Source: an optimization exercise on an open RTL-to-GDS flow (aim: small area, a short achievable clock period and few clock cycles). Production flows keep margins and buffers that such runs may drop.
At most, simulation tests tie the RTL to the original design; equivalence was not proved.
The series may have gaps, and a smaller design here may also do less where the tests do not look.
For runs 2 to 4, only the layout was checked, not whether the RTL still works.

--- design/flow/config.mk ---
export PLATFORM = sky130hd
export DESIGN_NAME = conv_acc
export DESIGN_NICKNAME = conv_acc
export VERILOG_FILES = /design/flow/design.v
export SDC_FILE = /design/flow/constraint.sdc
export NUM_CORES = 4
export LEC_CHECK = 0
export CAP_MARGIN = 20
export CORE_MARGIN = 2
export CORE_UTILIZATION = 40
export SLEW_MARGIN = 20
--- design/flow/constraint.sdc ---
create_clock -name core_clock -period 9.0 [get_ports {clk}]
set_input_delay 1.8000 -clock core_clock [delete_from_list [all_inputs] [get_ports {clk}]]
set_output_delay 1.8000 -clock core_clock [all_outputs]
set_load 0.01 [all_outputs]
--- design/flow/design.v ---
`timescale 1ns / 1ns
module conv_acc(
    input         clk,
    input         rst_n,
    input         in_valid,
    input  [31:0] in_data,
    output        in_ready,
    output        out_valid,
    output [19:0] out_data
);
localparam W = 20;
localparam M_W = 2'd0, M_ING = 2'd1, M_FL = 2'd2;
reg [1:0] mode;
reg [1:0] widx;
reg [1:0] phase;
reg [4:0] col;
reg [4:0] row;
reg [4:0] rot;
reg       rdy;
wire at_start = (row == 5'd0) && (col == 5'd0);
wire can_adv  = (rot == 5'd0) || at_start;
wire adv_ing  = (mode == M_ING) && in_valid && can_adv;
wire adv      = adv_ing || (mode == M_FL);
wire last_col = (col == 5'd27);
reg [1:0] mode_n;
reg [1:0] widx_n;
reg [1:0] phase_n;
reg [4:0] col_n;
reg [4:0] row_n;
reg [4:0] rot_n;
always @(*) begin
    mode_n  = mode;
    widx_n  = widx;
    phase_n = phase;
    col_n   = col;
    row_n   = row;
    rot_n   = rot;
    if (adv) begin
        rot_n = 5'd0;
        col_n = last_col ? 5'd0 : col + 5'd1;
        row_n = last_col ? row + 5'd1 : row;
    end else if (rot != 5'd0 || (mode == M_ING && !at_start)) begin
        rot_n = (rot == 5'd27) ? 5'd0 : rot + 5'd1;
    end
    if (adv_ing)
        phase_n = phase + 2'd1;
    case (mode)
        M_W: if (in_valid) begin
            widx_n = (widx == 2'd2) ? 2'd0 : widx + 2'd1;
            if (widx == 2'd2) mode_n = M_ING;
        end
        M_ING: if (adv && row == 5'd27 && last_col) mode_n = M_FL;
        default: if (row == 5'd29) begin
            mode_n = M_W;
            row_n  = 5'd0;
            col_n  = 5'd0;
        end
    endcase
end
wire at_start_n = (row_n == 5'd0) && (col_n == 5'd0);
wire rdy_n = (mode_n == M_W) ||
             ((mode_n == M_ING) && (phase_n == 2'd3) && ((rot_n == 5'd0) || at_start_n));
always @(posedge clk or negedge rst_n) begin
    if (!rst_n) begin
        mode  <= M_W;
        widx  <= 2'd0;
        phase <= 2'd0;
        col   <= 5'd0;
        row   <= 5'd0;
        rot   <= 5'd0;
        rdy   <= 1'b0;
    end else begin
        mode  <= mode_n;
        widx  <= widx_n;
        phase <= phase_n;
        col   <= col_n;
        row   <= row_n;
        rot   <= rot_n;
        rdy   <= rdy_n;
    end
end
assign in_ready = rdy;
reg [7:0] k0, k1, k2, k3, k4, k5, k6, k7, k8;
always @(posedge clk) begin
    if (mode == M_W && in_valid) begin
        if (widx == 2'd0) {k0, k1, k2, k3} <= in_data;
        if (widx == 2'd1) {k4, k5, k6, k7} <= in_data;
        if (widx == 2'd2) k8 <= in_data[7:0];
    end
end
wire [7:0] byte_in = in_data[8*phase +: 8];
reg  [7:0] ry [0:27];
reg  [7:0] rx [0:27];
reg  [7:0] t1, t2;
integer q;
always @(posedge clk) begin
    ry[0] <= adv ? byte_in : ry[27];
    rx[0] <= adv ? ry[27]  : rx[27];
    for (q = 1; q < 28; q = q + 1) begin
        ry[q] <= ry[q-1];
        rx[q] <= rx[q-1];
    end
    t1 <= rx[27];
    t2 <= t1;
end
reg v1, top1, bot1, cm0_1, cm2_1, ov1;
always @(posedge clk or negedge rst_n) begin
    if (!rst_n) begin
        v1 <= 1'b0;
        ov1 <= 1'b0;
    end else begin
        v1  <= adv;
        ov1 <= adv && ((col != 5'd0) ? (row >= 5'd1 && row <= 5'd28)
                                     : (row >= 5'd2 && row <= 5'd29));
    end
end
always @(posedge clk) begin
    top1  <= (row <= 5'd1);
    bot1  <= (row >= 5'd28);
    cm0_1 <= last_col;
    cm2_1 <= (col == 5'd0);
end
reg [9:0] p3_0, p3_1, p3_2;      
reg v2, top2, bot2, cm0_2, cm2_2, ov2;
always @(posedge clk) begin
    p3_0 <= {2'b0, t1}    + {1'b0, t1, 1'b0};
    p3_1 <= {2'b0, rx[0]} + {1'b0, rx[0], 1'b0};
    p3_2 <= {2'b0, ry[0]} + {1'b0, ry[0], 1'b0};
    top2  <= top1;
    bot2  <= bot1;
    cm0_2 <= cm0_1;
    cm2_2 <= cm2_1;
end
always @(posedge clk or negedge rst_n) begin
    if (!rst_n) begin
        v2 <= 1'b0;
        ov2 <= 1'b0;
    end else begin
        v2  <= v1;
        ov2 <= ov1;
    end
end
wire [7:0] px0 = t2;        
wire [7:0] px1 = rx[1];     
wire [7:0] px2 = ry[1];     
wire [71:0] kk = {k0, k1, k2, k3, k4, k5, k6, k7, k8};
wire [2:0] rmask = {~bot2, 1'b1, ~top2};    
wire [2:0] cmask = {~cm2_2, 1'b1, ~cm0_2};  
function [39:0] pp;    
    input [7:0] k;
    input       en;
    input [7:0] p;
    input [9:0] p3;
    integer m;
    reg [1:0] d;
    begin
        for (m = 0; m < 4; m = m + 1) begin
            d = k[2*m +: 2] & {2{en}};
            pp[10*m +: 10] = ({10{d == 2'd1}} & {2'b0, p})
                           | ({10{d == 2'd2}} & {1'b0, p, 1'b0})
                           | ({10{d == 2'd3}} & p3);
        end
    end
endfunction
wire [39:0] pp_0_0 = pp(k0, rmask[0] & cmask[0], px0, p3_0);
wire [39:0] pp_0_1 = pp(k1, rmask[0] & cmask[1], px0, p3_0);
wire [39:0] pp_0_2 = pp(k2, rmask[0] & cmask[2], px0, p3_0);
wire [39:0] pp_1_0 = pp(k3, rmask[1] & cmask[0], px1, p3_1);
wire [39:0] pp_1_1 = pp(k4, rmask[1] & cmask[1], px1, p3_1);
wire [39:0] pp_1_2 = pp(k5, rmask[1] & cmask[2], px1, p3_1);
wire [39:0] pp_2_0 = pp(k6, rmask[2] & cmask[0], px2, p3_2);
wire [39:0] pp_2_1 = pp(k7, rmask[2] & cmask[1], px2, p3_2);
wire [39:0] pp_2_2 = pp(k8, rmask[2] & cmask[2], px2, p3_2);
reg [W-1:0] r1_s, r1_c, r2_s, r2_c, o_s, o_c;
always @(posedge clk) begin
    if (v2) begin
        r1_s <= n0_s; r1_c <= n0_c;
        r2_s <= n1_s; r2_c <= n1_c;
    end
    o_s <= n2_s; o_c <= n2_c;
end
reg        ov3, ov4;
reg [W-1:0] res;
always @(posedge clk or negedge rst_n) begin
    if (!rst_n) begin
        ov3 <= 1'b0;
        ov4 <= 1'b0;
    end else begin
        ov3 <= ov2;
        ov4 <= ov3;
    end
end
always @(posedge clk) res <= o_s + o_c;
assign out_valid = ov4;
assign out_data  = res;
wire t0_w1;
wire t0_w2;
wire t0_w3;
wire t0_w4;
wire t0_w5;
wire t0_w6;
wire t0_w7;
wire t0_w8;
wire t0_w9;
wire t0_w10;
wire t0_w11;
wire t0_w12;
wire t0_w13;
wire t0_w14;
wire t0_w15;
wire t0_w16;
wire t0_w17;
wire t0_w18;
wire t0_w19;
wire t0_w20;
wire t0_w21;
wire t0_w22;
wire t0_w23;
wire t0_w24;
wire t0_w25;
wire t0_w26;
wire t0_w27;
wire t0_w28;
wire t0_w29;
wire t0_w30;
wire t0_w31;
wire t0_w32;
wire t0_w33;
wire t0_w34;
wire t0_w35;
wire t0_w36;
wire t0_w37;
wire t0_w38;
wire t0_w39;
wire t0_w40;
wire t0_w41;
wire t0_w42;
wire t0_w43;
wire t0_w44;
wire t0_w45;
wire t0_w46;
wire t0_w47;
wire t0_w48;
wire t0_w49;
wire t0_w50;
wire t0_w51;
wire t0_w52;
wire t0_w53;
wire t0_w54;
wire t0_w55;
wire t0_w56;
wire t0_w57;
wire t0_w58;
wire t0_w59;
wire t0_w60;
wire t0_w61;
wire t0_w62;
wire t0_w63;
wire t0_w64;
wire t0_w65;
wire t0_w66;
wire t0_w67;
wire t0_w68;
wire t0_w69;
wire t0_w70;
wire t0_w71;
wire t0_w72;
wire t0_w73;
wire t0_w74;
wire t0_w75;
wire t0_w76;
wire t0_w77;
wire t0_w78;
wire t0_w79;
wire t0_w80;
wire t0_w81;
wire t0_w82;
wire t0_w83;
wire t0_w84;
wire t0_w85;
wire t0_w86;
wire t0_w87;
wire t0_w88;
wire t0_w89;
wire t0_w90;
wire t0_w91;
wire t0_w92;
wire t0_w93;
wire t0_w94;
wire t0_w95;
wire t0_w96;
wire t0_w97;
wire t0_w98;
wire t0_w99;
wire t0_w100;
wire t0_w101;
wire t0_w102;
wire t0_w103;
wire t0_w104;
wire t0_w105;
wire t0_w106;
wire t0_w107;
wire t0_w108;
wire t0_w109;
wire t0_w110;
wire t0_w111;
wire t0_w112;
wire t0_w113;
wire t0_w114;
wire t0_w115;
wire t0_w116;
wire t0_w117;
wire t0_w118;
wire t0_w119;
wire t0_w120;
wire t0_w121;
wire t0_w122;
wire t0_w123;
wire t0_w124;
wire t0_w125;
wire t0_w126;
wire t0_w127;
wire t0_w128;
wire t0_w129;
wire t0_w130;
wire t0_w131;
wire t0_w132;
wire t0_w133;
wire t0_w134;
wire t0_w135;
wire t0_w136;
wire t0_w137;
wire t0_w138;
wire t0_w139;
wire t0_w140;
wire t0_w141;
wire t0_w142;
wire t0_w143;
wire t0_w144;
wire t0_w145;
wire t0_w146;
wire t0_w147;
wire t0_w148;
wire t0_w149;
wire t0_w150;
wire t0_w151;
wire t0_w152;
wire t0_w153;
wire t0_w154;
wire t0_w155;
wire t0_w156;
wire t0_w157;
wire t0_w158;
wire t0_w159;
wire t0_w160;
wire t0_w161;
wire t0_w162;
wire t0_w163;
wire t0_w164;
wire t0_w165;
wire t0_w166;
wire t0_w167;
wire t0_w168;
wire t0_w169;
wire t0_w170;
wire t0_w171;
wire t0_w172;
wire t0_w173;
wire t0_w174;
wire t0_w175;
wire t0_w176;
wire t0_w177;
wire t0_w178;
wire t0_w179;
wire t0_w180;
wire t0_w181;
wire t0_w182;
wire t0_w183;
wire t0_w184;
wire t0_w185;
wire t0_w186;
wire t0_w187;
wire t0_w188;
wire [W-1:0] n0_s, n0_c;
assign t0_w1 = pp_0_0[6] ^ pp_0_0[14] ^ pp_0_0[22];
assign t0_w2 = (pp_0_0[6] & pp_0_0[14]) | (pp_0_0[6] & pp_0_0[22]) | (pp_0_0[14] & pp_0_0[22]);
assign t0_w3 = pp_0_0[30] ^ pp_1_0[6];
assign t0_w4 = pp_0_0[30] & pp_1_0[6];
assign t0_w5 = pp_0_0[7] ^ pp_0_0[15] ^ pp_0_0[23];
assign t0_w6 = (pp_0_0[7] & pp_0_0[15]) | (pp_0_0[7] & pp_0_0[23]) | (pp_0_0[15] & pp_0_0[23]);
assign t0_w7 = pp_0_0[31] ^ pp_1_0[7] ^ pp_1_0[15];
assign t0_w8 = (pp_0_0[31] & pp_1_0[7]) | (pp_0_0[31] & pp_1_0[15]) | (pp_1_0[7] & pp_1_0[15]);
assign t0_w9 = pp_1_0[23] ^ pp_1_0[31];
assign t0_w10 = pp_1_0[23] & pp_1_0[31];
assign t0_w11 = pp_0_0[8] ^ pp_0_0[16] ^ pp_0_0[24];
assign t0_w12 = (pp_0_0[8] & pp_0_0[16]) | (pp_0_0[8] & pp_0_0[24]) | (pp_0_0[16] & pp_0_0[24]);
assign t0_w13 = pp_0_0[32] ^ pp_1_0[8] ^ pp_1_0[16];
assign t0_w14 = (pp_0_0[32] & pp_1_0[8]) | (pp_0_0[32] & pp_1_0[16]) | (pp_1_0[8] & pp_1_0[16]);
assign t0_w15 = pp_1_0[24] ^ pp_1_0[32] ^ pp_2_0[8];
assign t0_w16 = (pp_1_0[24] & pp_1_0[32]) | (pp_1_0[24] & pp_2_0[8]) | (pp_1_0[32] & pp_2_0[8]);
assign t0_w17 = pp_0_0[9] ^ pp_0_0[17] ^ pp_0_0[25];
assign t0_w18 = (pp_0_0[9] & pp_0_0[17]) | (pp_0_0[9] & pp_0_0[25]) | (pp_0_0[17] & pp_0_0[25]);
assign t0_w19 = pp_0_0[33] ^ pp_1_0[9] ^ pp_1_0[17];
assign t0_w20 = (pp_0_0[33] & pp_1_0[9]) | (pp_0_0[33] & pp_1_0[17]) | (pp_1_0[9] & pp_1_0[17]);
assign t0_w21 = pp_1_0[25] ^ pp_1_0[33] ^ pp_2_0[9];
assign t0_w22 = (pp_1_0[25] & pp_1_0[33]) | (pp_1_0[25] & pp_2_0[9]) | (pp_1_0[33] & pp_2_0[9]);
assign t0_w23 = pp_0_0[18] ^ pp_0_0[26] ^ pp_0_0[34];
assign t0_w24 = (pp_0_0[18] & pp_0_0[26]) | (pp_0_0[18] & pp_0_0[34]) | (pp_0_0[26] & pp_0_0[34]);
assign t0_w25 = pp_1_0[18] ^ pp_1_0[26];
assign t0_w26 = pp_1_0[18] & pp_1_0[26];
assign t0_w27 = pp_0_0[19] ^ pp_0_0[27] ^ pp_0_0[35];
assign t0_w28 = (pp_0_0[19] & pp_0_0[27]) | (pp_0_0[19] & pp_0_0[35]) | (pp_0_0[27] & pp_0_0[35]);
assign t0_w29 = pp_0_0[4] ^ pp_0_0[12] ^ pp_0_0[20];
assign t0_w30 = (pp_0_0[4] & pp_0_0[12]) | (pp_0_0[4] & pp_0_0[20]) | (pp_0_0[12] & pp_0_0[20]);
assign t0_w31 = pp_1_0[4] ^ pp_1_0[12];
assign t0_w32 = pp_1_0[4] & pp_1_0[12];
assign t0_w33 = pp_0_0[5] ^ pp_0_0[13] ^ pp_0_0[21];
assign t0_w34 = (pp_0_0[5] & pp_0_0[13]) | (pp_0_0[5] & pp_0_0[21]) | (pp_0_0[13] & pp_0_0[21]);
assign t0_w35 = pp_1_0[5] ^ pp_1_0[13] ^ pp_1_0[21];
assign t0_w36 = (pp_1_0[5] & pp_1_0[13]) | (pp_1_0[5] & pp_1_0[21]) | (pp_1_0[13] & pp_1_0[21]);
assign t0_w37 = pp_2_0[5] ^ pp_2_0[13];
assign t0_w38 = pp_2_0[5] & pp_2_0[13];
assign t0_w39 = t0_w1 ^ t0_w3 ^ pp_1_0[14];
assign t0_w40 = (t0_w1 & t0_w3) | (t0_w1 & pp_1_0[14]) | (t0_w3 & pp_1_0[14]);
assign t0_w41 = pp_1_0[22] ^ pp_1_0[30] ^ pp_2_0[6];
assign t0_w42 = (pp_1_0[22] & pp_1_0[30]) | (pp_1_0[22] & pp_2_0[6]) | (pp_1_0[30] & pp_2_0[6]);
assign t0_w43 = pp_2_0[14] ^ pp_2_0[22] ^ pp_2_0[30];
assign t0_w44 = (pp_2_0[14] & pp_2_0[22]) | (pp_2_0[14] & pp_2_0[30]) | (pp_2_0[22] & pp_2_0[30]);
assign t0_w45 = t0_w2 ^ t0_w4 ^ t0_w5;
assign t0_w46 = (t0_w2 & t0_w4) | (t0_w2 & t0_w5) | (t0_w4 & t0_w5);
assign t0_w47 = t0_w7 ^ t0_w9 ^ pp_2_0[7];
assign t0_w48 = (t0_w7 & t0_w9) | (t0_w7 & pp_2_0[7]) | (t0_w9 & pp_2_0[7]);
assign t0_w49 = pp_2_0[15] ^ pp_2_0[23] ^ pp_2_0[31];
assign t0_w50 = (pp_2_0[15] & pp_2_0[23]) | (pp_2_0[15] & pp_2_0[31]) | (pp_2_0[23] & pp_2_0[31]);
assign t0_w51 = t0_w6 ^ t0_w8 ^ t0_w10;
assign t0_w52 = (t0_w6 & t0_w8) | (t0_w6 & t0_w10) | (t0_w8 & t0_w10);
assign t0_w53 = t0_w11 ^ t0_w13 ^ t0_w15;
assign t0_w54 = (t0_w11 & t0_w13) | (t0_w11 & t0_w15) | (t0_w13 & t0_w15);
assign t0_w55 = pp_2_0[16] ^ pp_2_0[24] ^ pp_2_0[32];
assign t0_w56 = (pp_2_0[16] & pp_2_0[24]) | (pp_2_0[16] & pp_2_0[32]) | (pp_2_0[24] & pp_2_0[32]);
assign t0_w57 = t0_w12 ^ t0_w14 ^ t0_w16;
assign t0_w58 = (t0_w12 & t0_w14) | (t0_w12 & t0_w16) | (t0_w14 & t0_w16);
assign t0_w59 = t0_w17 ^ t0_w19 ^ t0_w21;
assign t0_w60 = (t0_w17 & t0_w19) | (t0_w17 & t0_w21) | (t0_w19 & t0_w21);
assign t0_w61 = pp_2_0[17] ^ pp_2_0[25] ^ pp_2_0[33];
assign t0_w62 = (pp_2_0[17] & pp_2_0[25]) | (pp_2_0[17] & pp_2_0[33]) | (pp_2_0[25] & pp_2_0[33]);
assign t0_w63 = t0_w18 ^ t0_w20 ^ t0_w22;
assign t0_w64 = (t0_w18 & t0_w20) | (t0_w18 & t0_w22) | (t0_w20 & t0_w22);
assign t0_w65 = t0_w23 ^ t0_w25 ^ pp_1_0[34];
assign t0_w66 = (t0_w23 & t0_w25) | (t0_w23 & pp_1_0[34]) | (t0_w25 & pp_1_0[34]);
assign t0_w67 = pp_2_0[18] ^ pp_2_0[26] ^ pp_2_0[34];
assign t0_w68 = (pp_2_0[18] & pp_2_0[26]) | (pp_2_0[18] & pp_2_0[34]) | (pp_2_0[26] & pp_2_0[34]);
assign t0_w69 = t0_w24 ^ t0_w26 ^ t0_w27;
assign t0_w70 = (t0_w24 & t0_w26) | (t0_w24 & t0_w27) | (t0_w26 & t0_w27);
assign t0_w71 = pp_1_0[19] ^ pp_1_0[27] ^ pp_1_0[35];
assign t0_w72 = (pp_1_0[19] & pp_1_0[27]) | (pp_1_0[19] & pp_1_0[35]) | (pp_1_0[27] & pp_1_0[35]);
assign t0_w73 = pp_2_0[19] ^ pp_2_0[27] ^ pp_2_0[35];
assign t0_w74 = (pp_2_0[19] & pp_2_0[27]) | (pp_2_0[19] & pp_2_0[35]) | (pp_2_0[27] & pp_2_0[35]);
assign t0_w75 = t0_w28 ^ pp_0_0[28] ^ pp_0_0[36];
assign t0_w76 = (t0_w28 & pp_0_0[28]) | (t0_w28 & pp_0_0[36]) | (pp_0_0[28] & pp_0_0[36]);
assign t0_w77 = pp_1_0[28] ^ pp_1_0[36] ^ pp_2_0[28];
assign t0_w78 = (pp_1_0[28] & pp_1_0[36]) | (pp_1_0[28] & pp_2_0[28]) | (pp_1_0[36] & pp_2_0[28]);
assign t0_w79 = pp_0_0[29] ^ pp_0_0[37] ^ pp_1_0[29];
assign t0_w80 = (pp_0_0[29] & pp_0_0[37]) | (pp_0_0[29] & pp_1_0[29]) | (pp_0_0[37] & pp_1_0[29]);
assign t0_w81 = pp_0_0[2] ^ pp_0_0[10] ^ pp_1_0[2];
assign t0_w82 = (pp_0_0[2] & pp_0_0[10]) | (pp_0_0[2] & pp_1_0[2]) | (pp_0_0[10] & pp_1_0[2]);
assign t0_w83 = pp_0_0[3] ^ pp_0_0[11] ^ pp_1_0[3];
assign t0_w84 = (pp_0_0[3] & pp_0_0[11]) | (pp_0_0[3] & pp_1_0[3]) | (pp_0_0[11] & pp_1_0[3]);
assign t0_w85 = pp_1_0[11] ^ pp_2_0[3];
assign t0_w86 = pp_1_0[11] & pp_2_0[3];
assign t0_w87 = t0_w29 ^ t0_w31 ^ pp_1_0[20];
assign t0_w88 = (t0_w29 & t0_w31) | (t0_w29 & pp_1_0[20]) | (t0_w31 & pp_1_0[20]);
assign t0_w89 = pp_2_0[4] ^ pp_2_0[12] ^ pp_2_0[20];
assign t0_w90 = (pp_2_0[4] & pp_2_0[12]) | (pp_2_0[4] & pp_2_0[20]) | (pp_2_0[12] & pp_2_0[20]);
assign t0_w91 = t0_w30 ^ t0_w32 ^ t0_w33;
assign t0_w92 = (t0_w30 & t0_w32) | (t0_w30 & t0_w33) | (t0_w32 & t0_w33);
assign t0_w93 = t0_w35 ^ t0_w37 ^ pp_2_0[21];
assign t0_w94 = (t0_w35 & t0_w37) | (t0_w35 & pp_2_0[21]) | (t0_w37 & pp_2_0[21]);
assign t0_w95 = t0_w34 ^ t0_w36 ^ t0_w38;
assign t0_w96 = (t0_w34 & t0_w36) | (t0_w34 & t0_w38) | (t0_w36 & t0_w38);
assign t0_w97 = t0_w39 ^ t0_w41 ^ t0_w43;
assign t0_w98 = (t0_w39 & t0_w41) | (t0_w39 & t0_w43) | (t0_w41 & t0_w43);
assign t0_w99 = t0_w40 ^ t0_w42 ^ t0_w44;
assign t0_w100 = (t0_w40 & t0_w42) | (t0_w40 & t0_w44) | (t0_w42 & t0_w44);
assign t0_w101 = t0_w45 ^ t0_w47 ^ t0_w49;
assign t0_w102 = (t0_w45 & t0_w47) | (t0_w45 & t0_w49) | (t0_w47 & t0_w49);
assign t0_w103 = t0_w46 ^ t0_w48 ^ t0_w50;
assign t0_w104 = (t0_w46 & t0_w48) | (t0_w46 & t0_w50) | (t0_w48 & t0_w50);
assign t0_w105 = t0_w51 ^ t0_w53 ^ t0_w55;
assign t0_w106 = (t0_w51 & t0_w53) | (t0_w51 & t0_w55) | (t0_w53 & t0_w55);
assign t0_w107 = t0_w52 ^ t0_w54 ^ t0_w56;
assign t0_w108 = (t0_w52 & t0_w54) | (t0_w52 & t0_w56) | (t0_w54 & t0_w56);
assign t0_w109 = t0_w57 ^ t0_w59 ^ t0_w61;
assign t0_w110 = (t0_w57 & t0_w59) | (t0_w57 & t0_w61) | (t0_w59 & t0_w61);
assign t0_w111 = t0_w58 ^ t0_w60 ^ t0_w62;
assign t0_w112 = (t0_w58 & t0_w60) | (t0_w58 & t0_w62) | (t0_w60 & t0_w62);
assign t0_w113 = t0_w63 ^ t0_w65 ^ t0_w67;
assign t0_w114 = (t0_w63 & t0_w65) | (t0_w63 & t0_w67) | (t0_w65 & t0_w67);
assign t0_w115 = t0_w64 ^ t0_w66 ^ t0_w68;
assign t0_w116 = (t0_w64 & t0_w66) | (t0_w64 & t0_w68) | (t0_w66 & t0_w68);
assign t0_w117 = t0_w69 ^ t0_w71 ^ t0_w73;
assign t0_w118 = (t0_w69 & t0_w71) | (t0_w69 & t0_w73) | (t0_w71 & t0_w73);
assign t0_w119 = t0_w70 ^ t0_w72 ^ t0_w74;
assign t0_w120 = (t0_w70 & t0_w72) | (t0_w70 & t0_w74) | (t0_w72 & t0_w74);
assign t0_w121 = t0_w75 ^ t0_w77 ^ pp_2_0[36];
assign t0_w122 = (t0_w75 & t0_w77) | (t0_w75 & pp_2_0[36]) | (t0_w77 & pp_2_0[36]);
assign t0_w123 = t0_w76 ^ t0_w78 ^ t0_w79;
assign t0_w124 = (t0_w76 & t0_w78) | (t0_w76 & t0_w79) | (t0_w78 & t0_w79);
assign t0_w125 = pp_1_0[37] ^ pp_2_0[29] ^ pp_2_0[37];
assign t0_w126 = (pp_1_0[37] & pp_2_0[29]) | (pp_1_0[37] & pp_2_0[37]) | (pp_2_0[29] & pp_2_0[37]);
assign t0_w127 = t0_w80 ^ pp_0_0[38] ^ pp_1_0[38];
assign t0_w128 = (t0_w80 & pp_0_0[38]) | (t0_w80 & pp_1_0[38]) | (pp_0_0[38] & pp_1_0[38]);
assign t0_w129 = t0_w81 ^ pp_1_0[10];
assign t0_w130 = t0_w81 & pp_1_0[10];
assign t0_w131 = t0_w82 ^ t0_w83 ^ t0_w85;
assign t0_w132 = (t0_w82 & t0_w83) | (t0_w82 & t0_w85) | (t0_w83 & t0_w85);
assign t0_w133 = t0_w84 ^ t0_w86 ^ t0_w87;
assign t0_w134 = (t0_w84 & t0_w86) | (t0_w84 & t0_w87) | (t0_w86 & t0_w87);
assign t0_w135 = t0_w88 ^ t0_w90 ^ t0_w91;
assign t0_w136 = (t0_w88 & t0_w90) | (t0_w88 & t0_w91) | (t0_w90 & t0_w91);
assign t0_w137 = t0_w92 ^ t0_w94 ^ t0_w95;
assign t0_w138 = (t0_w92 & t0_w94) | (t0_w92 & t0_w95) | (t0_w94 & t0_w95);
assign t0_w139 = t0_w96 ^ t0_w98 ^ t0_w99;
assign t0_w140 = (t0_w96 & t0_w98) | (t0_w96 & t0_w99) | (t0_w98 & t0_w99);
assign t0_w141 = t0_w100 ^ t0_w102 ^ t0_w103;
assign t0_w142 = (t0_w100 & t0_w102) | (t0_w100 & t0_w103) | (t0_w102 & t0_w103);
assign t0_w143 = t0_w104 ^ t0_w106 ^ t0_w107;
assign t0_w144 = (t0_w104 & t0_w106) | (t0_w104 & t0_w107) | (t0_w106 & t0_w107);
assign t0_w145 = t0_w108 ^ t0_w110 ^ t0_w111;
assign t0_w146 = (t0_w108 & t0_w110) | (t0_w108 & t0_w111) | (t0_w110 & t0_w111);
assign t0_w147 = t0_w112 ^ t0_w114 ^ t0_w115;
assign t0_w148 = (t0_w112 & t0_w114) | (t0_w112 & t0_w115) | (t0_w114 & t0_w115);
assign t0_w149 = t0_w116 ^ t0_w118 ^ t0_w119;
assign t0_w150 = (t0_w116 & t0_w118) | (t0_w116 & t0_w119) | (t0_w118 & t0_w119);
assign t0_w151 = t0_w120 ^ t0_w122 ^ t0_w123;
assign t0_w152 = (t0_w120 & t0_w122) | (t0_w120 & t0_w123) | (t0_w122 & t0_w123);
assign t0_w153 = t0_w124 ^ t0_w126 ^ t0_w127;
assign t0_w154 = (t0_w124 & t0_w126) | (t0_w124 & t0_w127) | (t0_w126 & t0_w127);
assign t0_w155 = t0_w128 ^ pp_0_0[39] ^ pp_1_0[39];
assign t0_w156 = (t0_w128 & pp_0_0[39]) | (t0_w128 & pp_1_0[39]) | (pp_0_0[39] & pp_1_0[39]);
assign t0_w157 = pp_0_0[0] ^ pp_1_0[0];
assign t0_w158 = pp_0_0[0] & pp_1_0[0];
assign t0_w159 = pp_0_0[1] ^ pp_1_0[1] ^ pp_2_0[1];
assign t0_w160 = (pp_0_0[1] & pp_1_0[1]) | (pp_0_0[1] & pp_2_0[1]) | (pp_1_0[1] & pp_2_0[1]);
assign t0_w161 = t0_w129 ^ pp_2_0[2] ^ pp_2_0[10];
assign t0_w162 = (t0_w129 & pp_2_0[2]) | (t0_w129 & pp_2_0[10]) | (pp_2_0[2] & pp_2_0[10]);
assign t0_w163 = t0_w130 ^ t0_w131 ^ pp_2_0[11];
assign t0_w164 = (t0_w130 & t0_w131) | (t0_w130 & pp_2_0[11]) | (t0_w131 & pp_2_0[11]);
assign t0_w165 = t0_w132 ^ t0_w133 ^ t0_w89;
assign t0_w166 = (t0_w132 & t0_w133) | (t0_w132 & t0_w89) | (t0_w133 & t0_w89);
assign t0_w167 = t0_w134 ^ t0_w135 ^ t0_w93;
assign t0_w168 = (t0_w134 & t0_w135) | (t0_w134 & t0_w93) | (t0_w135 & t0_w93);
assign t0_w169 = t0_w136 ^ t0_w137 ^ t0_w97;
assign t0_w170 = (t0_w136 & t0_w137) | (t0_w136 & t0_w97) | (t0_w137 & t0_w97);
assign t0_w171 = t0_w138 ^ t0_w139 ^ t0_w101;
assign t0_w172 = (t0_w138 & t0_w139) | (t0_w138 & t0_w101) | (t0_w139 & t0_w101);
assign t0_w173 = t0_w140 ^ t0_w141 ^ t0_w105;
assign t0_w174 = (t0_w140 & t0_w141) | (t0_w140 & t0_w105) | (t0_w141 & t0_w105);
assign t0_w175 = t0_w142 ^ t0_w143 ^ t0_w109;
assign t0_w176 = (t0_w142 & t0_w143) | (t0_w142 & t0_w109) | (t0_w143 & t0_w109);
assign t0_w177 = t0_w144 ^ t0_w145 ^ t0_w113;
assign t0_w178 = (t0_w144 & t0_w145) | (t0_w144 & t0_w113) | (t0_w145 & t0_w113);
assign t0_w179 = t0_w146 ^ t0_w147 ^ t0_w117;
assign t0_w180 = (t0_w146 & t0_w147) | (t0_w146 & t0_w117) | (t0_w147 & t0_w117);
assign t0_w181 = t0_w148 ^ t0_w149 ^ t0_w121;
assign t0_w182 = (t0_w148 & t0_w149) | (t0_w148 & t0_w121) | (t0_w149 & t0_w121);
assign t0_w183 = t0_w150 ^ t0_w151 ^ t0_w125;
assign t0_w184 = (t0_w150 & t0_w151) | (t0_w150 & t0_w125) | (t0_w151 & t0_w125);
assign t0_w185 = t0_w152 ^ t0_w153 ^ pp_2_0[38];
assign t0_w186 = (t0_w152 & t0_w153) | (t0_w152 & pp_2_0[38]) | (t0_w153 & pp_2_0[38]);
assign t0_w187 = t0_w154 ^ t0_w155 ^ pp_2_0[39];
assign t0_w188 = (t0_w154 & t0_w155) | (t0_w154 & pp_2_0[39]) | (t0_w155 & pp_2_0[39]);
assign n0_s = {1'b0, 1'b0, 1'b0, t0_w188, t0_w186, t0_w184, t0_w182, t0_w180, t0_w178, t0_w176, t0_w174, t0_w172, t0_w170, t0_w168, t0_w166, t0_w164, t0_w162, t0_w160, t0_w158, t0_w157};
assign n0_c = {1'b0, 1'b0, 1'b0, t0_w156, t0_w187, t0_w185, t0_w183, t0_w181, t0_w179, t0_w177, t0_w175, t0_w173, t0_w171, t0_w169, t0_w167, t0_w165, t0_w163, t0_w161, t0_w159, pp_2_0[0]};
wire t1_w1;
wire t1_w2;
wire t1_w3;
wire t1_w4;
wire t1_w5;
wire t1_w6;
wire t1_w7;
wire t1_w8;
wire t1_w9;
wire t1_w10;
wire t1_w11;
wire t1_w12;
wire t1_w13;
wire t1_w14;
wire t1_w15;
wire t1_w16;
wire t1_w17;
wire t1_w18;
wire t1_w19;
wire t1_w20;
wire t1_w21;
wire t1_w22;
wire t1_w23;
wire t1_w24;
wire t1_w25;
wire t1_w26;
wire t1_w27;
wire t1_w28;
wire t1_w29;
wire t1_w30;
wire t1_w31;
wire t1_w32;
wire t1_w33;
wire t1_w34;
wire t1_w35;
wire t1_w36;
wire t1_w37;
wire t1_w38;
wire t1_w39;
wire t1_w40;
wire t1_w41;
wire t1_w42;
wire t1_w43;
wire t1_w44;
wire t1_w45;
wire t1_w46;
wire t1_w47;
wire t1_w48;
wire t1_w49;
wire t1_w50;
wire t1_w51;
wire t1_w52;
wire t1_w53;
wire t1_w54;
wire t1_w55;
wire t1_w56;
wire t1_w57;
wire t1_w58;
wire t1_w59;
wire t1_w60;
wire t1_w61;
wire t1_w62;
wire t1_w63;
wire t1_w64;
wire t1_w65;
wire t1_w66;
wire t1_w67;
wire t1_w68;
wire t1_w69;
wire t1_w70;
wire t1_w71;
wire t1_w72;
wire t1_w73;
wire t1_w74;
wire t1_w75;
wire t1_w76;
wire t1_w77;
wire t1_w78;
wire t1_w79;
wire t1_w80;
wire t1_w81;
wire t1_w82;
wire t1_w83;
wire t1_w84;
wire t1_w85;
wire t1_w86;
wire t1_w87;
wire t1_w88;
wire t1_w89;
wire t1_w90;
wire t1_w91;
wire t1_w92;
wire t1_w93;
wire t1_w94;
wire t1_w95;
wire t1_w96;
wire t1_w97;
wire t1_w98;
wire t1_w99;
wire t1_w100;
wire t1_w101;
wire t1_w102;
wire t1_w103;
wire t1_w104;
wire t1_w105;
wire t1_w106;
wire t1_w107;
wire t1_w108;
wire t1_w109;
wire t1_w110;
wire t1_w111;
wire t1_w112;
wire t1_w113;
wire t1_w114;
wire t1_w115;
wire t1_w116;
wire t1_w117;
wire t1_w118;
wire t1_w119;
wire t1_w120;
wire t1_w121;
wire t1_w122;
wire t1_w123;
wire t1_w124;
wire t1_w125;
wire t1_w126;
wire t1_w127;
wire t1_w128;
wire t1_w129;
wire t1_w130;
wire t1_w131;
wire t1_w132;
wire t1_w133;
wire t1_w134;
wire t1_w135;
wire t1_w136;
wire t1_w137;
wire t1_w138;
wire t1_w139;
wire t1_w140;
wire t1_w141;
wire t1_w142;
wire t1_w143;
wire t1_w144;
wire t1_w145;
wire t1_w146;
wire t1_w147;
wire t1_w148;
wire t1_w149;
wire t1_w150;
wire t1_w151;
wire t1_w152;
wire t1_w153;
wire t1_w154;
wire t1_w155;
wire t1_w156;
wire t1_w157;
wire t1_w158;
wire t1_w159;
wire t1_w160;
wire t1_w161;
wire t1_w162;
wire t1_w163;
wire t1_w164;
wire t1_w165;
wire t1_w166;
wire t1_w167;
wire t1_w168;
wire t1_w169;
wire t1_w170;
wire t1_w171;
wire t1_w172;
wire t1_w173;
wire t1_w174;
wire t1_w175;
wire t1_w176;
wire t1_w177;
wire t1_w178;
wire t1_w179;
wire t1_w180;
wire t1_w181;
wire t1_w182;
wire t1_w183;
wire t1_w184;
wire t1_w185;
wire t1_w186;
wire t1_w187;
wire t1_w188;
wire t1_w189;
wire t1_w190;
wire t1_w191;
wire t1_w192;
wire t1_w193;
wire t1_w194;
wire t1_w195;
wire t1_w196;
wire t1_w197;
wire t1_w198;
wire t1_w199;
wire t1_w200;
wire t1_w201;
wire t1_w202;
wire t1_w203;
wire t1_w204;
wire t1_w205;
wire t1_w206;
wire t1_w207;
wire t1_w208;
wire t1_w209;
wire t1_w210;
wire t1_w211;
wire t1_w212;
wire t1_w213;
wire t1_w214;
wire t1_w215;
wire t1_w216;
wire t1_w217;
wire t1_w218;
wire t1_w219;
wire t1_w220;
wire t1_w221;
wire t1_w222;
wire t1_w223;
wire t1_w224;
wire t1_w225;
wire t1_w226;
wire t1_w227;
wire t1_w228;
wire t1_w229;
wire t1_w230;
wire t1_w231;
wire t1_w232;
wire t1_w233;
wire t1_w234;
wire t1_w235;
wire t1_w236;
wire t1_w237;
wire t1_w238;
wire t1_w239;
wire t1_w240;
wire t1_w241;
wire t1_w242;
wire t1_w243;
wire t1_w244;
wire t1_w245;
wire t1_w246;
wire t1_w247;
wire t1_w248;
wire t1_w249;
wire t1_w250;
wire t1_w251;
wire t1_w252;
wire t1_w253;
wire t1_w254;
wire t1_w255;
wire t1_w256;
wire t1_w257;
wire t1_w258;
wire t1_w259;
wire t1_w260;
wire t1_w261;
wire t1_w262;
wire [W-1:0] n1_s, n1_c;
assign t1_w1 = r1_s[6] ^ r1_c[6];
assign t1_w2 = r1_s[6] & r1_c[6];
assign t1_w3 = r1_s[7] ^ r1_c[7] ^ pp_0_1[7];
assign t1_w4 = (r1_s[7] & r1_c[7]) | (r1_s[7] & pp_0_1[7]) | (r1_c[7] & pp_0_1[7]);
assign t1_w5 = r1_s[8] ^ r1_c[8] ^ pp_0_1[8];
assign t1_w6 = (r1_s[8] & r1_c[8]) | (r1_s[8] & pp_0_1[8]) | (r1_c[8] & pp_0_1[8]);
assign t1_w7 = r1_s[9] ^ r1_c[9] ^ pp_0_1[9];
assign t1_w8 = (r1_s[9] & r1_c[9]) | (r1_s[9] & pp_0_1[9]) | (r1_c[9] & pp_0_1[9]);
assign t1_w9 = r1_s[4] ^ r1_c[4] ^ pp_0_1[4];
assign t1_w10 = (r1_s[4] & r1_c[4]) | (r1_s[4] & pp_0_1[4]) | (r1_c[4] & pp_0_1[4]);
assign t1_w11 = r1_s[5] ^ r1_c[5] ^ pp_0_1[5];
assign t1_w12 = (r1_s[5] & r1_c[5]) | (r1_s[5] & pp_0_1[5]) | (r1_c[5] & pp_0_1[5]);
assign t1_w13 = pp_0_1[13] ^ pp_0_1[21];
assign t1_w14 = pp_0_1[13] & pp_0_1[21];
assign t1_w15 = t1_w1 ^ pp_0_1[6] ^ pp_0_1[14];
assign t1_w16 = (t1_w1 & pp_0_1[6]) | (t1_w1 & pp_0_1[14]) | (pp_0_1[6] & pp_0_1[14]);
assign t1_w17 = pp_0_1[22] ^ pp_0_1[30] ^ pp_1_1[6];
assign t1_w18 = (pp_0_1[22] & pp_0_1[30]) | (pp_0_1[22] & pp_1_1[6]) | (pp_0_1[30] & pp_1_1[6]);
assign t1_w19 = pp_1_1[14] ^ pp_1_1[22] ^ pp_1_1[30];
assign t1_w20 = (pp_1_1[14] & pp_1_1[22]) | (pp_1_1[14] & pp_1_1[30]) | (pp_1_1[22] & pp_1_1[30]);
assign t1_w21 = t1_w2 ^ t1_w3 ^ pp_0_1[15];
assign t1_w22 = (t1_w2 & t1_w3) | (t1_w2 & pp_0_1[15]) | (t1_w3 & pp_0_1[15]);
assign t1_w23 = pp_0_1[23] ^ pp_0_1[31] ^ pp_1_1[7];
assign t1_w24 = (pp_0_1[23] & pp_0_1[31]) | (pp_0_1[23] & pp_1_1[7]) | (pp_0_1[31] & pp_1_1[7]);
assign t1_w25 = pp_1_1[15] ^ pp_1_1[23] ^ pp_1_1[31];
assign t1_w26 = (pp_1_1[15] & pp_1_1[23]) | (pp_1_1[15] & pp_1_1[31]) | (pp_1_1[23] & pp_1_1[31]);
assign t1_w27 = pp_2_1[7] ^ pp_2_1[15];
assign t1_w28 = pp_2_1[7] & pp_2_1[15];
assign t1_w29 = t1_w4 ^ t1_w5 ^ pp_0_1[16];
assign t1_w30 = (t1_w4 & t1_w5) | (t1_w4 & pp_0_1[16]) | (t1_w5 & pp_0_1[16]);
assign t1_w31 = pp_0_1[24] ^ pp_0_1[32] ^ pp_1_1[8];
assign t1_w32 = (pp_0_1[24] & pp_0_1[32]) | (pp_0_1[24] & pp_1_1[8]) | (pp_0_1[32] & pp_1_1[8]);
assign t1_w33 = pp_1_1[16] ^ pp_1_1[24] ^ pp_1_1[32];
assign t1_w34 = (pp_1_1[16] & pp_1_1[24]) | (pp_1_1[16] & pp_1_1[32]) | (pp_1_1[24] & pp_1_1[32]);
assign t1_w35 = pp_2_1[8] ^ pp_2_1[16] ^ pp_2_1[24];
assign t1_w36 = (pp_2_1[8] & pp_2_1[16]) | (pp_2_1[8] & pp_2_1[24]) | (pp_2_1[16] & pp_2_1[24]);
assign t1_w37 = t1_w6 ^ t1_w7 ^ pp_0_1[17];
assign t1_w38 = (t1_w6 & t1_w7) | (t1_w6 & pp_0_1[17]) | (t1_w7 & pp_0_1[17]);
assign t1_w39 = pp_0_1[25] ^ pp_0_1[33] ^ pp_1_1[9];
assign t1_w40 = (pp_0_1[25] & pp_0_1[33]) | (pp_0_1[25] & pp_1_1[9]) | (pp_0_1[33] & pp_1_1[9]);
assign t1_w41 = pp_1_1[17] ^ pp_1_1[25] ^ pp_1_1[33];
assign t1_w42 = (pp_1_1[17] & pp_1_1[25]) | (pp_1_1[17] & pp_1_1[33]) | (pp_1_1[25] & pp_1_1[33]);
assign t1_w43 = pp_2_1[9] ^ pp_2_1[17] ^ pp_2_1[25];
assign t1_w44 = (pp_2_1[9] & pp_2_1[17]) | (pp_2_1[9] & pp_2_1[25]) | (pp_2_1[17] & pp_2_1[25]);
assign t1_w45 = t1_w8 ^ r1_s[10] ^ r1_c[10];
assign t1_w46 = (t1_w8 & r1_s[10]) | (t1_w8 & r1_c[10]) | (r1_s[10] & r1_c[10]);
assign t1_w47 = pp_0_1[18] ^ pp_0_1[26] ^ pp_0_1[34];
assign t1_w48 = (pp_0_1[18] & pp_0_1[26]) | (pp_0_1[18] & pp_0_1[34]) | (pp_0_1[26] & pp_0_1[34]);
assign t1_w49 = pp_1_1[18] ^ pp_1_1[26] ^ pp_1_1[34];
assign t1_w50 = (pp_1_1[18] & pp_1_1[26]) | (pp_1_1[18] & pp_1_1[34]) | (pp_1_1[26] & pp_1_1[34]);
assign t1_w51 = pp_2_1[18] ^ pp_2_1[26];
assign t1_w52 = pp_2_1[18] & pp_2_1[26];
assign t1_w53 = r1_s[11] ^ r1_c[11] ^ pp_0_1[19];
assign t1_w54 = (r1_s[11] & r1_c[11]) | (r1_s[11] & pp_0_1[19]) | (r1_c[11] & pp_0_1[19]);
assign t1_w55 = pp_0_1[27] ^ pp_0_1[35] ^ pp_1_1[19];
assign t1_w56 = (pp_0_1[27] & pp_0_1[35]) | (pp_0_1[27] & pp_1_1[19]) | (pp_0_1[35] & pp_1_1[19]);
assign t1_w57 = pp_1_1[27] ^ pp_1_1[35] ^ pp_2_1[19];
assign t1_w58 = (pp_1_1[27] & pp_1_1[35]) | (pp_1_1[27] & pp_2_1[19]) | (pp_1_1[35] & pp_2_1[19]);
assign t1_w59 = r1_s[12] ^ r1_c[12] ^ pp_0_1[28];
assign t1_w60 = (r1_s[12] & r1_c[12]) | (r1_s[12] & pp_0_1[28]) | (r1_c[12] & pp_0_1[28]);
assign t1_w61 = r1_s[2] ^ r1_c[2] ^ pp_0_1[2];
assign t1_w62 = (r1_s[2] & r1_c[2]) | (r1_s[2] & pp_0_1[2]) | (r1_c[2] & pp_0_1[2]);
assign t1_w63 = r1_s[3] ^ r1_c[3] ^ pp_0_1[3];
assign t1_w64 = (r1_s[3] & r1_c[3]) | (r1_s[3] & pp_0_1[3]) | (r1_c[3] & pp_0_1[3]);
assign t1_w65 = pp_0_1[11] ^ pp_1_1[3];
assign t1_w66 = pp_0_1[11] & pp_1_1[3];
assign t1_w67 = t1_w9 ^ pp_0_1[12] ^ pp_0_1[20];
assign t1_w68 = (t1_w9 & pp_0_1[12]) | (t1_w9 & pp_0_1[20]) | (pp_0_1[12] & pp_0_1[20]);
assign t1_w69 = pp_1_1[4] ^ pp_1_1[12] ^ pp_1_1[20];
assign t1_w70 = (pp_1_1[4] & pp_1_1[12]) | (pp_1_1[4] & pp_1_1[20]) | (pp_1_1[12] & pp_1_1[20]);
assign t1_w71 = pp_2_1[4] ^ pp_2_1[12];
assign t1_w72 = pp_2_1[4] & pp_2_1[12];
assign t1_w73 = t1_w10 ^ t1_w11 ^ t1_w13;
assign t1_w74 = (t1_w10 & t1_w11) | (t1_w10 & t1_w13) | (t1_w11 & t1_w13);
assign t1_w75 = pp_1_1[5] ^ pp_1_1[13] ^ pp_1_1[21];
assign t1_w76 = (pp_1_1[5] & pp_1_1[13]) | (pp_1_1[5] & pp_1_1[21]) | (pp_1_1[13] & pp_1_1[21]);
assign t1_w77 = pp_2_1[5] ^ pp_2_1[13] ^ pp_2_1[21];
assign t1_w78 = (pp_2_1[5] & pp_2_1[13]) | (pp_2_1[5] & pp_2_1[21]) | (pp_2_1[13] & pp_2_1[21]);
assign t1_w79 = t1_w12 ^ t1_w14 ^ t1_w15;
assign t1_w80 = (t1_w12 & t1_w14) | (t1_w12 & t1_w15) | (t1_w14 & t1_w15);
assign t1_w81 = t1_w17 ^ t1_w19 ^ pp_2_1[6];
assign t1_w82 = (t1_w17 & t1_w19) | (t1_w17 & pp_2_1[6]) | (t1_w19 & pp_2_1[6]);
assign t1_w83 = pp_2_1[14] ^ pp_2_1[22] ^ pp_2_1[30];
assign t1_w84 = (pp_2_1[14] & pp_2_1[22]) | (pp_2_1[14] & pp_2_1[30]) | (pp_2_1[22] & pp_2_1[30]);
assign t1_w85 = t1_w16 ^ t1_w18 ^ t1_w20;
assign t1_w86 = (t1_w16 & t1_w18) | (t1_w16 & t1_w20) | (t1_w18 & t1_w20);
assign t1_w87 = t1_w21 ^ t1_w23 ^ t1_w25;
assign t1_w88 = (t1_w21 & t1_w23) | (t1_w21 & t1_w25) | (t1_w23 & t1_w25);
assign t1_w89 = t1_w27 ^ pp_2_1[23] ^ pp_2_1[31];
assign t1_w90 = (t1_w27 & pp_2_1[23]) | (t1_w27 & pp_2_1[31]) | (pp_2_1[23] & pp_2_1[31]);
assign t1_w91 = t1_w22 ^ t1_w24 ^ t1_w26;
assign t1_w92 = (t1_w22 & t1_w24) | (t1_w22 & t1_w26) | (t1_w24 & t1_w26);
assign t1_w93 = t1_w28 ^ t1_w29 ^ t1_w31;
assign t1_w94 = (t1_w28 & t1_w29) | (t1_w28 & t1_w31) | (t1_w29 & t1_w31);
assign t1_w95 = t1_w33 ^ t1_w35 ^ pp_2_1[32];
assign t1_w96 = (t1_w33 & t1_w35) | (t1_w33 & pp_2_1[32]) | (t1_w35 & pp_2_1[32]);
assign t1_w97 = t1_w30 ^ t1_w32 ^ t1_w34;
assign t1_w98 = (t1_w30 & t1_w32) | (t1_w30 & t1_w34) | (t1_w32 & t1_w34);
assign t1_w99 = t1_w36 ^ t1_w37 ^ t1_w39;
assign t1_w100 = (t1_w36 & t1_w37) | (t1_w36 & t1_w39) | (t1_w37 & t1_w39);
assign t1_w101 = t1_w41 ^ t1_w43 ^ pp_2_1[33];
assign t1_w102 = (t1_w41 & t1_w43) | (t1_w41 & pp_2_1[33]) | (t1_w43 & pp_2_1[33]);
assign t1_w103 = t1_w38 ^ t1_w40 ^ t1_w42;
assign t1_w104 = (t1_w38 & t1_w40) | (t1_w38 & t1_w42) | (t1_w40 & t1_w42);
assign t1_w105 = t1_w44 ^ t1_w45 ^ t1_w47;
assign t1_w106 = (t1_w44 & t1_w45) | (t1_w44 & t1_w47) | (t1_w45 & t1_w47);
assign t1_w107 = t1_w49 ^ t1_w51 ^ pp_2_1[34];
assign t1_w108 = (t1_w49 & t1_w51) | (t1_w49 & pp_2_1[34]) | (t1_w51 & pp_2_1[34]);
assign t1_w109 = t1_w46 ^ t1_w48 ^ t1_w50;
assign t1_w110 = (t1_w46 & t1_w48) | (t1_w46 & t1_w50) | (t1_w48 & t1_w50);
assign t1_w111 = t1_w52 ^ t1_w53 ^ t1_w55;
assign t1_w112 = (t1_w52 & t1_w53) | (t1_w52 & t1_w55) | (t1_w53 & t1_w55);
assign t1_w113 = t1_w57 ^ pp_2_1[27] ^ pp_2_1[35];
assign t1_w114 = (t1_w57 & pp_2_1[27]) | (t1_w57 & pp_2_1[35]) | (pp_2_1[27] & pp_2_1[35]);
assign t1_w115 = t1_w54 ^ t1_w56 ^ t1_w58;
assign t1_w116 = (t1_w54 & t1_w56) | (t1_w54 & t1_w58) | (t1_w56 & t1_w58);
assign t1_w117 = t1_w59 ^ pp_0_1[36] ^ pp_1_1[28];
assign t1_w118 = (t1_w59 & pp_0_1[36]) | (t1_w59 & pp_1_1[28]) | (pp_0_1[36] & pp_1_1[28]);
assign t1_w119 = pp_1_1[36] ^ pp_2_1[28] ^ pp_2_1[36];
assign t1_w120 = (pp_1_1[36] & pp_2_1[28]) | (pp_1_1[36] & pp_2_1[36]) | (pp_2_1[28] & pp_2_1[36]);
assign t1_w121 = t1_w60 ^ r1_s[13] ^ r1_c[13];
assign t1_w122 = (t1_w60 & r1_s[13]) | (t1_w60 & r1_c[13]) | (r1_s[13] & r1_c[13]);
assign t1_w123 = pp_0_1[29] ^ pp_0_1[37] ^ pp_1_1[29];
assign t1_w124 = (pp_0_1[29] & pp_0_1[37]) | (pp_0_1[29] & pp_1_1[29]) | (pp_0_1[37] & pp_1_1[29]);
assign t1_w125 = pp_1_1[37] ^ pp_2_1[29] ^ pp_2_1[37];
assign t1_w126 = (pp_1_1[37] & pp_2_1[29]) | (pp_1_1[37] & pp_2_1[37]) | (pp_2_1[29] & pp_2_1[37]);
assign t1_w127 = r1_s[14] ^ r1_c[14] ^ pp_0_1[38];
assign t1_w128 = (r1_s[14] & r1_c[14]) | (r1_s[14] & pp_0_1[38]) | (r1_c[14] & pp_0_1[38]);
assign t1_w129 = r1_s[0] ^ r1_c[0];
assign t1_w130 = r1_s[0] & r1_c[0];
assign t1_w131 = r1_s[1] ^ r1_c[1] ^ pp_0_1[1];
assign t1_w132 = (r1_s[1] & r1_c[1]) | (r1_s[1] & pp_0_1[1]) | (r1_c[1] & pp_0_1[1]);
assign t1_w133 = t1_w61 ^ pp_0_1[10] ^ pp_1_1[2];
assign t1_w134 = (t1_w61 & pp_0_1[10]) | (t1_w61 & pp_1_1[2]) | (pp_0_1[10] & pp_1_1[2]);
assign t1_w135 = pp_1_1[10] ^ pp_2_1[2];
assign t1_w136 = pp_1_1[10] & pp_2_1[2];
assign t1_w137 = t1_w62 ^ t1_w63 ^ t1_w65;
assign t1_w138 = (t1_w62 & t1_w63) | (t1_w62 & t1_w65) | (t1_w63 & t1_w65);
assign t1_w139 = pp_1_1[11] ^ pp_2_1[3] ^ pp_2_1[11];
assign t1_w140 = (pp_1_1[11] & pp_2_1[3]) | (pp_1_1[11] & pp_2_1[11]) | (pp_2_1[3] & pp_2_1[11]);
assign t1_w141 = t1_w64 ^ t1_w66 ^ t1_w67;
assign t1_w142 = (t1_w64 & t1_w66) | (t1_w64 & t1_w67) | (t1_w66 & t1_w67);
assign t1_w143 = t1_w69 ^ t1_w71 ^ pp_2_1[20];
assign t1_w144 = (t1_w69 & t1_w71) | (t1_w69 & pp_2_1[20]) | (t1_w71 & pp_2_1[20]);
assign t1_w145 = t1_w68 ^ t1_w70 ^ t1_w72;
assign t1_w146 = (t1_w68 & t1_w70) | (t1_w68 & t1_w72) | (t1_w70 & t1_w72);
assign t1_w147 = t1_w73 ^ t1_w75 ^ t1_w77;
assign t1_w148 = (t1_w73 & t1_w75) | (t1_w73 & t1_w77) | (t1_w75 & t1_w77);
assign t1_w149 = t1_w74 ^ t1_w76 ^ t1_w78;
assign t1_w150 = (t1_w74 & t1_w76) | (t1_w74 & t1_w78) | (t1_w76 & t1_w78);
assign t1_w151 = t1_w79 ^ t1_w81 ^ t1_w83;
assign t1_w152 = (t1_w79 & t1_w81) | (t1_w79 & t1_w83) | (t1_w81 & t1_w83);
assign t1_w153 = t1_w80 ^ t1_w82 ^ t1_w84;
assign t1_w154 = (t1_w80 & t1_w82) | (t1_w80 & t1_w84) | (t1_w82 & t1_w84);
assign t1_w155 = t1_w85 ^ t1_w87 ^ t1_w89;
assign t1_w156 = (t1_w85 & t1_w87) | (t1_w85 & t1_w89) | (t1_w87 & t1_w89);
assign t1_w157 = t1_w86 ^ t1_w88 ^ t1_w90;
assign t1_w158 = (t1_w86 & t1_w88) | (t1_w86 & t1_w90) | (t1_w88 & t1_w90);
assign t1_w159 = t1_w91 ^ t1_w93 ^ t1_w95;
assign t1_w160 = (t1_w91 & t1_w93) | (t1_w91 & t1_w95) | (t1_w93 & t1_w95);
assign t1_w161 = t1_w92 ^ t1_w94 ^ t1_w96;
assign t1_w162 = (t1_w92 & t1_w94) | (t1_w92 & t1_w96) | (t1_w94 & t1_w96);
assign t1_w163 = t1_w97 ^ t1_w99 ^ t1_w101;
assign t1_w164 = (t1_w97 & t1_w99) | (t1_w97 & t1_w101) | (t1_w99 & t1_w101);
assign t1_w165 = t1_w98 ^ t1_w100 ^ t1_w102;
assign t1_w166 = (t1_w98 & t1_w100) | (t1_w98 & t1_w102) | (t1_w100 & t1_w102);
assign t1_w167 = t1_w103 ^ t1_w105 ^ t1_w107;
assign t1_w168 = (t1_w103 & t1_w105) | (t1_w103 & t1_w107) | (t1_w105 & t1_w107);
assign t1_w169 = t1_w104 ^ t1_w106 ^ t1_w108;
assign t1_w170 = (t1_w104 & t1_w106) | (t1_w104 & t1_w108) | (t1_w106 & t1_w108);
assign t1_w171 = t1_w109 ^ t1_w111 ^ t1_w113;
assign t1_w172 = (t1_w109 & t1_w111) | (t1_w109 & t1_w113) | (t1_w111 & t1_w113);
assign t1_w173 = t1_w110 ^ t1_w112 ^ t1_w114;
assign t1_w174 = (t1_w110 & t1_w112) | (t1_w110 & t1_w114) | (t1_w112 & t1_w114);
assign t1_w175 = t1_w115 ^ t1_w117 ^ t1_w119;
assign t1_w176 = (t1_w115 & t1_w117) | (t1_w115 & t1_w119) | (t1_w117 & t1_w119);
assign t1_w177 = t1_w116 ^ t1_w118 ^ t1_w120;
assign t1_w178 = (t1_w116 & t1_w118) | (t1_w116 & t1_w120) | (t1_w118 & t1_w120);
assign t1_w179 = t1_w121 ^ t1_w123 ^ t1_w125;
assign t1_w180 = (t1_w121 & t1_w123) | (t1_w121 & t1_w125) | (t1_w123 & t1_w125);
assign t1_w181 = t1_w122 ^ t1_w124 ^ t1_w126;
assign t1_w182 = (t1_w122 & t1_w124) | (t1_w122 & t1_w126) | (t1_w124 & t1_w126);
assign t1_w183 = t1_w127 ^ pp_1_1[38] ^ pp_2_1[38];
assign t1_w184 = (t1_w127 & pp_1_1[38]) | (t1_w127 & pp_2_1[38]) | (pp_1_1[38] & pp_2_1[38]);
assign t1_w185 = t1_w128 ^ r1_s[15] ^ r1_c[15];
assign t1_w186 = (t1_w128 & r1_s[15]) | (t1_w128 & r1_c[15]) | (r1_s[15] & r1_c[15]);
assign t1_w187 = pp_0_1[39] ^ pp_1_1[39] ^ pp_2_1[39];
assign t1_w188 = (pp_0_1[39] & pp_1_1[39]) | (pp_0_1[39] & pp_2_1[39]) | (pp_1_1[39] & pp_2_1[39]);
assign t1_w189 = t1_w129 ^ pp_0_1[0];
assign t1_w190 = t1_w129 & pp_0_1[0];
assign t1_w191 = t1_w130 ^ t1_w131 ^ pp_1_1[1];
assign t1_w192 = (t1_w130 & t1_w131) | (t1_w130 & pp_1_1[1]) | (t1_w131 & pp_1_1[1]);
assign t1_w193 = t1_w132 ^ t1_w133 ^ t1_w135;
assign t1_w194 = (t1_w132 & t1_w133) | (t1_w132 & t1_w135) | (t1_w133 & t1_w135);
assign t1_w195 = t1_w134 ^ t1_w136 ^ t1_w137;
assign t1_w196 = (t1_w134 & t1_w136) | (t1_w134 & t1_w137) | (t1_w136 & t1_w137);
assign t1_w197 = t1_w138 ^ t1_w140 ^ t1_w141;
assign t1_w198 = (t1_w138 & t1_w140) | (t1_w138 & t1_w141) | (t1_w140 & t1_w141);
assign t1_w199 = t1_w142 ^ t1_w144 ^ t1_w145;
assign t1_w200 = (t1_w142 & t1_w144) | (t1_w142 & t1_w145) | (t1_w144 & t1_w145);
assign t1_w201 = t1_w146 ^ t1_w148 ^ t1_w149;
assign t1_w202 = (t1_w146 & t1_w148) | (t1_w146 & t1_w149) | (t1_w148 & t1_w149);
assign t1_w203 = t1_w150 ^ t1_w152 ^ t1_w153;
assign t1_w204 = (t1_w150 & t1_w152) | (t1_w150 & t1_w153) | (t1_w152 & t1_w153);
assign t1_w205 = t1_w154 ^ t1_w156 ^ t1_w157;
assign t1_w206 = (t1_w154 & t1_w156) | (t1_w154 & t1_w157) | (t1_w156 & t1_w157);
assign t1_w207 = t1_w158 ^ t1_w160 ^ t1_w161;
assign t1_w208 = (t1_w158 & t1_w160) | (t1_w158 & t1_w161) | (t1_w160 & t1_w161);
assign t1_w209 = t1_w162 ^ t1_w164 ^ t1_w165;
assign t1_w210 = (t1_w162 & t1_w164) | (t1_w162 & t1_w165) | (t1_w164 & t1_w165);
assign t1_w211 = t1_w166 ^ t1_w168 ^ t1_w169;
assign t1_w212 = (t1_w166 & t1_w168) | (t1_w166 & t1_w169) | (t1_w168 & t1_w169);
assign t1_w213 = t1_w170 ^ t1_w172 ^ t1_w173;
assign t1_w214 = (t1_w170 & t1_w172) | (t1_w170 & t1_w173) | (t1_w172 & t1_w173);
assign t1_w215 = t1_w174 ^ t1_w176 ^ t1_w177;
assign t1_w216 = (t1_w174 & t1_w176) | (t1_w174 & t1_w177) | (t1_w176 & t1_w177);
assign t1_w217 = t1_w178 ^ t1_w180 ^ t1_w181;
assign t1_w218 = (t1_w178 & t1_w180) | (t1_w178 & t1_w181) | (t1_w180 & t1_w181);
assign t1_w219 = t1_w182 ^ t1_w184 ^ t1_w185;
assign t1_w220 = (t1_w182 & t1_w184) | (t1_w182 & t1_w185) | (t1_w184 & t1_w185);
assign t1_w221 = t1_w186 ^ t1_w188 ^ r1_s[16];
assign t1_w222 = (t1_w186 & t1_w188) | (t1_w186 & r1_s[16]) | (t1_w188 & r1_s[16]);
assign t1_w223 = t1_w189 ^ pp_1_1[0];
assign t1_w224 = t1_w189 & pp_1_1[0];
assign t1_w225 = t1_w190 ^ t1_w191 ^ pp_2_1[1];
assign t1_w226 = (t1_w190 & t1_w191) | (t1_w190 & pp_2_1[1]) | (t1_w191 & pp_2_1[1]);
assign t1_w227 = t1_w192 ^ t1_w193 ^ pp_2_1[10];
assign t1_w228 = (t1_w192 & t1_w193) | (t1_w192 & pp_2_1[10]) | (t1_w193 & pp_2_1[10]);
assign t1_w229 = t1_w194 ^ t1_w195 ^ t1_w139;
assign t1_w230 = (t1_w194 & t1_w195) | (t1_w194 & t1_w139) | (t1_w195 & t1_w139);
assign t1_w231 = t1_w196 ^ t1_w197 ^ t1_w143;
assign t1_w232 = (t1_w196 & t1_w197) | (t1_w196 & t1_w143) | (t1_w197 & t1_w143);
assign t1_w233 = t1_w198 ^ t1_w199 ^ t1_w147;
assign t1_w234 = (t1_w198 & t1_w199) | (t1_w198 & t1_w147) | (t1_w199 & t1_w147);
assign t1_w235 = t1_w200 ^ t1_w201 ^ t1_w151;
assign t1_w236 = (t1_w200 & t1_w201) | (t1_w200 & t1_w151) | (t1_w201 & t1_w151);
assign t1_w237 = t1_w202 ^ t1_w203 ^ t1_w155;
assign t1_w238 = (t1_w202 & t1_w203) | (t1_w202 & t1_w155) | (t1_w203 & t1_w155);
assign t1_w239 = t1_w204 ^ t1_w205 ^ t1_w159;
assign t1_w240 = (t1_w204 & t1_w205) | (t1_w204 & t1_w159) | (t1_w205 & t1_w159);
assign t1_w241 = t1_w206 ^ t1_w207 ^ t1_w163;
assign t1_w242 = (t1_w206 & t1_w207) | (t1_w206 & t1_w163) | (t1_w207 & t1_w163);
assign t1_w243 = t1_w208 ^ t1_w209 ^ t1_w167;
assign t1_w244 = (t1_w208 & t1_w209) | (t1_w208 & t1_w167) | (t1_w209 & t1_w167);
assign t1_w245 = t1_w210 ^ t1_w211 ^ t1_w171;
assign t1_w246 = (t1_w210 & t1_w211) | (t1_w210 & t1_w171) | (t1_w211 & t1_w171);
assign t1_w247 = t1_w212 ^ t1_w213 ^ t1_w175;
assign t1_w248 = (t1_w212 & t1_w213) | (t1_w212 & t1_w175) | (t1_w213 & t1_w175);
assign t1_w249 = t1_w214 ^ t1_w215 ^ t1_w179;
assign t1_w250 = (t1_w214 & t1_w215) | (t1_w214 & t1_w179) | (t1_w215 & t1_w179);
assign t1_w251 = t1_w216 ^ t1_w217 ^ t1_w183;
assign t1_w252 = (t1_w216 & t1_w217) | (t1_w216 & t1_w183) | (t1_w217 & t1_w183);
assign t1_w253 = t1_w218 ^ t1_w219 ^ t1_w187;
assign t1_w254 = (t1_w218 & t1_w219) | (t1_w218 & t1_w187) | (t1_w219 & t1_w187);
assign t1_w255 = t1_w220 ^ t1_w221 ^ r1_c[16];
assign t1_w256 = (t1_w220 & t1_w221) | (t1_w220 & r1_c[16]) | (t1_w221 & r1_c[16]);
assign t1_w257 = t1_w222 ^ r1_s[17] ^ r1_c[17];
assign t1_w258 = (t1_w222 & r1_s[17]) | (t1_w222 & r1_c[17]) | (r1_s[17] & r1_c[17]);
assign t1_w259 = r1_s[18] ^ r1_c[18];
assign t1_w260 = r1_s[18] & r1_c[18];
assign t1_w261 = r1_s[19] ^ r1_c[19];
assign t1_w262 = r1_s[19] & r1_c[19];
assign n1_s = {t1_w260, t1_w258, t1_w256, t1_w254, t1_w252, t1_w250, t1_w248, t1_w246, t1_w244, t1_w242, t1_w240, t1_w238, t1_w236, t1_w234, t1_w232, t1_w230, t1_w228, t1_w226, t1_w224, t1_w223};
assign n1_c = {t1_w261, t1_w259, t1_w257, t1_w255, t1_w253, t1_w251, t1_w249, t1_w247, t1_w245, t1_w243, t1_w241, t1_w239, t1_w237, t1_w235, t1_w233, t1_w231, t1_w229, t1_w227, t1_w225, pp_2_1[0]};
wire t2_w1;
wire t2_w2;
wire t2_w3;
wire t2_w4;
wire t2_w5;
wire t2_w6;
wire t2_w7;
wire t2_w8;
wire t2_w9;
wire t2_w10;
wire t2_w11;
wire t2_w12;
wire t2_w13;
wire t2_w14;
wire t2_w15;
wire t2_w16;
wire t2_w17;
wire t2_w18;
wire t2_w19;
wire t2_w20;
wire t2_w21;
wire t2_w22;
wire t2_w23;
wire t2_w24;
wire t2_w25;
wire t2_w26;
wire t2_w27;
wire t2_w28;
wire t2_w29;
wire t2_w30;
wire t2_w31;
wire t2_w32;
wire t2_w33;
wire t2_w34;
wire t2_w35;
wire t2_w36;
wire t2_w37;
wire t2_w38;
wire t2_w39;
wire t2_w40;
wire t2_w41;
wire t2_w42;
wire t2_w43;
wire t2_w44;
wire t2_w45;
wire t2_w46;
wire t2_w47;
wire t2_w48;
wire t2_w49;
wire t2_w50;
wire t2_w51;
wire t2_w52;
wire t2_w53;
wire t2_w54;
wire t2_w55;
wire t2_w56;
wire t2_w57;
wire t2_w58;
wire t2_w59;
wire t2_w60;
wire t2_w61;
wire t2_w62;
wire t2_w63;
wire t2_w64;
wire t2_w65;
wire t2_w66;
wire t2_w67;
wire t2_w68;
wire t2_w69;
wire t2_w70;
wire t2_w71;
wire t2_w72;
wire t2_w73;
wire t2_w74;
wire t2_w75;
wire t2_w76;
wire t2_w77;
wire t2_w78;
wire t2_w79;
wire t2_w80;
wire t2_w81;
wire t2_w82;
wire t2_w83;
wire t2_w84;
wire t2_w85;
wire t2_w86;
wire t2_w87;
wire t2_w88;
wire t2_w89;
wire t2_w90;
wire t2_w91;
wire t2_w92;
wire t2_w93;
wire t2_w94;
wire t2_w95;
wire t2_w96;
wire t2_w97;
wire t2_w98;
wire t2_w99;
wire t2_w100;
wire t2_w101;
wire t2_w102;
wire t2_w103;
wire t2_w104;
wire t2_w105;
wire t2_w106;
wire t2_w107;
wire t2_w108;
wire t2_w109;
wire t2_w110;
wire t2_w111;
wire t2_w112;
wire t2_w113;
wire t2_w114;
wire t2_w115;
wire t2_w116;
wire t2_w117;
wire t2_w118;
wire t2_w119;
wire t2_w120;
wire t2_w121;
wire t2_w122;
wire t2_w123;
wire t2_w124;
wire t2_w125;
wire t2_w126;
wire t2_w127;
wire t2_w128;
wire t2_w129;
wire t2_w130;
wire t2_w131;
wire t2_w132;
wire t2_w133;
wire t2_w134;
wire t2_w135;
wire t2_w136;
wire t2_w137;
wire t2_w138;
wire t2_w139;
wire t2_w140;
wire t2_w141;
wire t2_w142;
wire t2_w143;
wire t2_w144;
wire t2_w145;
wire t2_w146;
wire t2_w147;
wire t2_w148;
wire t2_w149;
wire t2_w150;
wire t2_w151;
wire t2_w152;
wire t2_w153;
wire t2_w154;
wire t2_w155;
wire t2_w156;
wire t2_w157;
wire t2_w158;
wire t2_w159;
wire t2_w160;
wire t2_w161;
wire t2_w162;
wire t2_w163;
wire t2_w164;
wire t2_w165;
wire t2_w166;
wire t2_w167;
wire t2_w168;
wire t2_w169;
wire t2_w170;
wire t2_w171;
wire t2_w172;
wire t2_w173;
wire t2_w174;
wire t2_w175;
wire t2_w176;
wire t2_w177;
wire t2_w178;
wire t2_w179;
wire t2_w180;
wire t2_w181;
wire t2_w182;
wire t2_w183;
wire t2_w184;
wire t2_w185;
wire t2_w186;
wire t2_w187;
wire t2_w188;
wire t2_w189;
wire t2_w190;
wire t2_w191;
wire t2_w192;
wire t2_w193;
wire t2_w194;
wire t2_w195;
wire t2_w196;
wire t2_w197;
wire t2_w198;
wire t2_w199;
wire t2_w200;
wire t2_w201;
wire t2_w202;
wire t2_w203;
wire t2_w204;
wire t2_w205;
wire t2_w206;
wire t2_w207;
wire t2_w208;
wire t2_w209;
wire t2_w210;
wire t2_w211;
wire t2_w212;
wire t2_w213;
wire t2_w214;
wire t2_w215;
wire t2_w216;
wire t2_w217;
wire t2_w218;
wire t2_w219;
wire t2_w220;
wire t2_w221;
wire t2_w222;
wire t2_w223;
wire t2_w224;
wire t2_w225;
wire t2_w226;
wire t2_w227;
wire t2_w228;
wire t2_w229;
wire t2_w230;
wire t2_w231;
wire t2_w232;
wire t2_w233;
wire t2_w234;
wire t2_w235;
wire t2_w236;
wire t2_w237;
wire t2_w238;
wire t2_w239;
wire t2_w240;
wire t2_w241;
wire t2_w242;
wire t2_w243;
wire t2_w244;
wire t2_w245;
wire t2_w246;
wire t2_w247;
wire t2_w248;
wire t2_w249;
wire t2_w250;
wire t2_w251;
wire t2_w252;
wire t2_w253;
wire t2_w254;
wire t2_w255;
wire t2_w256;
wire t2_w257;
wire t2_w258;
wire t2_w259;
wire t2_w260;
wire t2_w261;
wire t2_w262;
wire [W-1:0] n2_s, n2_c;
assign t2_w1 = r2_s[6] ^ r2_c[6];
assign t2_w2 = r2_s[6] & r2_c[6];
assign t2_w3 = r2_s[7] ^ r2_c[7] ^ pp_0_2[7];
assign t2_w4 = (r2_s[7] & r2_c[7]) | (r2_s[7] & pp_0_2[7]) | (r2_c[7] & pp_0_2[7]);
assign t2_w5 = r2_s[8] ^ r2_c[8] ^ pp_0_2[8];
assign t2_w6 = (r2_s[8] & r2_c[8]) | (r2_s[8] & pp_0_2[8]) | (r2_c[8] & pp_0_2[8]);
assign t2_w7 = r2_s[9] ^ r2_c[9] ^ pp_0_2[9];
assign t2_w8 = (r2_s[9] & r2_c[9]) | (r2_s[9] & pp_0_2[9]) | (r2_c[9] & pp_0_2[9]);
assign t2_w9 = r2_s[4] ^ r2_c[4] ^ pp_0_2[4];
assign t2_w10 = (r2_s[4] & r2_c[4]) | (r2_s[4] & pp_0_2[4]) | (r2_c[4] & pp_0_2[4]);
assign t2_w11 = r2_s[5] ^ r2_c[5] ^ pp_0_2[5];
assign t2_w12 = (r2_s[5] & r2_c[5]) | (r2_s[5] & pp_0_2[5]) | (r2_c[5] & pp_0_2[5]);
assign t2_w13 = pp_0_2[13] ^ pp_0_2[21];
assign t2_w14 = pp_0_2[13] & pp_0_2[21];
assign t2_w15 = t2_w1 ^ pp_0_2[6] ^ pp_0_2[14];
assign t2_w16 = (t2_w1 & pp_0_2[6]) | (t2_w1 & pp_0_2[14]) | (pp_0_2[6] & pp_0_2[14]);
assign t2_w17 = pp_0_2[22] ^ pp_0_2[30] ^ pp_1_2[6];
assign t2_w18 = (pp_0_2[22] & pp_0_2[30]) | (pp_0_2[22] & pp_1_2[6]) | (pp_0_2[30] & pp_1_2[6]);
assign t2_w19 = pp_1_2[14] ^ pp_1_2[22] ^ pp_1_2[30];
assign t2_w20 = (pp_1_2[14] & pp_1_2[22]) | (pp_1_2[14] & pp_1_2[30]) | (pp_1_2[22] & pp_1_2[30]);
assign t2_w21 = t2_w2 ^ t2_w3 ^ pp_0_2[15];
assign t2_w22 = (t2_w2 & t2_w3) | (t2_w2 & pp_0_2[15]) | (t2_w3 & pp_0_2[15]);
assign t2_w23 = pp_0_2[23] ^ pp_0_2[31] ^ pp_1_2[7];
assign t2_w24 = (pp_0_2[23] & pp_0_2[31]) | (pp_0_2[23] & pp_1_2[7]) | (pp_0_2[31] & pp_1_2[7]);
assign t2_w25 = pp_1_2[15] ^ pp_1_2[23] ^ pp_1_2[31];
assign t2_w26 = (pp_1_2[15] & pp_1_2[23]) | (pp_1_2[15] & pp_1_2[31]) | (pp_1_2[23] & pp_1_2[31]);
assign t2_w27 = pp_2_2[7] ^ pp_2_2[15];
assign t2_w28 = pp_2_2[7] & pp_2_2[15];
assign t2_w29 = t2_w4 ^ t2_w5 ^ pp_0_2[16];
assign t2_w30 = (t2_w4 & t2_w5) | (t2_w4 & pp_0_2[16]) | (t2_w5 & pp_0_2[16]);
assign t2_w31 = pp_0_2[24] ^ pp_0_2[32] ^ pp_1_2[8];
assign t2_w32 = (pp_0_2[24] & pp_0_2[32]) | (pp_0_2[24] & pp_1_2[8]) | (pp_0_2[32] & pp_1_2[8]);
assign t2_w33 = pp_1_2[16] ^ pp_1_2[24] ^ pp_1_2[32];
assign t2_w34 = (pp_1_2[16] & pp_1_2[24]) | (pp_1_2[16] & pp_1_2[32]) | (pp_1_2[24] & pp_1_2[32]);
assign t2_w35 = pp_2_2[8] ^ pp_2_2[16] ^ pp_2_2[24];
assign t2_w36 = (pp_2_2[8] & pp_2_2[16]) | (pp_2_2[8] & pp_2_2[24]) | (pp_2_2[16] & pp_2_2[24]);
assign t2_w37 = t2_w6 ^ t2_w7 ^ pp_0_2[17];
assign t2_w38 = (t2_w6 & t2_w7) | (t2_w6 & pp_0_2[17]) | (t2_w7 & pp_0_2[17]);
assign t2_w39 = pp_0_2[25] ^ pp_0_2[33] ^ pp_1_2[9];
assign t2_w40 = (pp_0_2[25] & pp_0_2[33]) | (pp_0_2[25] & pp_1_2[9]) | (pp_0_2[33] & pp_1_2[9]);
assign t2_w41 = pp_1_2[17] ^ pp_1_2[25] ^ pp_1_2[33];
assign t2_w42 = (pp_1_2[17] & pp_1_2[25]) | (pp_1_2[17] & pp_1_2[33]) | (pp_1_2[25] & pp_1_2[33]);
assign t2_w43 = pp_2_2[9] ^ pp_2_2[17] ^ pp_2_2[25];
assign t2_w44 = (pp_2_2[9] & pp_2_2[17]) | (pp_2_2[9] & pp_2_2[25]) | (pp_2_2[17] & pp_2_2[25]);
assign t2_w45 = t2_w8 ^ r2_s[10] ^ r2_c[10];
assign t2_w46 = (t2_w8 & r2_s[10]) | (t2_w8 & r2_c[10]) | (r2_s[10] & r2_c[10]);
assign t2_w47 = pp_0_2[18] ^ pp_0_2[26] ^ pp_0_2[34];
assign t2_w48 = (pp_0_2[18] & pp_0_2[26]) | (pp_0_2[18] & pp_0_2[34]) | (pp_0_2[26] & pp_0_2[34]);
assign t2_w49 = pp_1_2[18] ^ pp_1_2[26] ^ pp_1_2[34];
assign t2_w50 = (pp_1_2[18] & pp_1_2[26]) | (pp_1_2[18] & pp_1_2[34]) | (pp_1_2[26] & pp_1_2[34]);
assign t2_w51 = pp_2_2[18] ^ pp_2_2[26];
assign t2_w52 = pp_2_2[18] & pp_2_2[26];
assign t2_w53 = r2_s[11] ^ r2_c[11] ^ pp_0_2[19];
assign t2_w54 = (r2_s[11] & r2_c[11]) | (r2_s[11] & pp_0_2[19]) | (r2_c[11] & pp_0_2[19]);
assign t2_w55 = pp_0_2[27] ^ pp_0_2[35] ^ pp_1_2[19];
assign t2_w56 = (pp_0_2[27] & pp_0_2[35]) | (pp_0_2[27] & pp_1_2[19]) | (pp_0_2[35] & pp_1_2[19]);
assign t2_w57 = pp_1_2[27] ^ pp_1_2[35] ^ pp_2_2[19];
assign t2_w58 = (pp_1_2[27] & pp_1_2[35]) | (pp_1_2[27] & pp_2_2[19]) | (pp_1_2[35] & pp_2_2[19]);
assign t2_w59 = r2_s[12] ^ r2_c[12] ^ pp_0_2[28];
assign t2_w60 = (r2_s[12] & r2_c[12]) | (r2_s[12] & pp_0_2[28]) | (r2_c[12] & pp_0_2[28]);
assign t2_w61 = r2_s[2] ^ r2_c[2] ^ pp_0_2[2];
assign t2_w62 = (r2_s[2] & r2_c[2]) | (r2_s[2] & pp_0_2[2]) | (r2_c[2] & pp_0_2[2]);
assign t2_w63 = r2_s[3] ^ r2_c[3] ^ pp_0_2[3];
assign t2_w64 = (r2_s[3] & r2_c[3]) | (r2_s[3] & pp_0_2[3]) | (r2_c[3] & pp_0_2[3]);
assign t2_w65 = pp_0_2[11] ^ pp_1_2[3];
assign t2_w66 = pp_0_2[11] & pp_1_2[3];
assign t2_w67 = t2_w9 ^ pp_0_2[12] ^ pp_0_2[20];
assign t2_w68 = (t2_w9 & pp_0_2[12]) | (t2_w9 & pp_0_2[20]) | (pp_0_2[12] & pp_0_2[20]);
assign t2_w69 = pp_1_2[4] ^ pp_1_2[12] ^ pp_1_2[20];
assign t2_w70 = (pp_1_2[4] & pp_1_2[12]) | (pp_1_2[4] & pp_1_2[20]) | (pp_1_2[12] & pp_1_2[20]);
assign t2_w71 = pp_2_2[4] ^ pp_2_2[12];
assign t2_w72 = pp_2_2[4] & pp_2_2[12];
assign t2_w73 = t2_w10 ^ t2_w11 ^ t2_w13;
assign t2_w74 = (t2_w10 & t2_w11) | (t2_w10 & t2_w13) | (t2_w11 & t2_w13);
assign t2_w75 = pp_1_2[5] ^ pp_1_2[13] ^ pp_1_2[21];
assign t2_w76 = (pp_1_2[5] & pp_1_2[13]) | (pp_1_2[5] & pp_1_2[21]) | (pp_1_2[13] & pp_1_2[21]);
assign t2_w77 = pp_2_2[5] ^ pp_2_2[13] ^ pp_2_2[21];
assign t2_w78 = (pp_2_2[5] & pp_2_2[13]) | (pp_2_2[5] & pp_2_2[21]) | (pp_2_2[13] & pp_2_2[21]);
assign t2_w79 = t2_w12 ^ t2_w14 ^ t2_w15;
assign t2_w80 = (t2_w12 & t2_w14) | (t2_w12 & t2_w15) | (t2_w14 & t2_w15);
assign t2_w81 = t2_w17 ^ t2_w19 ^ pp_2_2[6];
assign t2_w82 = (t2_w17 & t2_w19) | (t2_w17 & pp_2_2[6]) | (t2_w19 & pp_2_2[6]);
assign t2_w83 = pp_2_2[14] ^ pp_2_2[22] ^ pp_2_2[30];
assign t2_w84 = (pp_2_2[14] & pp_2_2[22]) | (pp_2_2[14] & pp_2_2[30]) | (pp_2_2[22] & pp_2_2[30]);
assign t2_w85 = t2_w16 ^ t2_w18 ^ t2_w20;
assign t2_w86 = (t2_w16 & t2_w18) | (t2_w16 & t2_w20) | (t2_w18 & t2_w20);
assign t2_w87 = t2_w21 ^ t2_w23 ^ t2_w25;
assign t2_w88 = (t2_w21 & t2_w23) | (t2_w21 & t2_w25) | (t2_w23 & t2_w25);
assign t2_w89 = t2_w27 ^ pp_2_2[23] ^ pp_2_2[31];
assign t2_w90 = (t2_w27 & pp_2_2[23]) | (t2_w27 & pp_2_2[31]) | (pp_2_2[23] & pp_2_2[31]);
assign t2_w91 = t2_w22 ^ t2_w24 ^ t2_w26;
assign t2_w92 = (t2_w22 & t2_w24) | (t2_w22 & t2_w26) | (t2_w24 & t2_w26);
assign t2_w93 = t2_w28 ^ t2_w29 ^ t2_w31;
assign t2_w94 = (t2_w28 & t2_w29) | (t2_w28 & t2_w31) | (t2_w29 & t2_w31);
assign t2_w95 = t2_w33 ^ t2_w35 ^ pp_2_2[32];
assign t2_w96 = (t2_w33 & t2_w35) | (t2_w33 & pp_2_2[32]) | (t2_w35 & pp_2_2[32]);
assign t2_w97 = t2_w30 ^ t2_w32 ^ t2_w34;
assign t2_w98 = (t2_w30 & t2_w32) | (t2_w30 & t2_w34) | (t2_w32 & t2_w34);
assign t2_w99 = t2_w36 ^ t2_w37 ^ t2_w39;
assign t2_w100 = (t2_w36 & t2_w37) | (t2_w36 & t2_w39) | (t2_w37 & t2_w39);
assign t2_w101 = t2_w41 ^ t2_w43 ^ pp_2_2[33];
assign t2_w102 = (t2_w41 & t2_w43) | (t2_w41 & pp_2_2[33]) | (t2_w43 & pp_2_2[33]);
assign t2_w103 = t2_w38 ^ t2_w40 ^ t2_w42;
assign t2_w104 = (t2_w38 & t2_w40) | (t2_w38 & t2_w42) | (t2_w40 & t2_w42);
assign t2_w105 = t2_w44 ^ t2_w45 ^ t2_w47;
assign t2_w106 = (t2_w44 & t2_w45) | (t2_w44 & t2_w47) | (t2_w45 & t2_w47);
assign t2_w107 = t2_w49 ^ t2_w51 ^ pp_2_2[34];
assign t2_w108 = (t2_w49 & t2_w51) | (t2_w49 & pp_2_2[34]) | (t2_w51 & pp_2_2[34]);
assign t2_w109 = t2_w46 ^ t2_w48 ^ t2_w50;
assign t2_w110 = (t2_w46 & t2_w48) | (t2_w46 & t2_w50) | (t2_w48 & t2_w50);
assign t2_w111 = t2_w52 ^ t2_w53 ^ t2_w55;
assign t2_w112 = (t2_w52 & t2_w53) | (t2_w52 & t2_w55) | (t2_w53 & t2_w55);
assign t2_w113 = t2_w57 ^ pp_2_2[27] ^ pp_2_2[35];
assign t2_w114 = (t2_w57 & pp_2_2[27]) | (t2_w57 & pp_2_2[35]) | (pp_2_2[27] & pp_2_2[35]);
assign t2_w115 = t2_w54 ^ t2_w56 ^ t2_w58;
assign t2_w116 = (t2_w54 & t2_w56) | (t2_w54 & t2_w58) | (t2_w56 & t2_w58);
assign t2_w117 = t2_w59 ^ pp_0_2[36] ^ pp_1_2[28];
assign t2_w118 = (t2_w59 & pp_0_2[36]) | (t2_w59 & pp_1_2[28]) | (pp_0_2[36] & pp_1_2[28]);
assign t2_w119 = pp_1_2[36] ^ pp_2_2[28] ^ pp_2_2[36];
assign t2_w120 = (pp_1_2[36] & pp_2_2[28]) | (pp_1_2[36] & pp_2_2[36]) | (pp_2_2[28] & pp_2_2[36]);
assign t2_w121 = t2_w60 ^ r2_s[13] ^ r2_c[13];
assign t2_w122 = (t2_w60 & r2_s[13]) | (t2_w60 & r2_c[13]) | (r2_s[13] & r2_c[13]);
assign t2_w123 = pp_0_2[29] ^ pp_0_2[37] ^ pp_1_2[29];
assign t2_w124 = (pp_0_2[29] & pp_0_2[37]) | (pp_0_2[29] & pp_1_2[29]) | (pp_0_2[37] & pp_1_2[29]);
assign t2_w125 = pp_1_2[37] ^ pp_2_2[29] ^ pp_2_2[37];
assign t2_w126 = (pp_1_2[37] & pp_2_2[29]) | (pp_1_2[37] & pp_2_2[37]) | (pp_2_2[29] & pp_2_2[37]);
assign t2_w127 = r2_s[14] ^ r2_c[14] ^ pp_0_2[38];
assign t2_w128 = (r2_s[14] & r2_c[14]) | (r2_s[14] & pp_0_2[38]) | (r2_c[14] & pp_0_2[38]);
assign t2_w129 = r2_s[0] ^ r2_c[0];
assign t2_w130 = r2_s[0] & r2_c[0];
assign t2_w131 = r2_s[1] ^ r2_c[1] ^ pp_0_2[1];
assign t2_w132 = (r2_s[1] & r2_c[1]) | (r2_s[1] & pp_0_2[1]) | (r2_c[1] & pp_0_2[1]);
assign t2_w133 = t2_w61 ^ pp_0_2[10] ^ pp_1_2[2];
assign t2_w134 = (t2_w61 & pp_0_2[10]) | (t2_w61 & pp_1_2[2]) | (pp_0_2[10] & pp_1_2[2]);
assign t2_w135 = pp_1_2[10] ^ pp_2_2[2];
assign t2_w136 = pp_1_2[10] & pp_2_2[2];
assign t2_w137 = t2_w62 ^ t2_w63 ^ t2_w65;
assign t2_w138 = (t2_w62 & t2_w63) | (t2_w62 & t2_w65) | (t2_w63 & t2_w65);
assign t2_w139 = pp_1_2[11] ^ pp_2_2[3] ^ pp_2_2[11];
assign t2_w140 = (pp_1_2[11] & pp_2_2[3]) | (pp_1_2[11] & pp_2_2[11]) | (pp_2_2[3] & pp_2_2[11]);
assign t2_w141 = t2_w64 ^ t2_w66 ^ t2_w67;
assign t2_w142 = (t2_w64 & t2_w66) | (t2_w64 & t2_w67) | (t2_w66 & t2_w67);
assign t2_w143 = t2_w69 ^ t2_w71 ^ pp_2_2[20];
assign t2_w144 = (t2_w69 & t2_w71) | (t2_w69 & pp_2_2[20]) | (t2_w71 & pp_2_2[20]);
assign t2_w145 = t2_w68 ^ t2_w70 ^ t2_w72;
assign t2_w146 = (t2_w68 & t2_w70) | (t2_w68 & t2_w72) | (t2_w70 & t2_w72);
assign t2_w147 = t2_w73 ^ t2_w75 ^ t2_w77;
assign t2_w148 = (t2_w73 & t2_w75) | (t2_w73 & t2_w77) | (t2_w75 & t2_w77);
assign t2_w149 = t2_w74 ^ t2_w76 ^ t2_w78;
assign t2_w150 = (t2_w74 & t2_w76) | (t2_w74 & t2_w78) | (t2_w76 & t2_w78);
assign t2_w151 = t2_w79 ^ t2_w81 ^ t2_w83;
assign t2_w152 = (t2_w79 & t2_w81) | (t2_w79 & t2_w83) | (t2_w81 & t2_w83);
assign t2_w153 = t2_w80 ^ t2_w82 ^ t2_w84;
assign t2_w154 = (t2_w80 & t2_w82) | (t2_w80 & t2_w84) | (t2_w82 & t2_w84);
assign t2_w155 = t2_w85 ^ t2_w87 ^ t2_w89;
assign t2_w156 = (t2_w85 & t2_w87) | (t2_w85 & t2_w89) | (t2_w87 & t2_w89);
assign t2_w157 = t2_w86 ^ t2_w88 ^ t2_w90;
assign t2_w158 = (t2_w86 & t2_w88) | (t2_w86 & t2_w90) | (t2_w88 & t2_w90);
assign t2_w159 = t2_w91 ^ t2_w93 ^ t2_w95;
assign t2_w160 = (t2_w91 & t2_w93) | (t2_w91 & t2_w95) | (t2_w93 & t2_w95);
assign t2_w161 = t2_w92 ^ t2_w94 ^ t2_w96;
assign t2_w162 = (t2_w92 & t2_w94) | (t2_w92 & t2_w96) | (t2_w94 & t2_w96);
assign t2_w163 = t2_w97 ^ t2_w99 ^ t2_w101;
assign t2_w164 = (t2_w97 & t2_w99) | (t2_w97 & t2_w101) | (t2_w99 & t2_w101);
assign t2_w165 = t2_w98 ^ t2_w100 ^ t2_w102;
assign t2_w166 = (t2_w98 & t2_w100) | (t2_w98 & t2_w102) | (t2_w100 & t2_w102);
assign t2_w167 = t2_w103 ^ t2_w105 ^ t2_w107;
assign t2_w168 = (t2_w103 & t2_w105) | (t2_w103 & t2_w107) | (t2_w105 & t2_w107);
assign t2_w169 = t2_w104 ^ t2_w106 ^ t2_w108;
assign t2_w170 = (t2_w104 & t2_w106) | (t2_w104 & t2_w108) | (t2_w106 & t2_w108);
assign t2_w171 = t2_w109 ^ t2_w111 ^ t2_w113;
assign t2_w172 = (t2_w109 & t2_w111) | (t2_w109 & t2_w113) | (t2_w111 & t2_w113);
assign t2_w173 = t2_w110 ^ t2_w112 ^ t2_w114;
assign t2_w174 = (t2_w110 & t2_w112) | (t2_w110 & t2_w114) | (t2_w112 & t2_w114);
assign t2_w175 = t2_w115 ^ t2_w117 ^ t2_w119;
assign t2_w176 = (t2_w115 & t2_w117) | (t2_w115 & t2_w119) | (t2_w117 & t2_w119);
assign t2_w177 = t2_w116 ^ t2_w118 ^ t2_w120;
assign t2_w178 = (t2_w116 & t2_w118) | (t2_w116 & t2_w120) | (t2_w118 & t2_w120);
assign t2_w179 = t2_w121 ^ t2_w123 ^ t2_w125;
assign t2_w180 = (t2_w121 & t2_w123) | (t2_w121 & t2_w125) | (t2_w123 & t2_w125);
assign t2_w181 = t2_w122 ^ t2_w124 ^ t2_w126;
assign t2_w182 = (t2_w122 & t2_w124) | (t2_w122 & t2_w126) | (t2_w124 & t2_w126);
assign t2_w183 = t2_w127 ^ pp_1_2[38] ^ pp_2_2[38];
assign t2_w184 = (t2_w127 & pp_1_2[38]) | (t2_w127 & pp_2_2[38]) | (pp_1_2[38] & pp_2_2[38]);
assign t2_w185 = t2_w128 ^ r2_s[15] ^ r2_c[15];
assign t2_w186 = (t2_w128 & r2_s[15]) | (t2_w128 & r2_c[15]) | (r2_s[15] & r2_c[15]);
assign t2_w187 = pp_0_2[39] ^ pp_1_2[39] ^ pp_2_2[39];
assign t2_w188 = (pp_0_2[39] & pp_1_2[39]) | (pp_0_2[39] & pp_2_2[39]) | (pp_1_2[39] & pp_2_2[39]);
assign t2_w189 = t2_w129 ^ pp_0_2[0];
assign t2_w190 = t2_w129 & pp_0_2[0];
assign t2_w191 = t2_w130 ^ t2_w131 ^ pp_1_2[1];
assign t2_w192 = (t2_w130 & t2_w131) | (t2_w130 & pp_1_2[1]) | (t2_w131 & pp_1_2[1]);
assign t2_w193 = t2_w132 ^ t2_w133 ^ t2_w135;
assign t2_w194 = (t2_w132 & t2_w133) | (t2_w132 & t2_w135) | (t2_w133 & t2_w135);
assign t2_w195 = t2_w134 ^ t2_w136 ^ t2_w137;
assign t2_w196 = (t2_w134 & t2_w136) | (t2_w134 & t2_w137) | (t2_w136 & t2_w137);
assign t2_w197 = t2_w138 ^ t2_w140 ^ t2_w141;
assign t2_w198 = (t2_w138 & t2_w140) | (t2_w138 & t2_w141) | (t2_w140 & t2_w141);
assign t2_w199 = t2_w142 ^ t2_w144 ^ t2_w145;
assign t2_w200 = (t2_w142 & t2_w144) | (t2_w142 & t2_w145) | (t2_w144 & t2_w145);
assign t2_w201 = t2_w146 ^ t2_w148 ^ t2_w149;
assign t2_w202 = (t2_w146 & t2_w148) | (t2_w146 & t2_w149) | (t2_w148 & t2_w149);
assign t2_w203 = t2_w150 ^ t2_w152 ^ t2_w153;
assign t2_w204 = (t2_w150 & t2_w152) | (t2_w150 & t2_w153) | (t2_w152 & t2_w153);
assign t2_w205 = t2_w154 ^ t2_w156 ^ t2_w157;
assign t2_w206 = (t2_w154 & t2_w156) | (t2_w154 & t2_w157) | (t2_w156 & t2_w157);
assign t2_w207 = t2_w158 ^ t2_w160 ^ t2_w161;
assign t2_w208 = (t2_w158 & t2_w160) | (t2_w158 & t2_w161) | (t2_w160 & t2_w161);
assign t2_w209 = t2_w162 ^ t2_w164 ^ t2_w165;
assign t2_w210 = (t2_w162 & t2_w164) | (t2_w162 & t2_w165) | (t2_w164 & t2_w165);
assign t2_w211 = t2_w166 ^ t2_w168 ^ t2_w169;
assign t2_w212 = (t2_w166 & t2_w168) | (t2_w166 & t2_w169) | (t2_w168 & t2_w169);
assign t2_w213 = t2_w170 ^ t2_w172 ^ t2_w173;
assign t2_w214 = (t2_w170 & t2_w172) | (t2_w170 & t2_w173) | (t2_w172 & t2_w173);
assign t2_w215 = t2_w174 ^ t2_w176 ^ t2_w177;
assign t2_w216 = (t2_w174 & t2_w176) | (t2_w174 & t2_w177) | (t2_w176 & t2_w177);
assign t2_w217 = t2_w178 ^ t2_w180 ^ t2_w181;
assign t2_w218 = (t2_w178 & t2_w180) | (t2_w178 & t2_w181) | (t2_w180 & t2_w181);
assign t2_w219 = t2_w182 ^ t2_w184 ^ t2_w185;
assign t2_w220 = (t2_w182 & t2_w184) | (t2_w182 & t2_w185) | (t2_w184 & t2_w185);
assign t2_w221 = t2_w186 ^ t2_w188 ^ r2_s[16];
assign t2_w222 = (t2_w186 & t2_w188) | (t2_w186 & r2_s[16]) | (t2_w188 & r2_s[16]);
assign t2_w223 = t2_w189 ^ pp_1_2[0];
assign t2_w224 = t2_w189 & pp_1_2[0];
assign t2_w225 = t2_w190 ^ t2_w191 ^ pp_2_2[1];
assign t2_w226 = (t2_w190 & t2_w191) | (t2_w190 & pp_2_2[1]) | (t2_w191 & pp_2_2[1]);
assign t2_w227 = t2_w192 ^ t2_w193 ^ pp_2_2[10];
assign t2_w228 = (t2_w192 & t2_w193) | (t2_w192 & pp_2_2[10]) | (t2_w193 & pp_2_2[10]);
assign t2_w229 = t2_w194 ^ t2_w195 ^ t2_w139;
assign t2_w230 = (t2_w194 & t2_w195) | (t2_w194 & t2_w139) | (t2_w195 & t2_w139);
assign t2_w231 = t2_w196 ^ t2_w197 ^ t2_w143;
assign t2_w232 = (t2_w196 & t2_w197) | (t2_w196 & t2_w143) | (t2_w197 & t2_w143);
assign t2_w233 = t2_w198 ^ t2_w199 ^ t2_w147;
assign t2_w234 = (t2_w198 & t2_w199) | (t2_w198 & t2_w147) | (t2_w199 & t2_w147);
assign t2_w235 = t2_w200 ^ t2_w201 ^ t2_w151;
assign t2_w236 = (t2_w200 & t2_w201) | (t2_w200 & t2_w151) | (t2_w201 & t2_w151);
assign t2_w237 = t2_w202 ^ t2_w203 ^ t2_w155;
assign t2_w238 = (t2_w202 & t2_w203) | (t2_w202 & t2_w155) | (t2_w203 & t2_w155);
assign t2_w239 = t2_w204 ^ t2_w205 ^ t2_w159;
assign t2_w240 = (t2_w204 & t2_w205) | (t2_w204 & t2_w159) | (t2_w205 & t2_w159);
assign t2_w241 = t2_w206 ^ t2_w207 ^ t2_w163;
assign t2_w242 = (t2_w206 & t2_w207) | (t2_w206 & t2_w163) | (t2_w207 & t2_w163);
assign t2_w243 = t2_w208 ^ t2_w209 ^ t2_w167;
assign t2_w244 = (t2_w208 & t2_w209) | (t2_w208 & t2_w167) | (t2_w209 & t2_w167);
assign t2_w245 = t2_w210 ^ t2_w211 ^ t2_w171;
assign t2_w246 = (t2_w210 & t2_w211) | (t2_w210 & t2_w171) | (t2_w211 & t2_w171);
assign t2_w247 = t2_w212 ^ t2_w213 ^ t2_w175;
assign t2_w248 = (t2_w212 & t2_w213) | (t2_w212 & t2_w175) | (t2_w213 & t2_w175);
assign t2_w249 = t2_w214 ^ t2_w215 ^ t2_w179;
assign t2_w250 = (t2_w214 & t2_w215) | (t2_w214 & t2_w179) | (t2_w215 & t2_w179);
assign t2_w251 = t2_w216 ^ t2_w217 ^ t2_w183;
assign t2_w252 = (t2_w216 & t2_w217) | (t2_w216 & t2_w183) | (t2_w217 & t2_w183);
assign t2_w253 = t2_w218 ^ t2_w219 ^ t2_w187;
assign t2_w254 = (t2_w218 & t2_w219) | (t2_w218 & t2_w187) | (t2_w219 & t2_w187);
assign t2_w255 = t2_w220 ^ t2_w221 ^ r2_c[16];
assign t2_w256 = (t2_w220 & t2_w221) | (t2_w220 & r2_c[16]) | (t2_w221 & r2_c[16]);
assign t2_w257 = t2_w222 ^ r2_s[17] ^ r2_c[17];
assign t2_w258 = (t2_w222 & r2_s[17]) | (t2_w222 & r2_c[17]) | (r2_s[17] & r2_c[17]);
assign t2_w259 = r2_s[18] ^ r2_c[18];
assign t2_w260 = r2_s[18] & r2_c[18];
assign t2_w261 = r2_s[19] ^ r2_c[19];
assign t2_w262 = r2_s[19] & r2_c[19];
assign n2_s = {t2_w260, t2_w258, t2_w256, t2_w254, t2_w252, t2_w250, t2_w248, t2_w246, t2_w244, t2_w242, t2_w240, t2_w238, t2_w236, t2_w234, t2_w232, t2_w230, t2_w228, t2_w226, t2_w224, t2_w223};
assign n2_c = {t2_w261, t2_w259, t2_w257, t2_w255, t2_w253, t2_w251, t2_w249, t2_w247, t2_w245, t2_w243, t2_w241, t2_w239, t2_w237, t2_w235, t2_w233, t2_w231, t2_w229, t2_w227, t2_w225, pp_2_2[0]};
endmodule
--- design/flow/run.sh ---
#!/bin/bash
# synth_recipe.tcl (not shown) runs the flow's synth.tcl, then flattens the netlist and writes it again
# the make line also repeats each setting of config.mk as NAME=value (left out here)
make -C /OpenROAD-flow-scripts/flow DESIGN_CONFIG=/design/flow/config.mk WORK_HOME=/design/flow/orfs CLKGATE_MAP_FILE= SYNTH_SCRIPT=/design/flow/synth_recipe.tcl finish
==> impl_metrics.yaml, run 1 <==
timing:
  max_freq_mhz: 213
  fin_crit_sh_pct: 52.1
  layout_min_cycle_time_ps: 4690
  rsz0062_at_grt: "false"
  setup_viol: 0
  tightest_slew_ps: 1140
  fin_tns_setup_ps: 0
  worst_slew_margin_rel_pct: 23.8
  finalHoldViolCount: 0
  final.setup_skew_ps: 34.9
  hold_slack_ps: 314
  drv_slew: 0
routing:
  drc_errors: 0
  vias_per_cell: 5.23
  route.met2.wl_um: 40900
  dr_wl_met3_um: 9790
  drt_iter0_markers: 2184
  first_pass_iters: 6
  drt-total-wl_um: 95900
  vias: 22276
  drt-met1-wl_um: 40400
  dr.max_layer_used: "met5"
  ant_nets: 0
  wl_per_cell_um: 22.5
floorplanning:
  taps: 1165
  dieArea_um2: 90900
  ios: 57
  die_w_um: 302
  start_util_pct: 40.2
  core_um2: 88100
  rows: 109
  die_h_um: 302
layout:
  design_area_um2: 39500
  nFlopsAndLatches: 726
  inverters_excl_clock: 377
  multiInputGateArea_um2: 17100
  nets: 3480
  area_growth_pct: 11.5
  drive_gt1_share_pct: 16.1
  nClkBuffers: 98
  layout.comb_gates.multi_input: 1753
  multi_input_area_share_pct: 43.2
  seq_share_pct: 40.8
  largest_registers: "rx: 224 flops, ry: 224 flops, res: 20 flops"
  non_clock_buffer_count: 105
  dominant-cell-class: "multi-input gates"
  bufAreaShareNonClock_pct: 2.35
  fill_cells: 8227
  seqCellArea_um2: 16100
  clk_share_pct: 6.41
  antenna_cells: 1
clocking:
  ctsHoldBuffers: 0
  cts_resized: 0
  cts_tree: "yes"
  cts_root_buf: "clkbuf_16"
  cts_buffers: 74
  post-cts-setup-buffers: 0
  clockBufferDepth: 3
  clock-sinks: 726
  clk_latency_ps: 650
  clk_pin_slew_ps: 60
  htreeDepth: 3
grt:
  grt_pass1_vias: 22140
  grt_use_met1_pct: 28.8
  grt_overflow: 0
  top_usage_layer: "met2"
  antenna_found_initial: 4
  grt_use_met3_pct: 6.77
  grt_max_degree: 49
  gr-usage-met2_pct: 31.7
  groute.usage.overall_pct: 21.5
  grt_pass1_wl_um: 143000
worst_setup_path:
  start_kind: "flop"
  crit_chain: "mux2_2 -> a21oi_1 -> nor2_1 -> fa_1 -> fa_1 -> fa_1 -> inv_1 -> fa_1 -> fa_1 -> inv_1 -> fa_1"
  critPathMostFrequentCell: "fa_1"
  required_ps: 9370
  cpPeakStageDelay_ps: 1030
  path_max_fanout: 24
  cp.arrival_ps: 5060
  worst_path_max_delay_cell: "dfxtp_1"
  cp-end-kind: "flop"
  crit_type: "reg -> reg"
synth:
  synthAdderAreaFrac_pct: 21.3
  synth_compound_area_share_pct: 7.47
  ys_seq_area_share_pct: 45.5
  yosys_warnings: 3
  ys_types: 70
  synthArstFlopShare_pct: 3.86
  synth_area_um2: 35400
  synth_area_leaders: "dfxtp_1 (31%), fa_1 (18%), edfxtp_1 (12%)"
  synth_edf_count: 142
  avgSynthCellArea_um2: 11.5
  muxShareOfSynthArea_pct: 9.75
  synth_top_area_share_pct: 31.4
  synth-simple-area-share_pct: 8.68
  synth_top_family_by_area: "adder cells"
  synthXorXnorAreaFrac_pct: 0.866
  ys_seq_elements: 726
  syn_inst: 3083
  synth_flop_cell: "dfxtp_1"
  synth_top_area_cell: "dfxtp_1"
placement:
  place_area_um2: 36900
  place_ws_ps: 4340
  placedCellCount: 4126
  hpwlAfterDp_um: 68800
  routabilityCongestion: 0.932
  io_buffers: 56
status:
  status: "timing/DRC/antenna clean"
flow_run:
  cap_viol_max_count: 0
worst_hold_path:
  hold_class: "reg -> reg"
Testbench counts for the RTL of run 1, summed over its fixed seeds: cycles 19,616.
run 1: cell usage after synthesis (17+ instances only):
| library cell | n |
|---|---|
| dfxtp_1 | 556 |
| mux2i_1 | 22 |
| nand2_1 | 217 |
| nor2b_1 | 45 |
| or2_2 | 37 |
| a22oi_1 | 135 |
| inv_1 | 376 |
| fa_1 | 327 |
| nor2_1 | 172 |
| a21o_1 | 23 |
| nand3_1 | 40 |
| ha_1 | 81 |
| mux2_2 | 271 |
| and2_1 | 17 |
| a22o_1 | 69 |
| and3_1 | 29 |
| xnor2_1 | 25 |
| dfrtp_1 | 28 |
| a21oi_1 | 61 |
| clkbuf_1 | 212 |
| edfxtp_1 | 142 |
| nand2b_1 | 22 |
| o21ai_0 | 40 |
run 1: placed cells by master (no fill, tap or decap), drive strengths merged, types with 7 or more instances in the layout:
| cell type | n |
|---|---|
| a21o | 24 |
| a21oi | 62 |
| a22o | 69 |
| a22oi | 135 |
| and2 | 17 |
| and3 | 29 |
| buf | 49 |
| clkbuf | 98 |
| clkdlybuf4s50 | 56 |
| clkinv | 15 |
| dfrtp | 28 |
| dfxtp | 556 |
| edfxtp | 142 |
| fa | 327 |
| ha | 81 |
| inv | 387 |
| mux2 | 271 |
| mux2i | 22 |
| mux4 | 8 |
| nand2 | 217 |
| nand2b | 23 |
| nand3 | 40 |
| nand3b | 9 |
| nand4 | 7 |
| nor2 | 173 |
| nor2b | 45 |
| nor3 | 10 |
| nor3b | 11 |
| o21ai | 47 |
| o21bai | 8 |
| or2 | 37 |
| xnor2 | 25 |
| xor2 | 10 |
run 1: critical path: cells and delay by family (launching register included):
family / cells / cell delay [ps]
and+or+nand+nor: 1 / 150
muxes: 1 / 300
adders and majority gates: 6 / 2780
DFF: 1 / 1030
AOI/OAI and AO/OA: 1 / 60
buffers and inverters: 2 / 100
run 1: final timing paths:
check / startpoint / end / slack (ps) / depth (start not counted)
min in group asynchronous: rst_n / mode[0] / 1550 / 2
max: t2[7] / r2_c[8] / 4310 / 11
min reg2reg: ry[2][0] / ry[3][0] / 310 / 0
min: ry[2][0] / ry[3][0] / 310 / 0
max reg2reg: t2[7] / r2_c[8] / 4310 / 11
max in group asynchronous: rst_n / v2 / 7160 / 2
run_1/final_worst_path.png
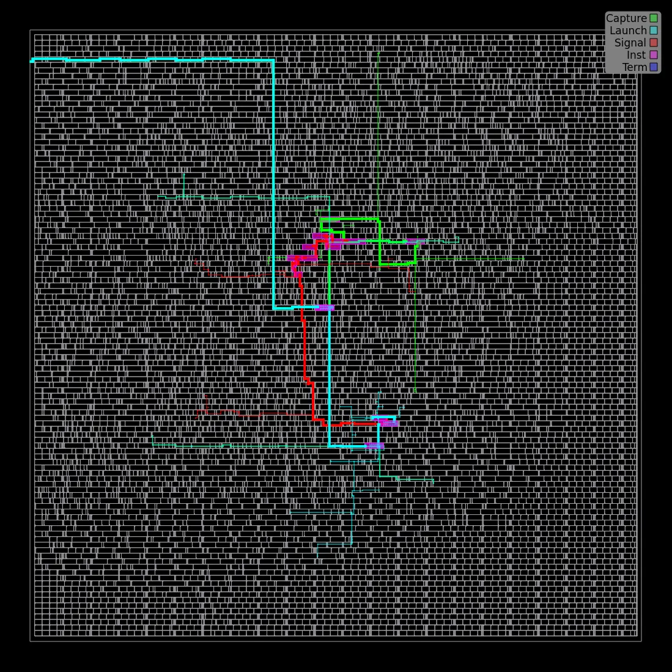
setup slack after layout: 4310 ps
final cell count without fillers: 4,260
Final Util: 44.8%

run_1/wire_density.png
Bar = 100 µm. The die is cut into 30 by 30 equal tiles; dark purple is low, yellow is high, scaled to the fullest tile. Values are wire area over tile area, all layers added.
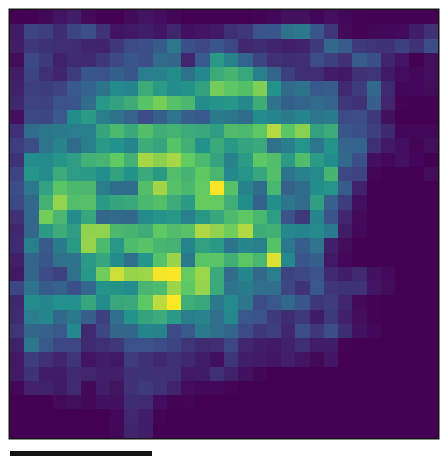
tiles over half the peak: 22%
nearly empty tiles: 23%
mean over tiles: 0.18
densest ninth of the die: middle
fullest tile: 0.67
emptiest ninth of the die: bottom right

run_1/metal_stack.png
Two of the layers only.
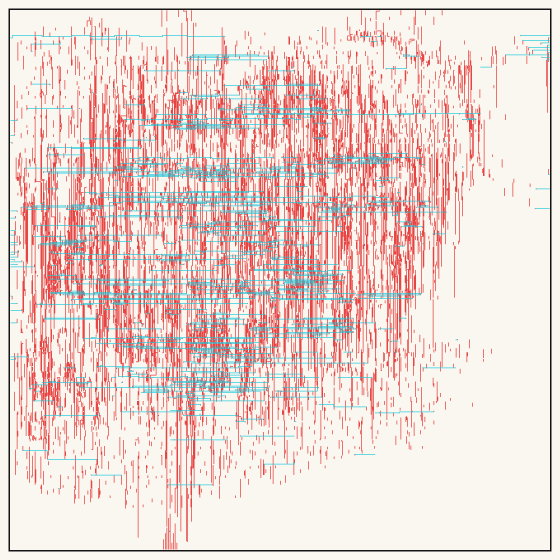
legend:
  met2:
    colour: red
    wire_length: 40.9 mm
  met3:
    colour: cyan
    wire_length: 9,790 µm

==> inputs of run 2 (changes only) <==
--- a/design/flow/design.v
+++ b/design/flow/design.v
@@ -123,3 +123,4 @@
 reg [9:0] p3_0, p3_1, p3_2;      
-reg v2, top2, bot2, cm0_2, cm2_2, ov2;
+reg [8:0] en;                    
+reg v2, ov2;
 always @(posedge clk) begin
@@ -128,6 +129,11 @@
     p3_2 <= {2'b0, ry[0]} + {1'b0, ry[0], 1'b0};
-    top2  <= top1;
-    bot2  <= bot1;
-    cm0_2 <= cm0_1;
-    cm2_2 <= cm2_1;
+    en[0] <= ~top1 & ~cm0_1;
+    en[1] <= ~top1;
+    en[2] <= ~top1 & ~cm2_1;
+    en[3] <= ~cm0_1;
+    en[4] <= 1'b1;
+    en[5] <= ~cm2_1;
+    en[6] <= ~bot1 & ~cm0_1;
+    en[7] <= ~bot1;
+    en[8] <= ~bot1 & ~cm2_1;
 end
@@ -145,5 +151,2 @@
 wire [7:0] px2 = ry[1];     
-wire [71:0] kk = {k0, k1, k2, k3, k4, k5, k6, k7, k8};
-wire [2:0] rmask = {~bot2, 1'b1, ~top2};    
-wire [2:0] cmask = {~cm2_2, 1'b1, ~cm0_2};  
 function [39:0] pp;    
@@ -164,11 +167,11 @@
 endfunction
-wire [39:0] pp_0_0 = pp(k0, rmask[0] & cmask[0], px0, p3_0);
-wire [39:0] pp_0_1 = pp(k1, rmask[0] & cmask[1], px0, p3_0);
-wire [39:0] pp_0_2 = pp(k2, rmask[0] & cmask[2], px0, p3_0);
-wire [39:0] pp_1_0 = pp(k3, rmask[1] & cmask[0], px1, p3_1);
-wire [39:0] pp_1_1 = pp(k4, rmask[1] & cmask[1], px1, p3_1);
-wire [39:0] pp_1_2 = pp(k5, rmask[1] & cmask[2], px1, p3_1);
-wire [39:0] pp_2_0 = pp(k6, rmask[2] & cmask[0], px2, p3_2);
-wire [39:0] pp_2_1 = pp(k7, rmask[2] & cmask[1], px2, p3_2);
-wire [39:0] pp_2_2 = pp(k8, rmask[2] & cmask[2], px2, p3_2);
+wire [39:0] pp_0_0 = pp(k0, en[0], px0, p3_0);
+wire [39:0] pp_0_1 = pp(k1, en[1], px0, p3_0);
+wire [39:0] pp_0_2 = pp(k2, en[2], px0, p3_0);
+wire [39:0] pp_1_0 = pp(k3, en[3], px1, p3_1);
+wire [39:0] pp_1_1 = pp(k4, en[4], px1, p3_1);
+wire [39:0] pp_1_2 = pp(k5, en[5], px1, p3_1);
+wire [39:0] pp_2_0 = pp(k6, en[6], px2, p3_2);
+wire [39:0] pp_2_1 = pp(k7, en[7], px2, p3_2);
+wire [39:0] pp_2_2 = pp(k8, en[8], px2, p3_2);
 reg [W-1:0] r1_s, r1_c, r2_s, r2_c, o_s, o_c;
--- a/design/flow/config.mk
+++ b/design/flow/config.mk
@@ -7,2 +7,3 @@
 export LEC_CHECK = 0
+export ABC_CLOCK_PERIOD_IN_PS = 3000
 export CAP_MARGIN = 20
@@ -10,2 +11,3 @@
 export CORE_UTILIZATION = 40
+export SETUP_SLACK_MARGIN = 5
 export SLEW_MARGIN = 20
==> run 2 against run 1 <==
Effect of this change:
- synthesized cell count increased by 0.65%
- sequential share of layout area decreased by 1.7 points
- worst setup slack improved by 450 ps
- hold slack got worse by 16 ps
- critical endpoint unchanged
==> impl_metrics.yaml, run 2 <==
worst_hold_path:
  hp-start: "rx[3][7]"
  whs_path_depth: 0
  whs_endpoint: "rx[4][7]"
  hold_class: "reg -> reg"
worst_setup_path:
  cp.arrival_ps: 4610
  crit_family: "adder cells"
  cpPeakStageDelay_ps: 560
  r2r_end: "r2_c[8]"
  crit_type: "reg -> reg"
  required_ps: 9360
  worstRegToRegCells: 14
  crit_chain: "mux2_4 -> nand2_2 -> o21ai_1 -> and2_4 -> fa_1 -> inv_1 -> fa_1 -> inv_2 -> fa_2 -> inv_2 -> fa_2 -> fa_1 -> inv_2 -> fa_2"
  rrSetupSlack_ps: 4750
  start_kind: "flop"
  path_max_fanout: 2
  worst_path_max_delay_cell: "fa_1"
  r2r-start: "k1[1]"
  critPathLaunch: "k1[1]"
  path_buf_inv: 4
  cp-end-kind: "flop"
routing:
  vias: 22983
  wl_per_cell_um: 22.4
  ant_nets: 0
  drt_iter0_markers: 2118
  drt-total-wl_um: 98400
  drc_errors: 0
  first_pass_iters: 5
  vias_per_cell: 5.22
synth:
  syn_inst: 3103
  synthArstFlopShare_pct: 3.84
  synth.most_common_cell: "dfxtp_1"
  ys_types: 67
  synth_area_um2: 35700
  ys_seq_area_share_pct: 45.3
  synth_area_leaders: "dfxtp_1 (31%), fa_1 (18%), edfxtp_1 (12%)"
  synth_top_area_cell: "dfxtp_1"
  avgSynthCellArea_um2: 11.5
  ys_seq_elements: 730
  synth_top_area_share_pct: 31.4
  yosys_warnings: 3
  synth_edf_count: 142
  yosys-top-cells-count: "dfxtp_1 (560), inv_1 (376), fa_1 (327)"
  synth_flop_cell: "dfxtp_1"
layout:
  drive_gt1_share_pct: 23.3
  layout_commonest_cell: "dfxtp_1"
  layout_common_cells: "dfxtp_1 (534), inv_1 (336), nand2_1 (300)"
  area_growth_pct: 16.2
  nets: 3612
  largest_registers: "rx: 224 flops, ry: 224 flops, res: 20 flops"
placement:
  io_buffers: 56
  routabilityCongestion: 0.907
  hpwlAfterDp_um: 69000
clocking:
  cts_root_buf: "clkbuf_16"
  clock-sinks: 730
  cts_buffers: 76
  htreeDepth: 3
  clockBufferDepth: 3
  clk_pin_slew_ps: 60
  ctsHoldBuffers: 0
  clk_latency_ps: 680
  cts_tree: "yes"
timing:
  drv_slew: 0
  max_freq_mhz: 236
  worst_slew_margin_rel_pct: 28.7
  hold_slack_ps: 298
  rsz0062_at_grt: "true"
  finalHoldViolCount: 0
  tightest_slew_ps: 1070
  fin_crit_sh_pct: 47.2
  setup_viol: 0
  final.setup_skew_ps: 68.1
status:
  status: "timing/DRC/antenna clean"
floorplanning:
  core_um2: 88400
  die_w_um: 303
  start_util_pct: 40.4
  rows: 109
  dieArea_um2: 91700
  die_h_um: 303
  ios: 57
grt:
  antenna_found_initial: 9
  grt_pass1_wl_um: 147000
  groute.usage.overall_pct: 21.7
  grt_max_degree: 71
  grt_pass1_vias: 22870
  grt_overflow: 0
flow_run:
  cap_viol_max_count: 0
run 2: worst max path at each step:
stage	endpoint	cells past startpoint	slack (ps)
6_report	r2_c[8]	14	4750
5_1_grt	r2_c[8]	14	4670
4_1_cts	r2_c[8]	14	4710
3_5_place_dp	r2_c[8]	14	4370
3_3_place_gp	r2_c[8]	14	4400
2_1_floorplan	r2_c[8]	15	4760
run 2: area by class of cell:
type | count | area [µm²]
multi-input cells | 1765 | 17600
diodes | 2 | 5.00
inverters | 376 | 1410
fillers | 8102 | 46900
clock buffers | 97 | 2100
repair buffers | 220 | 2100
clock inverters | 44 | 587
flip-flops and latches | 730 | 16200
well taps | 1165 | 1460
run 2: layer usage:
layer	vias up	routed length, µm	GRT usage (%)
li1	10315	-	-
met1	11402	41600	30.0
met2	1025	43800	33.9
met3	237	9020	4.36
met4	4	3960	7.45
met5	-	21	0
run 2: logic make-up (layout without fill, tap and decap cells):
| group | count (synthesis) | count (layout) | synth area share (%) |
|---|---|---|---|
| buffers and inverters | 608 | 737 | 6.49 |
| xor gates and xnor gates | 35 | 35 | 0.858 |
| and+or+nand+nor | 644 | 644 | 8.76 |
| muxes | 302 | 302 | 9.70 |
| other | 0 | 2 | 0 |
| adders and majority gates | 408 | 408 | 21.2 |
| DFF | 730 | 730 | 45.3 |
| AOI/OAI and AO/OA | 376 | 376 | 7.74 |
run 2: metrics by stage:
step / instance area (µm²) / setup WS (ps) / util [%] / std cells
2_1_floorplan: 35800 / 4760 / - / 3103
3_3_place_gp: 37200 / 4400 / 42.1 / 4133
5_1_grt: 41500 / 4670 / 47.0 / 4398
3_5_place_dp: 37200 / 4370 / 42.1 / 4133
4_1_cts: 40700 / 4710 / 46.1 / 4344
6_report: 41500 / 4750 / 47.0 / 4399
run 2: what timing repair did:
item,in CTS,in global routing
pin swaps,17,71
setup endpoints to repair,54,48
cloned,4,1
buffers inserted,66,52
resized for setup,81,149
run_2/final_worst_path.png
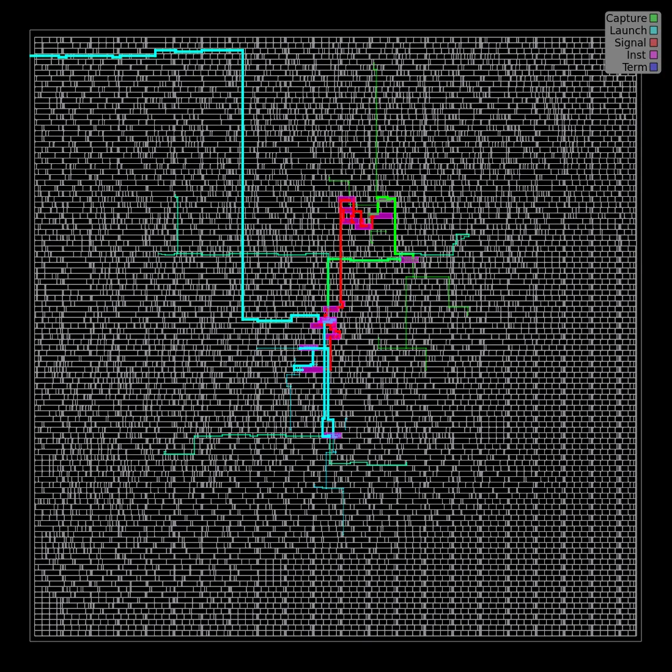
Final min period: 4250 ps
final cell count without fillers: 4,399
TNS Setup: 0 ps

run_2/gate_families.png
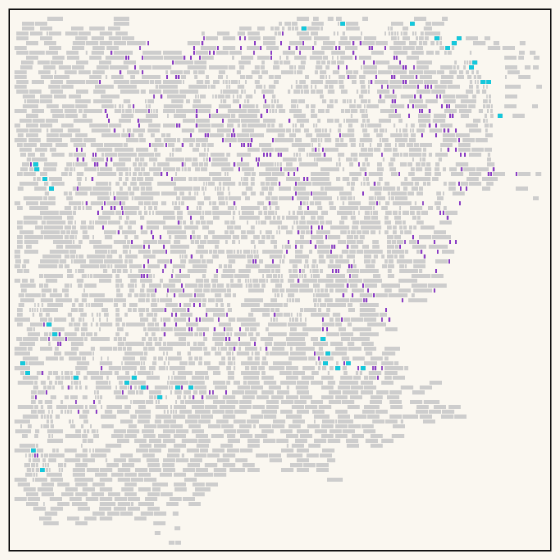
legend:
  XOR/XNOR gates:
    colour: cyan
    cells: 35
    most_used: xnor2_1
    where: widely spread
  inverters:
    colour: purple
    cells: 376
    most_used: inv_1

run_2/metal_stack.png
Two of the layers only.
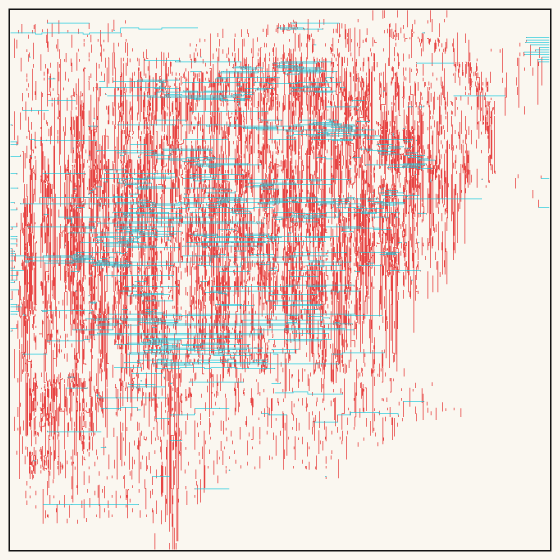
legend:
  met2:
    colour: red
    wire_length: 43.8 mm
  met3:
    colour: cyan
    wire_length: 9,020 µm

run_2/wire_density.png
Bar = 100 µm. The die is cut into 30 by 30 equal tiles; dark purple is low, yellow is high, scaled to the fullest tile. Values are wire area over tile area, all layers added.
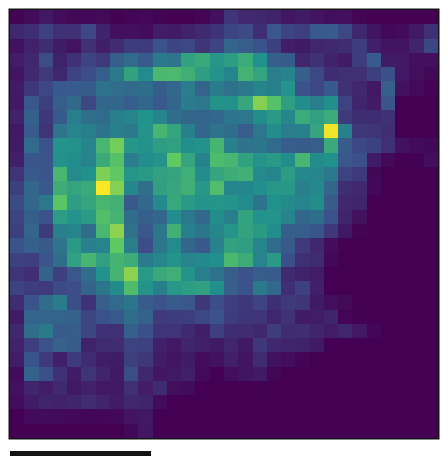

## Run 3: large edit since run 2, in outline
design/flow/design.v: 1632 -> 1667 lines; modules unchanged: 0
  conv_acc: edited, 1631 -> 1666 lines
--- a/design/flow/config.mk
+++ b/design/flow/config.mk
@@ -6,8 +6,8 @@
 export NUM_CORES = 4
 export LEC_CHECK = 0
-export ABC_CLOCK_PERIOD_IN_PS = 3000
 export CAP_MARGIN = 20
 export CORE_MARGIN = 2
-export CORE_UTILIZATION = 40
+export CORE_UTILIZATION = 65
+export PLACE_DENSITY = 0.72
 export SETUP_SLACK_MARGIN = 5
 export SLEW_MARGIN = 20
run_3/wire_density.png
Bar = 50 µm. The die is cut into 25 by 25 equal tiles; dark purple is low, yellow is high, scaled to the fullest tile. Values are wire area over tile area, all layers added.
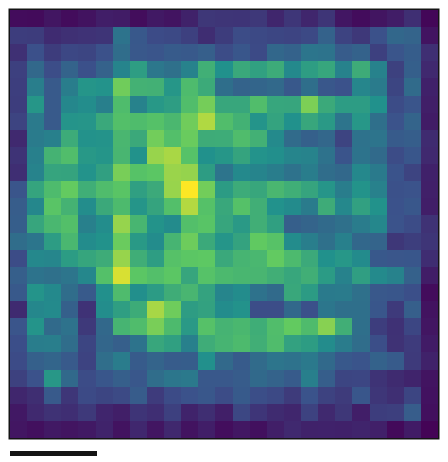
mean over tiles: 0.31
emptiest ninth of the die: bottom right
nearly empty tiles: 0.30%
densest ninth of the die: middle
tiles over half the peak: 34%

run_3/metal_stack.png
Two of the layers only.
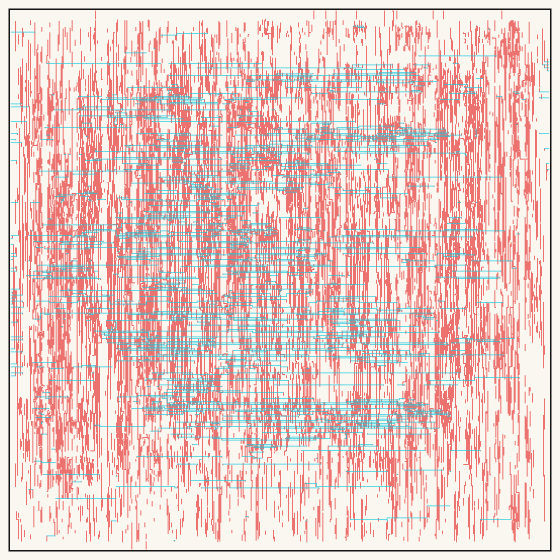
legend:
  met2:
    colour: red
    wire_length: 47.7 mm
  met3:
    colour: cyan
    wire_length: 11,900 µm

==> run 3 against run 2 <==
Effect of this change:
- highest routed layer unchanged
- still clean
- via count rose by 4.7%
- design area is 0.68% higher
- wire length grew 8.5%
- synthesized cell count up 1.2%
- hold slack improved by 24 ps
- core utilization increased by 25 points
- critical path type unchanged
- cell count shrank 10%
==> impl_metrics.yaml, run 3 <==
clocking:
  cts_tree: "yes"
  htreeDepth: 3
  clk_latency_ps: 670
  clk_pin_slew_ps: 70
  cts_buffers: 80
  clock-sinks: 826
  ctsHoldBuffers: 0
  clockBufferDepth: 3
  cts_root_buf: "clkbuf_16"
worst_setup_path:
  start_kind: "flop"
  cp.arrival_ps: 4170
  worstRegToRegCells: 8
  crit_type: "reg -> reg"
  critPathLaunch: "k1[2]"
  crit_end: "r2[50]"
  r2r-start: "k1[2]"
  path_max_fanout: 11
  required_ps: 9360
  rrSetupSlack_ps: 5190
  r2r_end: "r2[50]"
  cp-end-kind: "flop"
synth:
  ys_seq_area_share_pct: 49.3
  synth_flop_cell: "dfxtp_1"
  ys_types: 65
  synth_top_area_cell: "dfxtp_1"
  yosys-top-cells-count: "dfxtp_1 (594), nand2_1 (351), fa_1 (326)"
  avgSynthCellArea_um2: 12.1
  ys_seq_elements: 826
  synthArstFlopShare_pct: 3.63
  synth_edf_count: 202
  synth.most_common_cell: "dfxtp_1"
  syn_inst: 3141
  synth_top_area_share_pct: 31.3
  synth_area_leaders: "dfxtp_1 (31%), fa_1 (17%), edfxtp_1 (16%)"
  yosys_warnings: 3
  synth_area_um2: 38000
status:
  status: "timing/DRC/antenna clean"
grt:
  grt_pass1_vias: 25100
  top_usage_layer: "met2"
  grt_use_met3_pct: 9.82
  grt_pass1_wl_um: 160000
  grt_use_met1_pct: 48.4
  grt_overflow: 0
  gr-usage-met2_pct: 55.9
  groute.usage.overall_pct: 36.8
  grt_max_degree: 72
  antenna_found_initial: 9
floorplanning:
  dieArea_um2: 60300
  die_w_um: 246
  ios: 57
  core_um2: 57700
  die_h_um: 246
  rows: 88
  start_util_pct: 65.8
placement:
  place_ws_ps: 5130
  place_area_um2: 39000
  io_buffers: 56
  routabilityCongestion: 0.988
  hpwlAfterDp_um: 75200
  placedCellCount: 3788
timing:
  final.setup_skew_ps: 52.8
  layout_min_cycle_time_ps: 3810
  finalHoldViolCount: 0
  fin_tns_setup_ps: 0
  rsz0062_at_grt: "false"
  setup_viol: 0
  max_freq_mhz: 263
  worst_slew_margin_rel_pct: 19.9
  drv_slew: 0
  fin_crit_sh_pct: 42.3
  tightest_slew_ps: 1200
routing:
  drt_iter0_markers: 2554
  drt-met1-wl_um: 40900
  drc_errors: 0
  route.met2.wl_um: 47700
  vias_per_cell: 6.11
  first_pass_iters: 6
  vias: 24067
  dr.max_layer_used: "met5"
  wl_per_cell_um: 27.1
  ant_nets: 0
  drt-total-wl_um: 107000
  dr_wl_met3_um: 11900
layout:
  area_growth_pct: 10.1
  fill_cells: 3931
  layout_commonest_cell: "dfxtp_1"
  largest_registers: "rx: 224 flops, ry: 224 flops, o: 70 flops"
  design_area_um2: 41800
  layout_common_cells: "dfxtp_1 (592), nand2_1 (351), fa_1 (326)"
  nets: 3552
  drive_gt1_share_pct: 15.2
worst_hold_path:
  hold_class: "reg -> reg"
flow_run:
  cap_viol_max_count: 0
run_3/final_worst_path.png
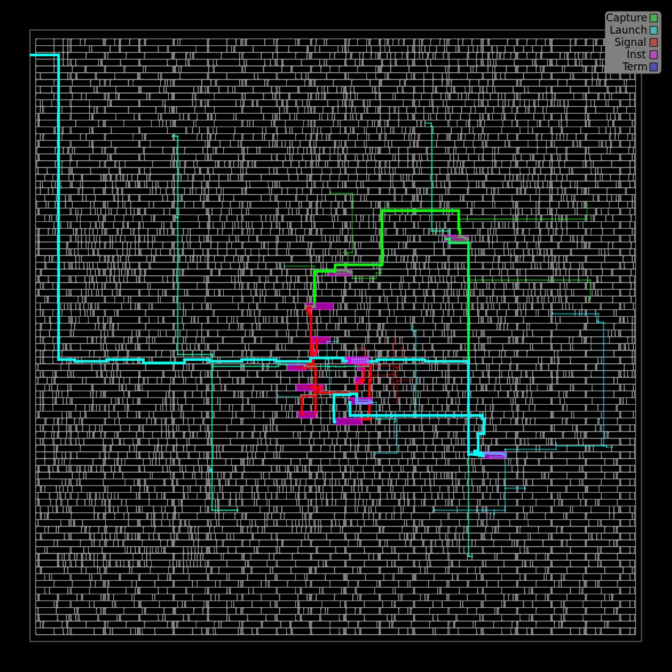
setup slack after layout: 5190 ps
Final Util: 72.4%
final cell count without fillers: 3,942

-- run 3: cell types whose count changed in the layout (fill, tap and decap cells not counted), sizes merged, moves of 9 or more --
cell and delta:
and2 +18, o21ai +25, nand2 +49, a22o -9, buf -120, inv -72
dfxtp +34, a21oi -12, a22oi -16, nor2b -12, edfxtp +60
-- run 3: worst min-delay path by stage --
| stage | slack, ps | cells past startpoint | start | to |
|---|---|---|---|---|
| 6_report | 320 | 0 | ry[15][5] | ry[16][5] |
| 5_1_grt | 320 | 0 | rx[5][1] | rx[6][1] |
| 4_1_cts | 320 | 0 | rx[5][1] | rx[6][1] |
| 3_5_place_dp | 310 | 0 | rx[19][2] | rx[20][2] |
| 3_3_place_gp | 310 | 0 | ry[5][2] | ry[6][2] |
| 2_1_floorplan | 310 | 0 | rx[9][0] | rx[10][0] |
-- run 3: worst max-delay path, stage by stage (launching register included) --
cell and delay [ps]:
edfxtp_1 620, nor2b_1 480, a22o_1 240, nand2_1 80
fa_1 510, fa_1 540, inv_1 70, fa_1 450
fa_1 500
-- run 3: cell type report --
| cell class | count | area [µm²] | area share, % |
|---|---|---|---|
| timing repair buffer | 94 | 846 | 2.02 |
| sequential | 826 | 18700 | 44.8 |
| clock inverter | 46 | 480 | 1.15 |
| inverter | 305 | 1140 | 2.74 |
| antenna | 5 | 12.5 | 0.0299 |
| multi-input combinational | 1798 | 17300 | 41.5 |
| tap | 765 | 957 | 2.29 |
| clock buffer | 103 | 2290 | 5.47 |
-- run 3: cells by family (layout without fill, tap and decap cells) --
logic type | after synthesis | after routing | share of synthesized area [%]
simple gates | 691 | 691 | 8.81
flops | 826 | 826 | 49.3
other cells | 0 | 5 | 0
compound gates | 354 | 354 | 6.71
mux | 301 | 301 | 9.11
buf+inv | 517 | 548 | 5.12
fa+ha+maj | 412 | 412 | 20.0
xor+xnor | 40 | 40 | 0.923
-- run 3: what timing repair did --
item	CTS	global route
endpoints found under the setup margin	0	2
gates resized for setup	0	2
buffers inserted	0	0
-- run 3: through the flow --
| step | utilization [%] | hold slack, ps |
|---|---|---|
| after floorplan | - | 310 |
| after global placement | 67.6 | 309 |
| after detailed placement | 67.6 | 312 |
| after CTS | 72.4 | 323 |
| after global routing | 72.4 | 325 |
| final | 72.4 | 322 |
==> inputs of run 4 (changes only) <==
--- a/design/flow/config.mk
+++ b/design/flow/config.mk
@@ -9,4 +9,3 @@
 export CORE_MARGIN = 2
-export CORE_UTILIZATION = 65
-export PLACE_DENSITY = 0.72
+export CORE_UTILIZATION = 40
 export SETUP_SLACK_MARGIN = 5
run_4/metal_stack.png
Two of the layers only.
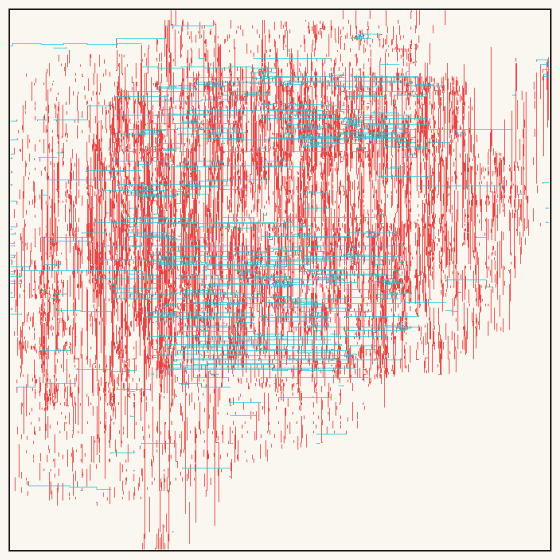
legend:
  met2:
    colour: red
    wire_length: 46.6 mm
  met3:
    colour: cyan
    wire_length: 9,590 µm

run_4/density.png
The die is cut into 31 by 31 equal tiles; dark purple is low, yellow is high, 0 to 100% covered.
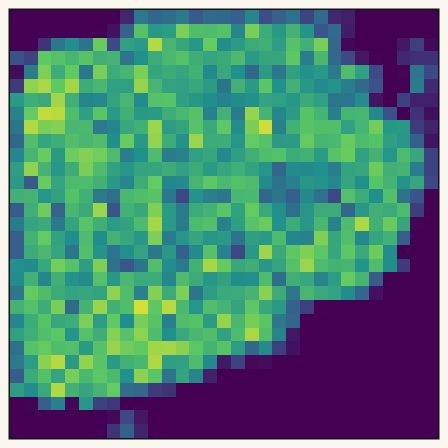
tiles over 75% full: 9.8%
emptiest ninth of the die: bottom right
mean over tiles: 42%
nearly empty tiles: 24%
fullest tile: 94%

run_4/wire_density.png
Bar = 100 µm. The die is cut into 31 by 31 equal tiles; dark purple is low, yellow is high, scaled to the fullest tile. Values are wire area over tile area, all layers added.
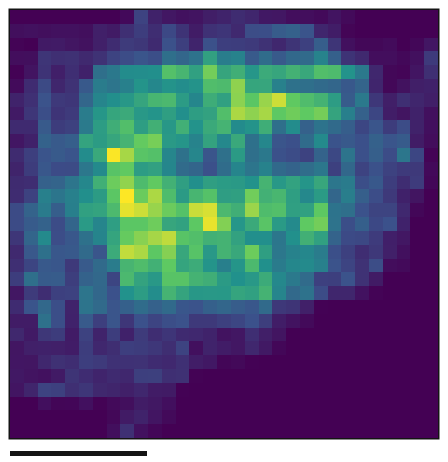
nearly empty tiles: 23%
mean over tiles: 0.18
emptiest ninth of the die: bottom right
densest ninth of the die: middle
tiles over half the peak: 21%

==> run 4 against run 3 <==
Effect of this change:
- still clean
- fmax grew 1.6%
- synthesized cell count is the same
- wire length shrank 1.0%
- clock skew grew 7.8 ps
- global-route usage shrank 15 points
- non-clock buffer count grew 11
- register-to-register slack gained 60 ps
- die area grew 61%
- critical path depth is the same
- highest routed layer unchanged
==> impl_metrics.yaml, run 4 <==
floorplanning:
  ios: 57
  rows: 112
  die_h_um: 312
  core_um2: 93700
  start_util_pct: 40.5
  dieArea_um2: 97400
grt:
  grt_overflow: 0
  grt_max_degree: 68
  grt_pass1_wl_um: 155000
  grt_pass1_vias: 23087
  groute.usage.overall_pct: 21.7
  antenna_found_initial: 10
layout:
  final_util_pct: 45.8
  fin_cells: 4451
  drive_gt1_share_pct: 15.8
  area_growth_pct: 13.0
  nets: 3569
  layout_common_cells: "dfxtp_1 (589), nand2_1 (351), fa_1 (326)"
  largest_registers: "rx: 224 flops, ry: 224 flops, o: 70 flops"
synth:
  synth_top_area_cell: "dfxtp_1"
  syn_inst: 3141
  synthArstFlopShare_pct: 3.63
  ys_seq_area_share_pct: 49.3
  ys_types: 65
  ys_seq_elements: 826
  synth_edf_count: 202
  synth_top_area_share_pct: 31.3
  avgSynthCellArea_um2: 12.1
  yosys_warnings: 3
  synth_area_um2: 38000
  synth_flop_cell: "dfxtp_1"
  synth_area_leaders: "dfxtp_1 (31%), fa_1 (17%), edfxtp_1 (16%)"
clocking:
  post-cts-setup-buffers: 0
  cts_resized: 0
  cts_tree: "yes"
  ctsHoldBuffers: 0
  clk_pin_slew_ps: 70
  cts_root_buf: "clkbuf_16"
  clock-sinks: 826
  htreeDepth: 3
  clk_latency_ps: 700
  cts_buffers: 86
worst_setup_path:
  crit_family: "adder cells"
  cp.arrival_ps: 4140
  crit_chain: "nor2b_1 -> a22o_1 -> nand2_1 -> fa_1 -> fa_1 -> inv_1 -> fa_1 -> fa_1"
  start_kind: "flop"
  crit_type: "reg -> reg"
  cp-end-kind: "flop"
  required_ps: 9390
  cpPeakStageDelay_ps: 610
  critPathMostFrequentCell: "fa_1"
  worst_path_max_delay_cell: "edfxtp_1"
  path_max_fanout: 11
  path_buf_inv: 1
routing:
  vias: 23386
  first_pass_iters: 6
  ant_nets: 0
  vias_per_cell: 5.25
  drc_errors: 0
  drt_iter0_markers: 2229
  wl_per_cell_um: 23.7
  drt-total-wl_um: 106000
placement:
  hpwlAfterDp_um: 75000
  io_buffers: 56
  place_ws_ps: 5300
  routabilityCongestion: 0.901
timing:
  rsz0062_at_grt: "false"
  drv_slew: 0
  fin_crit_sh_pct: 41.6
  worst_slew_margin_rel_pct: 16.2
  finalWorstSetupSlack_ps: 5250
  finalHoldViolCount: 0
  final.setup_skew_ps: 60.6
  fin_tns_setup_ps: 0
  setup_viol: 0
  layout_min_cycle_time_ps: 3750
worst_hold_path:
  hold_class: "reg -> reg"
status:
  status: "timing/DRC/antenna clean"
[run 4: final timing paths]
path	start	end	slack (ps)	cells after the start
worst max-delay path	k1[6]	r2[68]	5250	8
worst min-delay path	rx[25][2]	rx[26][2]	310	0
worst max register to register	k1[6]	r2[68]	5250	8
worst min register to register	rx[25][2]	rx[26][2]	310	0
max in group asynchronous	rst_n	v2	7180	2
min in group asynchronous	rst_n	phase[1]	1500	2
[run 4: layout make-up]
type                       count  area [µm²]
fill                        8514       50900
sequential                   826       18700
multi-input combinational   1798       17300
clock buffer                 115        2570
tap                         1254        1570
inverter                     305        1140
timing repair buffer         105         928
clock inverter                44         613
antenna                        4        10.0
[run 4: stage by stage]
| stage | hold slack (ps) | area, µm² |
|---|---|---|
| 2_1_floorplan | 310 | 38000 |
| 3_3_place_gp | 310 | 39700 |
| 3_5_place_dp | 312 | 39700 |
| 4_1_cts | 303 | 42900 |
| 5_1_grt | 317 | 42900 |
| 6_report | 313 | 42900 |
[run 4: per-layer routing]
layer  wire length, µm  global-route usage, %
met1             44800                   29.4
met2             46600                   33.2
met3              9590                   5.25
met4              4720                   9.48
met5                31                      0
[run 4: worst reg2reg max path, stage by stage, from the launching register on]
cell and delay (ps):
edfxtp_1 610, nor2b_1 480, a22o_1 220, nand2_1 70, fa_1 500, fa_1 540, inv_1 60, fa_1 570
fa_1 410
[run 4: kinds of logic after synthesis]
kind of cell | synth area share, %
AOI/OAI and AO/OA | 6.71
adders and majority gates | 20.0
xor gates and xnor gates | 0.923
buffers and inverters | 5.12
DFF | 49.3
and+or+nand+nor | 8.81
muxes | 9.11
## Run 5: large edit since run 4, in outline
design/flow/design.v: 1667 -> 1337 lines; modules unchanged: 0
  conv_acc: edited, 1666 -> 1332 lines
  csa_fa: new, 4 lines
==> module csa_fa as of run 5 <==
module csa_fa(input a, input b, input c, output s, output co);
assign s = a ^ b ^ c;
assign co = (a & b) | (a & c) | (b & c);
endmodule
--- a/design/flow/config.mk
+++ b/design/flow/config.mk
@@ -6,7 +6,11 @@
 export NUM_CORES = 4
 export LEC_CHECK = 0
+export ABC_AREA = 1
 export CAP_MARGIN = 20
 export CORE_MARGIN = 2
-export CORE_UTILIZATION = 40
+export CORE_UTILIZATION = 65
+export PLACE_DENSITY = 0.72
 export SETUP_SLACK_MARGIN = 5
 export SLEW_MARGIN = 20
+export SYNTH_HIERARCHICAL = 1
+export SYNTH_MINIMUM_KEEP_SIZE = 0
run_5/wire_density.png
Bar = 50 µm. The die is cut into 24 by 24 equal tiles; dark purple is low, yellow is high, scaled to the fullest tile. Values are wire area over tile area, all layers added.
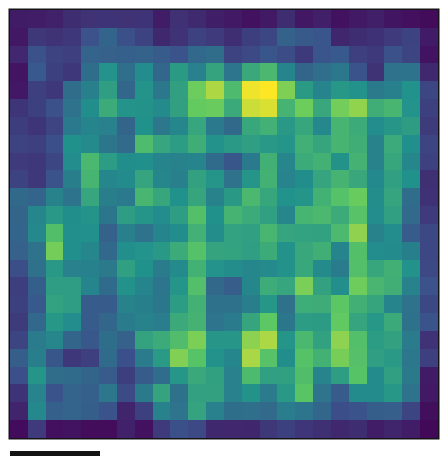
fullest tile: 0.93
tiles over half the peak: 38%
mean over tiles: 0.39

run_5/gate_families.png
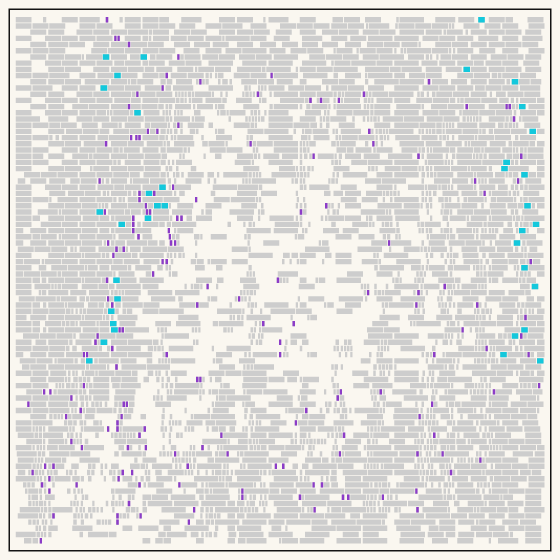
legend:
  inverters:
    colour: purple
    cells: 174
    most_used: inv_1
    where: widely spread
  XOR/XNOR gates:
    colour: cyan
    cells: 37
    most_used: xor2_1

==> run 5 against run 4 <==
Effect of this change:
- critical path type unchanged
- core utilization rose by 28 points
- wire length grew 14%
- still clean
- global-route usage rose by 22 points
- fmax up 0.50%
- hold slack got worse by 4.1 ps
- cell count decreased by 8.7%
==> impl_metrics.yaml, run 5 <==
status:
  status: "timing/DRC/antenna clean"
routing:
  wl_per_cell_um: 29.7
  vias_per_cell: 6.46
  drc_errors: 0
  drt_iter0_markers: 3781
  vias: 26253
  route.met2.wl_um: 56100
  dr.max_layer_used: "met5"
  drt-total-wl_um: 120000
  ant_nets: 0
  drt-met1-wl_um: 38600
  dr_wl_met3_um: 14800
  first_pass_iters: 9
synth:
  ys_seq_area_share_pct: 53.5
  muxShareOfSynthArea_pct: 0.0888
  yosys_warnings: 9
  synth.most_common_cell: "nand2_1"
  ys_types: 45
  yosys-top-cells-count: "nand2_1 (871), dfxtp_1 (596), fa_1 (338)"
  synthXorXnorAreaFrac_pct: 0.920
  synth_top_family_by_area: "adder cells"
  synth_area_leaders: "dfxtp_1 (34%), fa_1 (19%), edfxtp_1 (18%)"
  synthArstFlopShare_pct: 3.61
  syn_inst: 3192
  synth-simple-area-share_pct: 15.6
  synth_compound_area_share_pct: 4.80
  synth_edf_count: 206
  avgSynthCellArea_um2: 11.0
  synth_flop_cell: "dfxtp_1"
  synth_top_area_cell: "dfxtp_1"
  synth_top_area_share_pct: 33.9
  ys_seq_elements: 832
  synth_area_um2: 35200
  synthAdderAreaFrac_pct: 22.1
clocking:
  cts_buffers: 81
  ctsHoldBuffers: 0
  clk_pin_slew_ps: 60
  cts_resized: 0
  clockBufferDepth: 3
  clock-sinks: 832
  cts_root_buf: "clkbuf_16"
  htreeDepth: 3
  cts_tree: "yes"
  clk_latency_ps: 680
  post-cts-setup-buffers: 0
worst_setup_path:
  required_ps: 9530
  worst_path_max_delay_cell: "dfxtp_1"
  path_buf_inv: 1
  start_kind: "flop"
  path_max_fanout: 8
  critPathMostFrequentCell: "fa_1"
  cp-end-kind: "flop"
  crit_chain: "nand2_1 -> nor2_1 -> inv_1 -> o21ai_0 -> fa_1 -> fa_1 -> fa_1 -> fa_1"
  cp.arrival_ps: 4260
  crit_family: "adder cells"
  cpPeakStageDelay_ps: 520
  crit_type: "reg -> reg"
placement:
  hpwlAfterDp_um: 78700
  routabilityCongestion: 1.04
  place_ws_ps: 4820
  io_buffers: 56
grt:
  grt_pass1_wl_um: 175000
  antenna_found_initial: 6
  grt_overflow: 0
  grt_max_degree: 81
  groute.usage.overall_pct: 43.9
  grt_pass1_vias: 28195
layout:
  layout_common_cells: "nand2_1 (871), dfxtp_1 (593), fa_1 (338)"
  drive_gt1_share_pct: 6.25
  nets: 3748
  largest_registers: "rx: 224 flops, ry: 224 flops, o: 72 flops"
  layout_commonest_cell: "nand2_1"
  area_growth_pct: 12.4
timing:
  setup_viol: 0
  fin_tns_setup_ps: 0
  layout_min_cycle_time_ps: 3730
  fin_crit_sh_pct: 41.4
  rsz0062_at_grt: "false"
  drv_slew: 0
  tightest_slew_ps: 1280
  max_freq_mhz: 268
  worst_slew_margin_rel_pct: 14.7
  finalHoldViolCount: 0
  final.setup_skew_ps: 49.7
floorplanning:
  die_w_um: 237
  rows: 85
  die_h_um: 237
  dieArea_um2: 56100
  start_util_pct: 65.6
  core_um2: 53700
  ios: 57
flow_run:
  cap_viol_max_count: 0
worst_hold_path:
  hold_class: "reg -> reg"
Testbench counts for the RTL of run 5, summed over its fixed seeds: cycles 19,616.
run_5/final_worst_path.png
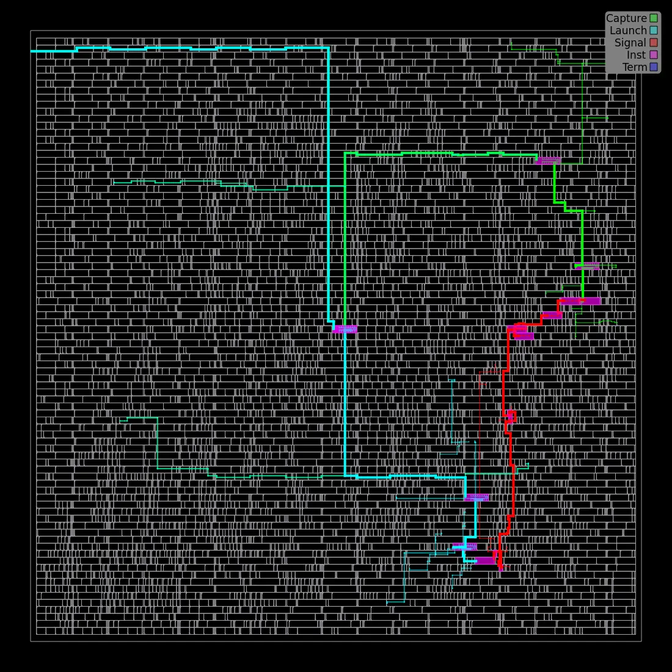
final cell count without fillers: 4,062
setup slack after layout: 5270 ps
Final Util: 73.7%

==> run 5: cell count changes after synthesis, moves of 35 or more <==
| cell | change |
|---|---|
| a22o_1 | -104 |
| nor2b_1 | -111 |
| and3_1 | -35 |
| inv_1 | -142 |
| mux2_2 | -275 |
| nand3_1 | +191 |
| o211ai_1 | +39 |
| nand2_1 | +520 |
| clkbuf_1 | -114 |
| o221ai_1 | +49 |
| and2_1 | -40 |
| nor2_1 | +180 |
| a22oi_1 | -81 |
==> run 5: worst paths after layout <==
path | to | start | cells after the start | slack [ps]
max | o[69] | en[2] | 8 | 5270
min | ry[15][6] | ry[14][6] | 0 | 310
max reg2reg | o[69] | en[2] | 8 | 5270
min reg2reg | ry[15][6] | ry[14][6] | 0 | 310
max in group asynchronous | v2 | rst_n | 2 | 7110
min in group asynchronous | col[1] | rst_n | 2 | 1530
==> run 5: per-layer routing <==
metal / GRT usage (%) / vias up
met2: 70.4 / 2382
met3: 13.1 / 802
met4: 34.3 / 4
met1: 49.3 / 12471
met5: 0 / -
li1: - / 10594
==> run 5: logic make-up (layout without fill, tap and decap cells) <==
logic type | Yosys count | count (layout)
AOI/OAI and AO/OA | 263 | 263
xor gates and xnor gates | 37 | 37
adders and majority gates | 419 | 419
buffers and inverters | 273 | 427
DFF | 832 | 832
muxes | 3 | 3
other | 1 | 21
and+or+nand+nor | 1364 | 1364
==> run 5: through the flow <==
step / hold WS (ps) / utilization [%] / area, µm² / std cells
finish: 308 / 73.7 / 39600 / 4062
detailed placement: 312 / 68.4 / 36700 / 3907
floorplan: 310 / - / 35300 / 3207
global route: 310 / 73.7 / 39600 / 4057
CTS: 312 / 73.7 / 39600 / 4057
global placement: 310 / 68.4 / 36700 / 3907
==> run 5: cell type report <==
| class | count | area [µm²] |
|---|---|---|
| multi-input cells | 2102 | 15400 |
| flip-flops and latches | 832 | 18900 |
| diodes | 5 | 12.5 |
| inverters | 174 | 653 |
| repair buffers | 103 | 913 |
| clock buffers | 109 | 2360 |
| clock inverters | 41 | 527 |
| well taps | 696 | 871 |
| fillers | 3283 | 14100 |
==> inputs of run 6 (changes only) <==
--- a/design/flow/design.v
+++ b/design/flow/design.v
@@ -12,4 +12,4 @@
 localparam M_W = 2'd0, M_ING = 2'd1, M_FL = 2'd2;
-reg [1:0] mode;
-reg [1:0] widx;
+reg       started;   
+reg       wph;       
 reg [1:0] phase;
@@ -18,11 +18,12 @@
 reg [4:0] rot;
-reg       rdy;       
-reg       ingc;      
 reg       fl;        
-wire adv      = (in_valid & ingc) | fl;
-wire last_col = (col == 5'd27);
-function [23:0] nxt;
+reg [4:0] fpos;
+reg       rdy;       
+reg       canr;      
+wire take = in_valid & canr;
+wire adv  = take | (fl & ~started);
+function [26:0] nxt;
     input       v;
-    input [1:0] mode;
-    input [1:0] widx;
+    input       started;
+    input       wph;
     input [1:0] phase;
@@ -31,13 +32,14 @@
     input [4:0] rot;
-    input       ingc;
     input       fl;
-    reg [1:0] mode_n, widx_n, phase_n;
-    reg [4:0] col_n, row_n, rot_n;
-    reg at_start, a, lc;
+    input [4:0] fpos;
+    input       canr;
+    reg st_n, wph_n, fl_n;
+    reg [1:0] phase_n;
+    reg [4:0] col_n, row_n, rot_n, fpos_n;
+    reg t, a;
     begin
-        at_start = (row == 5'd0) && (col == 5'd0);
-        lc       = (col == 5'd27);
-        a        = (v & ingc) | fl;
-        mode_n  = mode;
-        widx_n  = widx;
+        t = v & canr;
+        a = t | (fl & ~started);
+        st_n    = started;
+        wph_n   = wph;
         phase_n = phase;
@@ -46,38 +48,47 @@
         rot_n   = rot;
-        if (a) begin
+        fl_n    = fl;
+        fpos_n  = fpos;
+        if (a)
             rot_n = 5'd0;
-            col_n = lc ? 5'd0 : col + 5'd1;
-            row_n = lc ? row + 5'd1 : row;
-        end else if (rot != 5'd0 || (mode == M_ING && !at_start)) begin
+        else if (started)
             rot_n = (rot == 5'd27) ? 5'd0 : rot + 5'd1;
+        if (a && fl) begin
+            fpos_n = fpos + 5'd1;
+            if (fpos == 5'd28) fl_n = 1'b0;
         end
-        if (v & ingc)
+        if (t) begin
+            st_n    = 1'b1;
             phase_n = phase + 2'd1;
-        case (mode)
-            M_W: if (v) begin
-                widx_n = (widx == 2'd2) ? 2'd0 : widx + 2'd1;
-                if (widx == 2'd2) mode_n = M_ING;
-            end
-            M_ING: if (a && row == 5'd27 && lc) mode_n = M_FL;
-            default: if (row == 5'd29) begin
-                mode_n = M_W;
-                row_n  = 5'd0;
-                col_n  = 5'd0;
+            if (wph) begin
+                col_n = col + 5'd1;
+                if (col == 5'd8) begin
+                    wph_n   = 1'b0;
+                    phase_n = 2'd0;
+                    col_n   = 5'd0;
+                end
+            end else begin
+                col_n = (col == 5'd27) ? 5'd0 : col + 5'd1;
+                row_n = (col == 5'd27) ? row + 5'd1 : row;
+                if (row == 5'd27 && col == 5'd27) begin
+                    st_n   = 1'b0;
+                    wph_n  = 1'b1;
+                    row_n  = 5'd0;
+                    fl_n   = 1'b1;
+                    fpos_n = 5'd0;
+                end
             end
-        endcase
-        nxt = {mode_n, widx_n, phase_n, col_n, row_n, rot_n,
-               (mode_n == M_W) || ((mode_n == M_ING) && (phase_n == 2'd3) &&
-                                   ((rot_n == 5'd0) || (row_n == 5'd0 && col_n == 5'd0))),
-               (mode_n == M_ING) && ((rot_n == 5'd0) || (row_n == 5'd0 && col_n == 5'd0)),
-               (mode_n == M_FL)};
+        end
+        nxt = {st_n, wph_n, phase_n, col_n, row_n, rot_n, fl_n, fpos_n,
+               (~st_n | (rot_n == 5'd0)) & ((phase_n == 2'd3) | (wph_n & (col_n == 5'd8))),
+               ~st_n | (rot_n == 5'd0)};
     end
 endfunction
-wire [23:0] nx1 = nxt(1'b1, mode, widx, phase, col, row, rot, ingc, fl);
-wire [23:0] nx0 = nxt(1'b0, mode, widx, phase, col, row, rot, ingc, fl);
-wire [23:0] nx  = in_valid ? nx1 : nx0;
+wire [26:0] nx1 = nxt(1'b1, started, wph, phase, col, row, rot, fl, fpos, canr);
+wire [26:0] nx0 = nxt(1'b0, started, wph, phase, col, row, rot, fl, fpos, canr);
+wire [26:0] nx  = in_valid ? nx1 : nx0;
 always @(posedge clk or negedge rst_n) begin
     if (!rst_n) begin
-        {mode, widx, phase, col, row, rot, rdy, ingc, fl} <= {M_W, 22'd0};
+        {started, wph, phase, col, row, rot, fl, fpos, rdy, canr} <= {1'b0, 1'b1, 24'd0, 1'b1};
     end else begin
-        {mode, widx, phase, col, row, rot, rdy, ingc, fl} <= nx;
+        {started, wph, phase, col, row, rot, fl, fpos, rdy, canr} <= nx;
     end
@@ -85,10 +96,2 @@
 assign in_ready = rdy;
-reg [7:0] k0, k1, k2, k3, k4, k5, k6, k7, k8;
-always @(posedge clk) begin
-    if (mode == M_W) begin       
-        if (widx == 2'd0) {k0, k1, k2, k3} <= in_data;
-        if (widx == 2'd1) {k4, k5, k6, k7} <= in_data;
-        if (widx == 2'd2) k8 <= in_data[7:0];
-    end
-end
 wire [7:0] byte_in = in_data[8*phase +: 8];
@@ -108,11 +111,13 @@
 end
-reg v1, top1, bot1, cm0_1, cm2_1, ov1;
+reg v1, top1, bot1, cm0_1, cm2_1, ov1, wl1;
+wire pix = take & ~wph;         
 always @(posedge clk or negedge rst_n) begin
     if (!rst_n) begin
-        v1 <= 1'b0;
+        v1  <= 1'b0;
         ov1 <= 1'b0;
+        wl1 <= 1'b0;
     end else begin
         v1  <= adv;
-        ov1 <= adv && ((col != 5'd0) ? (row >= 5'd1 && row <= 5'd28)
-                                     : (row >= 5'd2 && row <= 5'd29));
+        ov1 <= adv & (fl | (pix & ((col != 5'd0) ? (row >= 5'd1) : (row >= 5'd2))));
+        wl1 <= pix & (row == 5'd0) & (col == 5'd20);
     end
@@ -120,6 +125,20 @@
 always @(posedge clk) begin
-    top1  <= (row <= 5'd1);
-    bot1  <= (row >= 5'd28);
-    cm0_1 <= last_col;
-    cm2_1 <= (col == 5'd0);
+    top1  <= ~fl & (row <= 5'd1);
+    bot1  <= fl;
+    cm0_1 <= fl ? (fpos == 5'd27) : (col == 5'd27);
+    cm2_1 <= fl ? (fpos == 5'd0 || fpos == 5'd28) : (col == 5'd0);
+end
+reg [7:0] k0, k1, k2, k3, k4, k5, k6, k7, k8;
+always @(posedge clk) begin
+    if (wl1) begin
+        k3 <= rx[1];
+        k2 <= rx[0];
+        k1 <= ry[27];
+        k0 <= ry[26];
+        k7 <= ry[25];
+        k6 <= ry[24];
+        k5 <= ry[23];
+        k4 <= ry[22];
+        k8 <= ry[21];
+    end
 end
run_6/wire_density.png
Bar = 50 µm. The die is cut into 24 by 24 equal tiles; dark purple is low, yellow is high, scaled to the fullest tile. Values are wire area over tile area, all layers added.
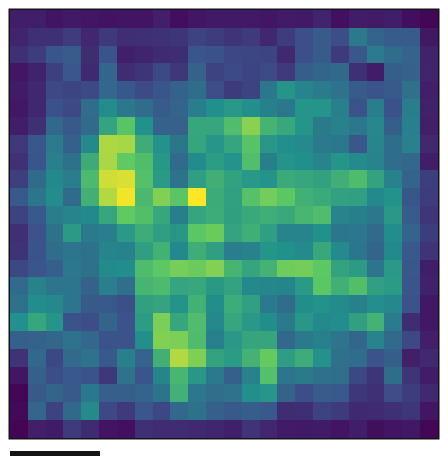
mean over tiles: 0.36
fullest tile: 0.97
nearly empty tiles: 0.70%
tiles over half the peak: 28%
densest ninth of the die: middle

run_6/final_worst_path.png
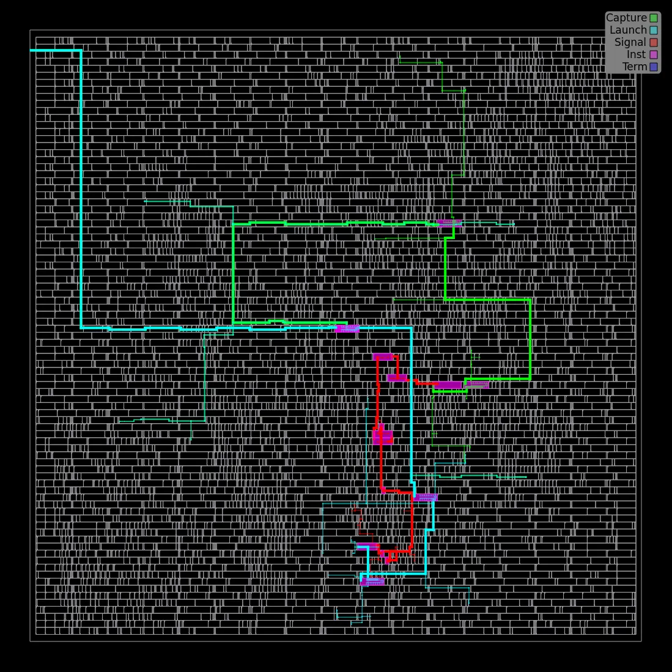
final cell count without fillers: 4,030
Final Util: 73.4%
Final min period: 3690 ps

run_6/metal_stack.png
Two of the layers only.
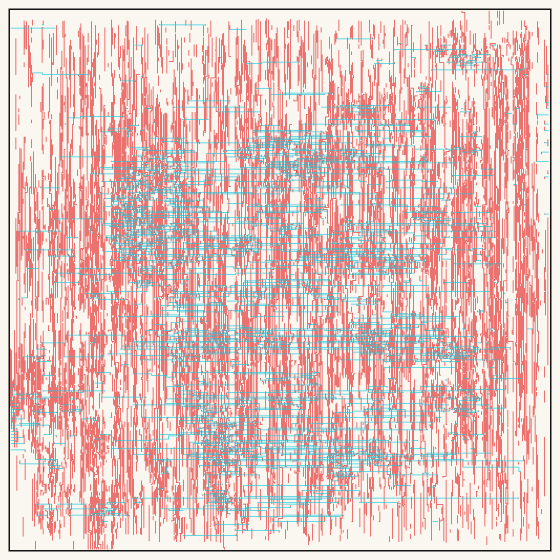
legend:
  met2:
    colour: red
    wire_length: 50.9 mm
  met3:
    colour: cyan
    wire_length: 12,900 µm

==> run 6 against run 5 <==
Effect of this change:
- area after synthesis down 0.11%
- sequential share of layout area up 0.49 points
- critical path type unchanged
- highest routed layer is now met4
- critical endpoint is now r2[69]
- largest cell class unchanged
- hold slack better by 13 ps
- fmax up 1.2%
- wire length down 6.6%
==> impl_metrics.yaml, run 6 <==
routing:
  vias: 25088
  ant_nets: 0
  drc_errors: 0
  wl_per_cell_um: 27.9
  vias_per_cell: 6.23
  drt-total-wl_um: 113000
  drt_iter0_markers: 3300
  first_pass_iters: 8
worst_setup_path:
  crit_type: "reg -> reg"
  worst_path_max_delay_cell: "fa_1"
  start_kind: "flop"
  crit_chain: "nand2_1 -> nor2_1 -> inv_1 -> o21ai_0 -> fa_1 -> fa_1 -> fa_1 -> fa_1"
  rrSetupSlack_ps: 5310
  required_ps: 9390
  cp.arrival_ps: 4070
  cp-end-kind: "flop"
  path_max_fanout: 9
  cpPeakStageDelay_ps: 510
  worstRegToRegCells: 8
  critPathMostFrequentCell: "fa_1"
  r2r_end: "r2[69]"
  r2r-start: "en[1]"
clocking:
  htreeDepth: 3
  cts_root_buf: "clkbuf_16"
  post-cts-setup-buffers: 0
  clk_pin_slew_ps: 70
  clk_latency_ps: 680
  cts_tree: "yes"
  ctsHoldBuffers: 0
  clock-sinks: 836
  cts_buffers: 80
  clockBufferDepth: 3
  cts_resized: 0
layout:
  multiInputGateArea_um2: 15200
  nets: 3719
  nFlopsAndLatches: 836
  seq_share_pct: 48.1
  seqCellArea_um2: 19000
  layout.comb_gates.multi_input: 2072
  antenna_cells: 3
  dominant-cell-class: "sequential cells"
  fill_cells: 3341
  largest_registers: "rx: 224 flops, ry: 224 flops, o: 72 flops"
  drive_gt1_share_pct: 5.76
  area_growth_pct: 12.0
  layout_commonest_cell: "nand2_1"
  nClkBuffers: 109
  multi_input_area_share_pct: 38.6
  layout_common_cells: "nand2_1 (863), dfxtp_1 (596), fa_1 (338)"
  bufAreaShareNonClock_pct: 2.15
  non_clock_buffer_count: 94
  inverters_excl_clock: 180
  clk_share_pct: 7.12
synth:
  synth_area_um2: 35200
  avgSynthCellArea_um2: 11.1
  synth_edf_count: 206
  syn_inst: 3166
  synth_flop_cell: "dfxtp_1"
  synth.most_common_cell: "nand2_1"
  ys_seq_area_share_pct: 53.9
  synth_top_area_share_pct: 33.9
  yosys_warnings: 9
  ys_seq_elements: 836
  synth_top_area_cell: "dfxtp_1"
  ys_types: 47
  yosys-top-cells-count: "nand2_1 (863), dfxtp_1 (596), fa_1 (338)"
  synthArstFlopShare_pct: 4.07
  synth_area_leaders: "dfxtp_1 (34%), fa_1 (19%), edfxtp_1 (18%)"
placement:
  placedCellCount: 3878
  io_buffers: 56
  hpwlAfterDp_um: 76800
  routabilityCongestion: 1.04
floorplanning:
  taps: 696
  ios: 57
  start_util_pct: 65.5
  die_w_um: 237
  core_um2: 53700
  rows: 85
  dieArea_um2: 56000
  die_h_um: 237
timing:
  setup_viol: 0
  tightest_slew_ps: 1110
  max_freq_mhz: 271
  fin_tns_setup_ps: 0
  final.setup_skew_ps: 55.7
  drv_slew: 0
  rsz0062_at_grt: "false"
  fin_crit_sh_pct: 41.0
  finalHoldViolCount: 0
  worst_slew_margin_rel_pct: 25.3
worst_hold_path:
  hold_class: "reg -> reg"
  hp-start: "ry[13][7]"
  whs_endpoint: "ry[14][7]"
  whs_path_depth: 0
status:
  status: "timing/DRC/antenna clean"
grt:
  grt_pass1_wl_um: 166000
  groute.usage.overall_pct: 41.2
  antenna_found_initial: 3
  grt_max_degree: 75
  grt_overflow: 0
  grt_pass1_vias: 26301
flow_run:
  cap_viol_max_count: 0
Testbench counts for the RTL of run 6, summed over its fixed seeds: cycles 19,296.
[run 6: cell types whose count changed after synthesis, moves of 5 or more]
| cell | delta |
|---|---|
| inv_1 | +8 |
| nand3_1 | -28 |
| clkbuf_1 | -15 |
| nand2_1 | -8 |
| xnor2_1 | -5 |
| buf_2 | +11 |
| o211ai_1 | +11 |
| o221ai_1 | -14 |
[run 6: per-stage QoR]
| step | cell area (µm²) | utilization, % | setup slack, ps | hold WS, ps |
|---|---|---|---|---|
| detailed placement | 36600 | 68.1 | 5210 | 312 |
| floorplan | 35300 | - | 5500 | 310 |
| finish | 39400 | 73.4 | 5310 | 321 |
| global placement | 36600 | 68.1 | 5300 | 310 |
| global route | 39400 | 73.4 | 5160 | 323 |
| CTS | 39400 | 73.4 | 5330 | 320 |
[run 6: kinds of logic (layout without fill, tap and decap cells)]
logic type | count (synthesis) | in the layout | synth area share (%)
XOR/XNOR | 34 | 34 | 0.846
other | 1 | 19 | 0.0107
AND/OR/NAND/NOR | 1334 | 1334 | 15.3
buffers and inverters | 273 | 423 | 3.01
AO/OA/AOI/OAI | 267 | 267 | 4.79
flip-flops | 836 | 836 | 53.9
adder cells (fa/ha/maj) | 420 | 420 | 22.1
multiplexers | 1 | 1 | 0.0284
[run 6: per-module statistics from Yosys, one instance, submodules excluded]
module / flops+latches / cells
csa_fa: 0 / 1
conv_acc: 836 / 2832
[run 6: worst max-delay path by stage]
stage	startpoint	to	slack, ps	cells past startpoint
after floorplan	v2	n2[38]	5500	0
after global placement	in_valid	ry[0][0]	5300	7
after detailed placement	in_valid	ry[0][3]	5210	7
after CTS	en[1]	r2[69]	5330	8
after global routing	en[1]	r2[68]	5160	8
final	en[1]	r2[69]	5310	8
[run 6: worst max-delay path, delay by kind of cell (launching register included)]
family          cells  cell delay, ps
buf+inv             1             150
fa+ha+maj           4            1940
compound gates      1             250
flops               1             490
simple gates        2             600
[run 6: layer usage]
layer	GRT usage [%]	vias to the layer above	wire length, µm
met3	12.2	656	12900
met2	64.4	1894	50900
li1	-	10478	-
met1	47.5	12060	37500
met4	33.1	0	11300
met5	0	-	0
==> run 7: too many edits to list; what changed since run 6 <==
design/flow/design.v: 1356 -> 1337 lines; modules unchanged: 1
  conv_acc: edited, 1351 -> 1332 lines
==> design/flow/flow/run.sh (new file) <==
#!/bin/bash
set -euo pipefail
export SETUP_SLACK_MARGIN=5.8
bash standard.sh > standard.log 2>&1
==> design/flow/standard.sh (new file) <==
#!/bin/bash
# synth_recipe.tcl (not shown) runs the flow's synth.tcl, then flattens the netlist and writes it again
# the make line also repeats each setting of config.mk as NAME=value (left out here)
make -C /OpenROAD-flow-scripts/flow DESIGN_CONFIG=/design/flow/config.mk WORK_HOME=/design/flow/orfs CLKGATE_MAP_FILE= SYNTH_SCRIPT=/design/flow/synth_recipe.tcl "${@:-finish}"
--- a/design/flow/config.mk
+++ b/design/flow/config.mk
@@ -11,5 +11,4 @@
 export CORE_UTILIZATION = 65
 export PLACE_DENSITY = 0.72
-export SETUP_SLACK_MARGIN = 5
 export SLEW_MARGIN = 20
 export SYNTH_HIERARCHICAL = 1
removed: design/flow/run.sh
run_7/density.png
The die is cut into 23 by 23 equal tiles; dark purple is low, yellow is high, 0 to 100% covered.
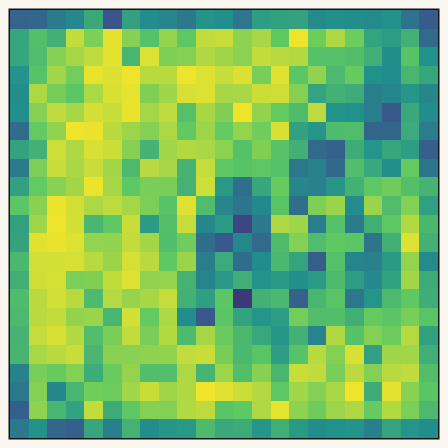
tiles over 75% full: 48%
fullest tile: 98%
mean over tiles: 71%

run_7/metal_stack.png
Two of the layers only.
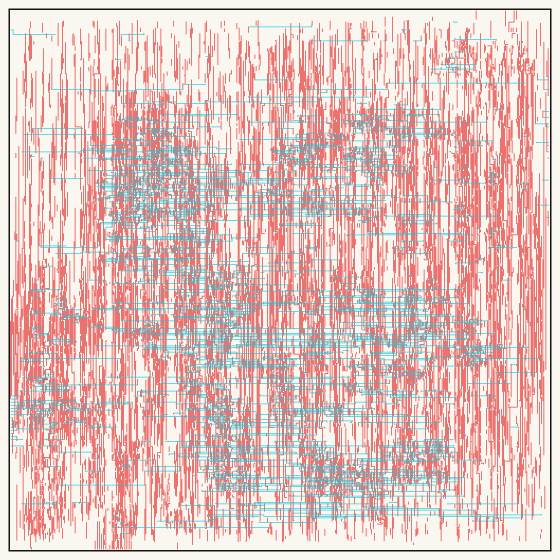
legend:
  met3:
    colour: cyan
    wire_length: 13,600 µm
  met2:
    colour: red
    wire_length: 51.5 mm

==> run 7 against run 6 <==
Effect of this change:
- still clean
- non-clock buffer count up 72
- wire length up 2.0%
- hold slack worse by 16 ps
==> impl_metrics.yaml, run 7 <==
status:
  status: "timing/DRC/antenna clean"
placement:
  placedCellCount: 3850
  hpwlAfterDp_um: 76800
  routabilityCongestion: 1.04
  io_buffers: 56
synth:
  yosys_warnings: 9
  muxShareOfSynthArea_pct: 0.0289
  synthAdderAreaFrac_pct: 22.3
  ys_types: 44
  synthArstFlopShare_pct: 4.16
  ys_seq_area_share_pct: 53.3
  synth_top_family_by_area: "adder cells"
  yosys-top-cells-count: "nand2_1 (876), dfxtp_1 (595), fa_1 (334)"
  synth_top_area_cell: "dfxtp_1"
  synth_flop_cell: "dfxtp_1"
  ys_seq_elements: 818
  synth_area_um2: 34600
  syn_inst: 3153
  synth_compound_area_share_pct: 4.82
  synth_area_leaders: "dfxtp_1 (34%), fa_1 (19%), edfxtp_1 (16%)"
  synth_top_area_share_pct: 34.4
  synth-simple-area-share_pct: 15.7
floorplanning:
  core_um2: 52700
  start_util_pct: 65.7
  die_w_um: 235
timing:
  rsz0062_at_grt: "true"
  max_freq_mhz: 308
  tightest_slew_ps: 1320
  fin_crit_sh_pct: 36.1
  setup_viol: 0
  drv_slew: 0
  finalHoldViolCount: 0
  final.setup_skew_ps: 49.0
  hold_slack_ps: 306
  fin_tns_setup_ps: 0
  worst_slew_margin_rel_pct: 11.6
worst_setup_path:
  path_max_fanout: 7
  crit_chain: "inv_1 -> nor2_4 -> inv_1 -> o21ai_2 -> fa_2 -> fa_2 -> fa_2 -> fa_1"
  critPathMostFrequentCell: "fa_2"
  rrSetupSlack_ps: 5750
  cp-end-kind: "flop"
  crit_type: "reg -> reg"
  path_buf_inv: 2
  cp.arrival_ps: 3660
  start_kind: "flop"
  worst_path_max_delay_cell: "fa_2"
  cpPeakStageDelay_ps: 560
  crit_family: "adder cells"
routing:
  drt-total-wl_um: 115000
  drc_errors: 0
  ant_nets: 0
  vias: 25424
grt:
  grt_pass1_vias: 25777
  groute.usage.overall_pct: 41.8
  grt_max_degree: 67
  grt_overflow: 0
worst_hold_path:
  hp-start: "rx[15][4]"
  whs_endpoint: "rx[16][4]"
  hold_class: "reg -> reg"
  whs_path_depth: 0
layout:
  largest_registers: "rx: 224 flops, ry: 224 flops, o: 71 flops"
  drive_gt1_share_pct: 12.7
  nets: 3768
  area_growth_pct: 15.5
  fill_cells: 3182
  layout_common_cells: "nand2_1 (846), dfxtp_1 (582), fa_1 (307)"
  layout_commonest_cell: "nand2_1"
clocking:
  htreeDepth: 3
  clk_latency_ps: 690
  cts_buffers: 78
  cts_tree: "yes"
  clockBufferDepth: 3
  clk_pin_slew_ps: 70
Testbench counts for the RTL of run 7, summed over its fixed seeds: cycles 19,296.
run_7/final_worst_path.png
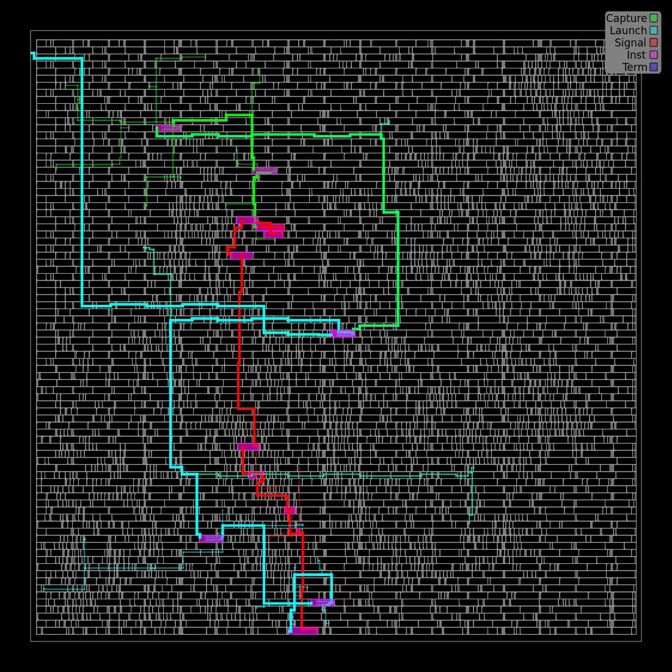
setup slack after layout: 5750 ps
Final Util: 75.9%
Final min period: 3250 ps
final cell count without fillers: 4,075

-- run 7: area by class of cell --
| cell class | instances | area [µm²] | area share, % |
|---|---|---|---|
| sequential | 818 | 18500 | 46.2 |
| multi-input combinational | 2072 | 15800 | 39.5 |
| clock buffer | 99 | 2140 | 5.34 |
| timing repair buffer | 166 | 1410 | 3.52 |
| tap | 688 | 861 | 2.15 |
| inverter | 181 | 733 | 1.83 |
| clock inverter | 45 | 541 | 1.35 |
| antenna | 6 | 15.0 | 0.0376 |
-- run 7: per-module statistics from Yosys, one instance, submodules excluded --
module    copies in the design  area, µm²
csa_fa                     330       20.0
conv_acc                     1      28000
-- run 7: logic make-up (layout without fill, tap and decap cells) --
logic type,Yosys count,in the layout
buffers and inverters,274,491
DFF,818,818
muxes,1,1
adders and majority gates,416,416
other,1,18
AOI/OAI and AO/OA,265,265
xor gates and xnor gates,35,35
and+or+nand+nor,1343,1343
-- run 7: worst max-delay path by stage --
stage / start / end / slack [ps] / cells past startpoint
global route: k3[0] / r1[30] / 5650 / 8
finish: k0[2] / r1[31] / 5750 / 8
detailed placement: in_valid / fl / 5250 / 6
global placement: in_valid / fl / 5310 / 6
CTS: k3[0] / r1[28] / 5710 / 8
floorplan: en[0] / r1[29] / 5810 / 9
-- run 7: stage by stage --
| step | instance area [µm²] | utilization (%) |
|---|---|---|
| 6_report | 40000 | 75.9 |
| 5_1_grt | 40000 | 75.9 |
| 4_1_cts | 39200 | 74.4 |
| 3_5_place_dp | 36000 | 68.3 |
| 3_3_place_gp | 36000 | 68.3 |
| 2_1_floorplan | 34700 | - |
-- run 7: layer usage --
metal / track usage (%) / part of all wire, %
met4: 33.1 / 10
met3: 13.3 / 12
met2: 65.0 / 45
met1: 48.2 / 33
met5: 0 / 0.048
-- run 7: timing repair --
item | CTS | global route
gates resized for setup | 141 | 127
endpoints found under the hold margin | 0 | 0
setup endpoints to repair | 87 | 51
buffers inserted | 29 | 46
pin swaps | 16 | 61
run_7/gate_families.png
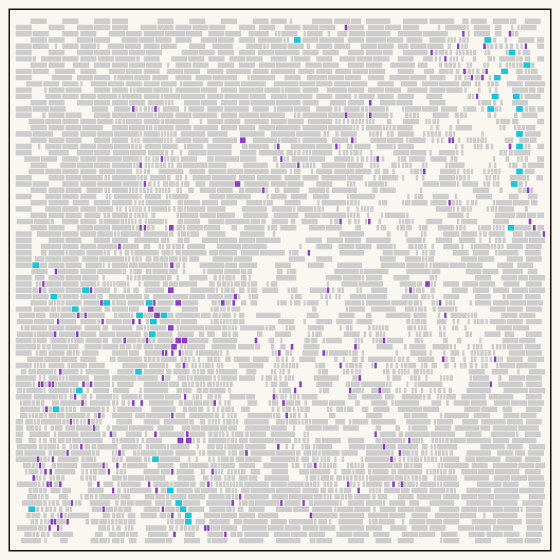

==> inputs of run 8 (changes only) <==
--- a/design/flow/config.mk
+++ b/design/flow/config.mk
@@ -11,2 +11,4 @@
 export CORE_UTILIZATION = 65
+export CTS_CLUSTER_DIAMETER = 100
+export CTS_CLUSTER_SIZE = 30
 export PLACE_DENSITY = 0.72
run_8/gate_families.png
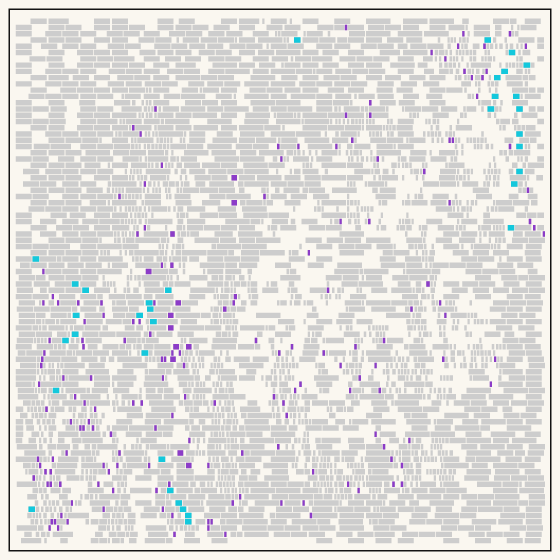
legend:
  inverters:
    colour: purple
    cells: 181
    most_used: inv_1
    where: widely spread
  XOR/XNOR gates:
    colour: cyan
    cells: 35
    most_used: xor2_1
    where: widely spread

run_8/wire_density.png
Bar = 50 µm. The die is cut into 23 by 23 equal tiles; dark purple is low, yellow is high, scaled to the fullest tile. Values are wire area over tile area, all layers added.
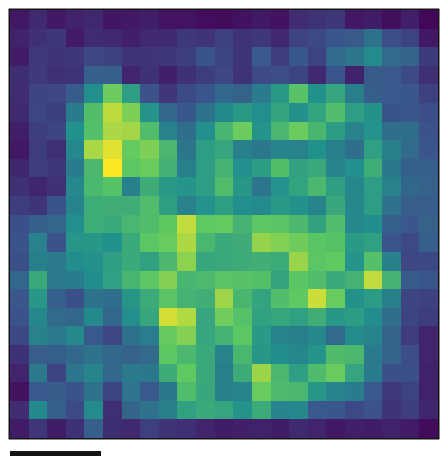
nearly empty tiles: 0.20%
densest ninth of the die: middle
fullest tile: 0.86

==> run 8 against run 7 <==
Effect of this change:
- clock skew fell by 8.5 ps
- critical path depth did not move
- cell count is 2.0% lower
- wire length is 5.3% lower
- critical path type unchanged
==> impl_metrics.yaml, run 8 <==
status:
  status: "timing/DRC/antenna clean"
worst_setup_path:
  critPathLaunch: "k3[0]"
  worstRegToRegCells: 8
  required_ps: 9380
  worst_path_max_delay_cell: "edfxtp_1"
  cpPeakStageDelay_ps: 530
  cp.arrival_ps: 3640
  r2r-start: "k3[0]"
  start_kind: "flop"
  critPathMostFrequentCell: "fa_1"
  cp-end-kind: "flop"
  path_max_fanout: 4
  crit_type: "reg -> reg"
  crit_chain: "nand2_2 -> nor2_2 -> clkinv_2 -> o211ai_1 -> fa_1 -> fa_2 -> fa_1 -> fa_1"
synth:
  synth_area_leaders: "dfxtp_1 (34%), fa_1 (19%), edfxtp_1 (16%)"
  yosys-top-cells-count: "nand2_1 (876), dfxtp_1 (595), fa_1 (334)"
  ys_seq_elements: 818
  avgSynthCellArea_um2: 11.0
  synth_edf_count: 189
  synth_area_um2: 34600
  synth_compound_area_share_pct: 4.82
  ys_seq_area_share_pct: 53.3
  ys_types: 44
  synth_top_family_by_area: "adder cells"
  synth.most_common_cell: "nand2_1"
  muxShareOfSynthArea_pct: 0.0289
  yosys_warnings: 9
  synthArstFlopShare_pct: 4.16
  synth_top_area_share_pct: 34.4
  synthAdderAreaFrac_pct: 22.3
  synth-simple-area-share_pct: 15.7
  synth_top_area_cell: "dfxtp_1"
  syn_inst: 3153
  synthXorXnorAreaFrac_pct: 0.886
  synth_flop_cell: "dfxtp_1"
clocking:
  cts_buffers: 36
  clk_pin_slew_ps: 110
  clockBufferDepth: 3
  clock-sinks: 818
  ctsHoldBuffers: 0
  htreeDepth: 2
  cts_root_buf: "clkbuf_16"
  clk_latency_ps: 630
  cts_tree: "yes"
timing:
  fin_tns_setup_ps: 0
  worst_slew_margin_rel_pct: 16.6
  final.setup_skew_ps: 40.4
  drv_slew: 0
  tightest_slew_ps: 1250
  max_freq_mhz: 307
  rsz0062_at_grt: "true"
  finalHoldViolCount: 0
  hold_slack_ps: 326
  setup_viol: 0
  fin_crit_sh_pct: 36.2
grt:
  grt_pass1_wl_um: 157000
  antenna_found_initial: 10
  groute.usage.overall_pct: 39.5
  grt_max_degree: 67
  grt_pass1_vias: 24576
  grt_overflow: 0
worst_hold_path:
  hold_class: "reg -> reg"
  whs_path_depth: 0
  hp-start: "ry[15][4]"
floorplanning:
  die_w_um: 235
  rows: 84
  dieArea_um2: 55100
  core_um2: 52700
  start_util_pct: 65.7
  ios: 57
  die_h_um: 235
placement:
  hpwlAfterDp_um: 76800
  placedCellCount: 3850
  routabilityCongestion: 1.04
  place_area_um2: 36000
  place_ws_ps: 5250
  io_buffers: 56
layout:
  area_growth_pct: 10.8
  largest_registers: "rx: 224 flops, ry: 224 flops, o: 71 flops"
  drive_gt1_share_pct: 10.0
  nets: 3723
  design_area_um2: 38400
  layout_common_cells: "nand2_1 (857), dfxtp_1 (583), fa_1 (309)"
  layout_commonest_cell: "nand2_1"
routing:
  vias_per_cell: 6.17
  drc_errors: 0
  drt_iter0_markers: 3141
  vias: 24647
  drt-total-wl_um: 109000
  wl_per_cell_um: 27.2
  ant_nets: 0
  first_pass_iters: 8
flow_run:
  cap_viol_max_count: 0
run_8/final_worst_path.png
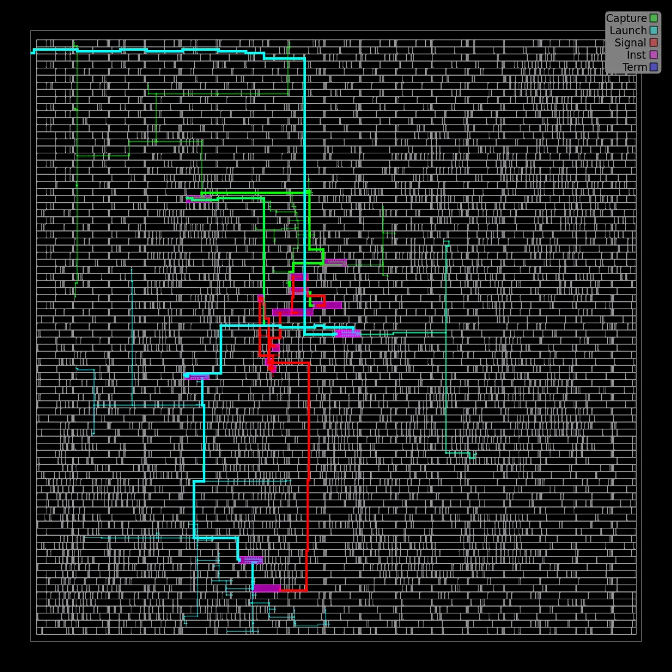
setup slack after layout: 5740 ps
Final Util: 72.9%
Final min period: 3260 ps
final cell count without fillers: 3,992

==> run 8: changes by cell type in the layout (fill, tap and decap cells not counted), moves of 5 or more <==
| cell | delta |
|---|---|
| nor2_4 | -11 |
| nand2_1 | +11 |
| nand2_2 | -10 |
| nor2_2 | +6 |
| clkinv_2 | -12 |
| nor2_1 | +5 |
| clkbuf_16 | -46 |
| clkinv_1 | -10 |
==> run 8: layer usage <==
metal	part of all wire, %	vias to the layer above	wire (µm)	GRT usage, %
li1	-	10409	-	-
met1	33	11798	36100	46.4
met2	45	1843	49400	62.4
met3	12	589	12900	11.1
met4	9.4	8	10200	29.0
met5	0.051	-	55	0
==> run 8: cell families after synthesis <==
group           count (synthesis)
simple gates                 1343
flops                         818
fa+ha+maj                     416
buf+inv                       274
compound gates                265
xor+xnor                       35
other cells                     1
mux                             1
==> run 8: final timing paths <==
check | slack, ps | end
worst max-delay path | 5740 | r1[28]
worst min-delay path | 330 | ry[16][4]
worst max register to register | 5740 | r1[28]
worst min register to register | 330 | ry[16][4]
max in group asynchronous | 7060 | v2
min in group asynchronous | 1580 | col[3]
==> run 8: final cells by class <==
type / instances / area (µm²)
sequential: 818 / 18500
multi-input combinational: 2072 / 15700
fill: 3515 / 14300
timing repair buffer: 163 / 1400
clock buffer: 49 / 950
tap: 688 / 861
inverter: 181 / 728
clock inverter: 13 / 250
antenna: 8 / 20.0
==> run 8: repair_timing <==
| action | CTS | global route |
|---|---|---|
| pin swaps | 9 | 56 |
| buffers inserted | 12 | 60 |
| setup endpoints to repair | 84 | 57 |
| gates cloned | 0 | 0 |
| gates resized for setup | 123 | 101 |
==> run 8: Yosys stat by module (local to each module, per instance) <==
module | times used | flip-flops and latches | cells inside | area, µm²
conv_acc | 1 | 818 | 2823 | 28000
csa_fa | 330 | 0 | 1 | 20.0
==> run 8: critical path: cells and delay by family (launching register included) <==
family                   cells  cell delay, ps
AO/OA/AOI/OAI                1             270
adder cells (fa/ha/maj)      4            1830
buffers and inverters        1             100
flip-flops                   1             530
AND/OR/NAND/NOR              2             280
==> inputs of run 9 (changes only) <==
--- a/design/flow/config.mk
+++ b/design/flow/config.mk
@@ -11,3 +11,3 @@
 export CORE_UTILIZATION = 65
-export CTS_CLUSTER_DIAMETER = 100
+export CTS_CLUSTER_DIAMETER = 60
 export CTS_CLUSTER_SIZE = 30
==> run 9 against run 8 <==
Effect of this change:
- still clean on timing, DRC and antenna
- hold slack got worse by 14 ps
- register-to-register slack got worse by 20 ps
- fmax decreased by 0.58%
- clock skew increased by 9.2 ps
==> impl_metrics.yaml, run 9 <==
floorplanning:
  dieArea_um2: 55100
  ios: 57
  die_h_um: 235
  start_util_pct: 65.7
  core_um2: 52700
  die_w_um: 235
  rows: 84
clocking:
  clk_pin_slew_ps: 110
  clk_latency_ps: 660
  htreeDepth: 2
  clock-sinks: 818
  cts_root_buf: "clkbuf_16"
  cts_buffers: 48
  cts_tree: "yes"
  clockBufferDepth: 3
routing:
  first_pass_iters: 9
  dr.max_layer_used: "met5"
  drt-total-wl_um: 110000
  vias: 24795
  drc_errors: 0
  dr_wl_met3_um: 13100
  vias_per_cell: 6.16
  wl_per_cell_um: 27.4
  drt-met1-wl_um: 36400
  drt_iter0_markers: 3195
  ant_nets: 0
  route.met2.wl_um: 49700
worst_setup_path:
  crit_type: "reg -> reg"
  start_kind: "flop"
  crit_chain: "nand2_2 -> nor2_2 -> clkinv_2 -> buf_4 -> o211ai_1 -> ha_1 -> fa_2 -> fa_2 -> fa_1"
  cp-end-kind: "flop"
  worst_path_max_delay_cell: "edfxtp_1"
  critPathMostFrequentCell: "fa_2"
  cp.arrival_ps: 3660
  path_max_fanout: 6
  cpPeakStageDelay_ps: 590
  required_ps: 9380
synth:
  syn_inst: 3153
  synth_compound_area_share_pct: 4.82
  avgSynthCellArea_um2: 11.0
  ys_seq_elements: 818
  yosys-top-cells-count: "nand2_1 (876), dfxtp_1 (595), fa_1 (334)"
  synth_top_area_cell: "dfxtp_1"
  ys_types: 44
  yosys_warnings: 9
  synthXorXnorAreaFrac_pct: 0.886
  synth_edf_count: 189
  muxShareOfSynthArea_pct: 0.0289
  synth.most_common_cell: "nand2_1"
  synthArstFlopShare_pct: 4.16
  synth_area_um2: 34600
  synth-simple-area-share_pct: 15.7
  synth_top_area_share_pct: 34.4
  ys_seq_area_share_pct: 53.3
  synthAdderAreaFrac_pct: 22.3
  synth_flop_cell: "dfxtp_1"
  synth_area_leaders: "dfxtp_1 (34%), fa_1 (19%), edfxtp_1 (16%)"
  synth_top_family_by_area: "adder cells"
timing:
  drv_slew: 0
  max_freq_mhz: 305
  rsz0062_at_grt: "true"
  fin_crit_sh_pct: 36.4
  final.setup_skew_ps: 49.6
  tightest_slew_ps: 1190
  setup_viol: 0
  finalHoldViolCount: 0
  worst_slew_margin_rel_pct: 20.6
  fin_tns_setup_ps: 0
grt:
  grt_max_degree: 67
  grt_overflow: 0
  antenna_found_initial: 11
  grt_pass1_wl_um: 159000
  groute.usage.overall_pct: 39.9
  grt_pass1_vias: 24840
layout:
  fill_cells: 3335
  seqCellArea_um2: 18500
  multiInputGateArea_um2: 15800
  largest_registers: "rx: 224 flops, ry: 224 flops, o: 71 flops"
  layout_common_cells: "nand2_1 (849), dfxtp_1 (583), fa_1 (311)"
  layout_commonest_cell: "nand2_1"
  area_growth_pct: 13.3
  drive_gt1_share_pct: 11.9
  design_area_um2: 39200
  nets: 3748
status:
  status: "timing/DRC/antenna clean"
worst_hold_path:
  hold_class: "reg -> reg"
flow_run:
  cap_viol_max_count: 0
placement:
  place_area_um2: 36000
  io_buffers: 56
  hpwlAfterDp_um: 76800
  routabilityCongestion: 1.04
run 9: cell counts after synthesis:
Identical to the previous run, type by type.
run 9: layer usage:
metal / vias up / global-route usage, %
met4: 8 / 30.1
met2: 1822 / 62.4
met5: - / 0
met3: 623 / 11.3
li1: 10483 / -
met1: 11859 / 47.1
run 9: Yosys stat by module (local to each module, per instance):
module    cells  flip-flops and latches  copies in the design  area [µm²]
csa_fa        1                       0                   330        20.0
conv_acc   2823                     818                     1       28000
run 9: kinds of logic (layout without fill, tap and decap cells):
| group | Yosys count | after routing |
|---|---|---|
| AND/OR/NAND/NOR | 1343 | 1343 |
| flip-flops | 818 | 818 |
| adder cells (fa/ha/maj) | 416 | 416 |
| buffers and inverters | 274 | 444 |
| AO/OA/AOI/OAI | 265 | 265 |
| XOR/XNOR | 35 | 35 |
| other | 1 | 18 |
| multiplexers | 1 | 1 |
run 9: timing repair:
action,CTS,global route
hold buffers,0,0
pin swaps,14,70
setup buffers,26,59
gates resized for setup,140,117
setup endpoints to repair,83,55
run 9: final timing paths:
path	from	endpoint	slack, ps	cells past startpoint
worst max-delay path	k3[0]	r1[27]	5720	9
worst max register to register	k3[0]	r1[27]	5720	9
min in group asynchronous	rst_n	started	1580	2
worst min register to register	rx[12][4]	rx[13][4]	310	0
worst min-delay path	rx[12][4]	rx[13][4]	310	0
max in group asynchronous	rst_n	v2	7070	2
run 9: cell type report:
class / instances / share of cell area [%]
inverters: 181 / 1.86
repair buffers: 176 / 3.83
well taps: 688 / 2.19
flip-flops and latches: 818 / 47.1
clock buffers: 57 / 3.15
multi-input cells: 2072 / 40.2
diodes: 6 / 0.0383
clock inverters: 30 / 1.59
run 9: metrics by stage:
step                instances  hold slack (ps)  setup WS, ps
detailed placement       3850              312          5250
global placement         3850              310          5310
CTS                      3963              305          5800
global route             4025              303          5630
finish                   4028              312          5720
floorplan                3164              310          5810
run 9: critical path, delay by kind of cell (launching register included):
kind / cells / cell delay [ps]
and+or+nand+nor: 2 / 290
DFF: 1 / 590
adders and majority gates: 4 / 1710
AOI/OAI and AO/OA: 1 / 170
buffers and inverters: 2 / 260
run_9/final_worst_path.png
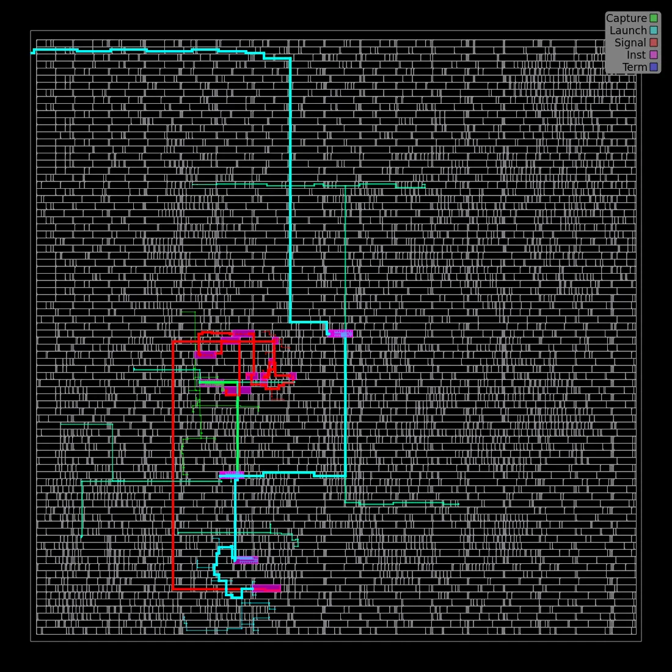
Final Util: 74.5%
final cell count without fillers: 4,028
setup slack after layout: 5720 ps
Final min period: 3280 ps

run_9/metal_stack.png
Two of the layers only.
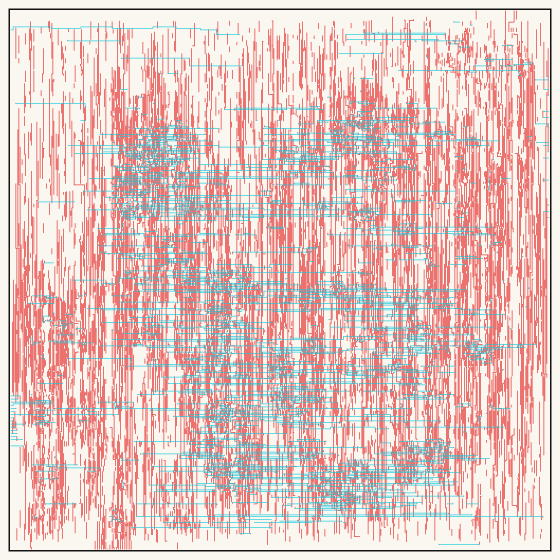
legend:
  met3:
    colour: cyan
    wire_length: 13,100 µm
  met2:
    colour: red
    wire_length: 49.7 mm

run_9/gate_families.png
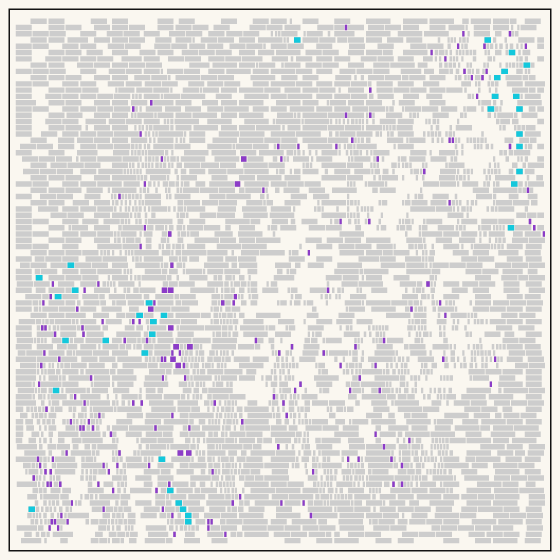
legend:
  XOR/XNOR gates:
    colour: cyan
    cells: 35
    most_used: xor2_1
    where: widely spread
  inverters:
    colour: purple
    cells: 181
    most_used: inv_1
    where: widely spread

==> inputs of run 10 (changes only) <==
==> design/flow/flow/run.sh (replaced) <==
#!/bin/bash
set -euo pipefail
export SETUP_SLACK_MARGIN=6.1
bash standard.sh > standard.log 2>&1
--- a/design/flow/config.mk
+++ b/design/flow/config.mk
@@ -11,3 +11,3 @@
 export CORE_UTILIZATION = 65
-export CTS_CLUSTER_DIAMETER = 60
+export CTS_CLUSTER_DIAMETER = 100
 export CTS_CLUSTER_SIZE = 30
run_10/gate_families.png
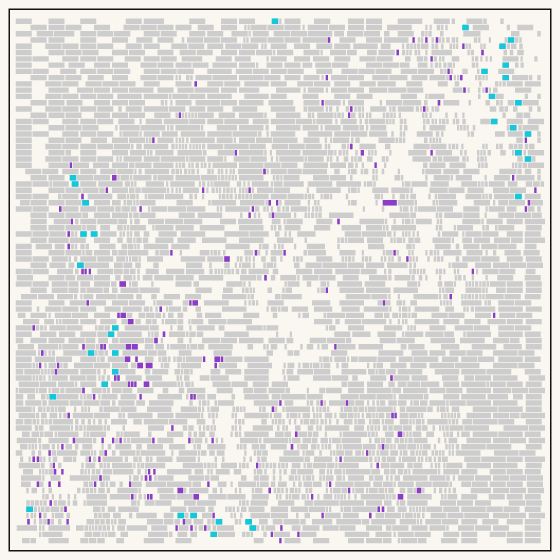
legend:
  inverters:
    colour: purple
    cells: 181
    most_used: inv_1
    where: widely spread
  XOR/XNOR gates:
    colour: cyan
    cells: 35
    most_used: xor2_1
    where: widely spread

run_10/wire_density.png
Bar = 50 µm. The die is cut into 23 by 23 equal tiles; dark purple is low, yellow is high, scaled to the fullest tile. Values are wire area over tile area, all layers added.
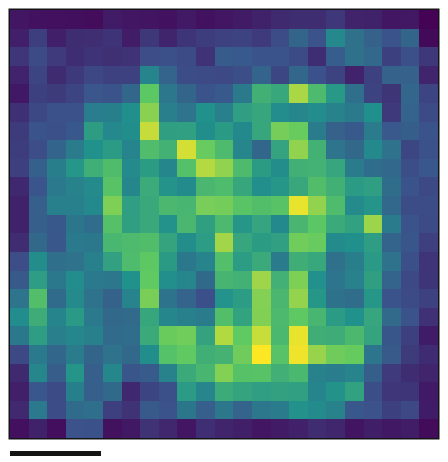
mean over tiles: 0.35
fullest tile: 0.88
densest ninth of the die: middle

==> run 10 against run 9 <==
Effect of this change:
- clock-buffer cell count is 9 lower
- sequential cell count did not move
- core utilization rose by 0.37 points
- via count up 0.23%
==> impl_metrics.yaml, run 10 <==
status:
  status: "timing/DRC/antenna clean"
layout:
  layout_common_cells: "nand2_1 (832), dfxtp_1 (571), fa_1 (244)"
  bufAreaShareNonClock_pct: 4.26
  antenna_cells: 2
  fill_cells: 3352
  nFlopsAndLatches: 818
  nets: 3758
  seq_share_pct: 46.9
  drive_gt1_share_pct: 17.7
  largest_registers: "rx: 224 flops, ry: 224 flops, o: 71 flops"
  multi_input_area_share_pct: 42.0
  multiInputGateArea_um2: 16600
  area_growth_pct: 13.9
  layout.comb_gates.multi_input: 2072
  nClkBuffers: 48
  dominant-cell-class: "sequential cells"
  clk_share_pct: 2.64
  layout_commonest_cell: "nand2_1"
worst_setup_path:
  start_kind: "flop"
  crit_type: "reg -> reg"
  cp.arrival_ps: 3850
  required_ps: 9540
  path_max_fanout: 5
  rrSetupSlack_ps: 5690
  cp-end-kind: "flop"
floorplanning:
  dieArea_um2: 55100
  core_um2: 52700
  die_h_um: 235
  taps: 688
  start_util_pct: 65.7
  die_w_um: 235
flow_run:
  cap_viol_max_count: 0
clocking:
  cts_root_buf: "clkbuf_16"
  cts_tree: "yes"
  clk_pin_slew_ps: 110
  clk_latency_ps: 620
  ctsHoldBuffers: 0
  htreeDepth: 2
  clock-sinks: 818
  clockBufferDepth: 3
synth:
  synth_area_leaders: "dfxtp_1 (34%), fa_1 (19%), edfxtp_1 (16%)"
  syn_inst: 3153
  yosys-top-cells-count: "nand2_1 (876), dfxtp_1 (595), fa_1 (334)"
  avgSynthCellArea_um2: 11.0
  ys_seq_area_share_pct: 53.3
  yosys_warnings: 9
  ys_seq_elements: 818
  synthArstFlopShare_pct: 4.16
  synth_edf_count: 189
  synth_flop_cell: "dfxtp_1"
  synth_top_area_share_pct: 34.4
  ys_types: 44
placement:
  hpwlAfterDp_um: 75900
  io_buffers: 56
  routabilityCongestion: 1.02
  place_ws_ps: 5260
grt:
  grt_pass1_wl_um: 160000
  groute.usage.overall_pct: 39.6
  grt_max_degree: 82
  grt_overflow: 0
routing:
  drt-total-wl_um: 109000
  drc_errors: 0
  first_pass_iters: 6
  drt_iter0_markers: 3023
timing:
  final.setup_skew_ps: 43.9
  tightest_slew_ps: 1110
  drv_slew: 0
  worst_slew_margin_rel_pct: 25.7
  rsz0062_at_grt: "true"
  fin_crit_sh_pct: 36.7
  setup_viol: 0
  max_freq_mhz: 302
worst_hold_path:
  hold_class: "reg -> reg"
run_10/final_worst_path.png
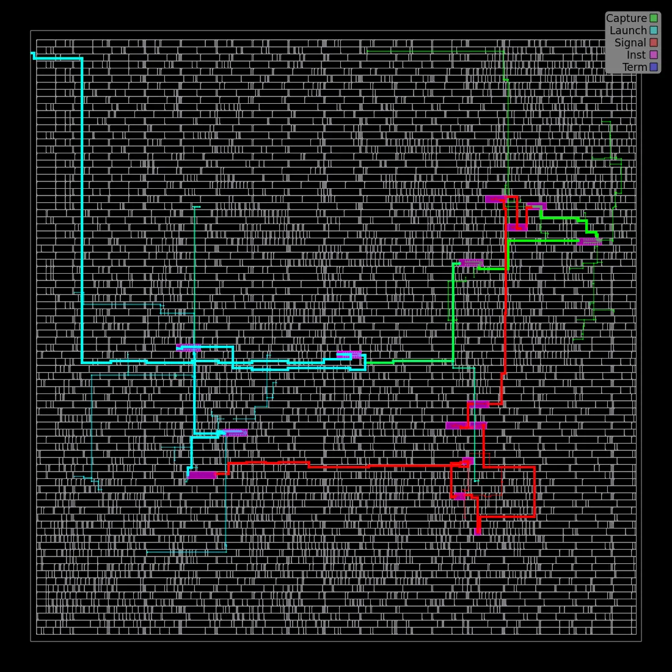
Final min period: 3310 ps
final cell count without fillers: 4,019
Final Util: 74.8%
setup slack after layout: 5690 ps

-- run 10: routing by layer --
| layer | track usage (%) | up-vias | share of wire, % |
|---|---|---|---|
| met1 | 46.9 | 12030 | 34 |
| met5 | 0 | - | 0 |
| li1 | - | 10497 | - |
| met3 | 9.59 | 530 | 11 |
| met2 | 63.5 | 1796 | 46 |
| met4 | 29.2 | 0 | 9.3 |
-- run 10: cell families (layout without fill, tap and decap cells) --
| kind of cell | Yosys count | after routing | synth area share, % |
|---|---|---|---|
| fa+ha+maj | 416 | 416 | 22.3 |
| compound gates | 265 | 265 | 4.82 |
| other cells | 1 | 14 | 0.0108 |
| mux | 1 | 1 | 0.0289 |
| xor+xnor | 35 | 35 | 0.886 |
| flops | 818 | 818 | 53.3 |
| simple gates | 1343 | 1343 | 15.7 |
| buf+inv | 274 | 439 | 3.04 |
-- run 10: worst paths after layout --
kind,to,depth (start not counted),start
worst max register to register,o[69],8,k2[2]
worst min-delay path,ry[21][1],0,ry[20][1]
worst max-delay path,o[69],8,k2[2]
min in group asynchronous,col[4],2,rst_n
max in group asynchronous,v2,2,rst_n
worst min register to register,ry[21][1],0,ry[20][1]
-- run 10: repair_timing --
| action | in CTS | in global routing |
|---|---|---|
| cloned | 0 | 1 |
| gates resized for setup | 297 | 165 |
| endpoints found under the setup margin | 143 | 99 |
| pin swaps | 92 | 113 |
| buffers inserted | 78 | 37 |
-- run 10: stage by stage --
step | hold WS, ps | instance area, µm² | std cells
finish | 325 | 39400 | 4019
global route | 335 | 39400 | 4017
CTS | 329 | 38500 | 3979
detailed placement | 312 | 36300 | 3843
global placement | 310 | 36300 | 3843
floorplan | 310 | 35000 | 3164
-- run 10: critical path: stages, from the launching register on --
cell and delay [ps]:
edfxtp_1 560, buf_6 200, nor2_4 190, nand2_2 150
nand3_4 90, fa_2 450, fa_2 610, fa_2 470
fa_2 530
==> inputs of run 11 (changes only) <==
==> design/flow/flow/run.sh (replaced) <==
#!/bin/bash
set -euo pipefail
export SETUP_SLACK_MARGIN=5.8
bash standard.sh > standard.log 2>&1
--- a/design/flow/config.mk
+++ b/design/flow/config.mk
@@ -12,3 +12,3 @@
 export CTS_CLUSTER_DIAMETER = 100
-export CTS_CLUSTER_SIZE = 30
+export CTS_CLUSTER_SIZE = 24
 export PLACE_DENSITY = 0.72
==> run 11 against run 10 <==
Effect of this change:
- still clean
- register-to-register slack got worse by 50 ps
- area after synthesis unchanged
- sequential share of layout area grew 0.85 points
- via count about the same
- clock-buffer cell count is 15 higher
- global-route usage rose by 0.18 points
- clock skew shrank 15 ps
- critical path type unchanged
- highest routed layer is now met5
==> impl_metrics.yaml, run 11 <==
status:
  status: "timing/DRC/antenna clean"
clocking:
  cts_tree: "yes"
  htreeDepth: 2
  cts_buffers: 41
  clk_latency_ps: 640
  clockBufferDepth: 3
  cts_root_buf: "clkbuf_16"
  ctsHoldBuffers: 0
  clock-sinks: 818
  clk_pin_slew_ps: 100
timing:
  max_freq_mhz: 298
  finalWorstSetupSlack_ps: 5640
  rsz0062_at_grt: "true"
  worst_slew_margin_rel_pct: 22.5
  tightest_slew_ps: 1160
  drv_slew: 0
  fin_crit_sh_pct: 37.3
  final.setup_skew_ps: 28.7
  finalHoldViolCount: 0
  setup_viol: 0
  fin_tns_setup_ps: 0
worst_setup_path:
  required_ps: 9390
  critPathMostFrequentCell: "fa_1"
  cp.arrival_ps: 3750
  path_max_fanout: 7
  cp-end-kind: "flop"
  crit_type: "reg -> reg"
  rrSetupSlack_ps: 5640
  worst_path_max_delay_cell: "fa_1"
  cpPeakStageDelay_ps: 540
  crit_chain: "nand2_2 -> nor2_4 -> buf_4 -> nand2_1 -> nand3_1 -> fa_1 -> fa_1 -> fa_1 -> fa_1"
  start_kind: "flop"
layout:
  seqCellArea_um2: 18500
  layout_common_cells: "nand2_1 (852), dfxtp_1 (582), fa_1 (306)"
  design_area_um2: 38600
  drive_gt1_share_pct: 11.1
  layout_commonest_cell: "nand2_1"
  nets: 3746
  fill_cells: 3454
  area_growth_pct: 11.7
  multiInputGateArea_um2: 15800
  largest_registers: "rx: 224 flops, ry: 224 flops, o: 71 flops"
grt:
  grt_use_met3_pct: 11.7
  grt_pass1_vias: 24863
  grt_max_degree: 67
  grt_use_met1_pct: 46.9
  top_usage_layer: "met2"
  antenna_found_initial: 14
  grt_overflow: 0
  grt_pass1_wl_um: 159000
  gr-usage-met2_pct: 62.5
  groute.usage.overall_pct: 39.8
synth:
  avgSynthCellArea_um2: 11.0
  muxShareOfSynthArea_pct: 0.0289
  synth_area_um2: 34600
  yosys_warnings: 9
  ys_seq_area_share_pct: 53.3
  synth.most_common_cell: "nand2_1"
  synth_flop_cell: "dfxtp_1"
  yosys-top-cells-count: "nand2_1 (876), dfxtp_1 (595), fa_1 (334)"
  synthXorXnorAreaFrac_pct: 0.886
  synth_top_area_cell: "dfxtp_1"
  synth-simple-area-share_pct: 15.7
  synth_top_family_by_area: "adder cells"
  synth_edf_count: 189
  synthArstFlopShare_pct: 4.16
  synthAdderAreaFrac_pct: 22.3
  synth_compound_area_share_pct: 4.82
  synth_area_leaders: "dfxtp_1 (34%), fa_1 (19%), edfxtp_1 (16%)"
  ys_types: 44
  syn_inst: 3153
  ys_seq_elements: 818
  synth_top_area_share_pct: 34.4
routing:
  drt-met1-wl_um: 35900
  wl_per_cell_um: 27.3
  vias: 24858
  drt-total-wl_um: 110000
  vias_per_cell: 6.19
  first_pass_iters: 9
  drt_iter0_markers: 3143
  drc_errors: 0
  route.met2.wl_um: 50000
  dr_wl_met3_um: 13500
  dr.max_layer_used: "met5"
  ant_nets: 0
placement:
  place_area_um2: 36000
  routabilityCongestion: 1.04
  place_ws_ps: 5250
  io_buffers: 56
  hpwlAfterDp_um: 76800
  placedCellCount: 3850
floorplanning:
  rows: 84
  ios: 57
  die_h_um: 235
  die_w_um: 235
  dieArea_um2: 55100
  start_util_pct: 65.7
  core_um2: 52700
flow_run:
  cap_viol_max_count: 0
worst_hold_path:
  hold_class: "reg -> reg"
==> run 11: cell types whose count changed in the layout (fill, tap and decap cells not counted), moves of 12 or more <==
cell / before / now
fa_1: 244 / 306
fa_2: 90 / 28
nand3_1: 161 / 188
buf_2: 22 / 0
nor2_1: 149 / 171
dlygate4sd2_1: 1 / 22
nand3_2: 35 / 14
nand2_1: 832 / 852
nor2_4: 57 / 41
nand2_4: 17 / 5
==> run 11: through the flow <==
step / hold WS (ps) / utilization [%]
floorplan: 310 / -
global placement: 310 / 68.3
detailed placement: 312 / 68.3
CTS: 327 / 71.5
global route: 328 / 73.4
finish: 317 / 73.4
==> run 11: kinds of logic after synthesis <==
kind of cell,count (synthesis)
xor gates and xnor gates,35
other,1
DFF,818
buffers and inverters,274
and+or+nand+nor,1343
muxes,1
adders and majority gates,416
AOI/OAI and AO/OA,265
==> run 11: per-module statistics from Yosys, one instance, submodules excluded <==
module    cells inside  cell area, µm²  flops+latches
conv_acc          2823           28000            818
csa_fa               1            20.0              0
==> run 11: critical path: cells and delay by family, from the launching register on <==
| family | cells | cell delay (ps) |
|---|---|---|
| flops | 1 | 440 |
| buf+inv | 1 | 140 |
| fa+ha+maj | 4 | 1980 |
| simple gates | 4 | 550 |
==> run 11: what timing repair did <==
item	4_1_cts	5_1_grt
setup endpoints to repair	87	58
pin swaps	11	69
gates resized for setup	131	125
setup buffers	21	69
==> run 11: path summary, 6_finish.rpt <==
check | from | to | cells after the start
setup / recovery | k0[6] | r1[30] | 9
hold / removal | ry[14][0] | ry[15][0] | 0
setup reg to reg | k0[6] | r1[30] | 9
hold reg to reg | ry[14][0] | ry[15][0] | 0
max in group asynchronous | rst_n | v2 | 2
min in group asynchronous | rst_n | col[3] | 2
==> run 11: final cells by class <==
type	instances	share of cell area (%)
Sequential cell	818	47.8
Timing Repair Buffer	181	4.02
Antenna cell	7	0.0453
Clock buffer	63	2.87
Tap cell	688	2.23
Multi-Input combinational cell	2072	40.8
Clock inverter	8	0.317
Inverter	181	1.89
run_11/metal_stack.png
Two of the layers only.
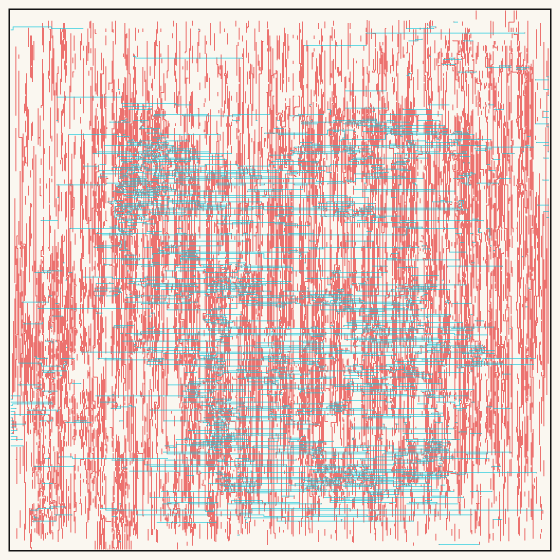
legend:
  met3:
    colour: cyan
    wire_length: 13,500 µm
  met2:
    colour: red
    wire_length: 50.0 mm

run_11/density.png
The die is cut into 23 by 23 equal tiles; dark purple is low, yellow is high, 0 to 100% covered.
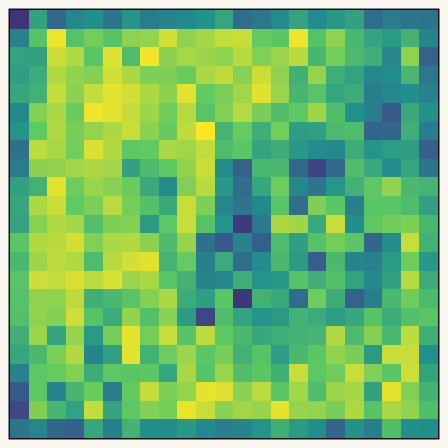
fullest tile: 100%
tiles over 75% full: 42%
mean over tiles: 69%

run_11/final_worst_path.png
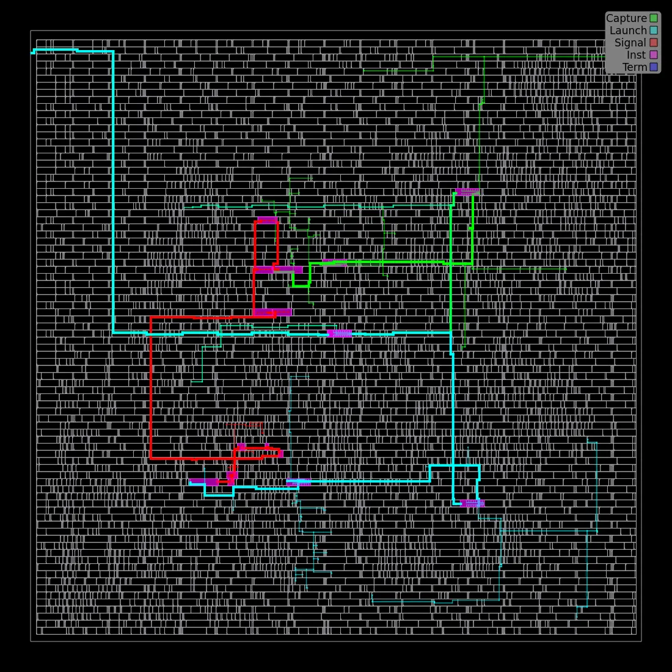
Final min period: 3360 ps
final cell count without fillers: 4,018

==> inputs of run 12 (changes only) <==
--- a/design/flow/design.v
+++ b/design/flow/design.v
@@ -17,3 +17,3 @@
 reg [4:0] row;
-reg [4:0] rot;
+reg [5:0] rot;       
 reg       fl;        
@@ -24,3 +24,3 @@
 wire adv  = take | (fl & ~started);
-function [26:0] nxt;
+function [27:0] nxt;
     input       v;
@@ -31,3 +31,3 @@
     input [4:0] row;
-    input [4:0] rot;
+    input [5:0] rot;
     input       fl;
@@ -37,3 +37,4 @@
     reg [1:0] phase_n;
-    reg [4:0] col_n, row_n, rot_n, fpos_n;
+    reg [4:0] col_n, row_n, fpos_n;
+    reg [5:0] rot_n;
     reg t, a;
@@ -51,5 +52,5 @@
         if (a)
-            rot_n = 5'd0;
+            rot_n = 6'd0;
         else if (started)
-            rot_n = (rot == 5'd27) ? 5'd0 : rot + 5'd1;
+            rot_n = (rot == 6'd57) ? 6'd0 : rot + 6'd1;
         if (a && fl) begin
@@ -81,12 +82,12 @@
         nxt = {st_n, wph_n, phase_n, col_n, row_n, rot_n, fl_n, fpos_n,
-               (~st_n | (rot_n == 5'd0)) & ((phase_n == 2'd3) | (wph_n & (col_n == 5'd8))),
-               ~st_n | (rot_n == 5'd0)};
+               (~st_n | (rot_n == 6'd0)) & ((phase_n == 2'd3) | (wph_n & (col_n == 5'd8))),
+               ~st_n | (rot_n == 6'd0)};
     end
 endfunction
-wire [26:0] nx1 = nxt(1'b1, started, wph, phase, col, row, rot, fl, fpos, canr);
-wire [26:0] nx0 = nxt(1'b0, started, wph, phase, col, row, rot, fl, fpos, canr);
-wire [26:0] nx  = in_valid ? nx1 : nx0;
+wire [27:0] nx1 = nxt(1'b1, started, wph, phase, col, row, rot, fl, fpos, canr);
+wire [27:0] nx0 = nxt(1'b0, started, wph, phase, col, row, rot, fl, fpos, canr);
+wire [27:0] nx  = in_valid ? nx1 : nx0;
 always @(posedge clk or negedge rst_n) begin
     if (!rst_n) begin
-        {started, wph, phase, col, row, rot, fl, fpos, rdy, canr} <= {1'b0, 1'b1, 24'd0, 1'b1};
+        {started, wph, phase, col, row, rot, fl, fpos, rdy, canr} <= {1'b0, 1'b1, 25'd0, 1'b1};
     end else begin
@@ -102,4 +103,4 @@
 always @(posedge clk) begin
-    ry[0] <= adv ? byte_in : ry[27];
-    rx[0] <= adv ? ry[27]  : rx[27];
+    ry[0] <= adv ? byte_in : t2;
+    rx[0] <= ry[27];
     for (q = 1; q < 28; q = q + 1) begin
@@ -111,3 +112,3 @@
 end
-reg v1, top1, bot1, cm0_1, cm2_1, ov1, wl1;
+reg top1, bot1, cm0_1, cm2_1, ov1, wl1;
 wire pix = take & ~wph;         
@@ -115,3 +116,2 @@
     if (!rst_n) begin
-        v1  <= 1'b0;
         ov1 <= 1'b0;
@@ -119,3 +119,2 @@
     end else begin
-        v1  <= adv;
         ov1 <= adv & (fl | (pix & ((col != 5'd0) ? (row >= 5'd1) : (row >= 5'd2))));
@@ -124,7 +123,12 @@
 end
+wire [3:0] fl_now = {~fl & (row <= 5'd1), fl,
+                     fl ? (fpos == 5'd27) : (col == 5'd27),
+                     fl ? (fpos == 5'd0 || fpos == 5'd28) : (col == 5'd0)};
+reg  [3:0] h1, h2;
 always @(posedge clk) begin
-    top1  <= ~fl & (row <= 5'd1);
-    bot1  <= fl;
-    cm0_1 <= fl ? (fpos == 5'd27) : (col == 5'd27);
-    cm2_1 <= fl ? (fpos == 5'd0 || fpos == 5'd28) : (col == 5'd0);
+    if (adv) begin
+        h1 <= fl_now;
+        h2 <= h1;
+    end
+    {top1, bot1, cm0_1, cm2_1} <= adv ? fl_now : (rot == 6'd56) ? h2 : h1;
 end
@@ -146,3 +150,3 @@
 reg [8:0] en;                    
-reg v2, ov2;
+reg ov2;
 always @(posedge clk) begin
@@ -162,9 +166,4 @@
 always @(posedge clk or negedge rst_n) begin
-    if (!rst_n) begin
-        v2 <= 1'b0;
-        ov2 <= 1'b0;
-    end else begin
-        v2  <= v1;
-        ov2 <= ov1;
-    end
+    if (!rst_n) ov2 <= 1'b0;
+    else        ov2 <= ov1;
 end
@@ -202,6 +201,4 @@
 always @(posedge clk) begin
-    if (v2) begin
-        r1 <= n0;
-        r2 <= n1;
-    end
+    r1 <= n0;
+    r2 <= n1;
     o <= n2;
run_12/gate_families.png
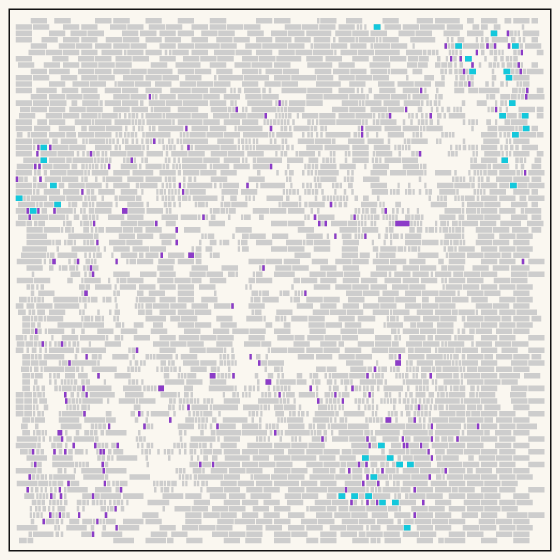
legend:
  inverters:
    colour: purple
    cells: 182
    most_used: inv_1
    where: widely spread
  XOR/XNOR gates:
    colour: cyan
    cells: 33
    most_used: xor2_1
    where: widely spread

run_12/final_worst_path.png
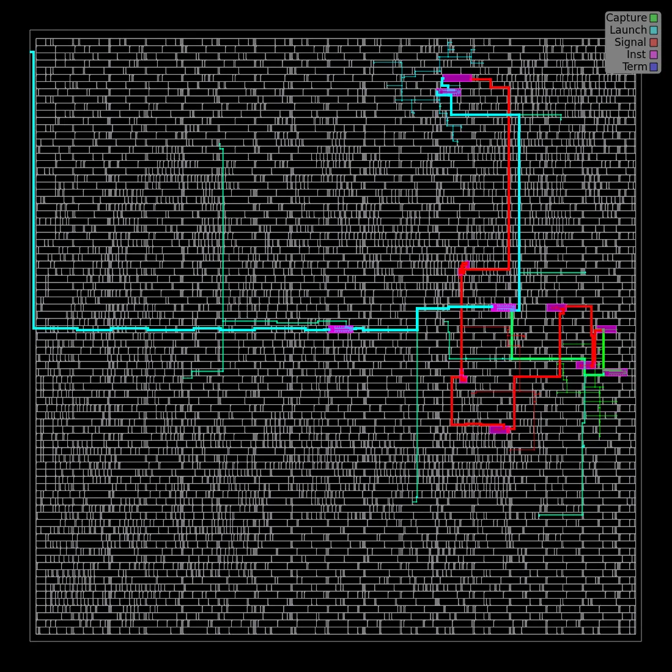
final cell count without fillers: 3,933
Final min period: 3240 ps

==> run 12 against run 11 <==
Effect of this change:
- global-route usage shrank 1.9 points
- die area fell by 2.6%
- via count shrank 3.8%
- wire length fell by 8.1%
- core utilization down 1.8 points
- critical path depth decreased by 2
- area after synthesis decreased by 2.6%
- largest cell class unchanged
- critical path type unchanged
- still clean on timing, DRC and antenna
==> impl_metrics.yaml, run 12 <==
status:
  status: "timing/DRC/antenna clean"
timing:
  finalHoldViolCount: 0
  drv_slew: 0
  fin_tns_setup_ps: 0
  max_freq_mhz: 309
  fin_crit_sh_pct: 36.0
  final.setup_skew_ps: 29.3
  worst_slew_margin_rel_pct: 26.9
  tightest_slew_ps: 1100
  setup_viol: 0
  rsz0062_at_grt: "true"
synth:
  synth_top_area_cell: "dfxtp_1"
  synthArstFlopShare_pct: 4.00
  synth_area_leaders: "dfxtp_1 (42%), fa_1 (20%), nand2_1 (9.4%)"
  synth.most_common_cell: "nand2_1"
  ys_seq_area_share_pct: 51.9
  yosys_warnings: 9
  synth_flop_cell: "dfxtp_1"
  avgSynthCellArea_um2: 10.7
  syn_inst: 3156
  synth_edf_count: 80
  yosys-top-cells-count: "nand2_1 (840), dfxtp_1 (712), fa_1 (334)"
  synth_area_um2: 33700
  synth_top_area_share_pct: 42.3
  ys_types: 47
  ys_seq_elements: 825
routing:
  drt-met1-wl_um: 35800
  drt_iter0_markers: 2584
  drc_errors: 0
  route.met2.wl_um: 45800
  vias: 23924
  vias_per_cell: 6.08
  drt-total-wl_um: 101000
  ant_nets: 0
  dr.max_layer_used: "met5"
  first_pass_iters: 7
  dr_wl_met3_um: 9870
  wl_per_cell_um: 25.6
floorplanning:
  die_h_um: 232
  dieArea_um2: 53700
  die_w_um: 232
  ios: 57
  core_um2: 51300
  rows: 83
  start_util_pct: 65.7
worst_setup_path:
  required_ps: 9480
  crit_chain: "nand2_1 -> nor2_1 -> nand2_1 -> o211ai_1 -> fa_1 -> fa_1 -> fa_1"
  cpPeakStageDelay_ps: 620
  rrSetupSlack_ps: 5760
  worstRegToRegCells: 7
  crit_type: "reg -> reg"
  critPathLaunch: "k5[0]"
  cp-end-kind: "flop"
  start_kind: "flop"
  path_max_fanout: 7
  critPathMostFrequentCell: "fa_1"
  r2r-start: "k5[0]"
  cp.arrival_ps: 3720
  worst_path_max_delay_cell: "nor2_1"
  r2r_end: "o[66]"
grt:
  grt_use_met1_pct: 47.0
  grt_max_degree: 73
  gr-usage-met2_pct: 59.5
  antenna_found_initial: 4
  grt_use_met3_pct: 7.44
  grt_pass1_wl_um: 149000
  grt_pass1_vias: 24196
  top_usage_layer: "met2"
  grt_overflow: 0
  groute.usage.overall_pct: 37.9
clocking:
  htreeDepth: 2
  cts_buffers: 40
  cts_root_buf: "clkbuf_16"
  ctsHoldBuffers: 0
  clk_pin_slew_ps: 100
  clockBufferDepth: 3
  cts_tree: "yes"
  clk_latency_ps: 610
  clock-sinks: 825
layout:
  drive_gt1_share_pct: 6.58
  layout_commonest_cell: "nand2_1"
  antenna_cells: 0
  multiInputGateArea_um2: 15500
  layout_common_cells: "nand2_1 (834), dfxtp_1 (699), fa_1 (330)"
  seqCellArea_um2: 17500
  area_growth_pct: 8.92
  fill_cells: 3535
  nets: 3685
  largest_registers: "rx: 224 flops, ry: 224 flops, o: 71 flops"
worst_hold_path:
  whs_path_depth: 0
  whs_endpoint: "rx[16][4]"
  hp-start: "rx[15][4]"
  hold_class: "reg -> reg"
placement:
  routabilityCongestion: 0.970
  io_buffers: 56
  hpwlAfterDp_um: 72200
  placedCellCount: 3842
flow_run:
  cap_viol_max_count: 0
Testbench counts for the RTL of run 12, summed over its fixed seeds: cycles 19,296.
run_12/wire_density.png
Bar = 50 µm. The die is cut into 23 by 23 equal tiles; dark purple is low, yellow is high, scaled to the fullest tile. Values are wire area over tile area, all layers added.
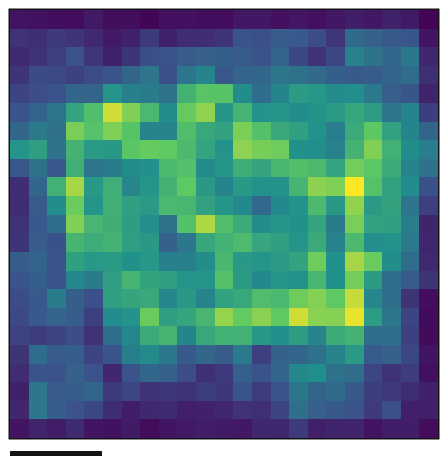
tiles over half the peak: 36%
nearly empty tiles: 0.40%
emptiest ninth of the die: bottom left
mean over tiles: 0.33
fullest tile: 0.84

## run 12: cell types whose count changed after synthesis, sizes merged, moves of 4 or more
cell	change
nor2	+14
nand4	+6
edfxtp	-109
a21o	+4
o21ai	-7
nand3	-4
nor3	+6
dfxtp	+117
nand2	-40
o211ai	+13
buf	+4
## run 12: stage by stage
stage	cell area [µm²]	hold WS [ps]	setup slack, ps	util, %
final	36700	321	5760	71.6
after global routing	36700	334	5750	71.6
after CTS	36300	329	5800	70.7
after detailed placement	35000	312	5380	68.3
after global placement	35000	309	5440	68.3
after floorplan	33700	310	5880	-
## run 12: cells by family (layout without fill, tap and decap cells)
group | count (synthesis) | count (layout) | synth area share [%]
compound gates | 279 | 279 | 5.26
xor+xnor | 33 | 33 | 0.858
fa+ha+maj | 418 | 418 | 23.0
buf+inv | 277 | 363 | 3.18
flops | 825 | 825 | 51.9
other cells | 1 | 12 | 0.0111
simple gates | 1323 | 1323 | 15.9
## run 12: repair_timing
action | CTS | global route
resized for setup | 70 | 81
setup buffers | 4 | 24
pin swaps | 5 | 14
endpoints found under the hold margin | 0 | 0
setup endpoints to repair | 75 | 46
## run 12: cell type report
| class | count | area share [%] |
|---|---|---|
| clock inverters | 4 | 0.116 |
| multi-input cells | 2065 | 42.1 |
| flip-flops and latches | 825 | 47.7 |
| clock buffers | 59 | 2.92 |
| inverters | 182 | 1.98 |
| repair buffers | 118 | 2.84 |
| well taps | 680 | 2.32 |
## run 12: critical path: cells and delay by family, from the launching register on
family,cells,cell delay [ps]
compound gates,1,190
fa+ha+maj,3,1580
flops,1,490
simple gates,3,860
## run 12: worst max-delay path by stage
| stage | to | slack, ps | cells past startpoint |
|---|---|---|---|
| final | o[66] | 5760 | 7 |
| after global placement | started | 5440 | 10 |
| after global routing | r2[69] | 5750 | 8 |
| after CTS | o[68] | 5800 | 7 |
| after floorplan | o[68] | 5880 | 9 |
| after detailed placement | fpos[3] | 5380 | 10 |
run_12/metal_stack.png
Two of the layers only.
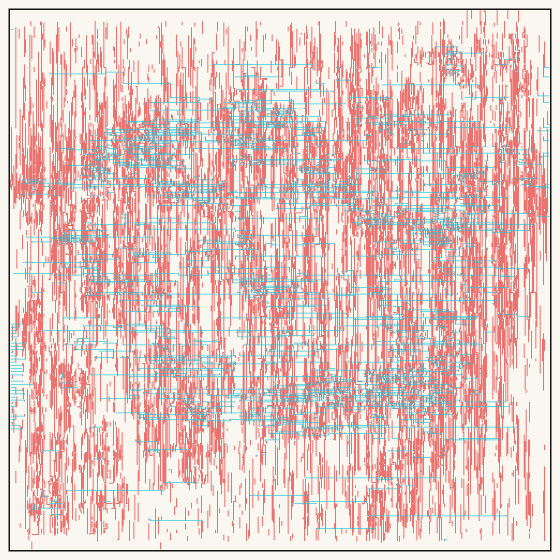

==> inputs of run 13 (changes only) <==
==> design/flow/flow/run.sh (replaced) <==
#!/bin/bash
set -euo pipefail
export SETUP_SLACK_MARGIN=6.0
bash standard.sh > standard.log 2>&1
run_13/metal_stack.png
Two of the layers only.
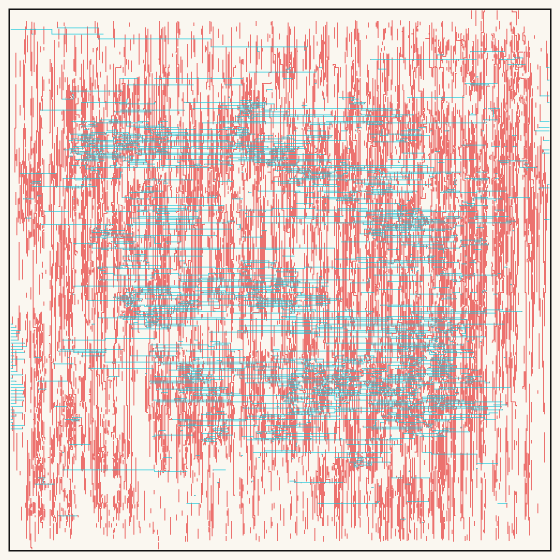
legend:
  met3:
    colour: cyan
    wire_length: 12,100 µm
  met2:
    colour: red
    wire_length: 46.5 mm

run_13/wire_density.png
Bar = 50 µm. The die is cut into 23 by 23 equal tiles; dark purple is low, yellow is high, scaled to the fullest tile. Values are wire area over tile area, all layers added.
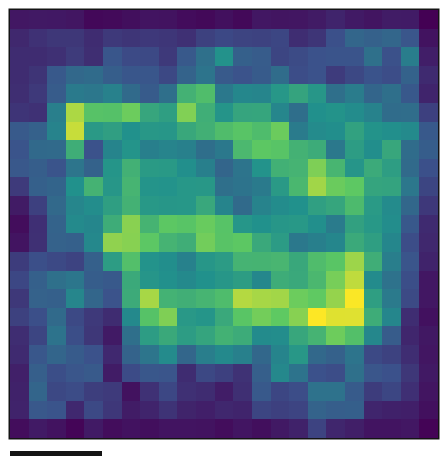
nearly empty tiles: 0.60%
mean over tiles: 0.35
tiles over half the peak: 30%
emptiest ninth of the die: bottom left

==> run 13 against run 12 <==
Effect of this change:
- register-to-register slack better by 50 ps
- sequential cell count is the same
- first-iteration DRC count increased by 23%
- fmax up 1.7%
- synthesized cell count did not move
- via count rose by 2.5%
- die area unchanged
- area after synthesis stayed put
==> impl_metrics.yaml, run 13 <==
worst_setup_path:
  worst_path_max_delay_cell: "fa_2"
  path_max_fanout: 7
  cp-end-kind: "flop"
  crit_family: "adder cells"
  required_ps: 9500
  cpPeakStageDelay_ps: 560
  cp.arrival_ps: 3680
  crit_chain: "buf_6 -> nand2_2 -> nor2_4 -> nand2_1 -> nand3_2 -> fa_1 -> fa_1 -> fa_2 -> fa_2"
  path_buf_inv: 1
  start_kind: "flop"
  crit_type: "reg -> reg"
timing:
  fin_tns_setup_ps: 0
  tightest_slew_ps: 1060
  hold_slack_ps: 321
  max_freq_mhz: 314
  drv_slew: 0
  worst_slew_margin_rel_pct: 28.6
  layout_min_cycle_time_ps: 3190
  rsz0062_at_grt: "true"
  finalHoldViolCount: 0
  final.setup_skew_ps: 36.6
  fin_crit_sh_pct: 35.4
  setup_viol: 0
layout:
  layout_common_cells: "nand2_1 (806), dfxtp_1 (694), fa_1 (295)"
  nets: 3750
  area_growth_pct: 12.5
  largest_registers: "rx: 224 flops, ry: 224 flops, o: 71 flops"
  layout_commonest_cell: "nand2_1"
  drive_gt1_share_pct: 13.1
grt:
  grt_overflow: 0
  antenna_found_initial: 7
  grt_pass1_vias: 24571
  grt_max_degree: 73
  groute.usage.overall_pct: 38.8
  grt_pass1_wl_um: 152000
synth:
  synth.most_common_cell: "nand2_1"
  synth_top_area_share_pct: 42.3
  syn_inst: 3156
  synth_area_um2: 33700
  yosys_warnings: 9
  synth_edf_count: 80
  ys_seq_area_share_pct: 51.9
  avgSynthCellArea_um2: 10.7
  synth_flop_cell: "dfxtp_1"
  yosys-top-cells-count: "nand2_1 (840), dfxtp_1 (712), fa_1 (334)"
  ys_types: 47
  synth_top_area_cell: "dfxtp_1"
  synthArstFlopShare_pct: 4.00
  ys_seq_elements: 825
  synth_area_leaders: "dfxtp_1 (42%), fa_1 (20%), nand2_1 (9.4%)"
clocking:
  clockBufferDepth: 3
  ctsHoldBuffers: 0
  cts_resized: 234
  post-cts-setup-buffers: 60
  clk_latency_ps: 620
  cts_tree: "yes"
  cts_root_buf: "clkbuf_16"
  clock-sinks: 825
  clk_pin_slew_ps: 100
  htreeDepth: 2
  cts_buffers: 41
floorplanning:
  start_util_pct: 65.7
  die_w_um: 232
  ios: 57
  dieArea_um2: 53700
  core_um2: 51300
  die_h_um: 232
  rows: 83
routing:
  drt_iter0_markers: 3190
  first_pass_iters: 8
  wl_per_cell_um: 26.1
  vias_per_cell: 6.12
  vias: 24512
  ant_nets: 0
  drc_errors: 0
  drt-total-wl_um: 104000
status:
  status: "timing/DRC/antenna clean"
worst_hold_path:
  hold_class: "reg -> reg"
placement:
  hpwlAfterDp_um: 71900
  routabilityCongestion: 0.995
  io_buffers: 56
flow_run:
  cap_viol_max_count: 0
run_13/gate_families.png
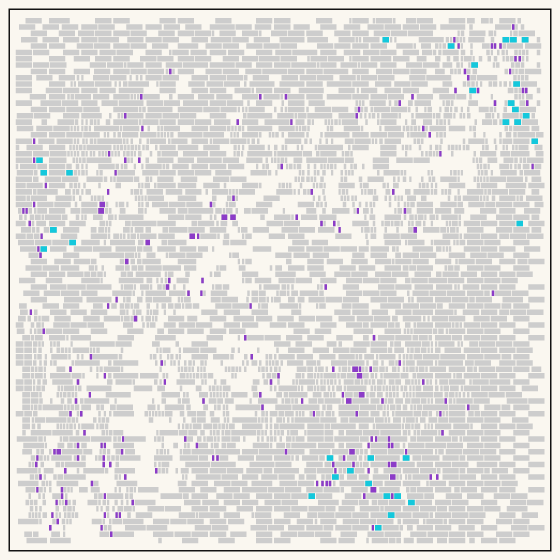
legend:
  XOR/XNOR gates:
    colour: cyan
    cells: 33
    most_used: xor2_1
    where: widely spread
  inverters:
    colour: purple
    cells: 182
    most_used: inv_1
    where: widely spread

==> run 13: cell families after synthesis <==
| group | synth area share, % |
|---|---|
| adder cells (fa/ha/maj) | 23.0 |
| flip-flops | 51.9 |
| XOR/XNOR | 0.858 |
| other | 0.0111 |
| AND/OR/NAND/NOR | 15.9 |
| AO/OA/AOI/OAI | 5.26 |
| buffers and inverters | 3.18 |
==> run 13: final timing paths <==
kind,startpoint,end,slack [ps],depth (start not counted)
min in group asynchronous,rst_n,col[4],1570,2
worst max-delay path,en[2],o[69],5810,9
max in group asynchronous,rst_n,wl1,7080,2
worst max register to register,en[2],o[69],5810,9
worst min register to register,rx[10][7],rx[11][7],320,0
worst min-delay path,rx[10][7],rx[11][7],320,0
==> run 13: cell type report <==
type	count	area, µm²
Clock inverter	6	67.6
Inverter	182	742
Clock buffer	61	1100
Multi-Input combinational cell	2065	16000
Sequential cell	825	17500
Antenna cell	2	5.00
Fill cell	3308	13400
Tap cell	680	851
Timing Repair Buffer	182	1630
==> run 13: worst reg2reg max path, delay by kind of cell, from the launching register on <==
| family | cells | cell delay [ps] |
|---|---|---|
| adders and majority gates | 4 | 1950 |
| and+or+nand+nor | 4 | 500 |
| DFF | 1 | 480 |
| buffers and inverters | 1 | 150 |
==> run 13: layer usage <==
| metal | vias up | GRT usage (%) | wire, µm |
|---|---|---|---|
| met5 | - | 0 | 52 |
| met4 | 8 | 28.0 | 9910 |
| met3 | 584 | 9.66 | 12100 |
| met2 | 1802 | 60.5 | 46500 |
| met1 | 11723 | 47.2 | 35800 |
| li1 | 10395 | - | - |
==> run 13: stage by stage <==
stage               instance area (µm²)  instances  worst slack [ps]  util (%)
CTS                               37300       3971              5920      72.6
global route                      37900       4001              5790      73.9
detailed placement                35100       3843              5390      68.3
finish                            37900       4003              5810      73.9
global placement                  35100       3843              5430      68.3
floorplan                         33800       3167              5980         -
==> run 13: per-module statistics from Yosys (local to each module, per instance) <==
module	times used	cells inside	area [µm²]
csa_fa	330	1	20.0
conv_acc	1	2826	27100
==> inputs of run 14 (changes only) <==
==> design/flow/flow/run.sh (replaced) <==
#!/bin/bash
set -euo pipefail
export SETUP_SLACK_MARGIN=5.8
export BUFFER_PORTS_ARGS="-buffer_cell sky130_fd_sc_hd__buf_2"
bash standard.sh > standard.log 2>&1
run_14/final_worst_path.png
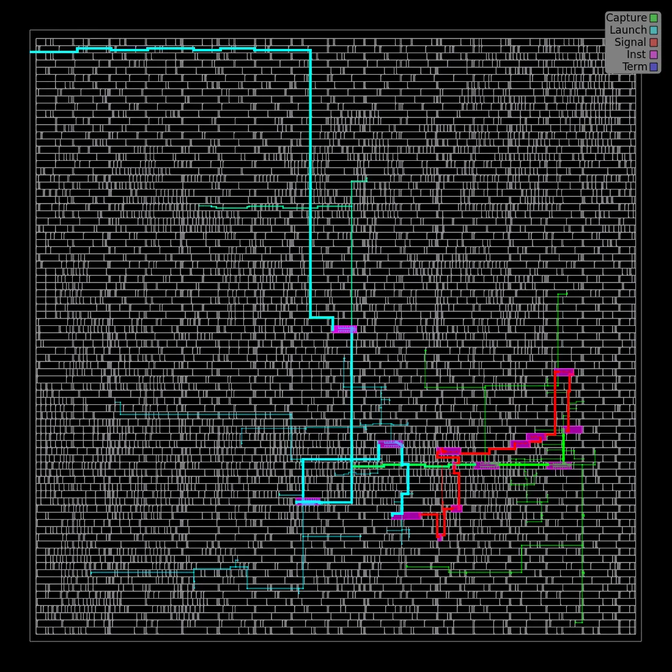
Final Util: 71.0%
Final min period: 3190 ps
final cell count without fillers: 3,925
setup slack after layout: 5810 ps

run_14/metal_stack.png
Two of the layers only.
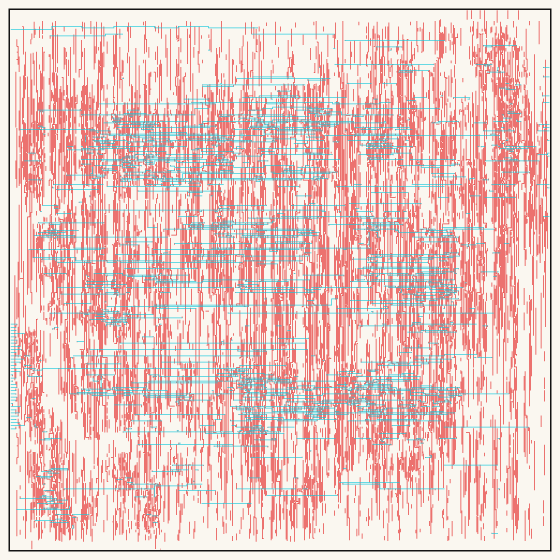
legend:
  met3:
    colour: cyan
    wire_length: 10,000 µm
  met2:
    colour: red
    wire_length: 45.7 mm

run_14/wire_density.png
Bar = 50 µm. The die is cut into 23 by 23 equal tiles; dark purple is low, yellow is high, scaled to the fullest tile. Values are wire area over tile area, all layers added.
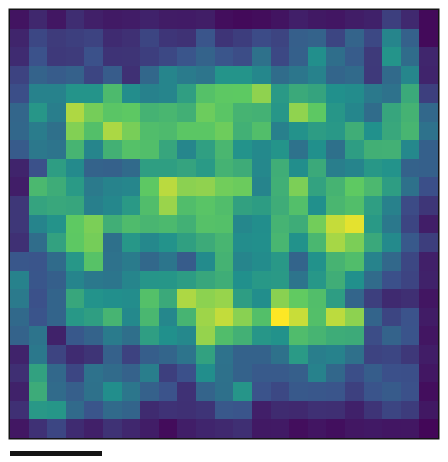
emptiest ninth of the die: bottom right
nearly empty tiles: 0.20%
fullest tile: 0.77

==> run 14 against run 13 <==
Effect of this change:
- cell count down 1.9%
- register-to-register slack about the same
- design area decreased by 3.8%
==> impl_metrics.yaml, run 14 <==
timing:
  rsz0062_at_grt: "true"
  final.setup_skew_ps: 29.4
  drv_slew: 0
  fin_tns_setup_ps: 0
  worst_slew_margin_rel_pct: 26.6
  max_freq_mhz: 313
  finalHoldViolCount: 0
  tightest_slew_ps: 1100
  setup_viol: 0
routing:
  drc_errors: 0
  first_pass_iters: 8
  vias_per_cell: 6.00
  ant_nets: 0
  drt-total-wl_um: 98100
  drt_iter0_markers: 2676
synth:
  yosys_warnings: 9
  ys_types: 47
  yosys-top-cells-count: "nand2_1 (840), dfxtp_1 (712), fa_1 (334)"
  synth_top_area_cell: "dfxtp_1"
  synth_edf_count: 80
  synth_area_um2: 33700
  ys_seq_area_share_pct: 51.9
  synth_flop_cell: "dfxtp_1"
  ys_seq_elements: 825
  synth_top_area_share_pct: 42.3
  synth_area_leaders: "dfxtp_1 (42%), fa_1 (20%), nand2_1 (9.4%)"
  synth.most_common_cell: "nand2_1"
  avgSynthCellArea_um2: 10.7
  synthArstFlopShare_pct: 4.00
placement:
  placedCellCount: 3836
  place_ws_ps: 5390
  hpwlAfterDp_um: 73000
  routabilityCongestion: 0.995
worst_setup_path:
  crit_chain: "nand2_1 -> nor2_4 -> inv_1 -> o21ai_0 -> fa_1 -> fa_1 -> fa_1 -> fa_1"
  path_max_fanout: 3
  required_ps: 9480
  cp-end-kind: "flop"
  path_buf_inv: 1
  cp.arrival_ps: 3670
  crit_family: "adder cells"
  worst_path_max_delay_cell: "fa_1"
  start_kind: "flop"
clocking:
  clockBufferDepth: 3
  htreeDepth: 2
  cts_buffers: 40
  clk_latency_ps: 620
  clk_pin_slew_ps: 110
  cts_tree: "yes"
  cts_root_buf: "clkbuf_16"
  clock-sinks: 825
layout:
  nets: 3676
  fill_cells: 3584
  largest_registers: "rx: 224 flops, ry: 224 flops, o: 71 flops"
  antenna_cells: 0
  area_growth_pct: 8.14
grt:
  antenna_found_initial: 3
  grt_pass1_wl_um: 145000
  groute.usage.overall_pct: 37.1
  grt_overflow: 0
  grt_max_degree: 73
worst_hold_path:
  hold_class: "reg -> reg"
floorplanning:
  ios: 57
  rows: 83
  start_util_pct: 65.7
  die_w_um: 232
  core_um2: 51300
flow_run:
  cap_viol_max_count: 0
status:
  status: "timing/DRC/antenna clean"
run 14: cell counts after synthesis:
No cell type changed its count.
run 14: area by class of cell:
type	instances	area, µm²	share of cell area [%]
Timing Repair Buffer	109	717	1.97
Clock buffer	59	1090	3.00
Clock inverter	5	58.8	0.161
Sequential cell	825	17500	48.1
Inverter	182	712	1.95
Multi-Input combinational cell	2065	15500	42.5
Tap cell	680	851	2.33
run 14: final timing paths:
check | startpoint | to | slack [ps] | depth (start not counted)
setup / recovery | k2[1] | o[68] | 5810 | 8
hold / removal | ry[20][7] | ry[21][7] | 320 | 0
setup reg to reg | k2[1] | o[68] | 5810 | 8
hold reg to reg | ry[20][7] | ry[21][7] | 320 | 0
max in group asynchronous | rst_n | wl1 | 7250 | 1
min in group asynchronous | rst_n | row[3] | 1240 | 1
run 14: cell families (layout without fill, tap and decap cells):
logic type | Yosys count | in the layout | synth area share, %
xor gates and xnor gates | 33 | 33 | 0.858
DFF | 825 | 825 | 51.9
and+or+nand+nor | 1323 | 1323 | 15.9
other | 1 | 12 | 0.0111
adders and majority gates | 418 | 418 | 23.0
AOI/OAI and AO/OA | 279 | 279 | 5.26
buffers and inverters | 277 | 355 | 3.18
run 14: stage by stage:
step | hold WS (ps) | area [µm²]
final | 317 | 36400
after CTS | 326 | 36000
after floorplan | 310 | 33700
after global routing | 331 | 36400
after detailed placement | 312 | 34700
after global placement | 309 | 34700
run 14: Yosys stat by module, one instance, submodules excluded:
module    cells  flops+latches  area, µm²  copies in the design
conv_acc   2826            825      27100                     1
csa_fa        1              0       20.0                   330
run 14: what timing repair did:
item	CTS	global route
hold endpoints to repair	0	0
gates resized for setup	48	82
setup endpoints to repair	52	40
setup buffers	0	25
pin swaps	3	26
run 14: layer usage:
layer	vias up	track usage (%)	part of all wire, %
met4	4	22.4	7.4
met5	-	0	0.028
met3	369	7.13	10
met2	1526	60.3	47
met1	11399	46.4	36
li1	10247	-	-
run_14/density.png
The die is cut into 23 by 23 equal tiles; dark purple is low, yellow is high, 0 to 100% covered.
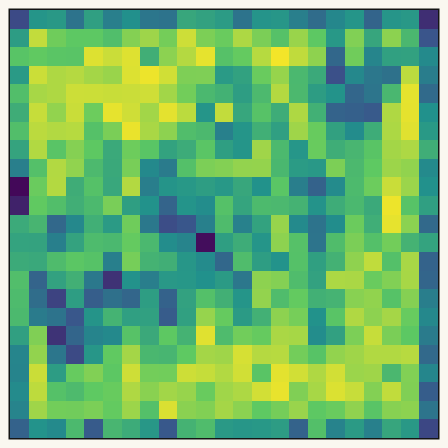

==> inputs of run 15 (changes only) <==
==> design/flow/flow/run.sh (replaced) <==
#!/bin/bash
set -euo pipefail
export SETUP_SLACK_MARGIN=6.1
export BUFFER_PORTS_ARGS="-buffer_cell sky130_fd_sc_hd__buf_2"
bash standard.sh > standard.log 2>&1
run_15/density.png
The die is cut into 23 by 23 equal tiles; dark purple is low, yellow is high, 0 to 100% covered.
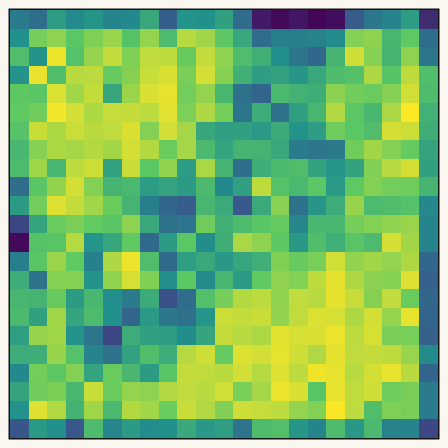
tiles over 75% full: 48%
mean over tiles: 70%
nearly empty tiles: 0.20%
fullest tile: 100%

run_15/final_worst_path.png
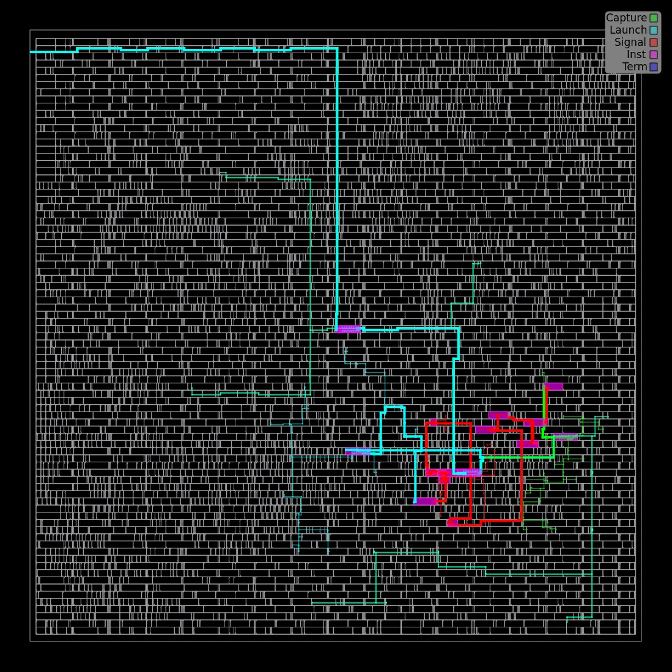
Final min period: 3180 ps
final cell count without fillers: 4,030

run_15/gate_families.png
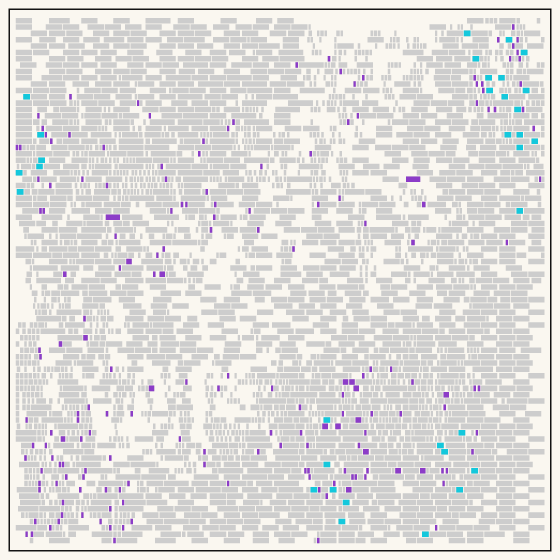
legend:
  inverters:
    colour: purple
    cells: 182
    most_used: inv_1
    where: widely spread
  XOR/XNOR gates:
    colour: cyan
    cells: 33
    most_used: xor2_1
    where: widely spread

==> run 15 against run 14 <==
Effect of this change:
- sequential share of layout area down 2.3 points
- register-to-register slack about the same
- die area unchanged
- global-route usage up 3.0 points
==> impl_metrics.yaml, run 15 <==
status:
  status: "timing/DRC/antenna clean"
flow_run:
  cap_viol_max_count: 0
routing:
  vias: 24980
  drt-total-wl_um: 109000
  drt_iter0_markers: 3099
  drc_errors: 0
  vias_per_cell: 6.20
  first_pass_iters: 10
  ant_nets: 0
  wl_per_cell_um: 27.1
synth:
  synth_area_um2: 33700
  synthXorXnorAreaFrac_pct: 0.858
  synth_top_area_cell: "dfxtp_1"
  synth_edf_count: 80
  synth-simple-area-share_pct: 15.9
  yosys-top-cells-count: "nand2_1 (840), dfxtp_1 (712), fa_1 (334)"
  synth_flop_cell: "dfxtp_1"
  synth_compound_area_share_pct: 5.26
  yosys_warnings: 9
  synth_top_area_share_pct: 42.3
  ys_seq_area_share_pct: 51.9
  synthAdderAreaFrac_pct: 23.0
  ys_types: 47
  synth.most_common_cell: "nand2_1"
  synth_area_leaders: "dfxtp_1 (42%), fa_1 (20%), nand2_1 (9.4%)"
  synth_top_family_by_area: "adder cells"
  muxShareOfSynthArea_pct: 0
  synthArstFlopShare_pct: 4.00
  syn_inst: 3156
  avgSynthCellArea_um2: 10.7
  ys_seq_elements: 825
worst_setup_path:
  critPathLaunch: "en[2]"
  required_ps: 9500
  cp.arrival_ps: 3690
  crit_end: "o[68]"
  start_kind: "flop"
  r2r-start: "en[2]"
  r2r_end: "o[68]"
  worstRegToRegCells: 9
  path_max_fanout: 6
  cp-end-kind: "flop"
  crit_type: "reg -> reg"
  rrSetupSlack_ps: 5820
floorplanning:
  ios: 57
  dieArea_um2: 53700
  die_h_um: 232
  start_util_pct: 65.7
  die_w_um: 232
  core_um2: 51300
  rows: 83
layout:
  largest_registers: "rx: 224 flops, ry: 224 flops, o: 71 flops"
  drive_gt1_share_pct: 16.9
  layout_common_cells: "nand2_1 (794), dfxtp_1 (687), fa_1 (281)"
  layout_commonest_cell: "nand2_1"
  final_util_pct: 74.8
  nets: 3780
  area_growth_pct: 13.8
timing:
  setup_viol: 0
  fin_tns_setup_ps: 0
  worst_slew_margin_rel_pct: 25.8
  fin_crit_sh_pct: 35.4
  max_freq_mhz: 314
  rsz0062_at_grt: "true"
  finalHoldViolCount: 0
  drv_slew: 0
  tightest_slew_ps: 1110
  final.setup_skew_ps: 34.3
clocking:
  clock-sinks: 825
  cts_buffers: 40
  cts_root_buf: "clkbuf_16"
  htreeDepth: 2
  clockBufferDepth: 3
  cts_tree: "yes"
  clk_latency_ps: 630
  clk_pin_slew_ps: 110
worst_hold_path:
  hold_class: "reg -> reg"
grt:
  antenna_found_initial: 3
  groute.usage.overall_pct: 40.2
  grt_pass1_wl_um: 156000
  grt_max_degree: 73
  grt_overflow: 0
  grt_pass1_vias: 25062
placement:
  io_buffers: 56
  routabilityCongestion: 1.00
  hpwlAfterDp_um: 75600
==> run 15: cell counts after synthesis <==
No cell type changed its count.
==> run 15: how the worst min path moves through the flow <==
| stage | endpoint | start | depth (start not counted) | slack (ps) |
|---|---|---|---|---|
| 2_1_floorplan | rx[10][0] | rx[9][0] | 0 | 310 |
| 3_3_place_gp | ry[8][2] | ry[7][2] | 0 | 310 |
| 3_5_place_dp | ry[8][6] | ry[7][6] | 0 | 310 |
| 4_1_cts | ry[18][5] | ry[17][5] | 0 | 330 |
| 5_1_grt | rx[5][0] | rx[4][0] | 0 | 330 |
| 6_report | rx[4][1] | rx[3][1] | 0 | 320 |
==> run 15: worst max-delay path: stages, from the launching register on <==
cell	delay [ps]
dfxtp_4	430
buf_12	130
nand2_4	60
nor2_4	200
nand2_2	120
nand3_2	150
fa_1	460
fa_1	510
fa_2	560
fa_2	440
==> run 15: through the flow <==
| step | hold slack, ps | cell area [µm²] | cells | setup WS, ps |
|---|---|---|---|---|
| 6_report | 322 | 38400 | 4030 | 5820 |
| 4_1_cts | 329 | 37300 | 3984 | 5990 |
| 5_1_grt | 325 | 38400 | 4029 | 5770 |
| 2_1_floorplan | 310 | 33900 | 3167 | 6090 |
| 3_3_place_gp | 309 | 34800 | 3836 | 5290 |
| 3_5_place_dp | 312 | 34800 | 3836 | 5190 |
==> run 15: layer usage <==
layer | track usage, % | vias to the layer above | routed length, µm
met5 | 0 | - | 0
met4 | 27.4 | 0 | 10000
met3 | 8.96 | 579 | 12000
met2 | 64.3 | 1910 | 49500
met1 | 48.8 | 12033 | 37800
li1 | - | 10458 | -
==> run 15: layout make-up <==
class	count	area (µm²)
diodes	1	2.50
multi-input cells	2065	16300
inverters	182	773
flip-flops and latches	825	17500
repair buffers	213	1690
clock buffers	60	1110
fillers	3219	12900
clock inverters	4	62.6
well taps	680	851
==> run 15: what timing repair did <==
action | in CTS | in global routing
buffers inserted | 82 | 44
pin swaps | 71 | 83
endpoints found under the setup margin | 93 | 93
hold buffers | 0 | 0
gates cloned | 2 | 1
resized for setup | 207 | 159
==> run 16: too many edits to list; what changed since run 15 <==
design/flow/design.v: 1334 -> 1338 lines; modules unchanged: 1
  conv_acc: edited, 1329 -> 1333 lines
==> design/flow/flow/run.sh (replaced) <==
#!/bin/bash
set -euo pipefail
export SETUP_SLACK_MARGIN=5.8
bash standard.sh > standard.log 2>&1
run_16/final_worst_path.png
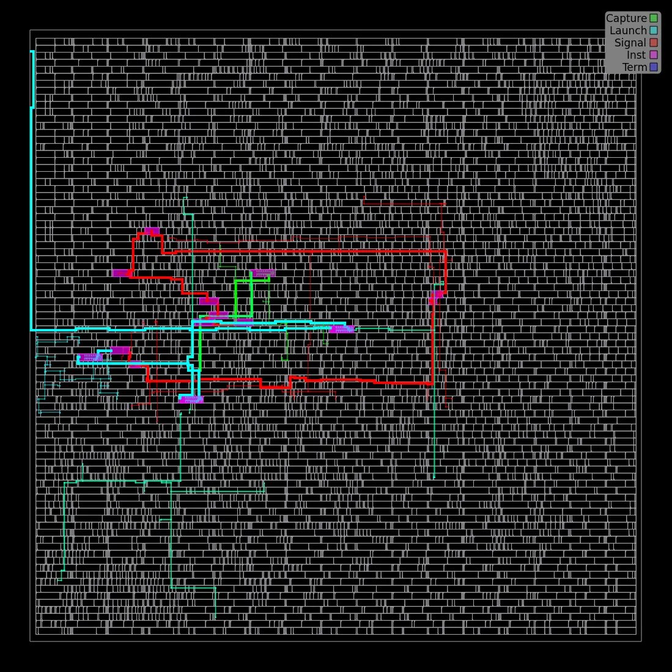
Final min period: 3240 ps
final cell count without fillers: 3,963
Final Util: 72.3%
setup slack after layout: 5760 ps

run_16/wire_density.png
Bar = 50 µm. The die is cut into 24 by 24 equal tiles; dark purple is low, yellow is high, scaled to the fullest tile. Values are wire area over tile area, all layers added.
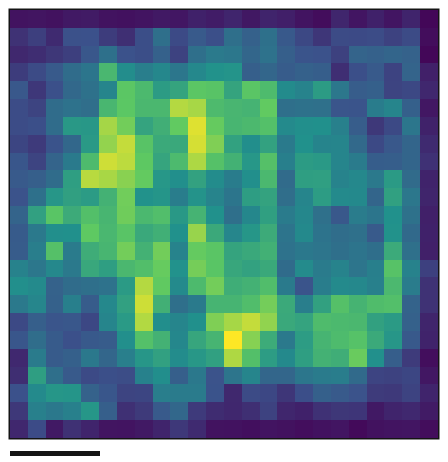
mean over tiles: 0.36
nearly empty tiles: 0.30%
tiles over half the peak: 33%
fullest tile: 0.88

==> run 16 against run 15 <==
Effect of this change:
- still clean
- sequential cell count grew 43
- first-iteration DRC count rose by 8.4%
- area after synthesis up 4.8%
- design area increased by 1.4%
- critical path type unchanged
- largest cell class unchanged
- highest routed layer is now met5
==> impl_metrics.yaml, run 16 <==
grt:
  antenna_found_initial: 5
  groute.usage.overall_pct: 40.9
  grt_pass1_vias: 26128
  grt_overflow: 0
synth:
  avgSynthCellArea_um2: 11.3
  synth_area_leaders: "dfxtp_1 (41%), fa_1 (19%), edfxtp_1 (9.7%)"
  synth_flop_cell: "dfxtp_1"
  ys_types: 45
  synth_area_um2: 35300
  ys_seq_area_share_pct: 52.9
  synth_top_area_cell: "dfxtp_1"
  ys_seq_elements: 868
  synth_top_area_share_pct: 40.9
  synthArstFlopShare_pct: 3.80
  synth_edf_count: 114
  yosys-top-cells-count: "dfxtp_1 (721), nand2_1 (522), inv_1 (363)"
layout:
  layout_commonest_cell: "dfxtp_1"
  seqCellArea_um2: 18700
  design_area_um2: 38900
  drive_gt1_share_pct: 8.24
  largest_registers: "rx: 224 flops, ry: 224 flops, o: 71 flops"
  multiInputGateArea_um2: 14900
  fill_cells: 3480
  nets: 3692
  layout_common_cells: "dfxtp_1 (712), nand2_1 (512), inv_1 (333)"
routing:
  drt_iter0_markers: 3358
  drt-total-wl_um: 114000
  first_pass_iters: 7
worst_setup_path:
  cp.arrival_ps: 3740
  start_kind: "flop"
  worstRegToRegCells: 8
  rrSetupSlack_ps: 5760
  r2r-start: "tm[1]"
  crit_type: "reg -> reg"
  required_ps: 9500
  r2r_end: "r1[28]"
  path_max_fanout: 13
  crit_end: "r1[28]"
  cp-end-kind: "flop"
timing:
  hold_slack_ps: 328
  worst_slew_margin_rel_pct: 33.2
  final.setup_skew_ps: 32.5
  max_freq_mhz: 308
  rsz0062_at_grt: "true"
  fin_crit_sh_pct: 36.0
  finalHoldViolCount: 0
floorplanning:
  rows: 85
  core_um2: 53800
  ios: 57
  dieArea_um2: 56200
  die_h_um: 237
  die_w_um: 237
flow_run:
  cap_viol_max_count: 0
clocking:
  cts_buffers: 44
  ctsHoldBuffers: 0
  cts_tree: "yes"
  htreeDepth: 2
  clock-sinks: 868
  cts_root_buf: "clkbuf_16"
  clk_pin_slew_ps: 90
worst_hold_path:
  whs_endpoint: "ry[7][3]"
  whs_path_depth: 0
  hp-start: "ry[6][3]"
status:
  status: "timing/DRC/antenna clean"
placement:
  place_area_um2: 36500
  routabilityCongestion: 0.993
  hpwlAfterDp_um: 80000
Testbench counts for the RTL of run 16, summed over its fixed seeds: cycles 19,296.
run_16/metal_stack.png
Two of the layers only.
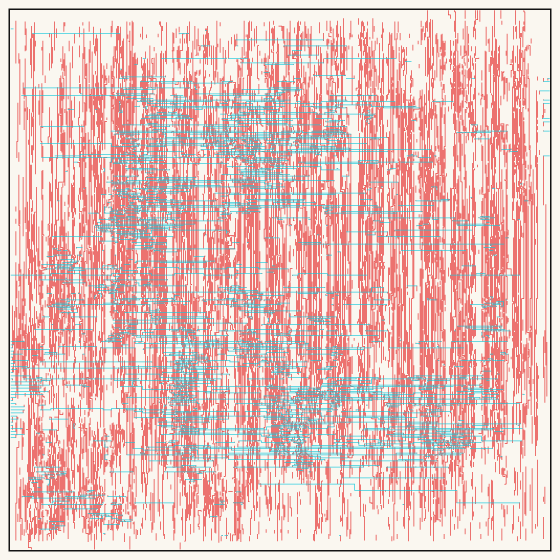
legend:
  met3:
    colour: cyan
    wire_length: 12,900 µm
  met2:
    colour: red
    wire_length: 54.0 mm

[run 16: changes by cell type after synthesis, sizes merged, moves of 9 or more]
cell and delta:
xor2 -11, nand2 -314, edfxtp +34, nor2 -16, clkinv +22, nand3 -154
dfxtp +9, o211ai -64, o22ai +9, clkbuf +14, inv +196, a21oi +40
o221ai +217
[run 16: metrics by stage]
stage | setup slack [ps] | cells | utilization (%)
6_report | 5760 | 3963 | 72.3
5_1_grt | 5740 | 3961 | 72.3
4_1_cts | 5770 | 3929 | 71.5
3_5_place_dp | 4780 | 3802 | 67.9
3_3_place_gp | 4890 | 3802 | 67.9
2_1_floorplan | 5900 | 3133 | -
[run 16: layout make-up]
class / instances / area share [%]
inverters: 400 / 4.14
flip-flops and latches: 868 / 48.1
repair buffers: 162 / 3.87
clock buffers: 69 / 3.07
clock inverters: 9 / 0.325
well taps: 696 / 2.24
diodes: 2 / 0.0129
multi-input cells: 1757 / 38.3
[run 16: what timing repair did]
item                                    in CTS  in global routing
setup buffers                               48                 32
endpoints found under the setup margin     109                 55
cloned                                       1                  0
gates resized for setup                     89                 39
pin swaps                                    3                  9
[run 16: cells by family (layout without fill, tap and decap cells)]
| logic type | after synthesis | count (layout) | synth area share (%) |
|---|---|---|---|
| simple gates | 833 | 833 | 9.38 |
| other cells | 1 | 14 | 0.0106 |
| flops | 868 | 868 | 52.9 |
| compound gates | 467 | 467 | 9.53 |
| buf+inv | 508 | 640 | 5.55 |
| xor+xnor | 21 | 21 | 0.521 |
| fa+ha+maj | 424 | 424 | 22.1 |
[run 16: modules after synthesis (local to each module, per instance)]
module	times used	flops+latches
conv_acc	1	868
csa_fa	330	0
[run 16: worst max-delay path, cell delays in order (launching register included)]
cell        delay [ps]
dfxtp_1            340
buf_6              230
clkinvlp_4         200
buf_6              220
o221ai_2           190
fa_1               520
fa_1               530
fa_1               430
fa_1               470
[run 16: per-layer routing]
metal,vias to the layer above,GRT usage (%),share of wire (%)
met3,555,10.2,11
met4,2,27.4,7.9
met1,12237,47.4,33
met2,1950,67.7,47
met5,-,0,0.011
li1,10453,-,-

==> gallery <==
Placement density heat map.
Plate I
The die is cut into 24 by 24 equal tiles; dark purple is low, yellow is high, 0 to 100% covered.
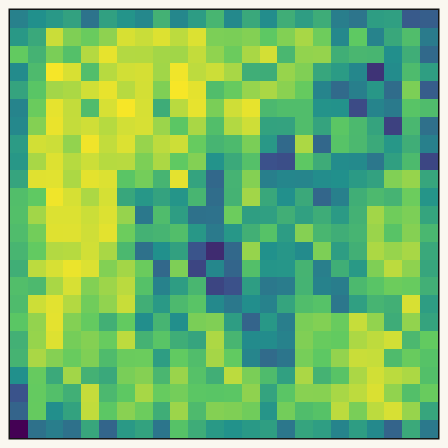
Plate II
The die is cut into 24 by 24 equal tiles; dark purple is low, yellow is high, 0 to 100% covered.
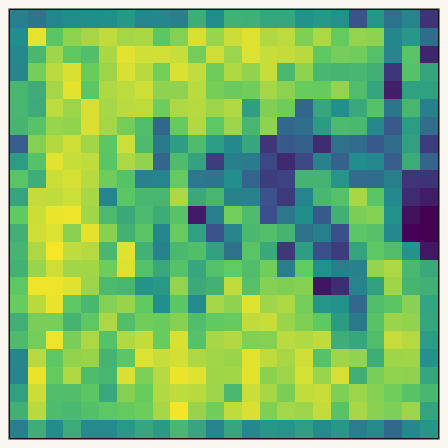
Plate III
The die is cut into 24 by 24 equal tiles; dark purple is low, yellow is high, 0 to 100% covered.
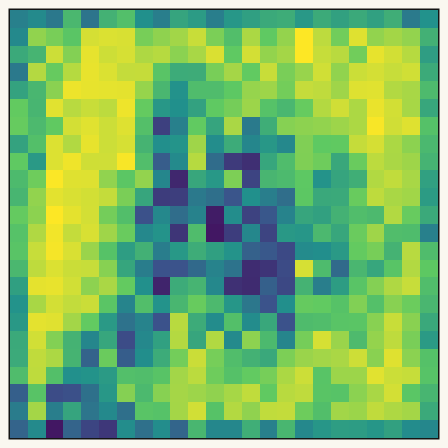
Plate IV
The die is cut into 23 by 23 equal tiles; dark purple is low, yellow is high, 0 to 100% covered.
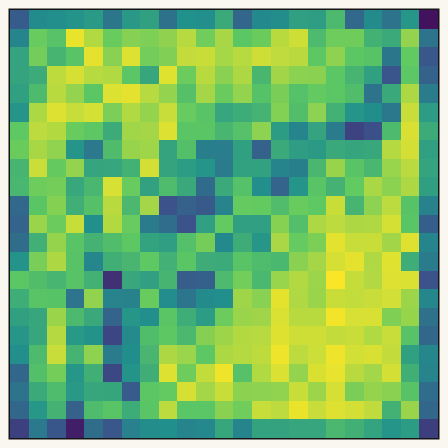
Plate V
The die is cut into 23 by 23 equal tiles; dark purple is low, yellow is high, 0 to 100% covered.
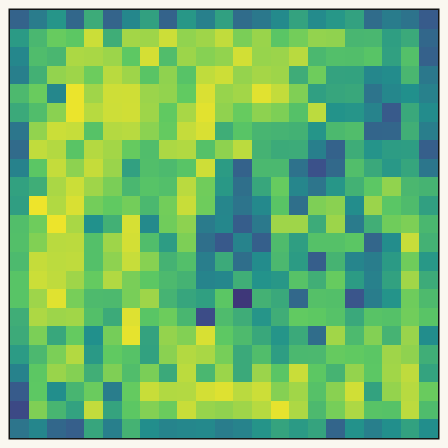
Plate VI
The die is cut into 30 by 30 equal tiles; dark purple is low, yellow is high, 0 to 100% covered.
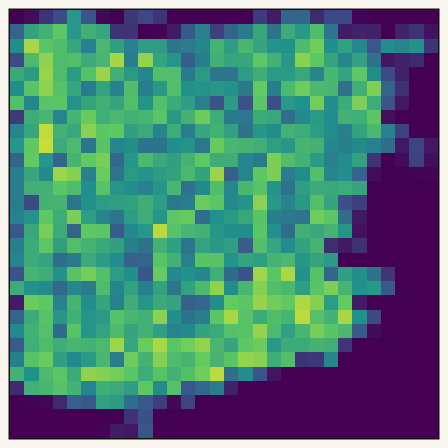
The one with the lowest utilization is Plate VI.
- run 13 = Plate IV
- run 6 = Plate I
- run 16 = Plate II
- run 1 = Plate VI
- run 5 = Plate III
- run 8 = Plate V

==> port drivers added, routing unchanged <==
No port has a modelled driver above. Below, the same layouts with a new extraction and two added sets of constraints.
Step 1 (the two cells are an assumption about what drives the block):
set clk [get_ports {clk}]
set_driving_cell -lib_cell sky130_fd_sc_hd__clkbuf_16 $clk
set_driving_cell -lib_cell sky130_fd_sc_hd__buf_2 [delete_from_list [all_inputs] $clk]
Step 2 adds t to the input delays and takes it off the output delays; t is the mean of the earliest and latest rising clock arrival at the registers after step 1. Input paths then give back, and output paths get back, about the clock's delay inside the block.
Three values: ideal ports, drivers, drivers and shift; two values: the first two.
run | t, ns | setup slack, ns | hold WS [ns]
run 1 | 0.699 | 4.308 / 4.308 / 4.308 | 0.314 / 0.314 / 0.314
run 2 | 0.712 | 4.754 / 4.754 / 4.732 | 0.298 / 0.298 / 0.298
run 3 | 0.718 | 5.194 / 5.194 / 5.194 | 0.322 / 0.322 / 0.322
run 4 | 0.736 | 5.252 / 5.252 / 5.252 | 0.313 / 0.313 / 0.313
run 5 | 0.717 | 5.271 / 5.271 / 4.627 | 0.308 / 0.308 / 0.308
run 6 | 0.716 | 5.314 / 5.314 / 5.170 | 0.321 / 0.321 / 0.321
run 7 | 0.726 | 5.750 / 5.750 / 5.319 | 0.306 / 0.306 / 0.306
run 8 | 0.671 | 5.742 / 5.742 / 5.369 | 0.326 / 0.326 / 0.326
run 9 | 0.700 | 5.723 / 5.723 / 5.383 | 0.312 / 0.312 / 0.312
run 10 | 0.669 | 5.693 / 5.693 / 5.606 | 0.325 / 0.325 / 0.325
run 11 | 0.696 | 5.642 / 5.642 / 5.386 | 0.317 / 0.317 / 0.317
run 12 | 0.654 | 5.760 / 5.760 / 5.378 | 0.321 / 0.321 / 0.321
run 13 | 0.664 | 5.814 / 5.814 / 5.766 | 0.321 / 0.321 / 0.321
run 14 | 0.658 | 5.809 / 5.809 / 5.809 | 0.317 / 0.317 / 0.317
run 15 | 0.677 | 5.816 / 5.816 / 5.715 | 0.322 / 0.322 / 0.322
run 16 | 0.673 | 5.756 / 5.756 / 5.335 | 0.328 / 0.328 / 0.328
After both steps every run listed still meets setup and hold. The setup slack of run 5, which loses most, moves by 0.000 ns with the drivers and by -0.644 ns with both steps.
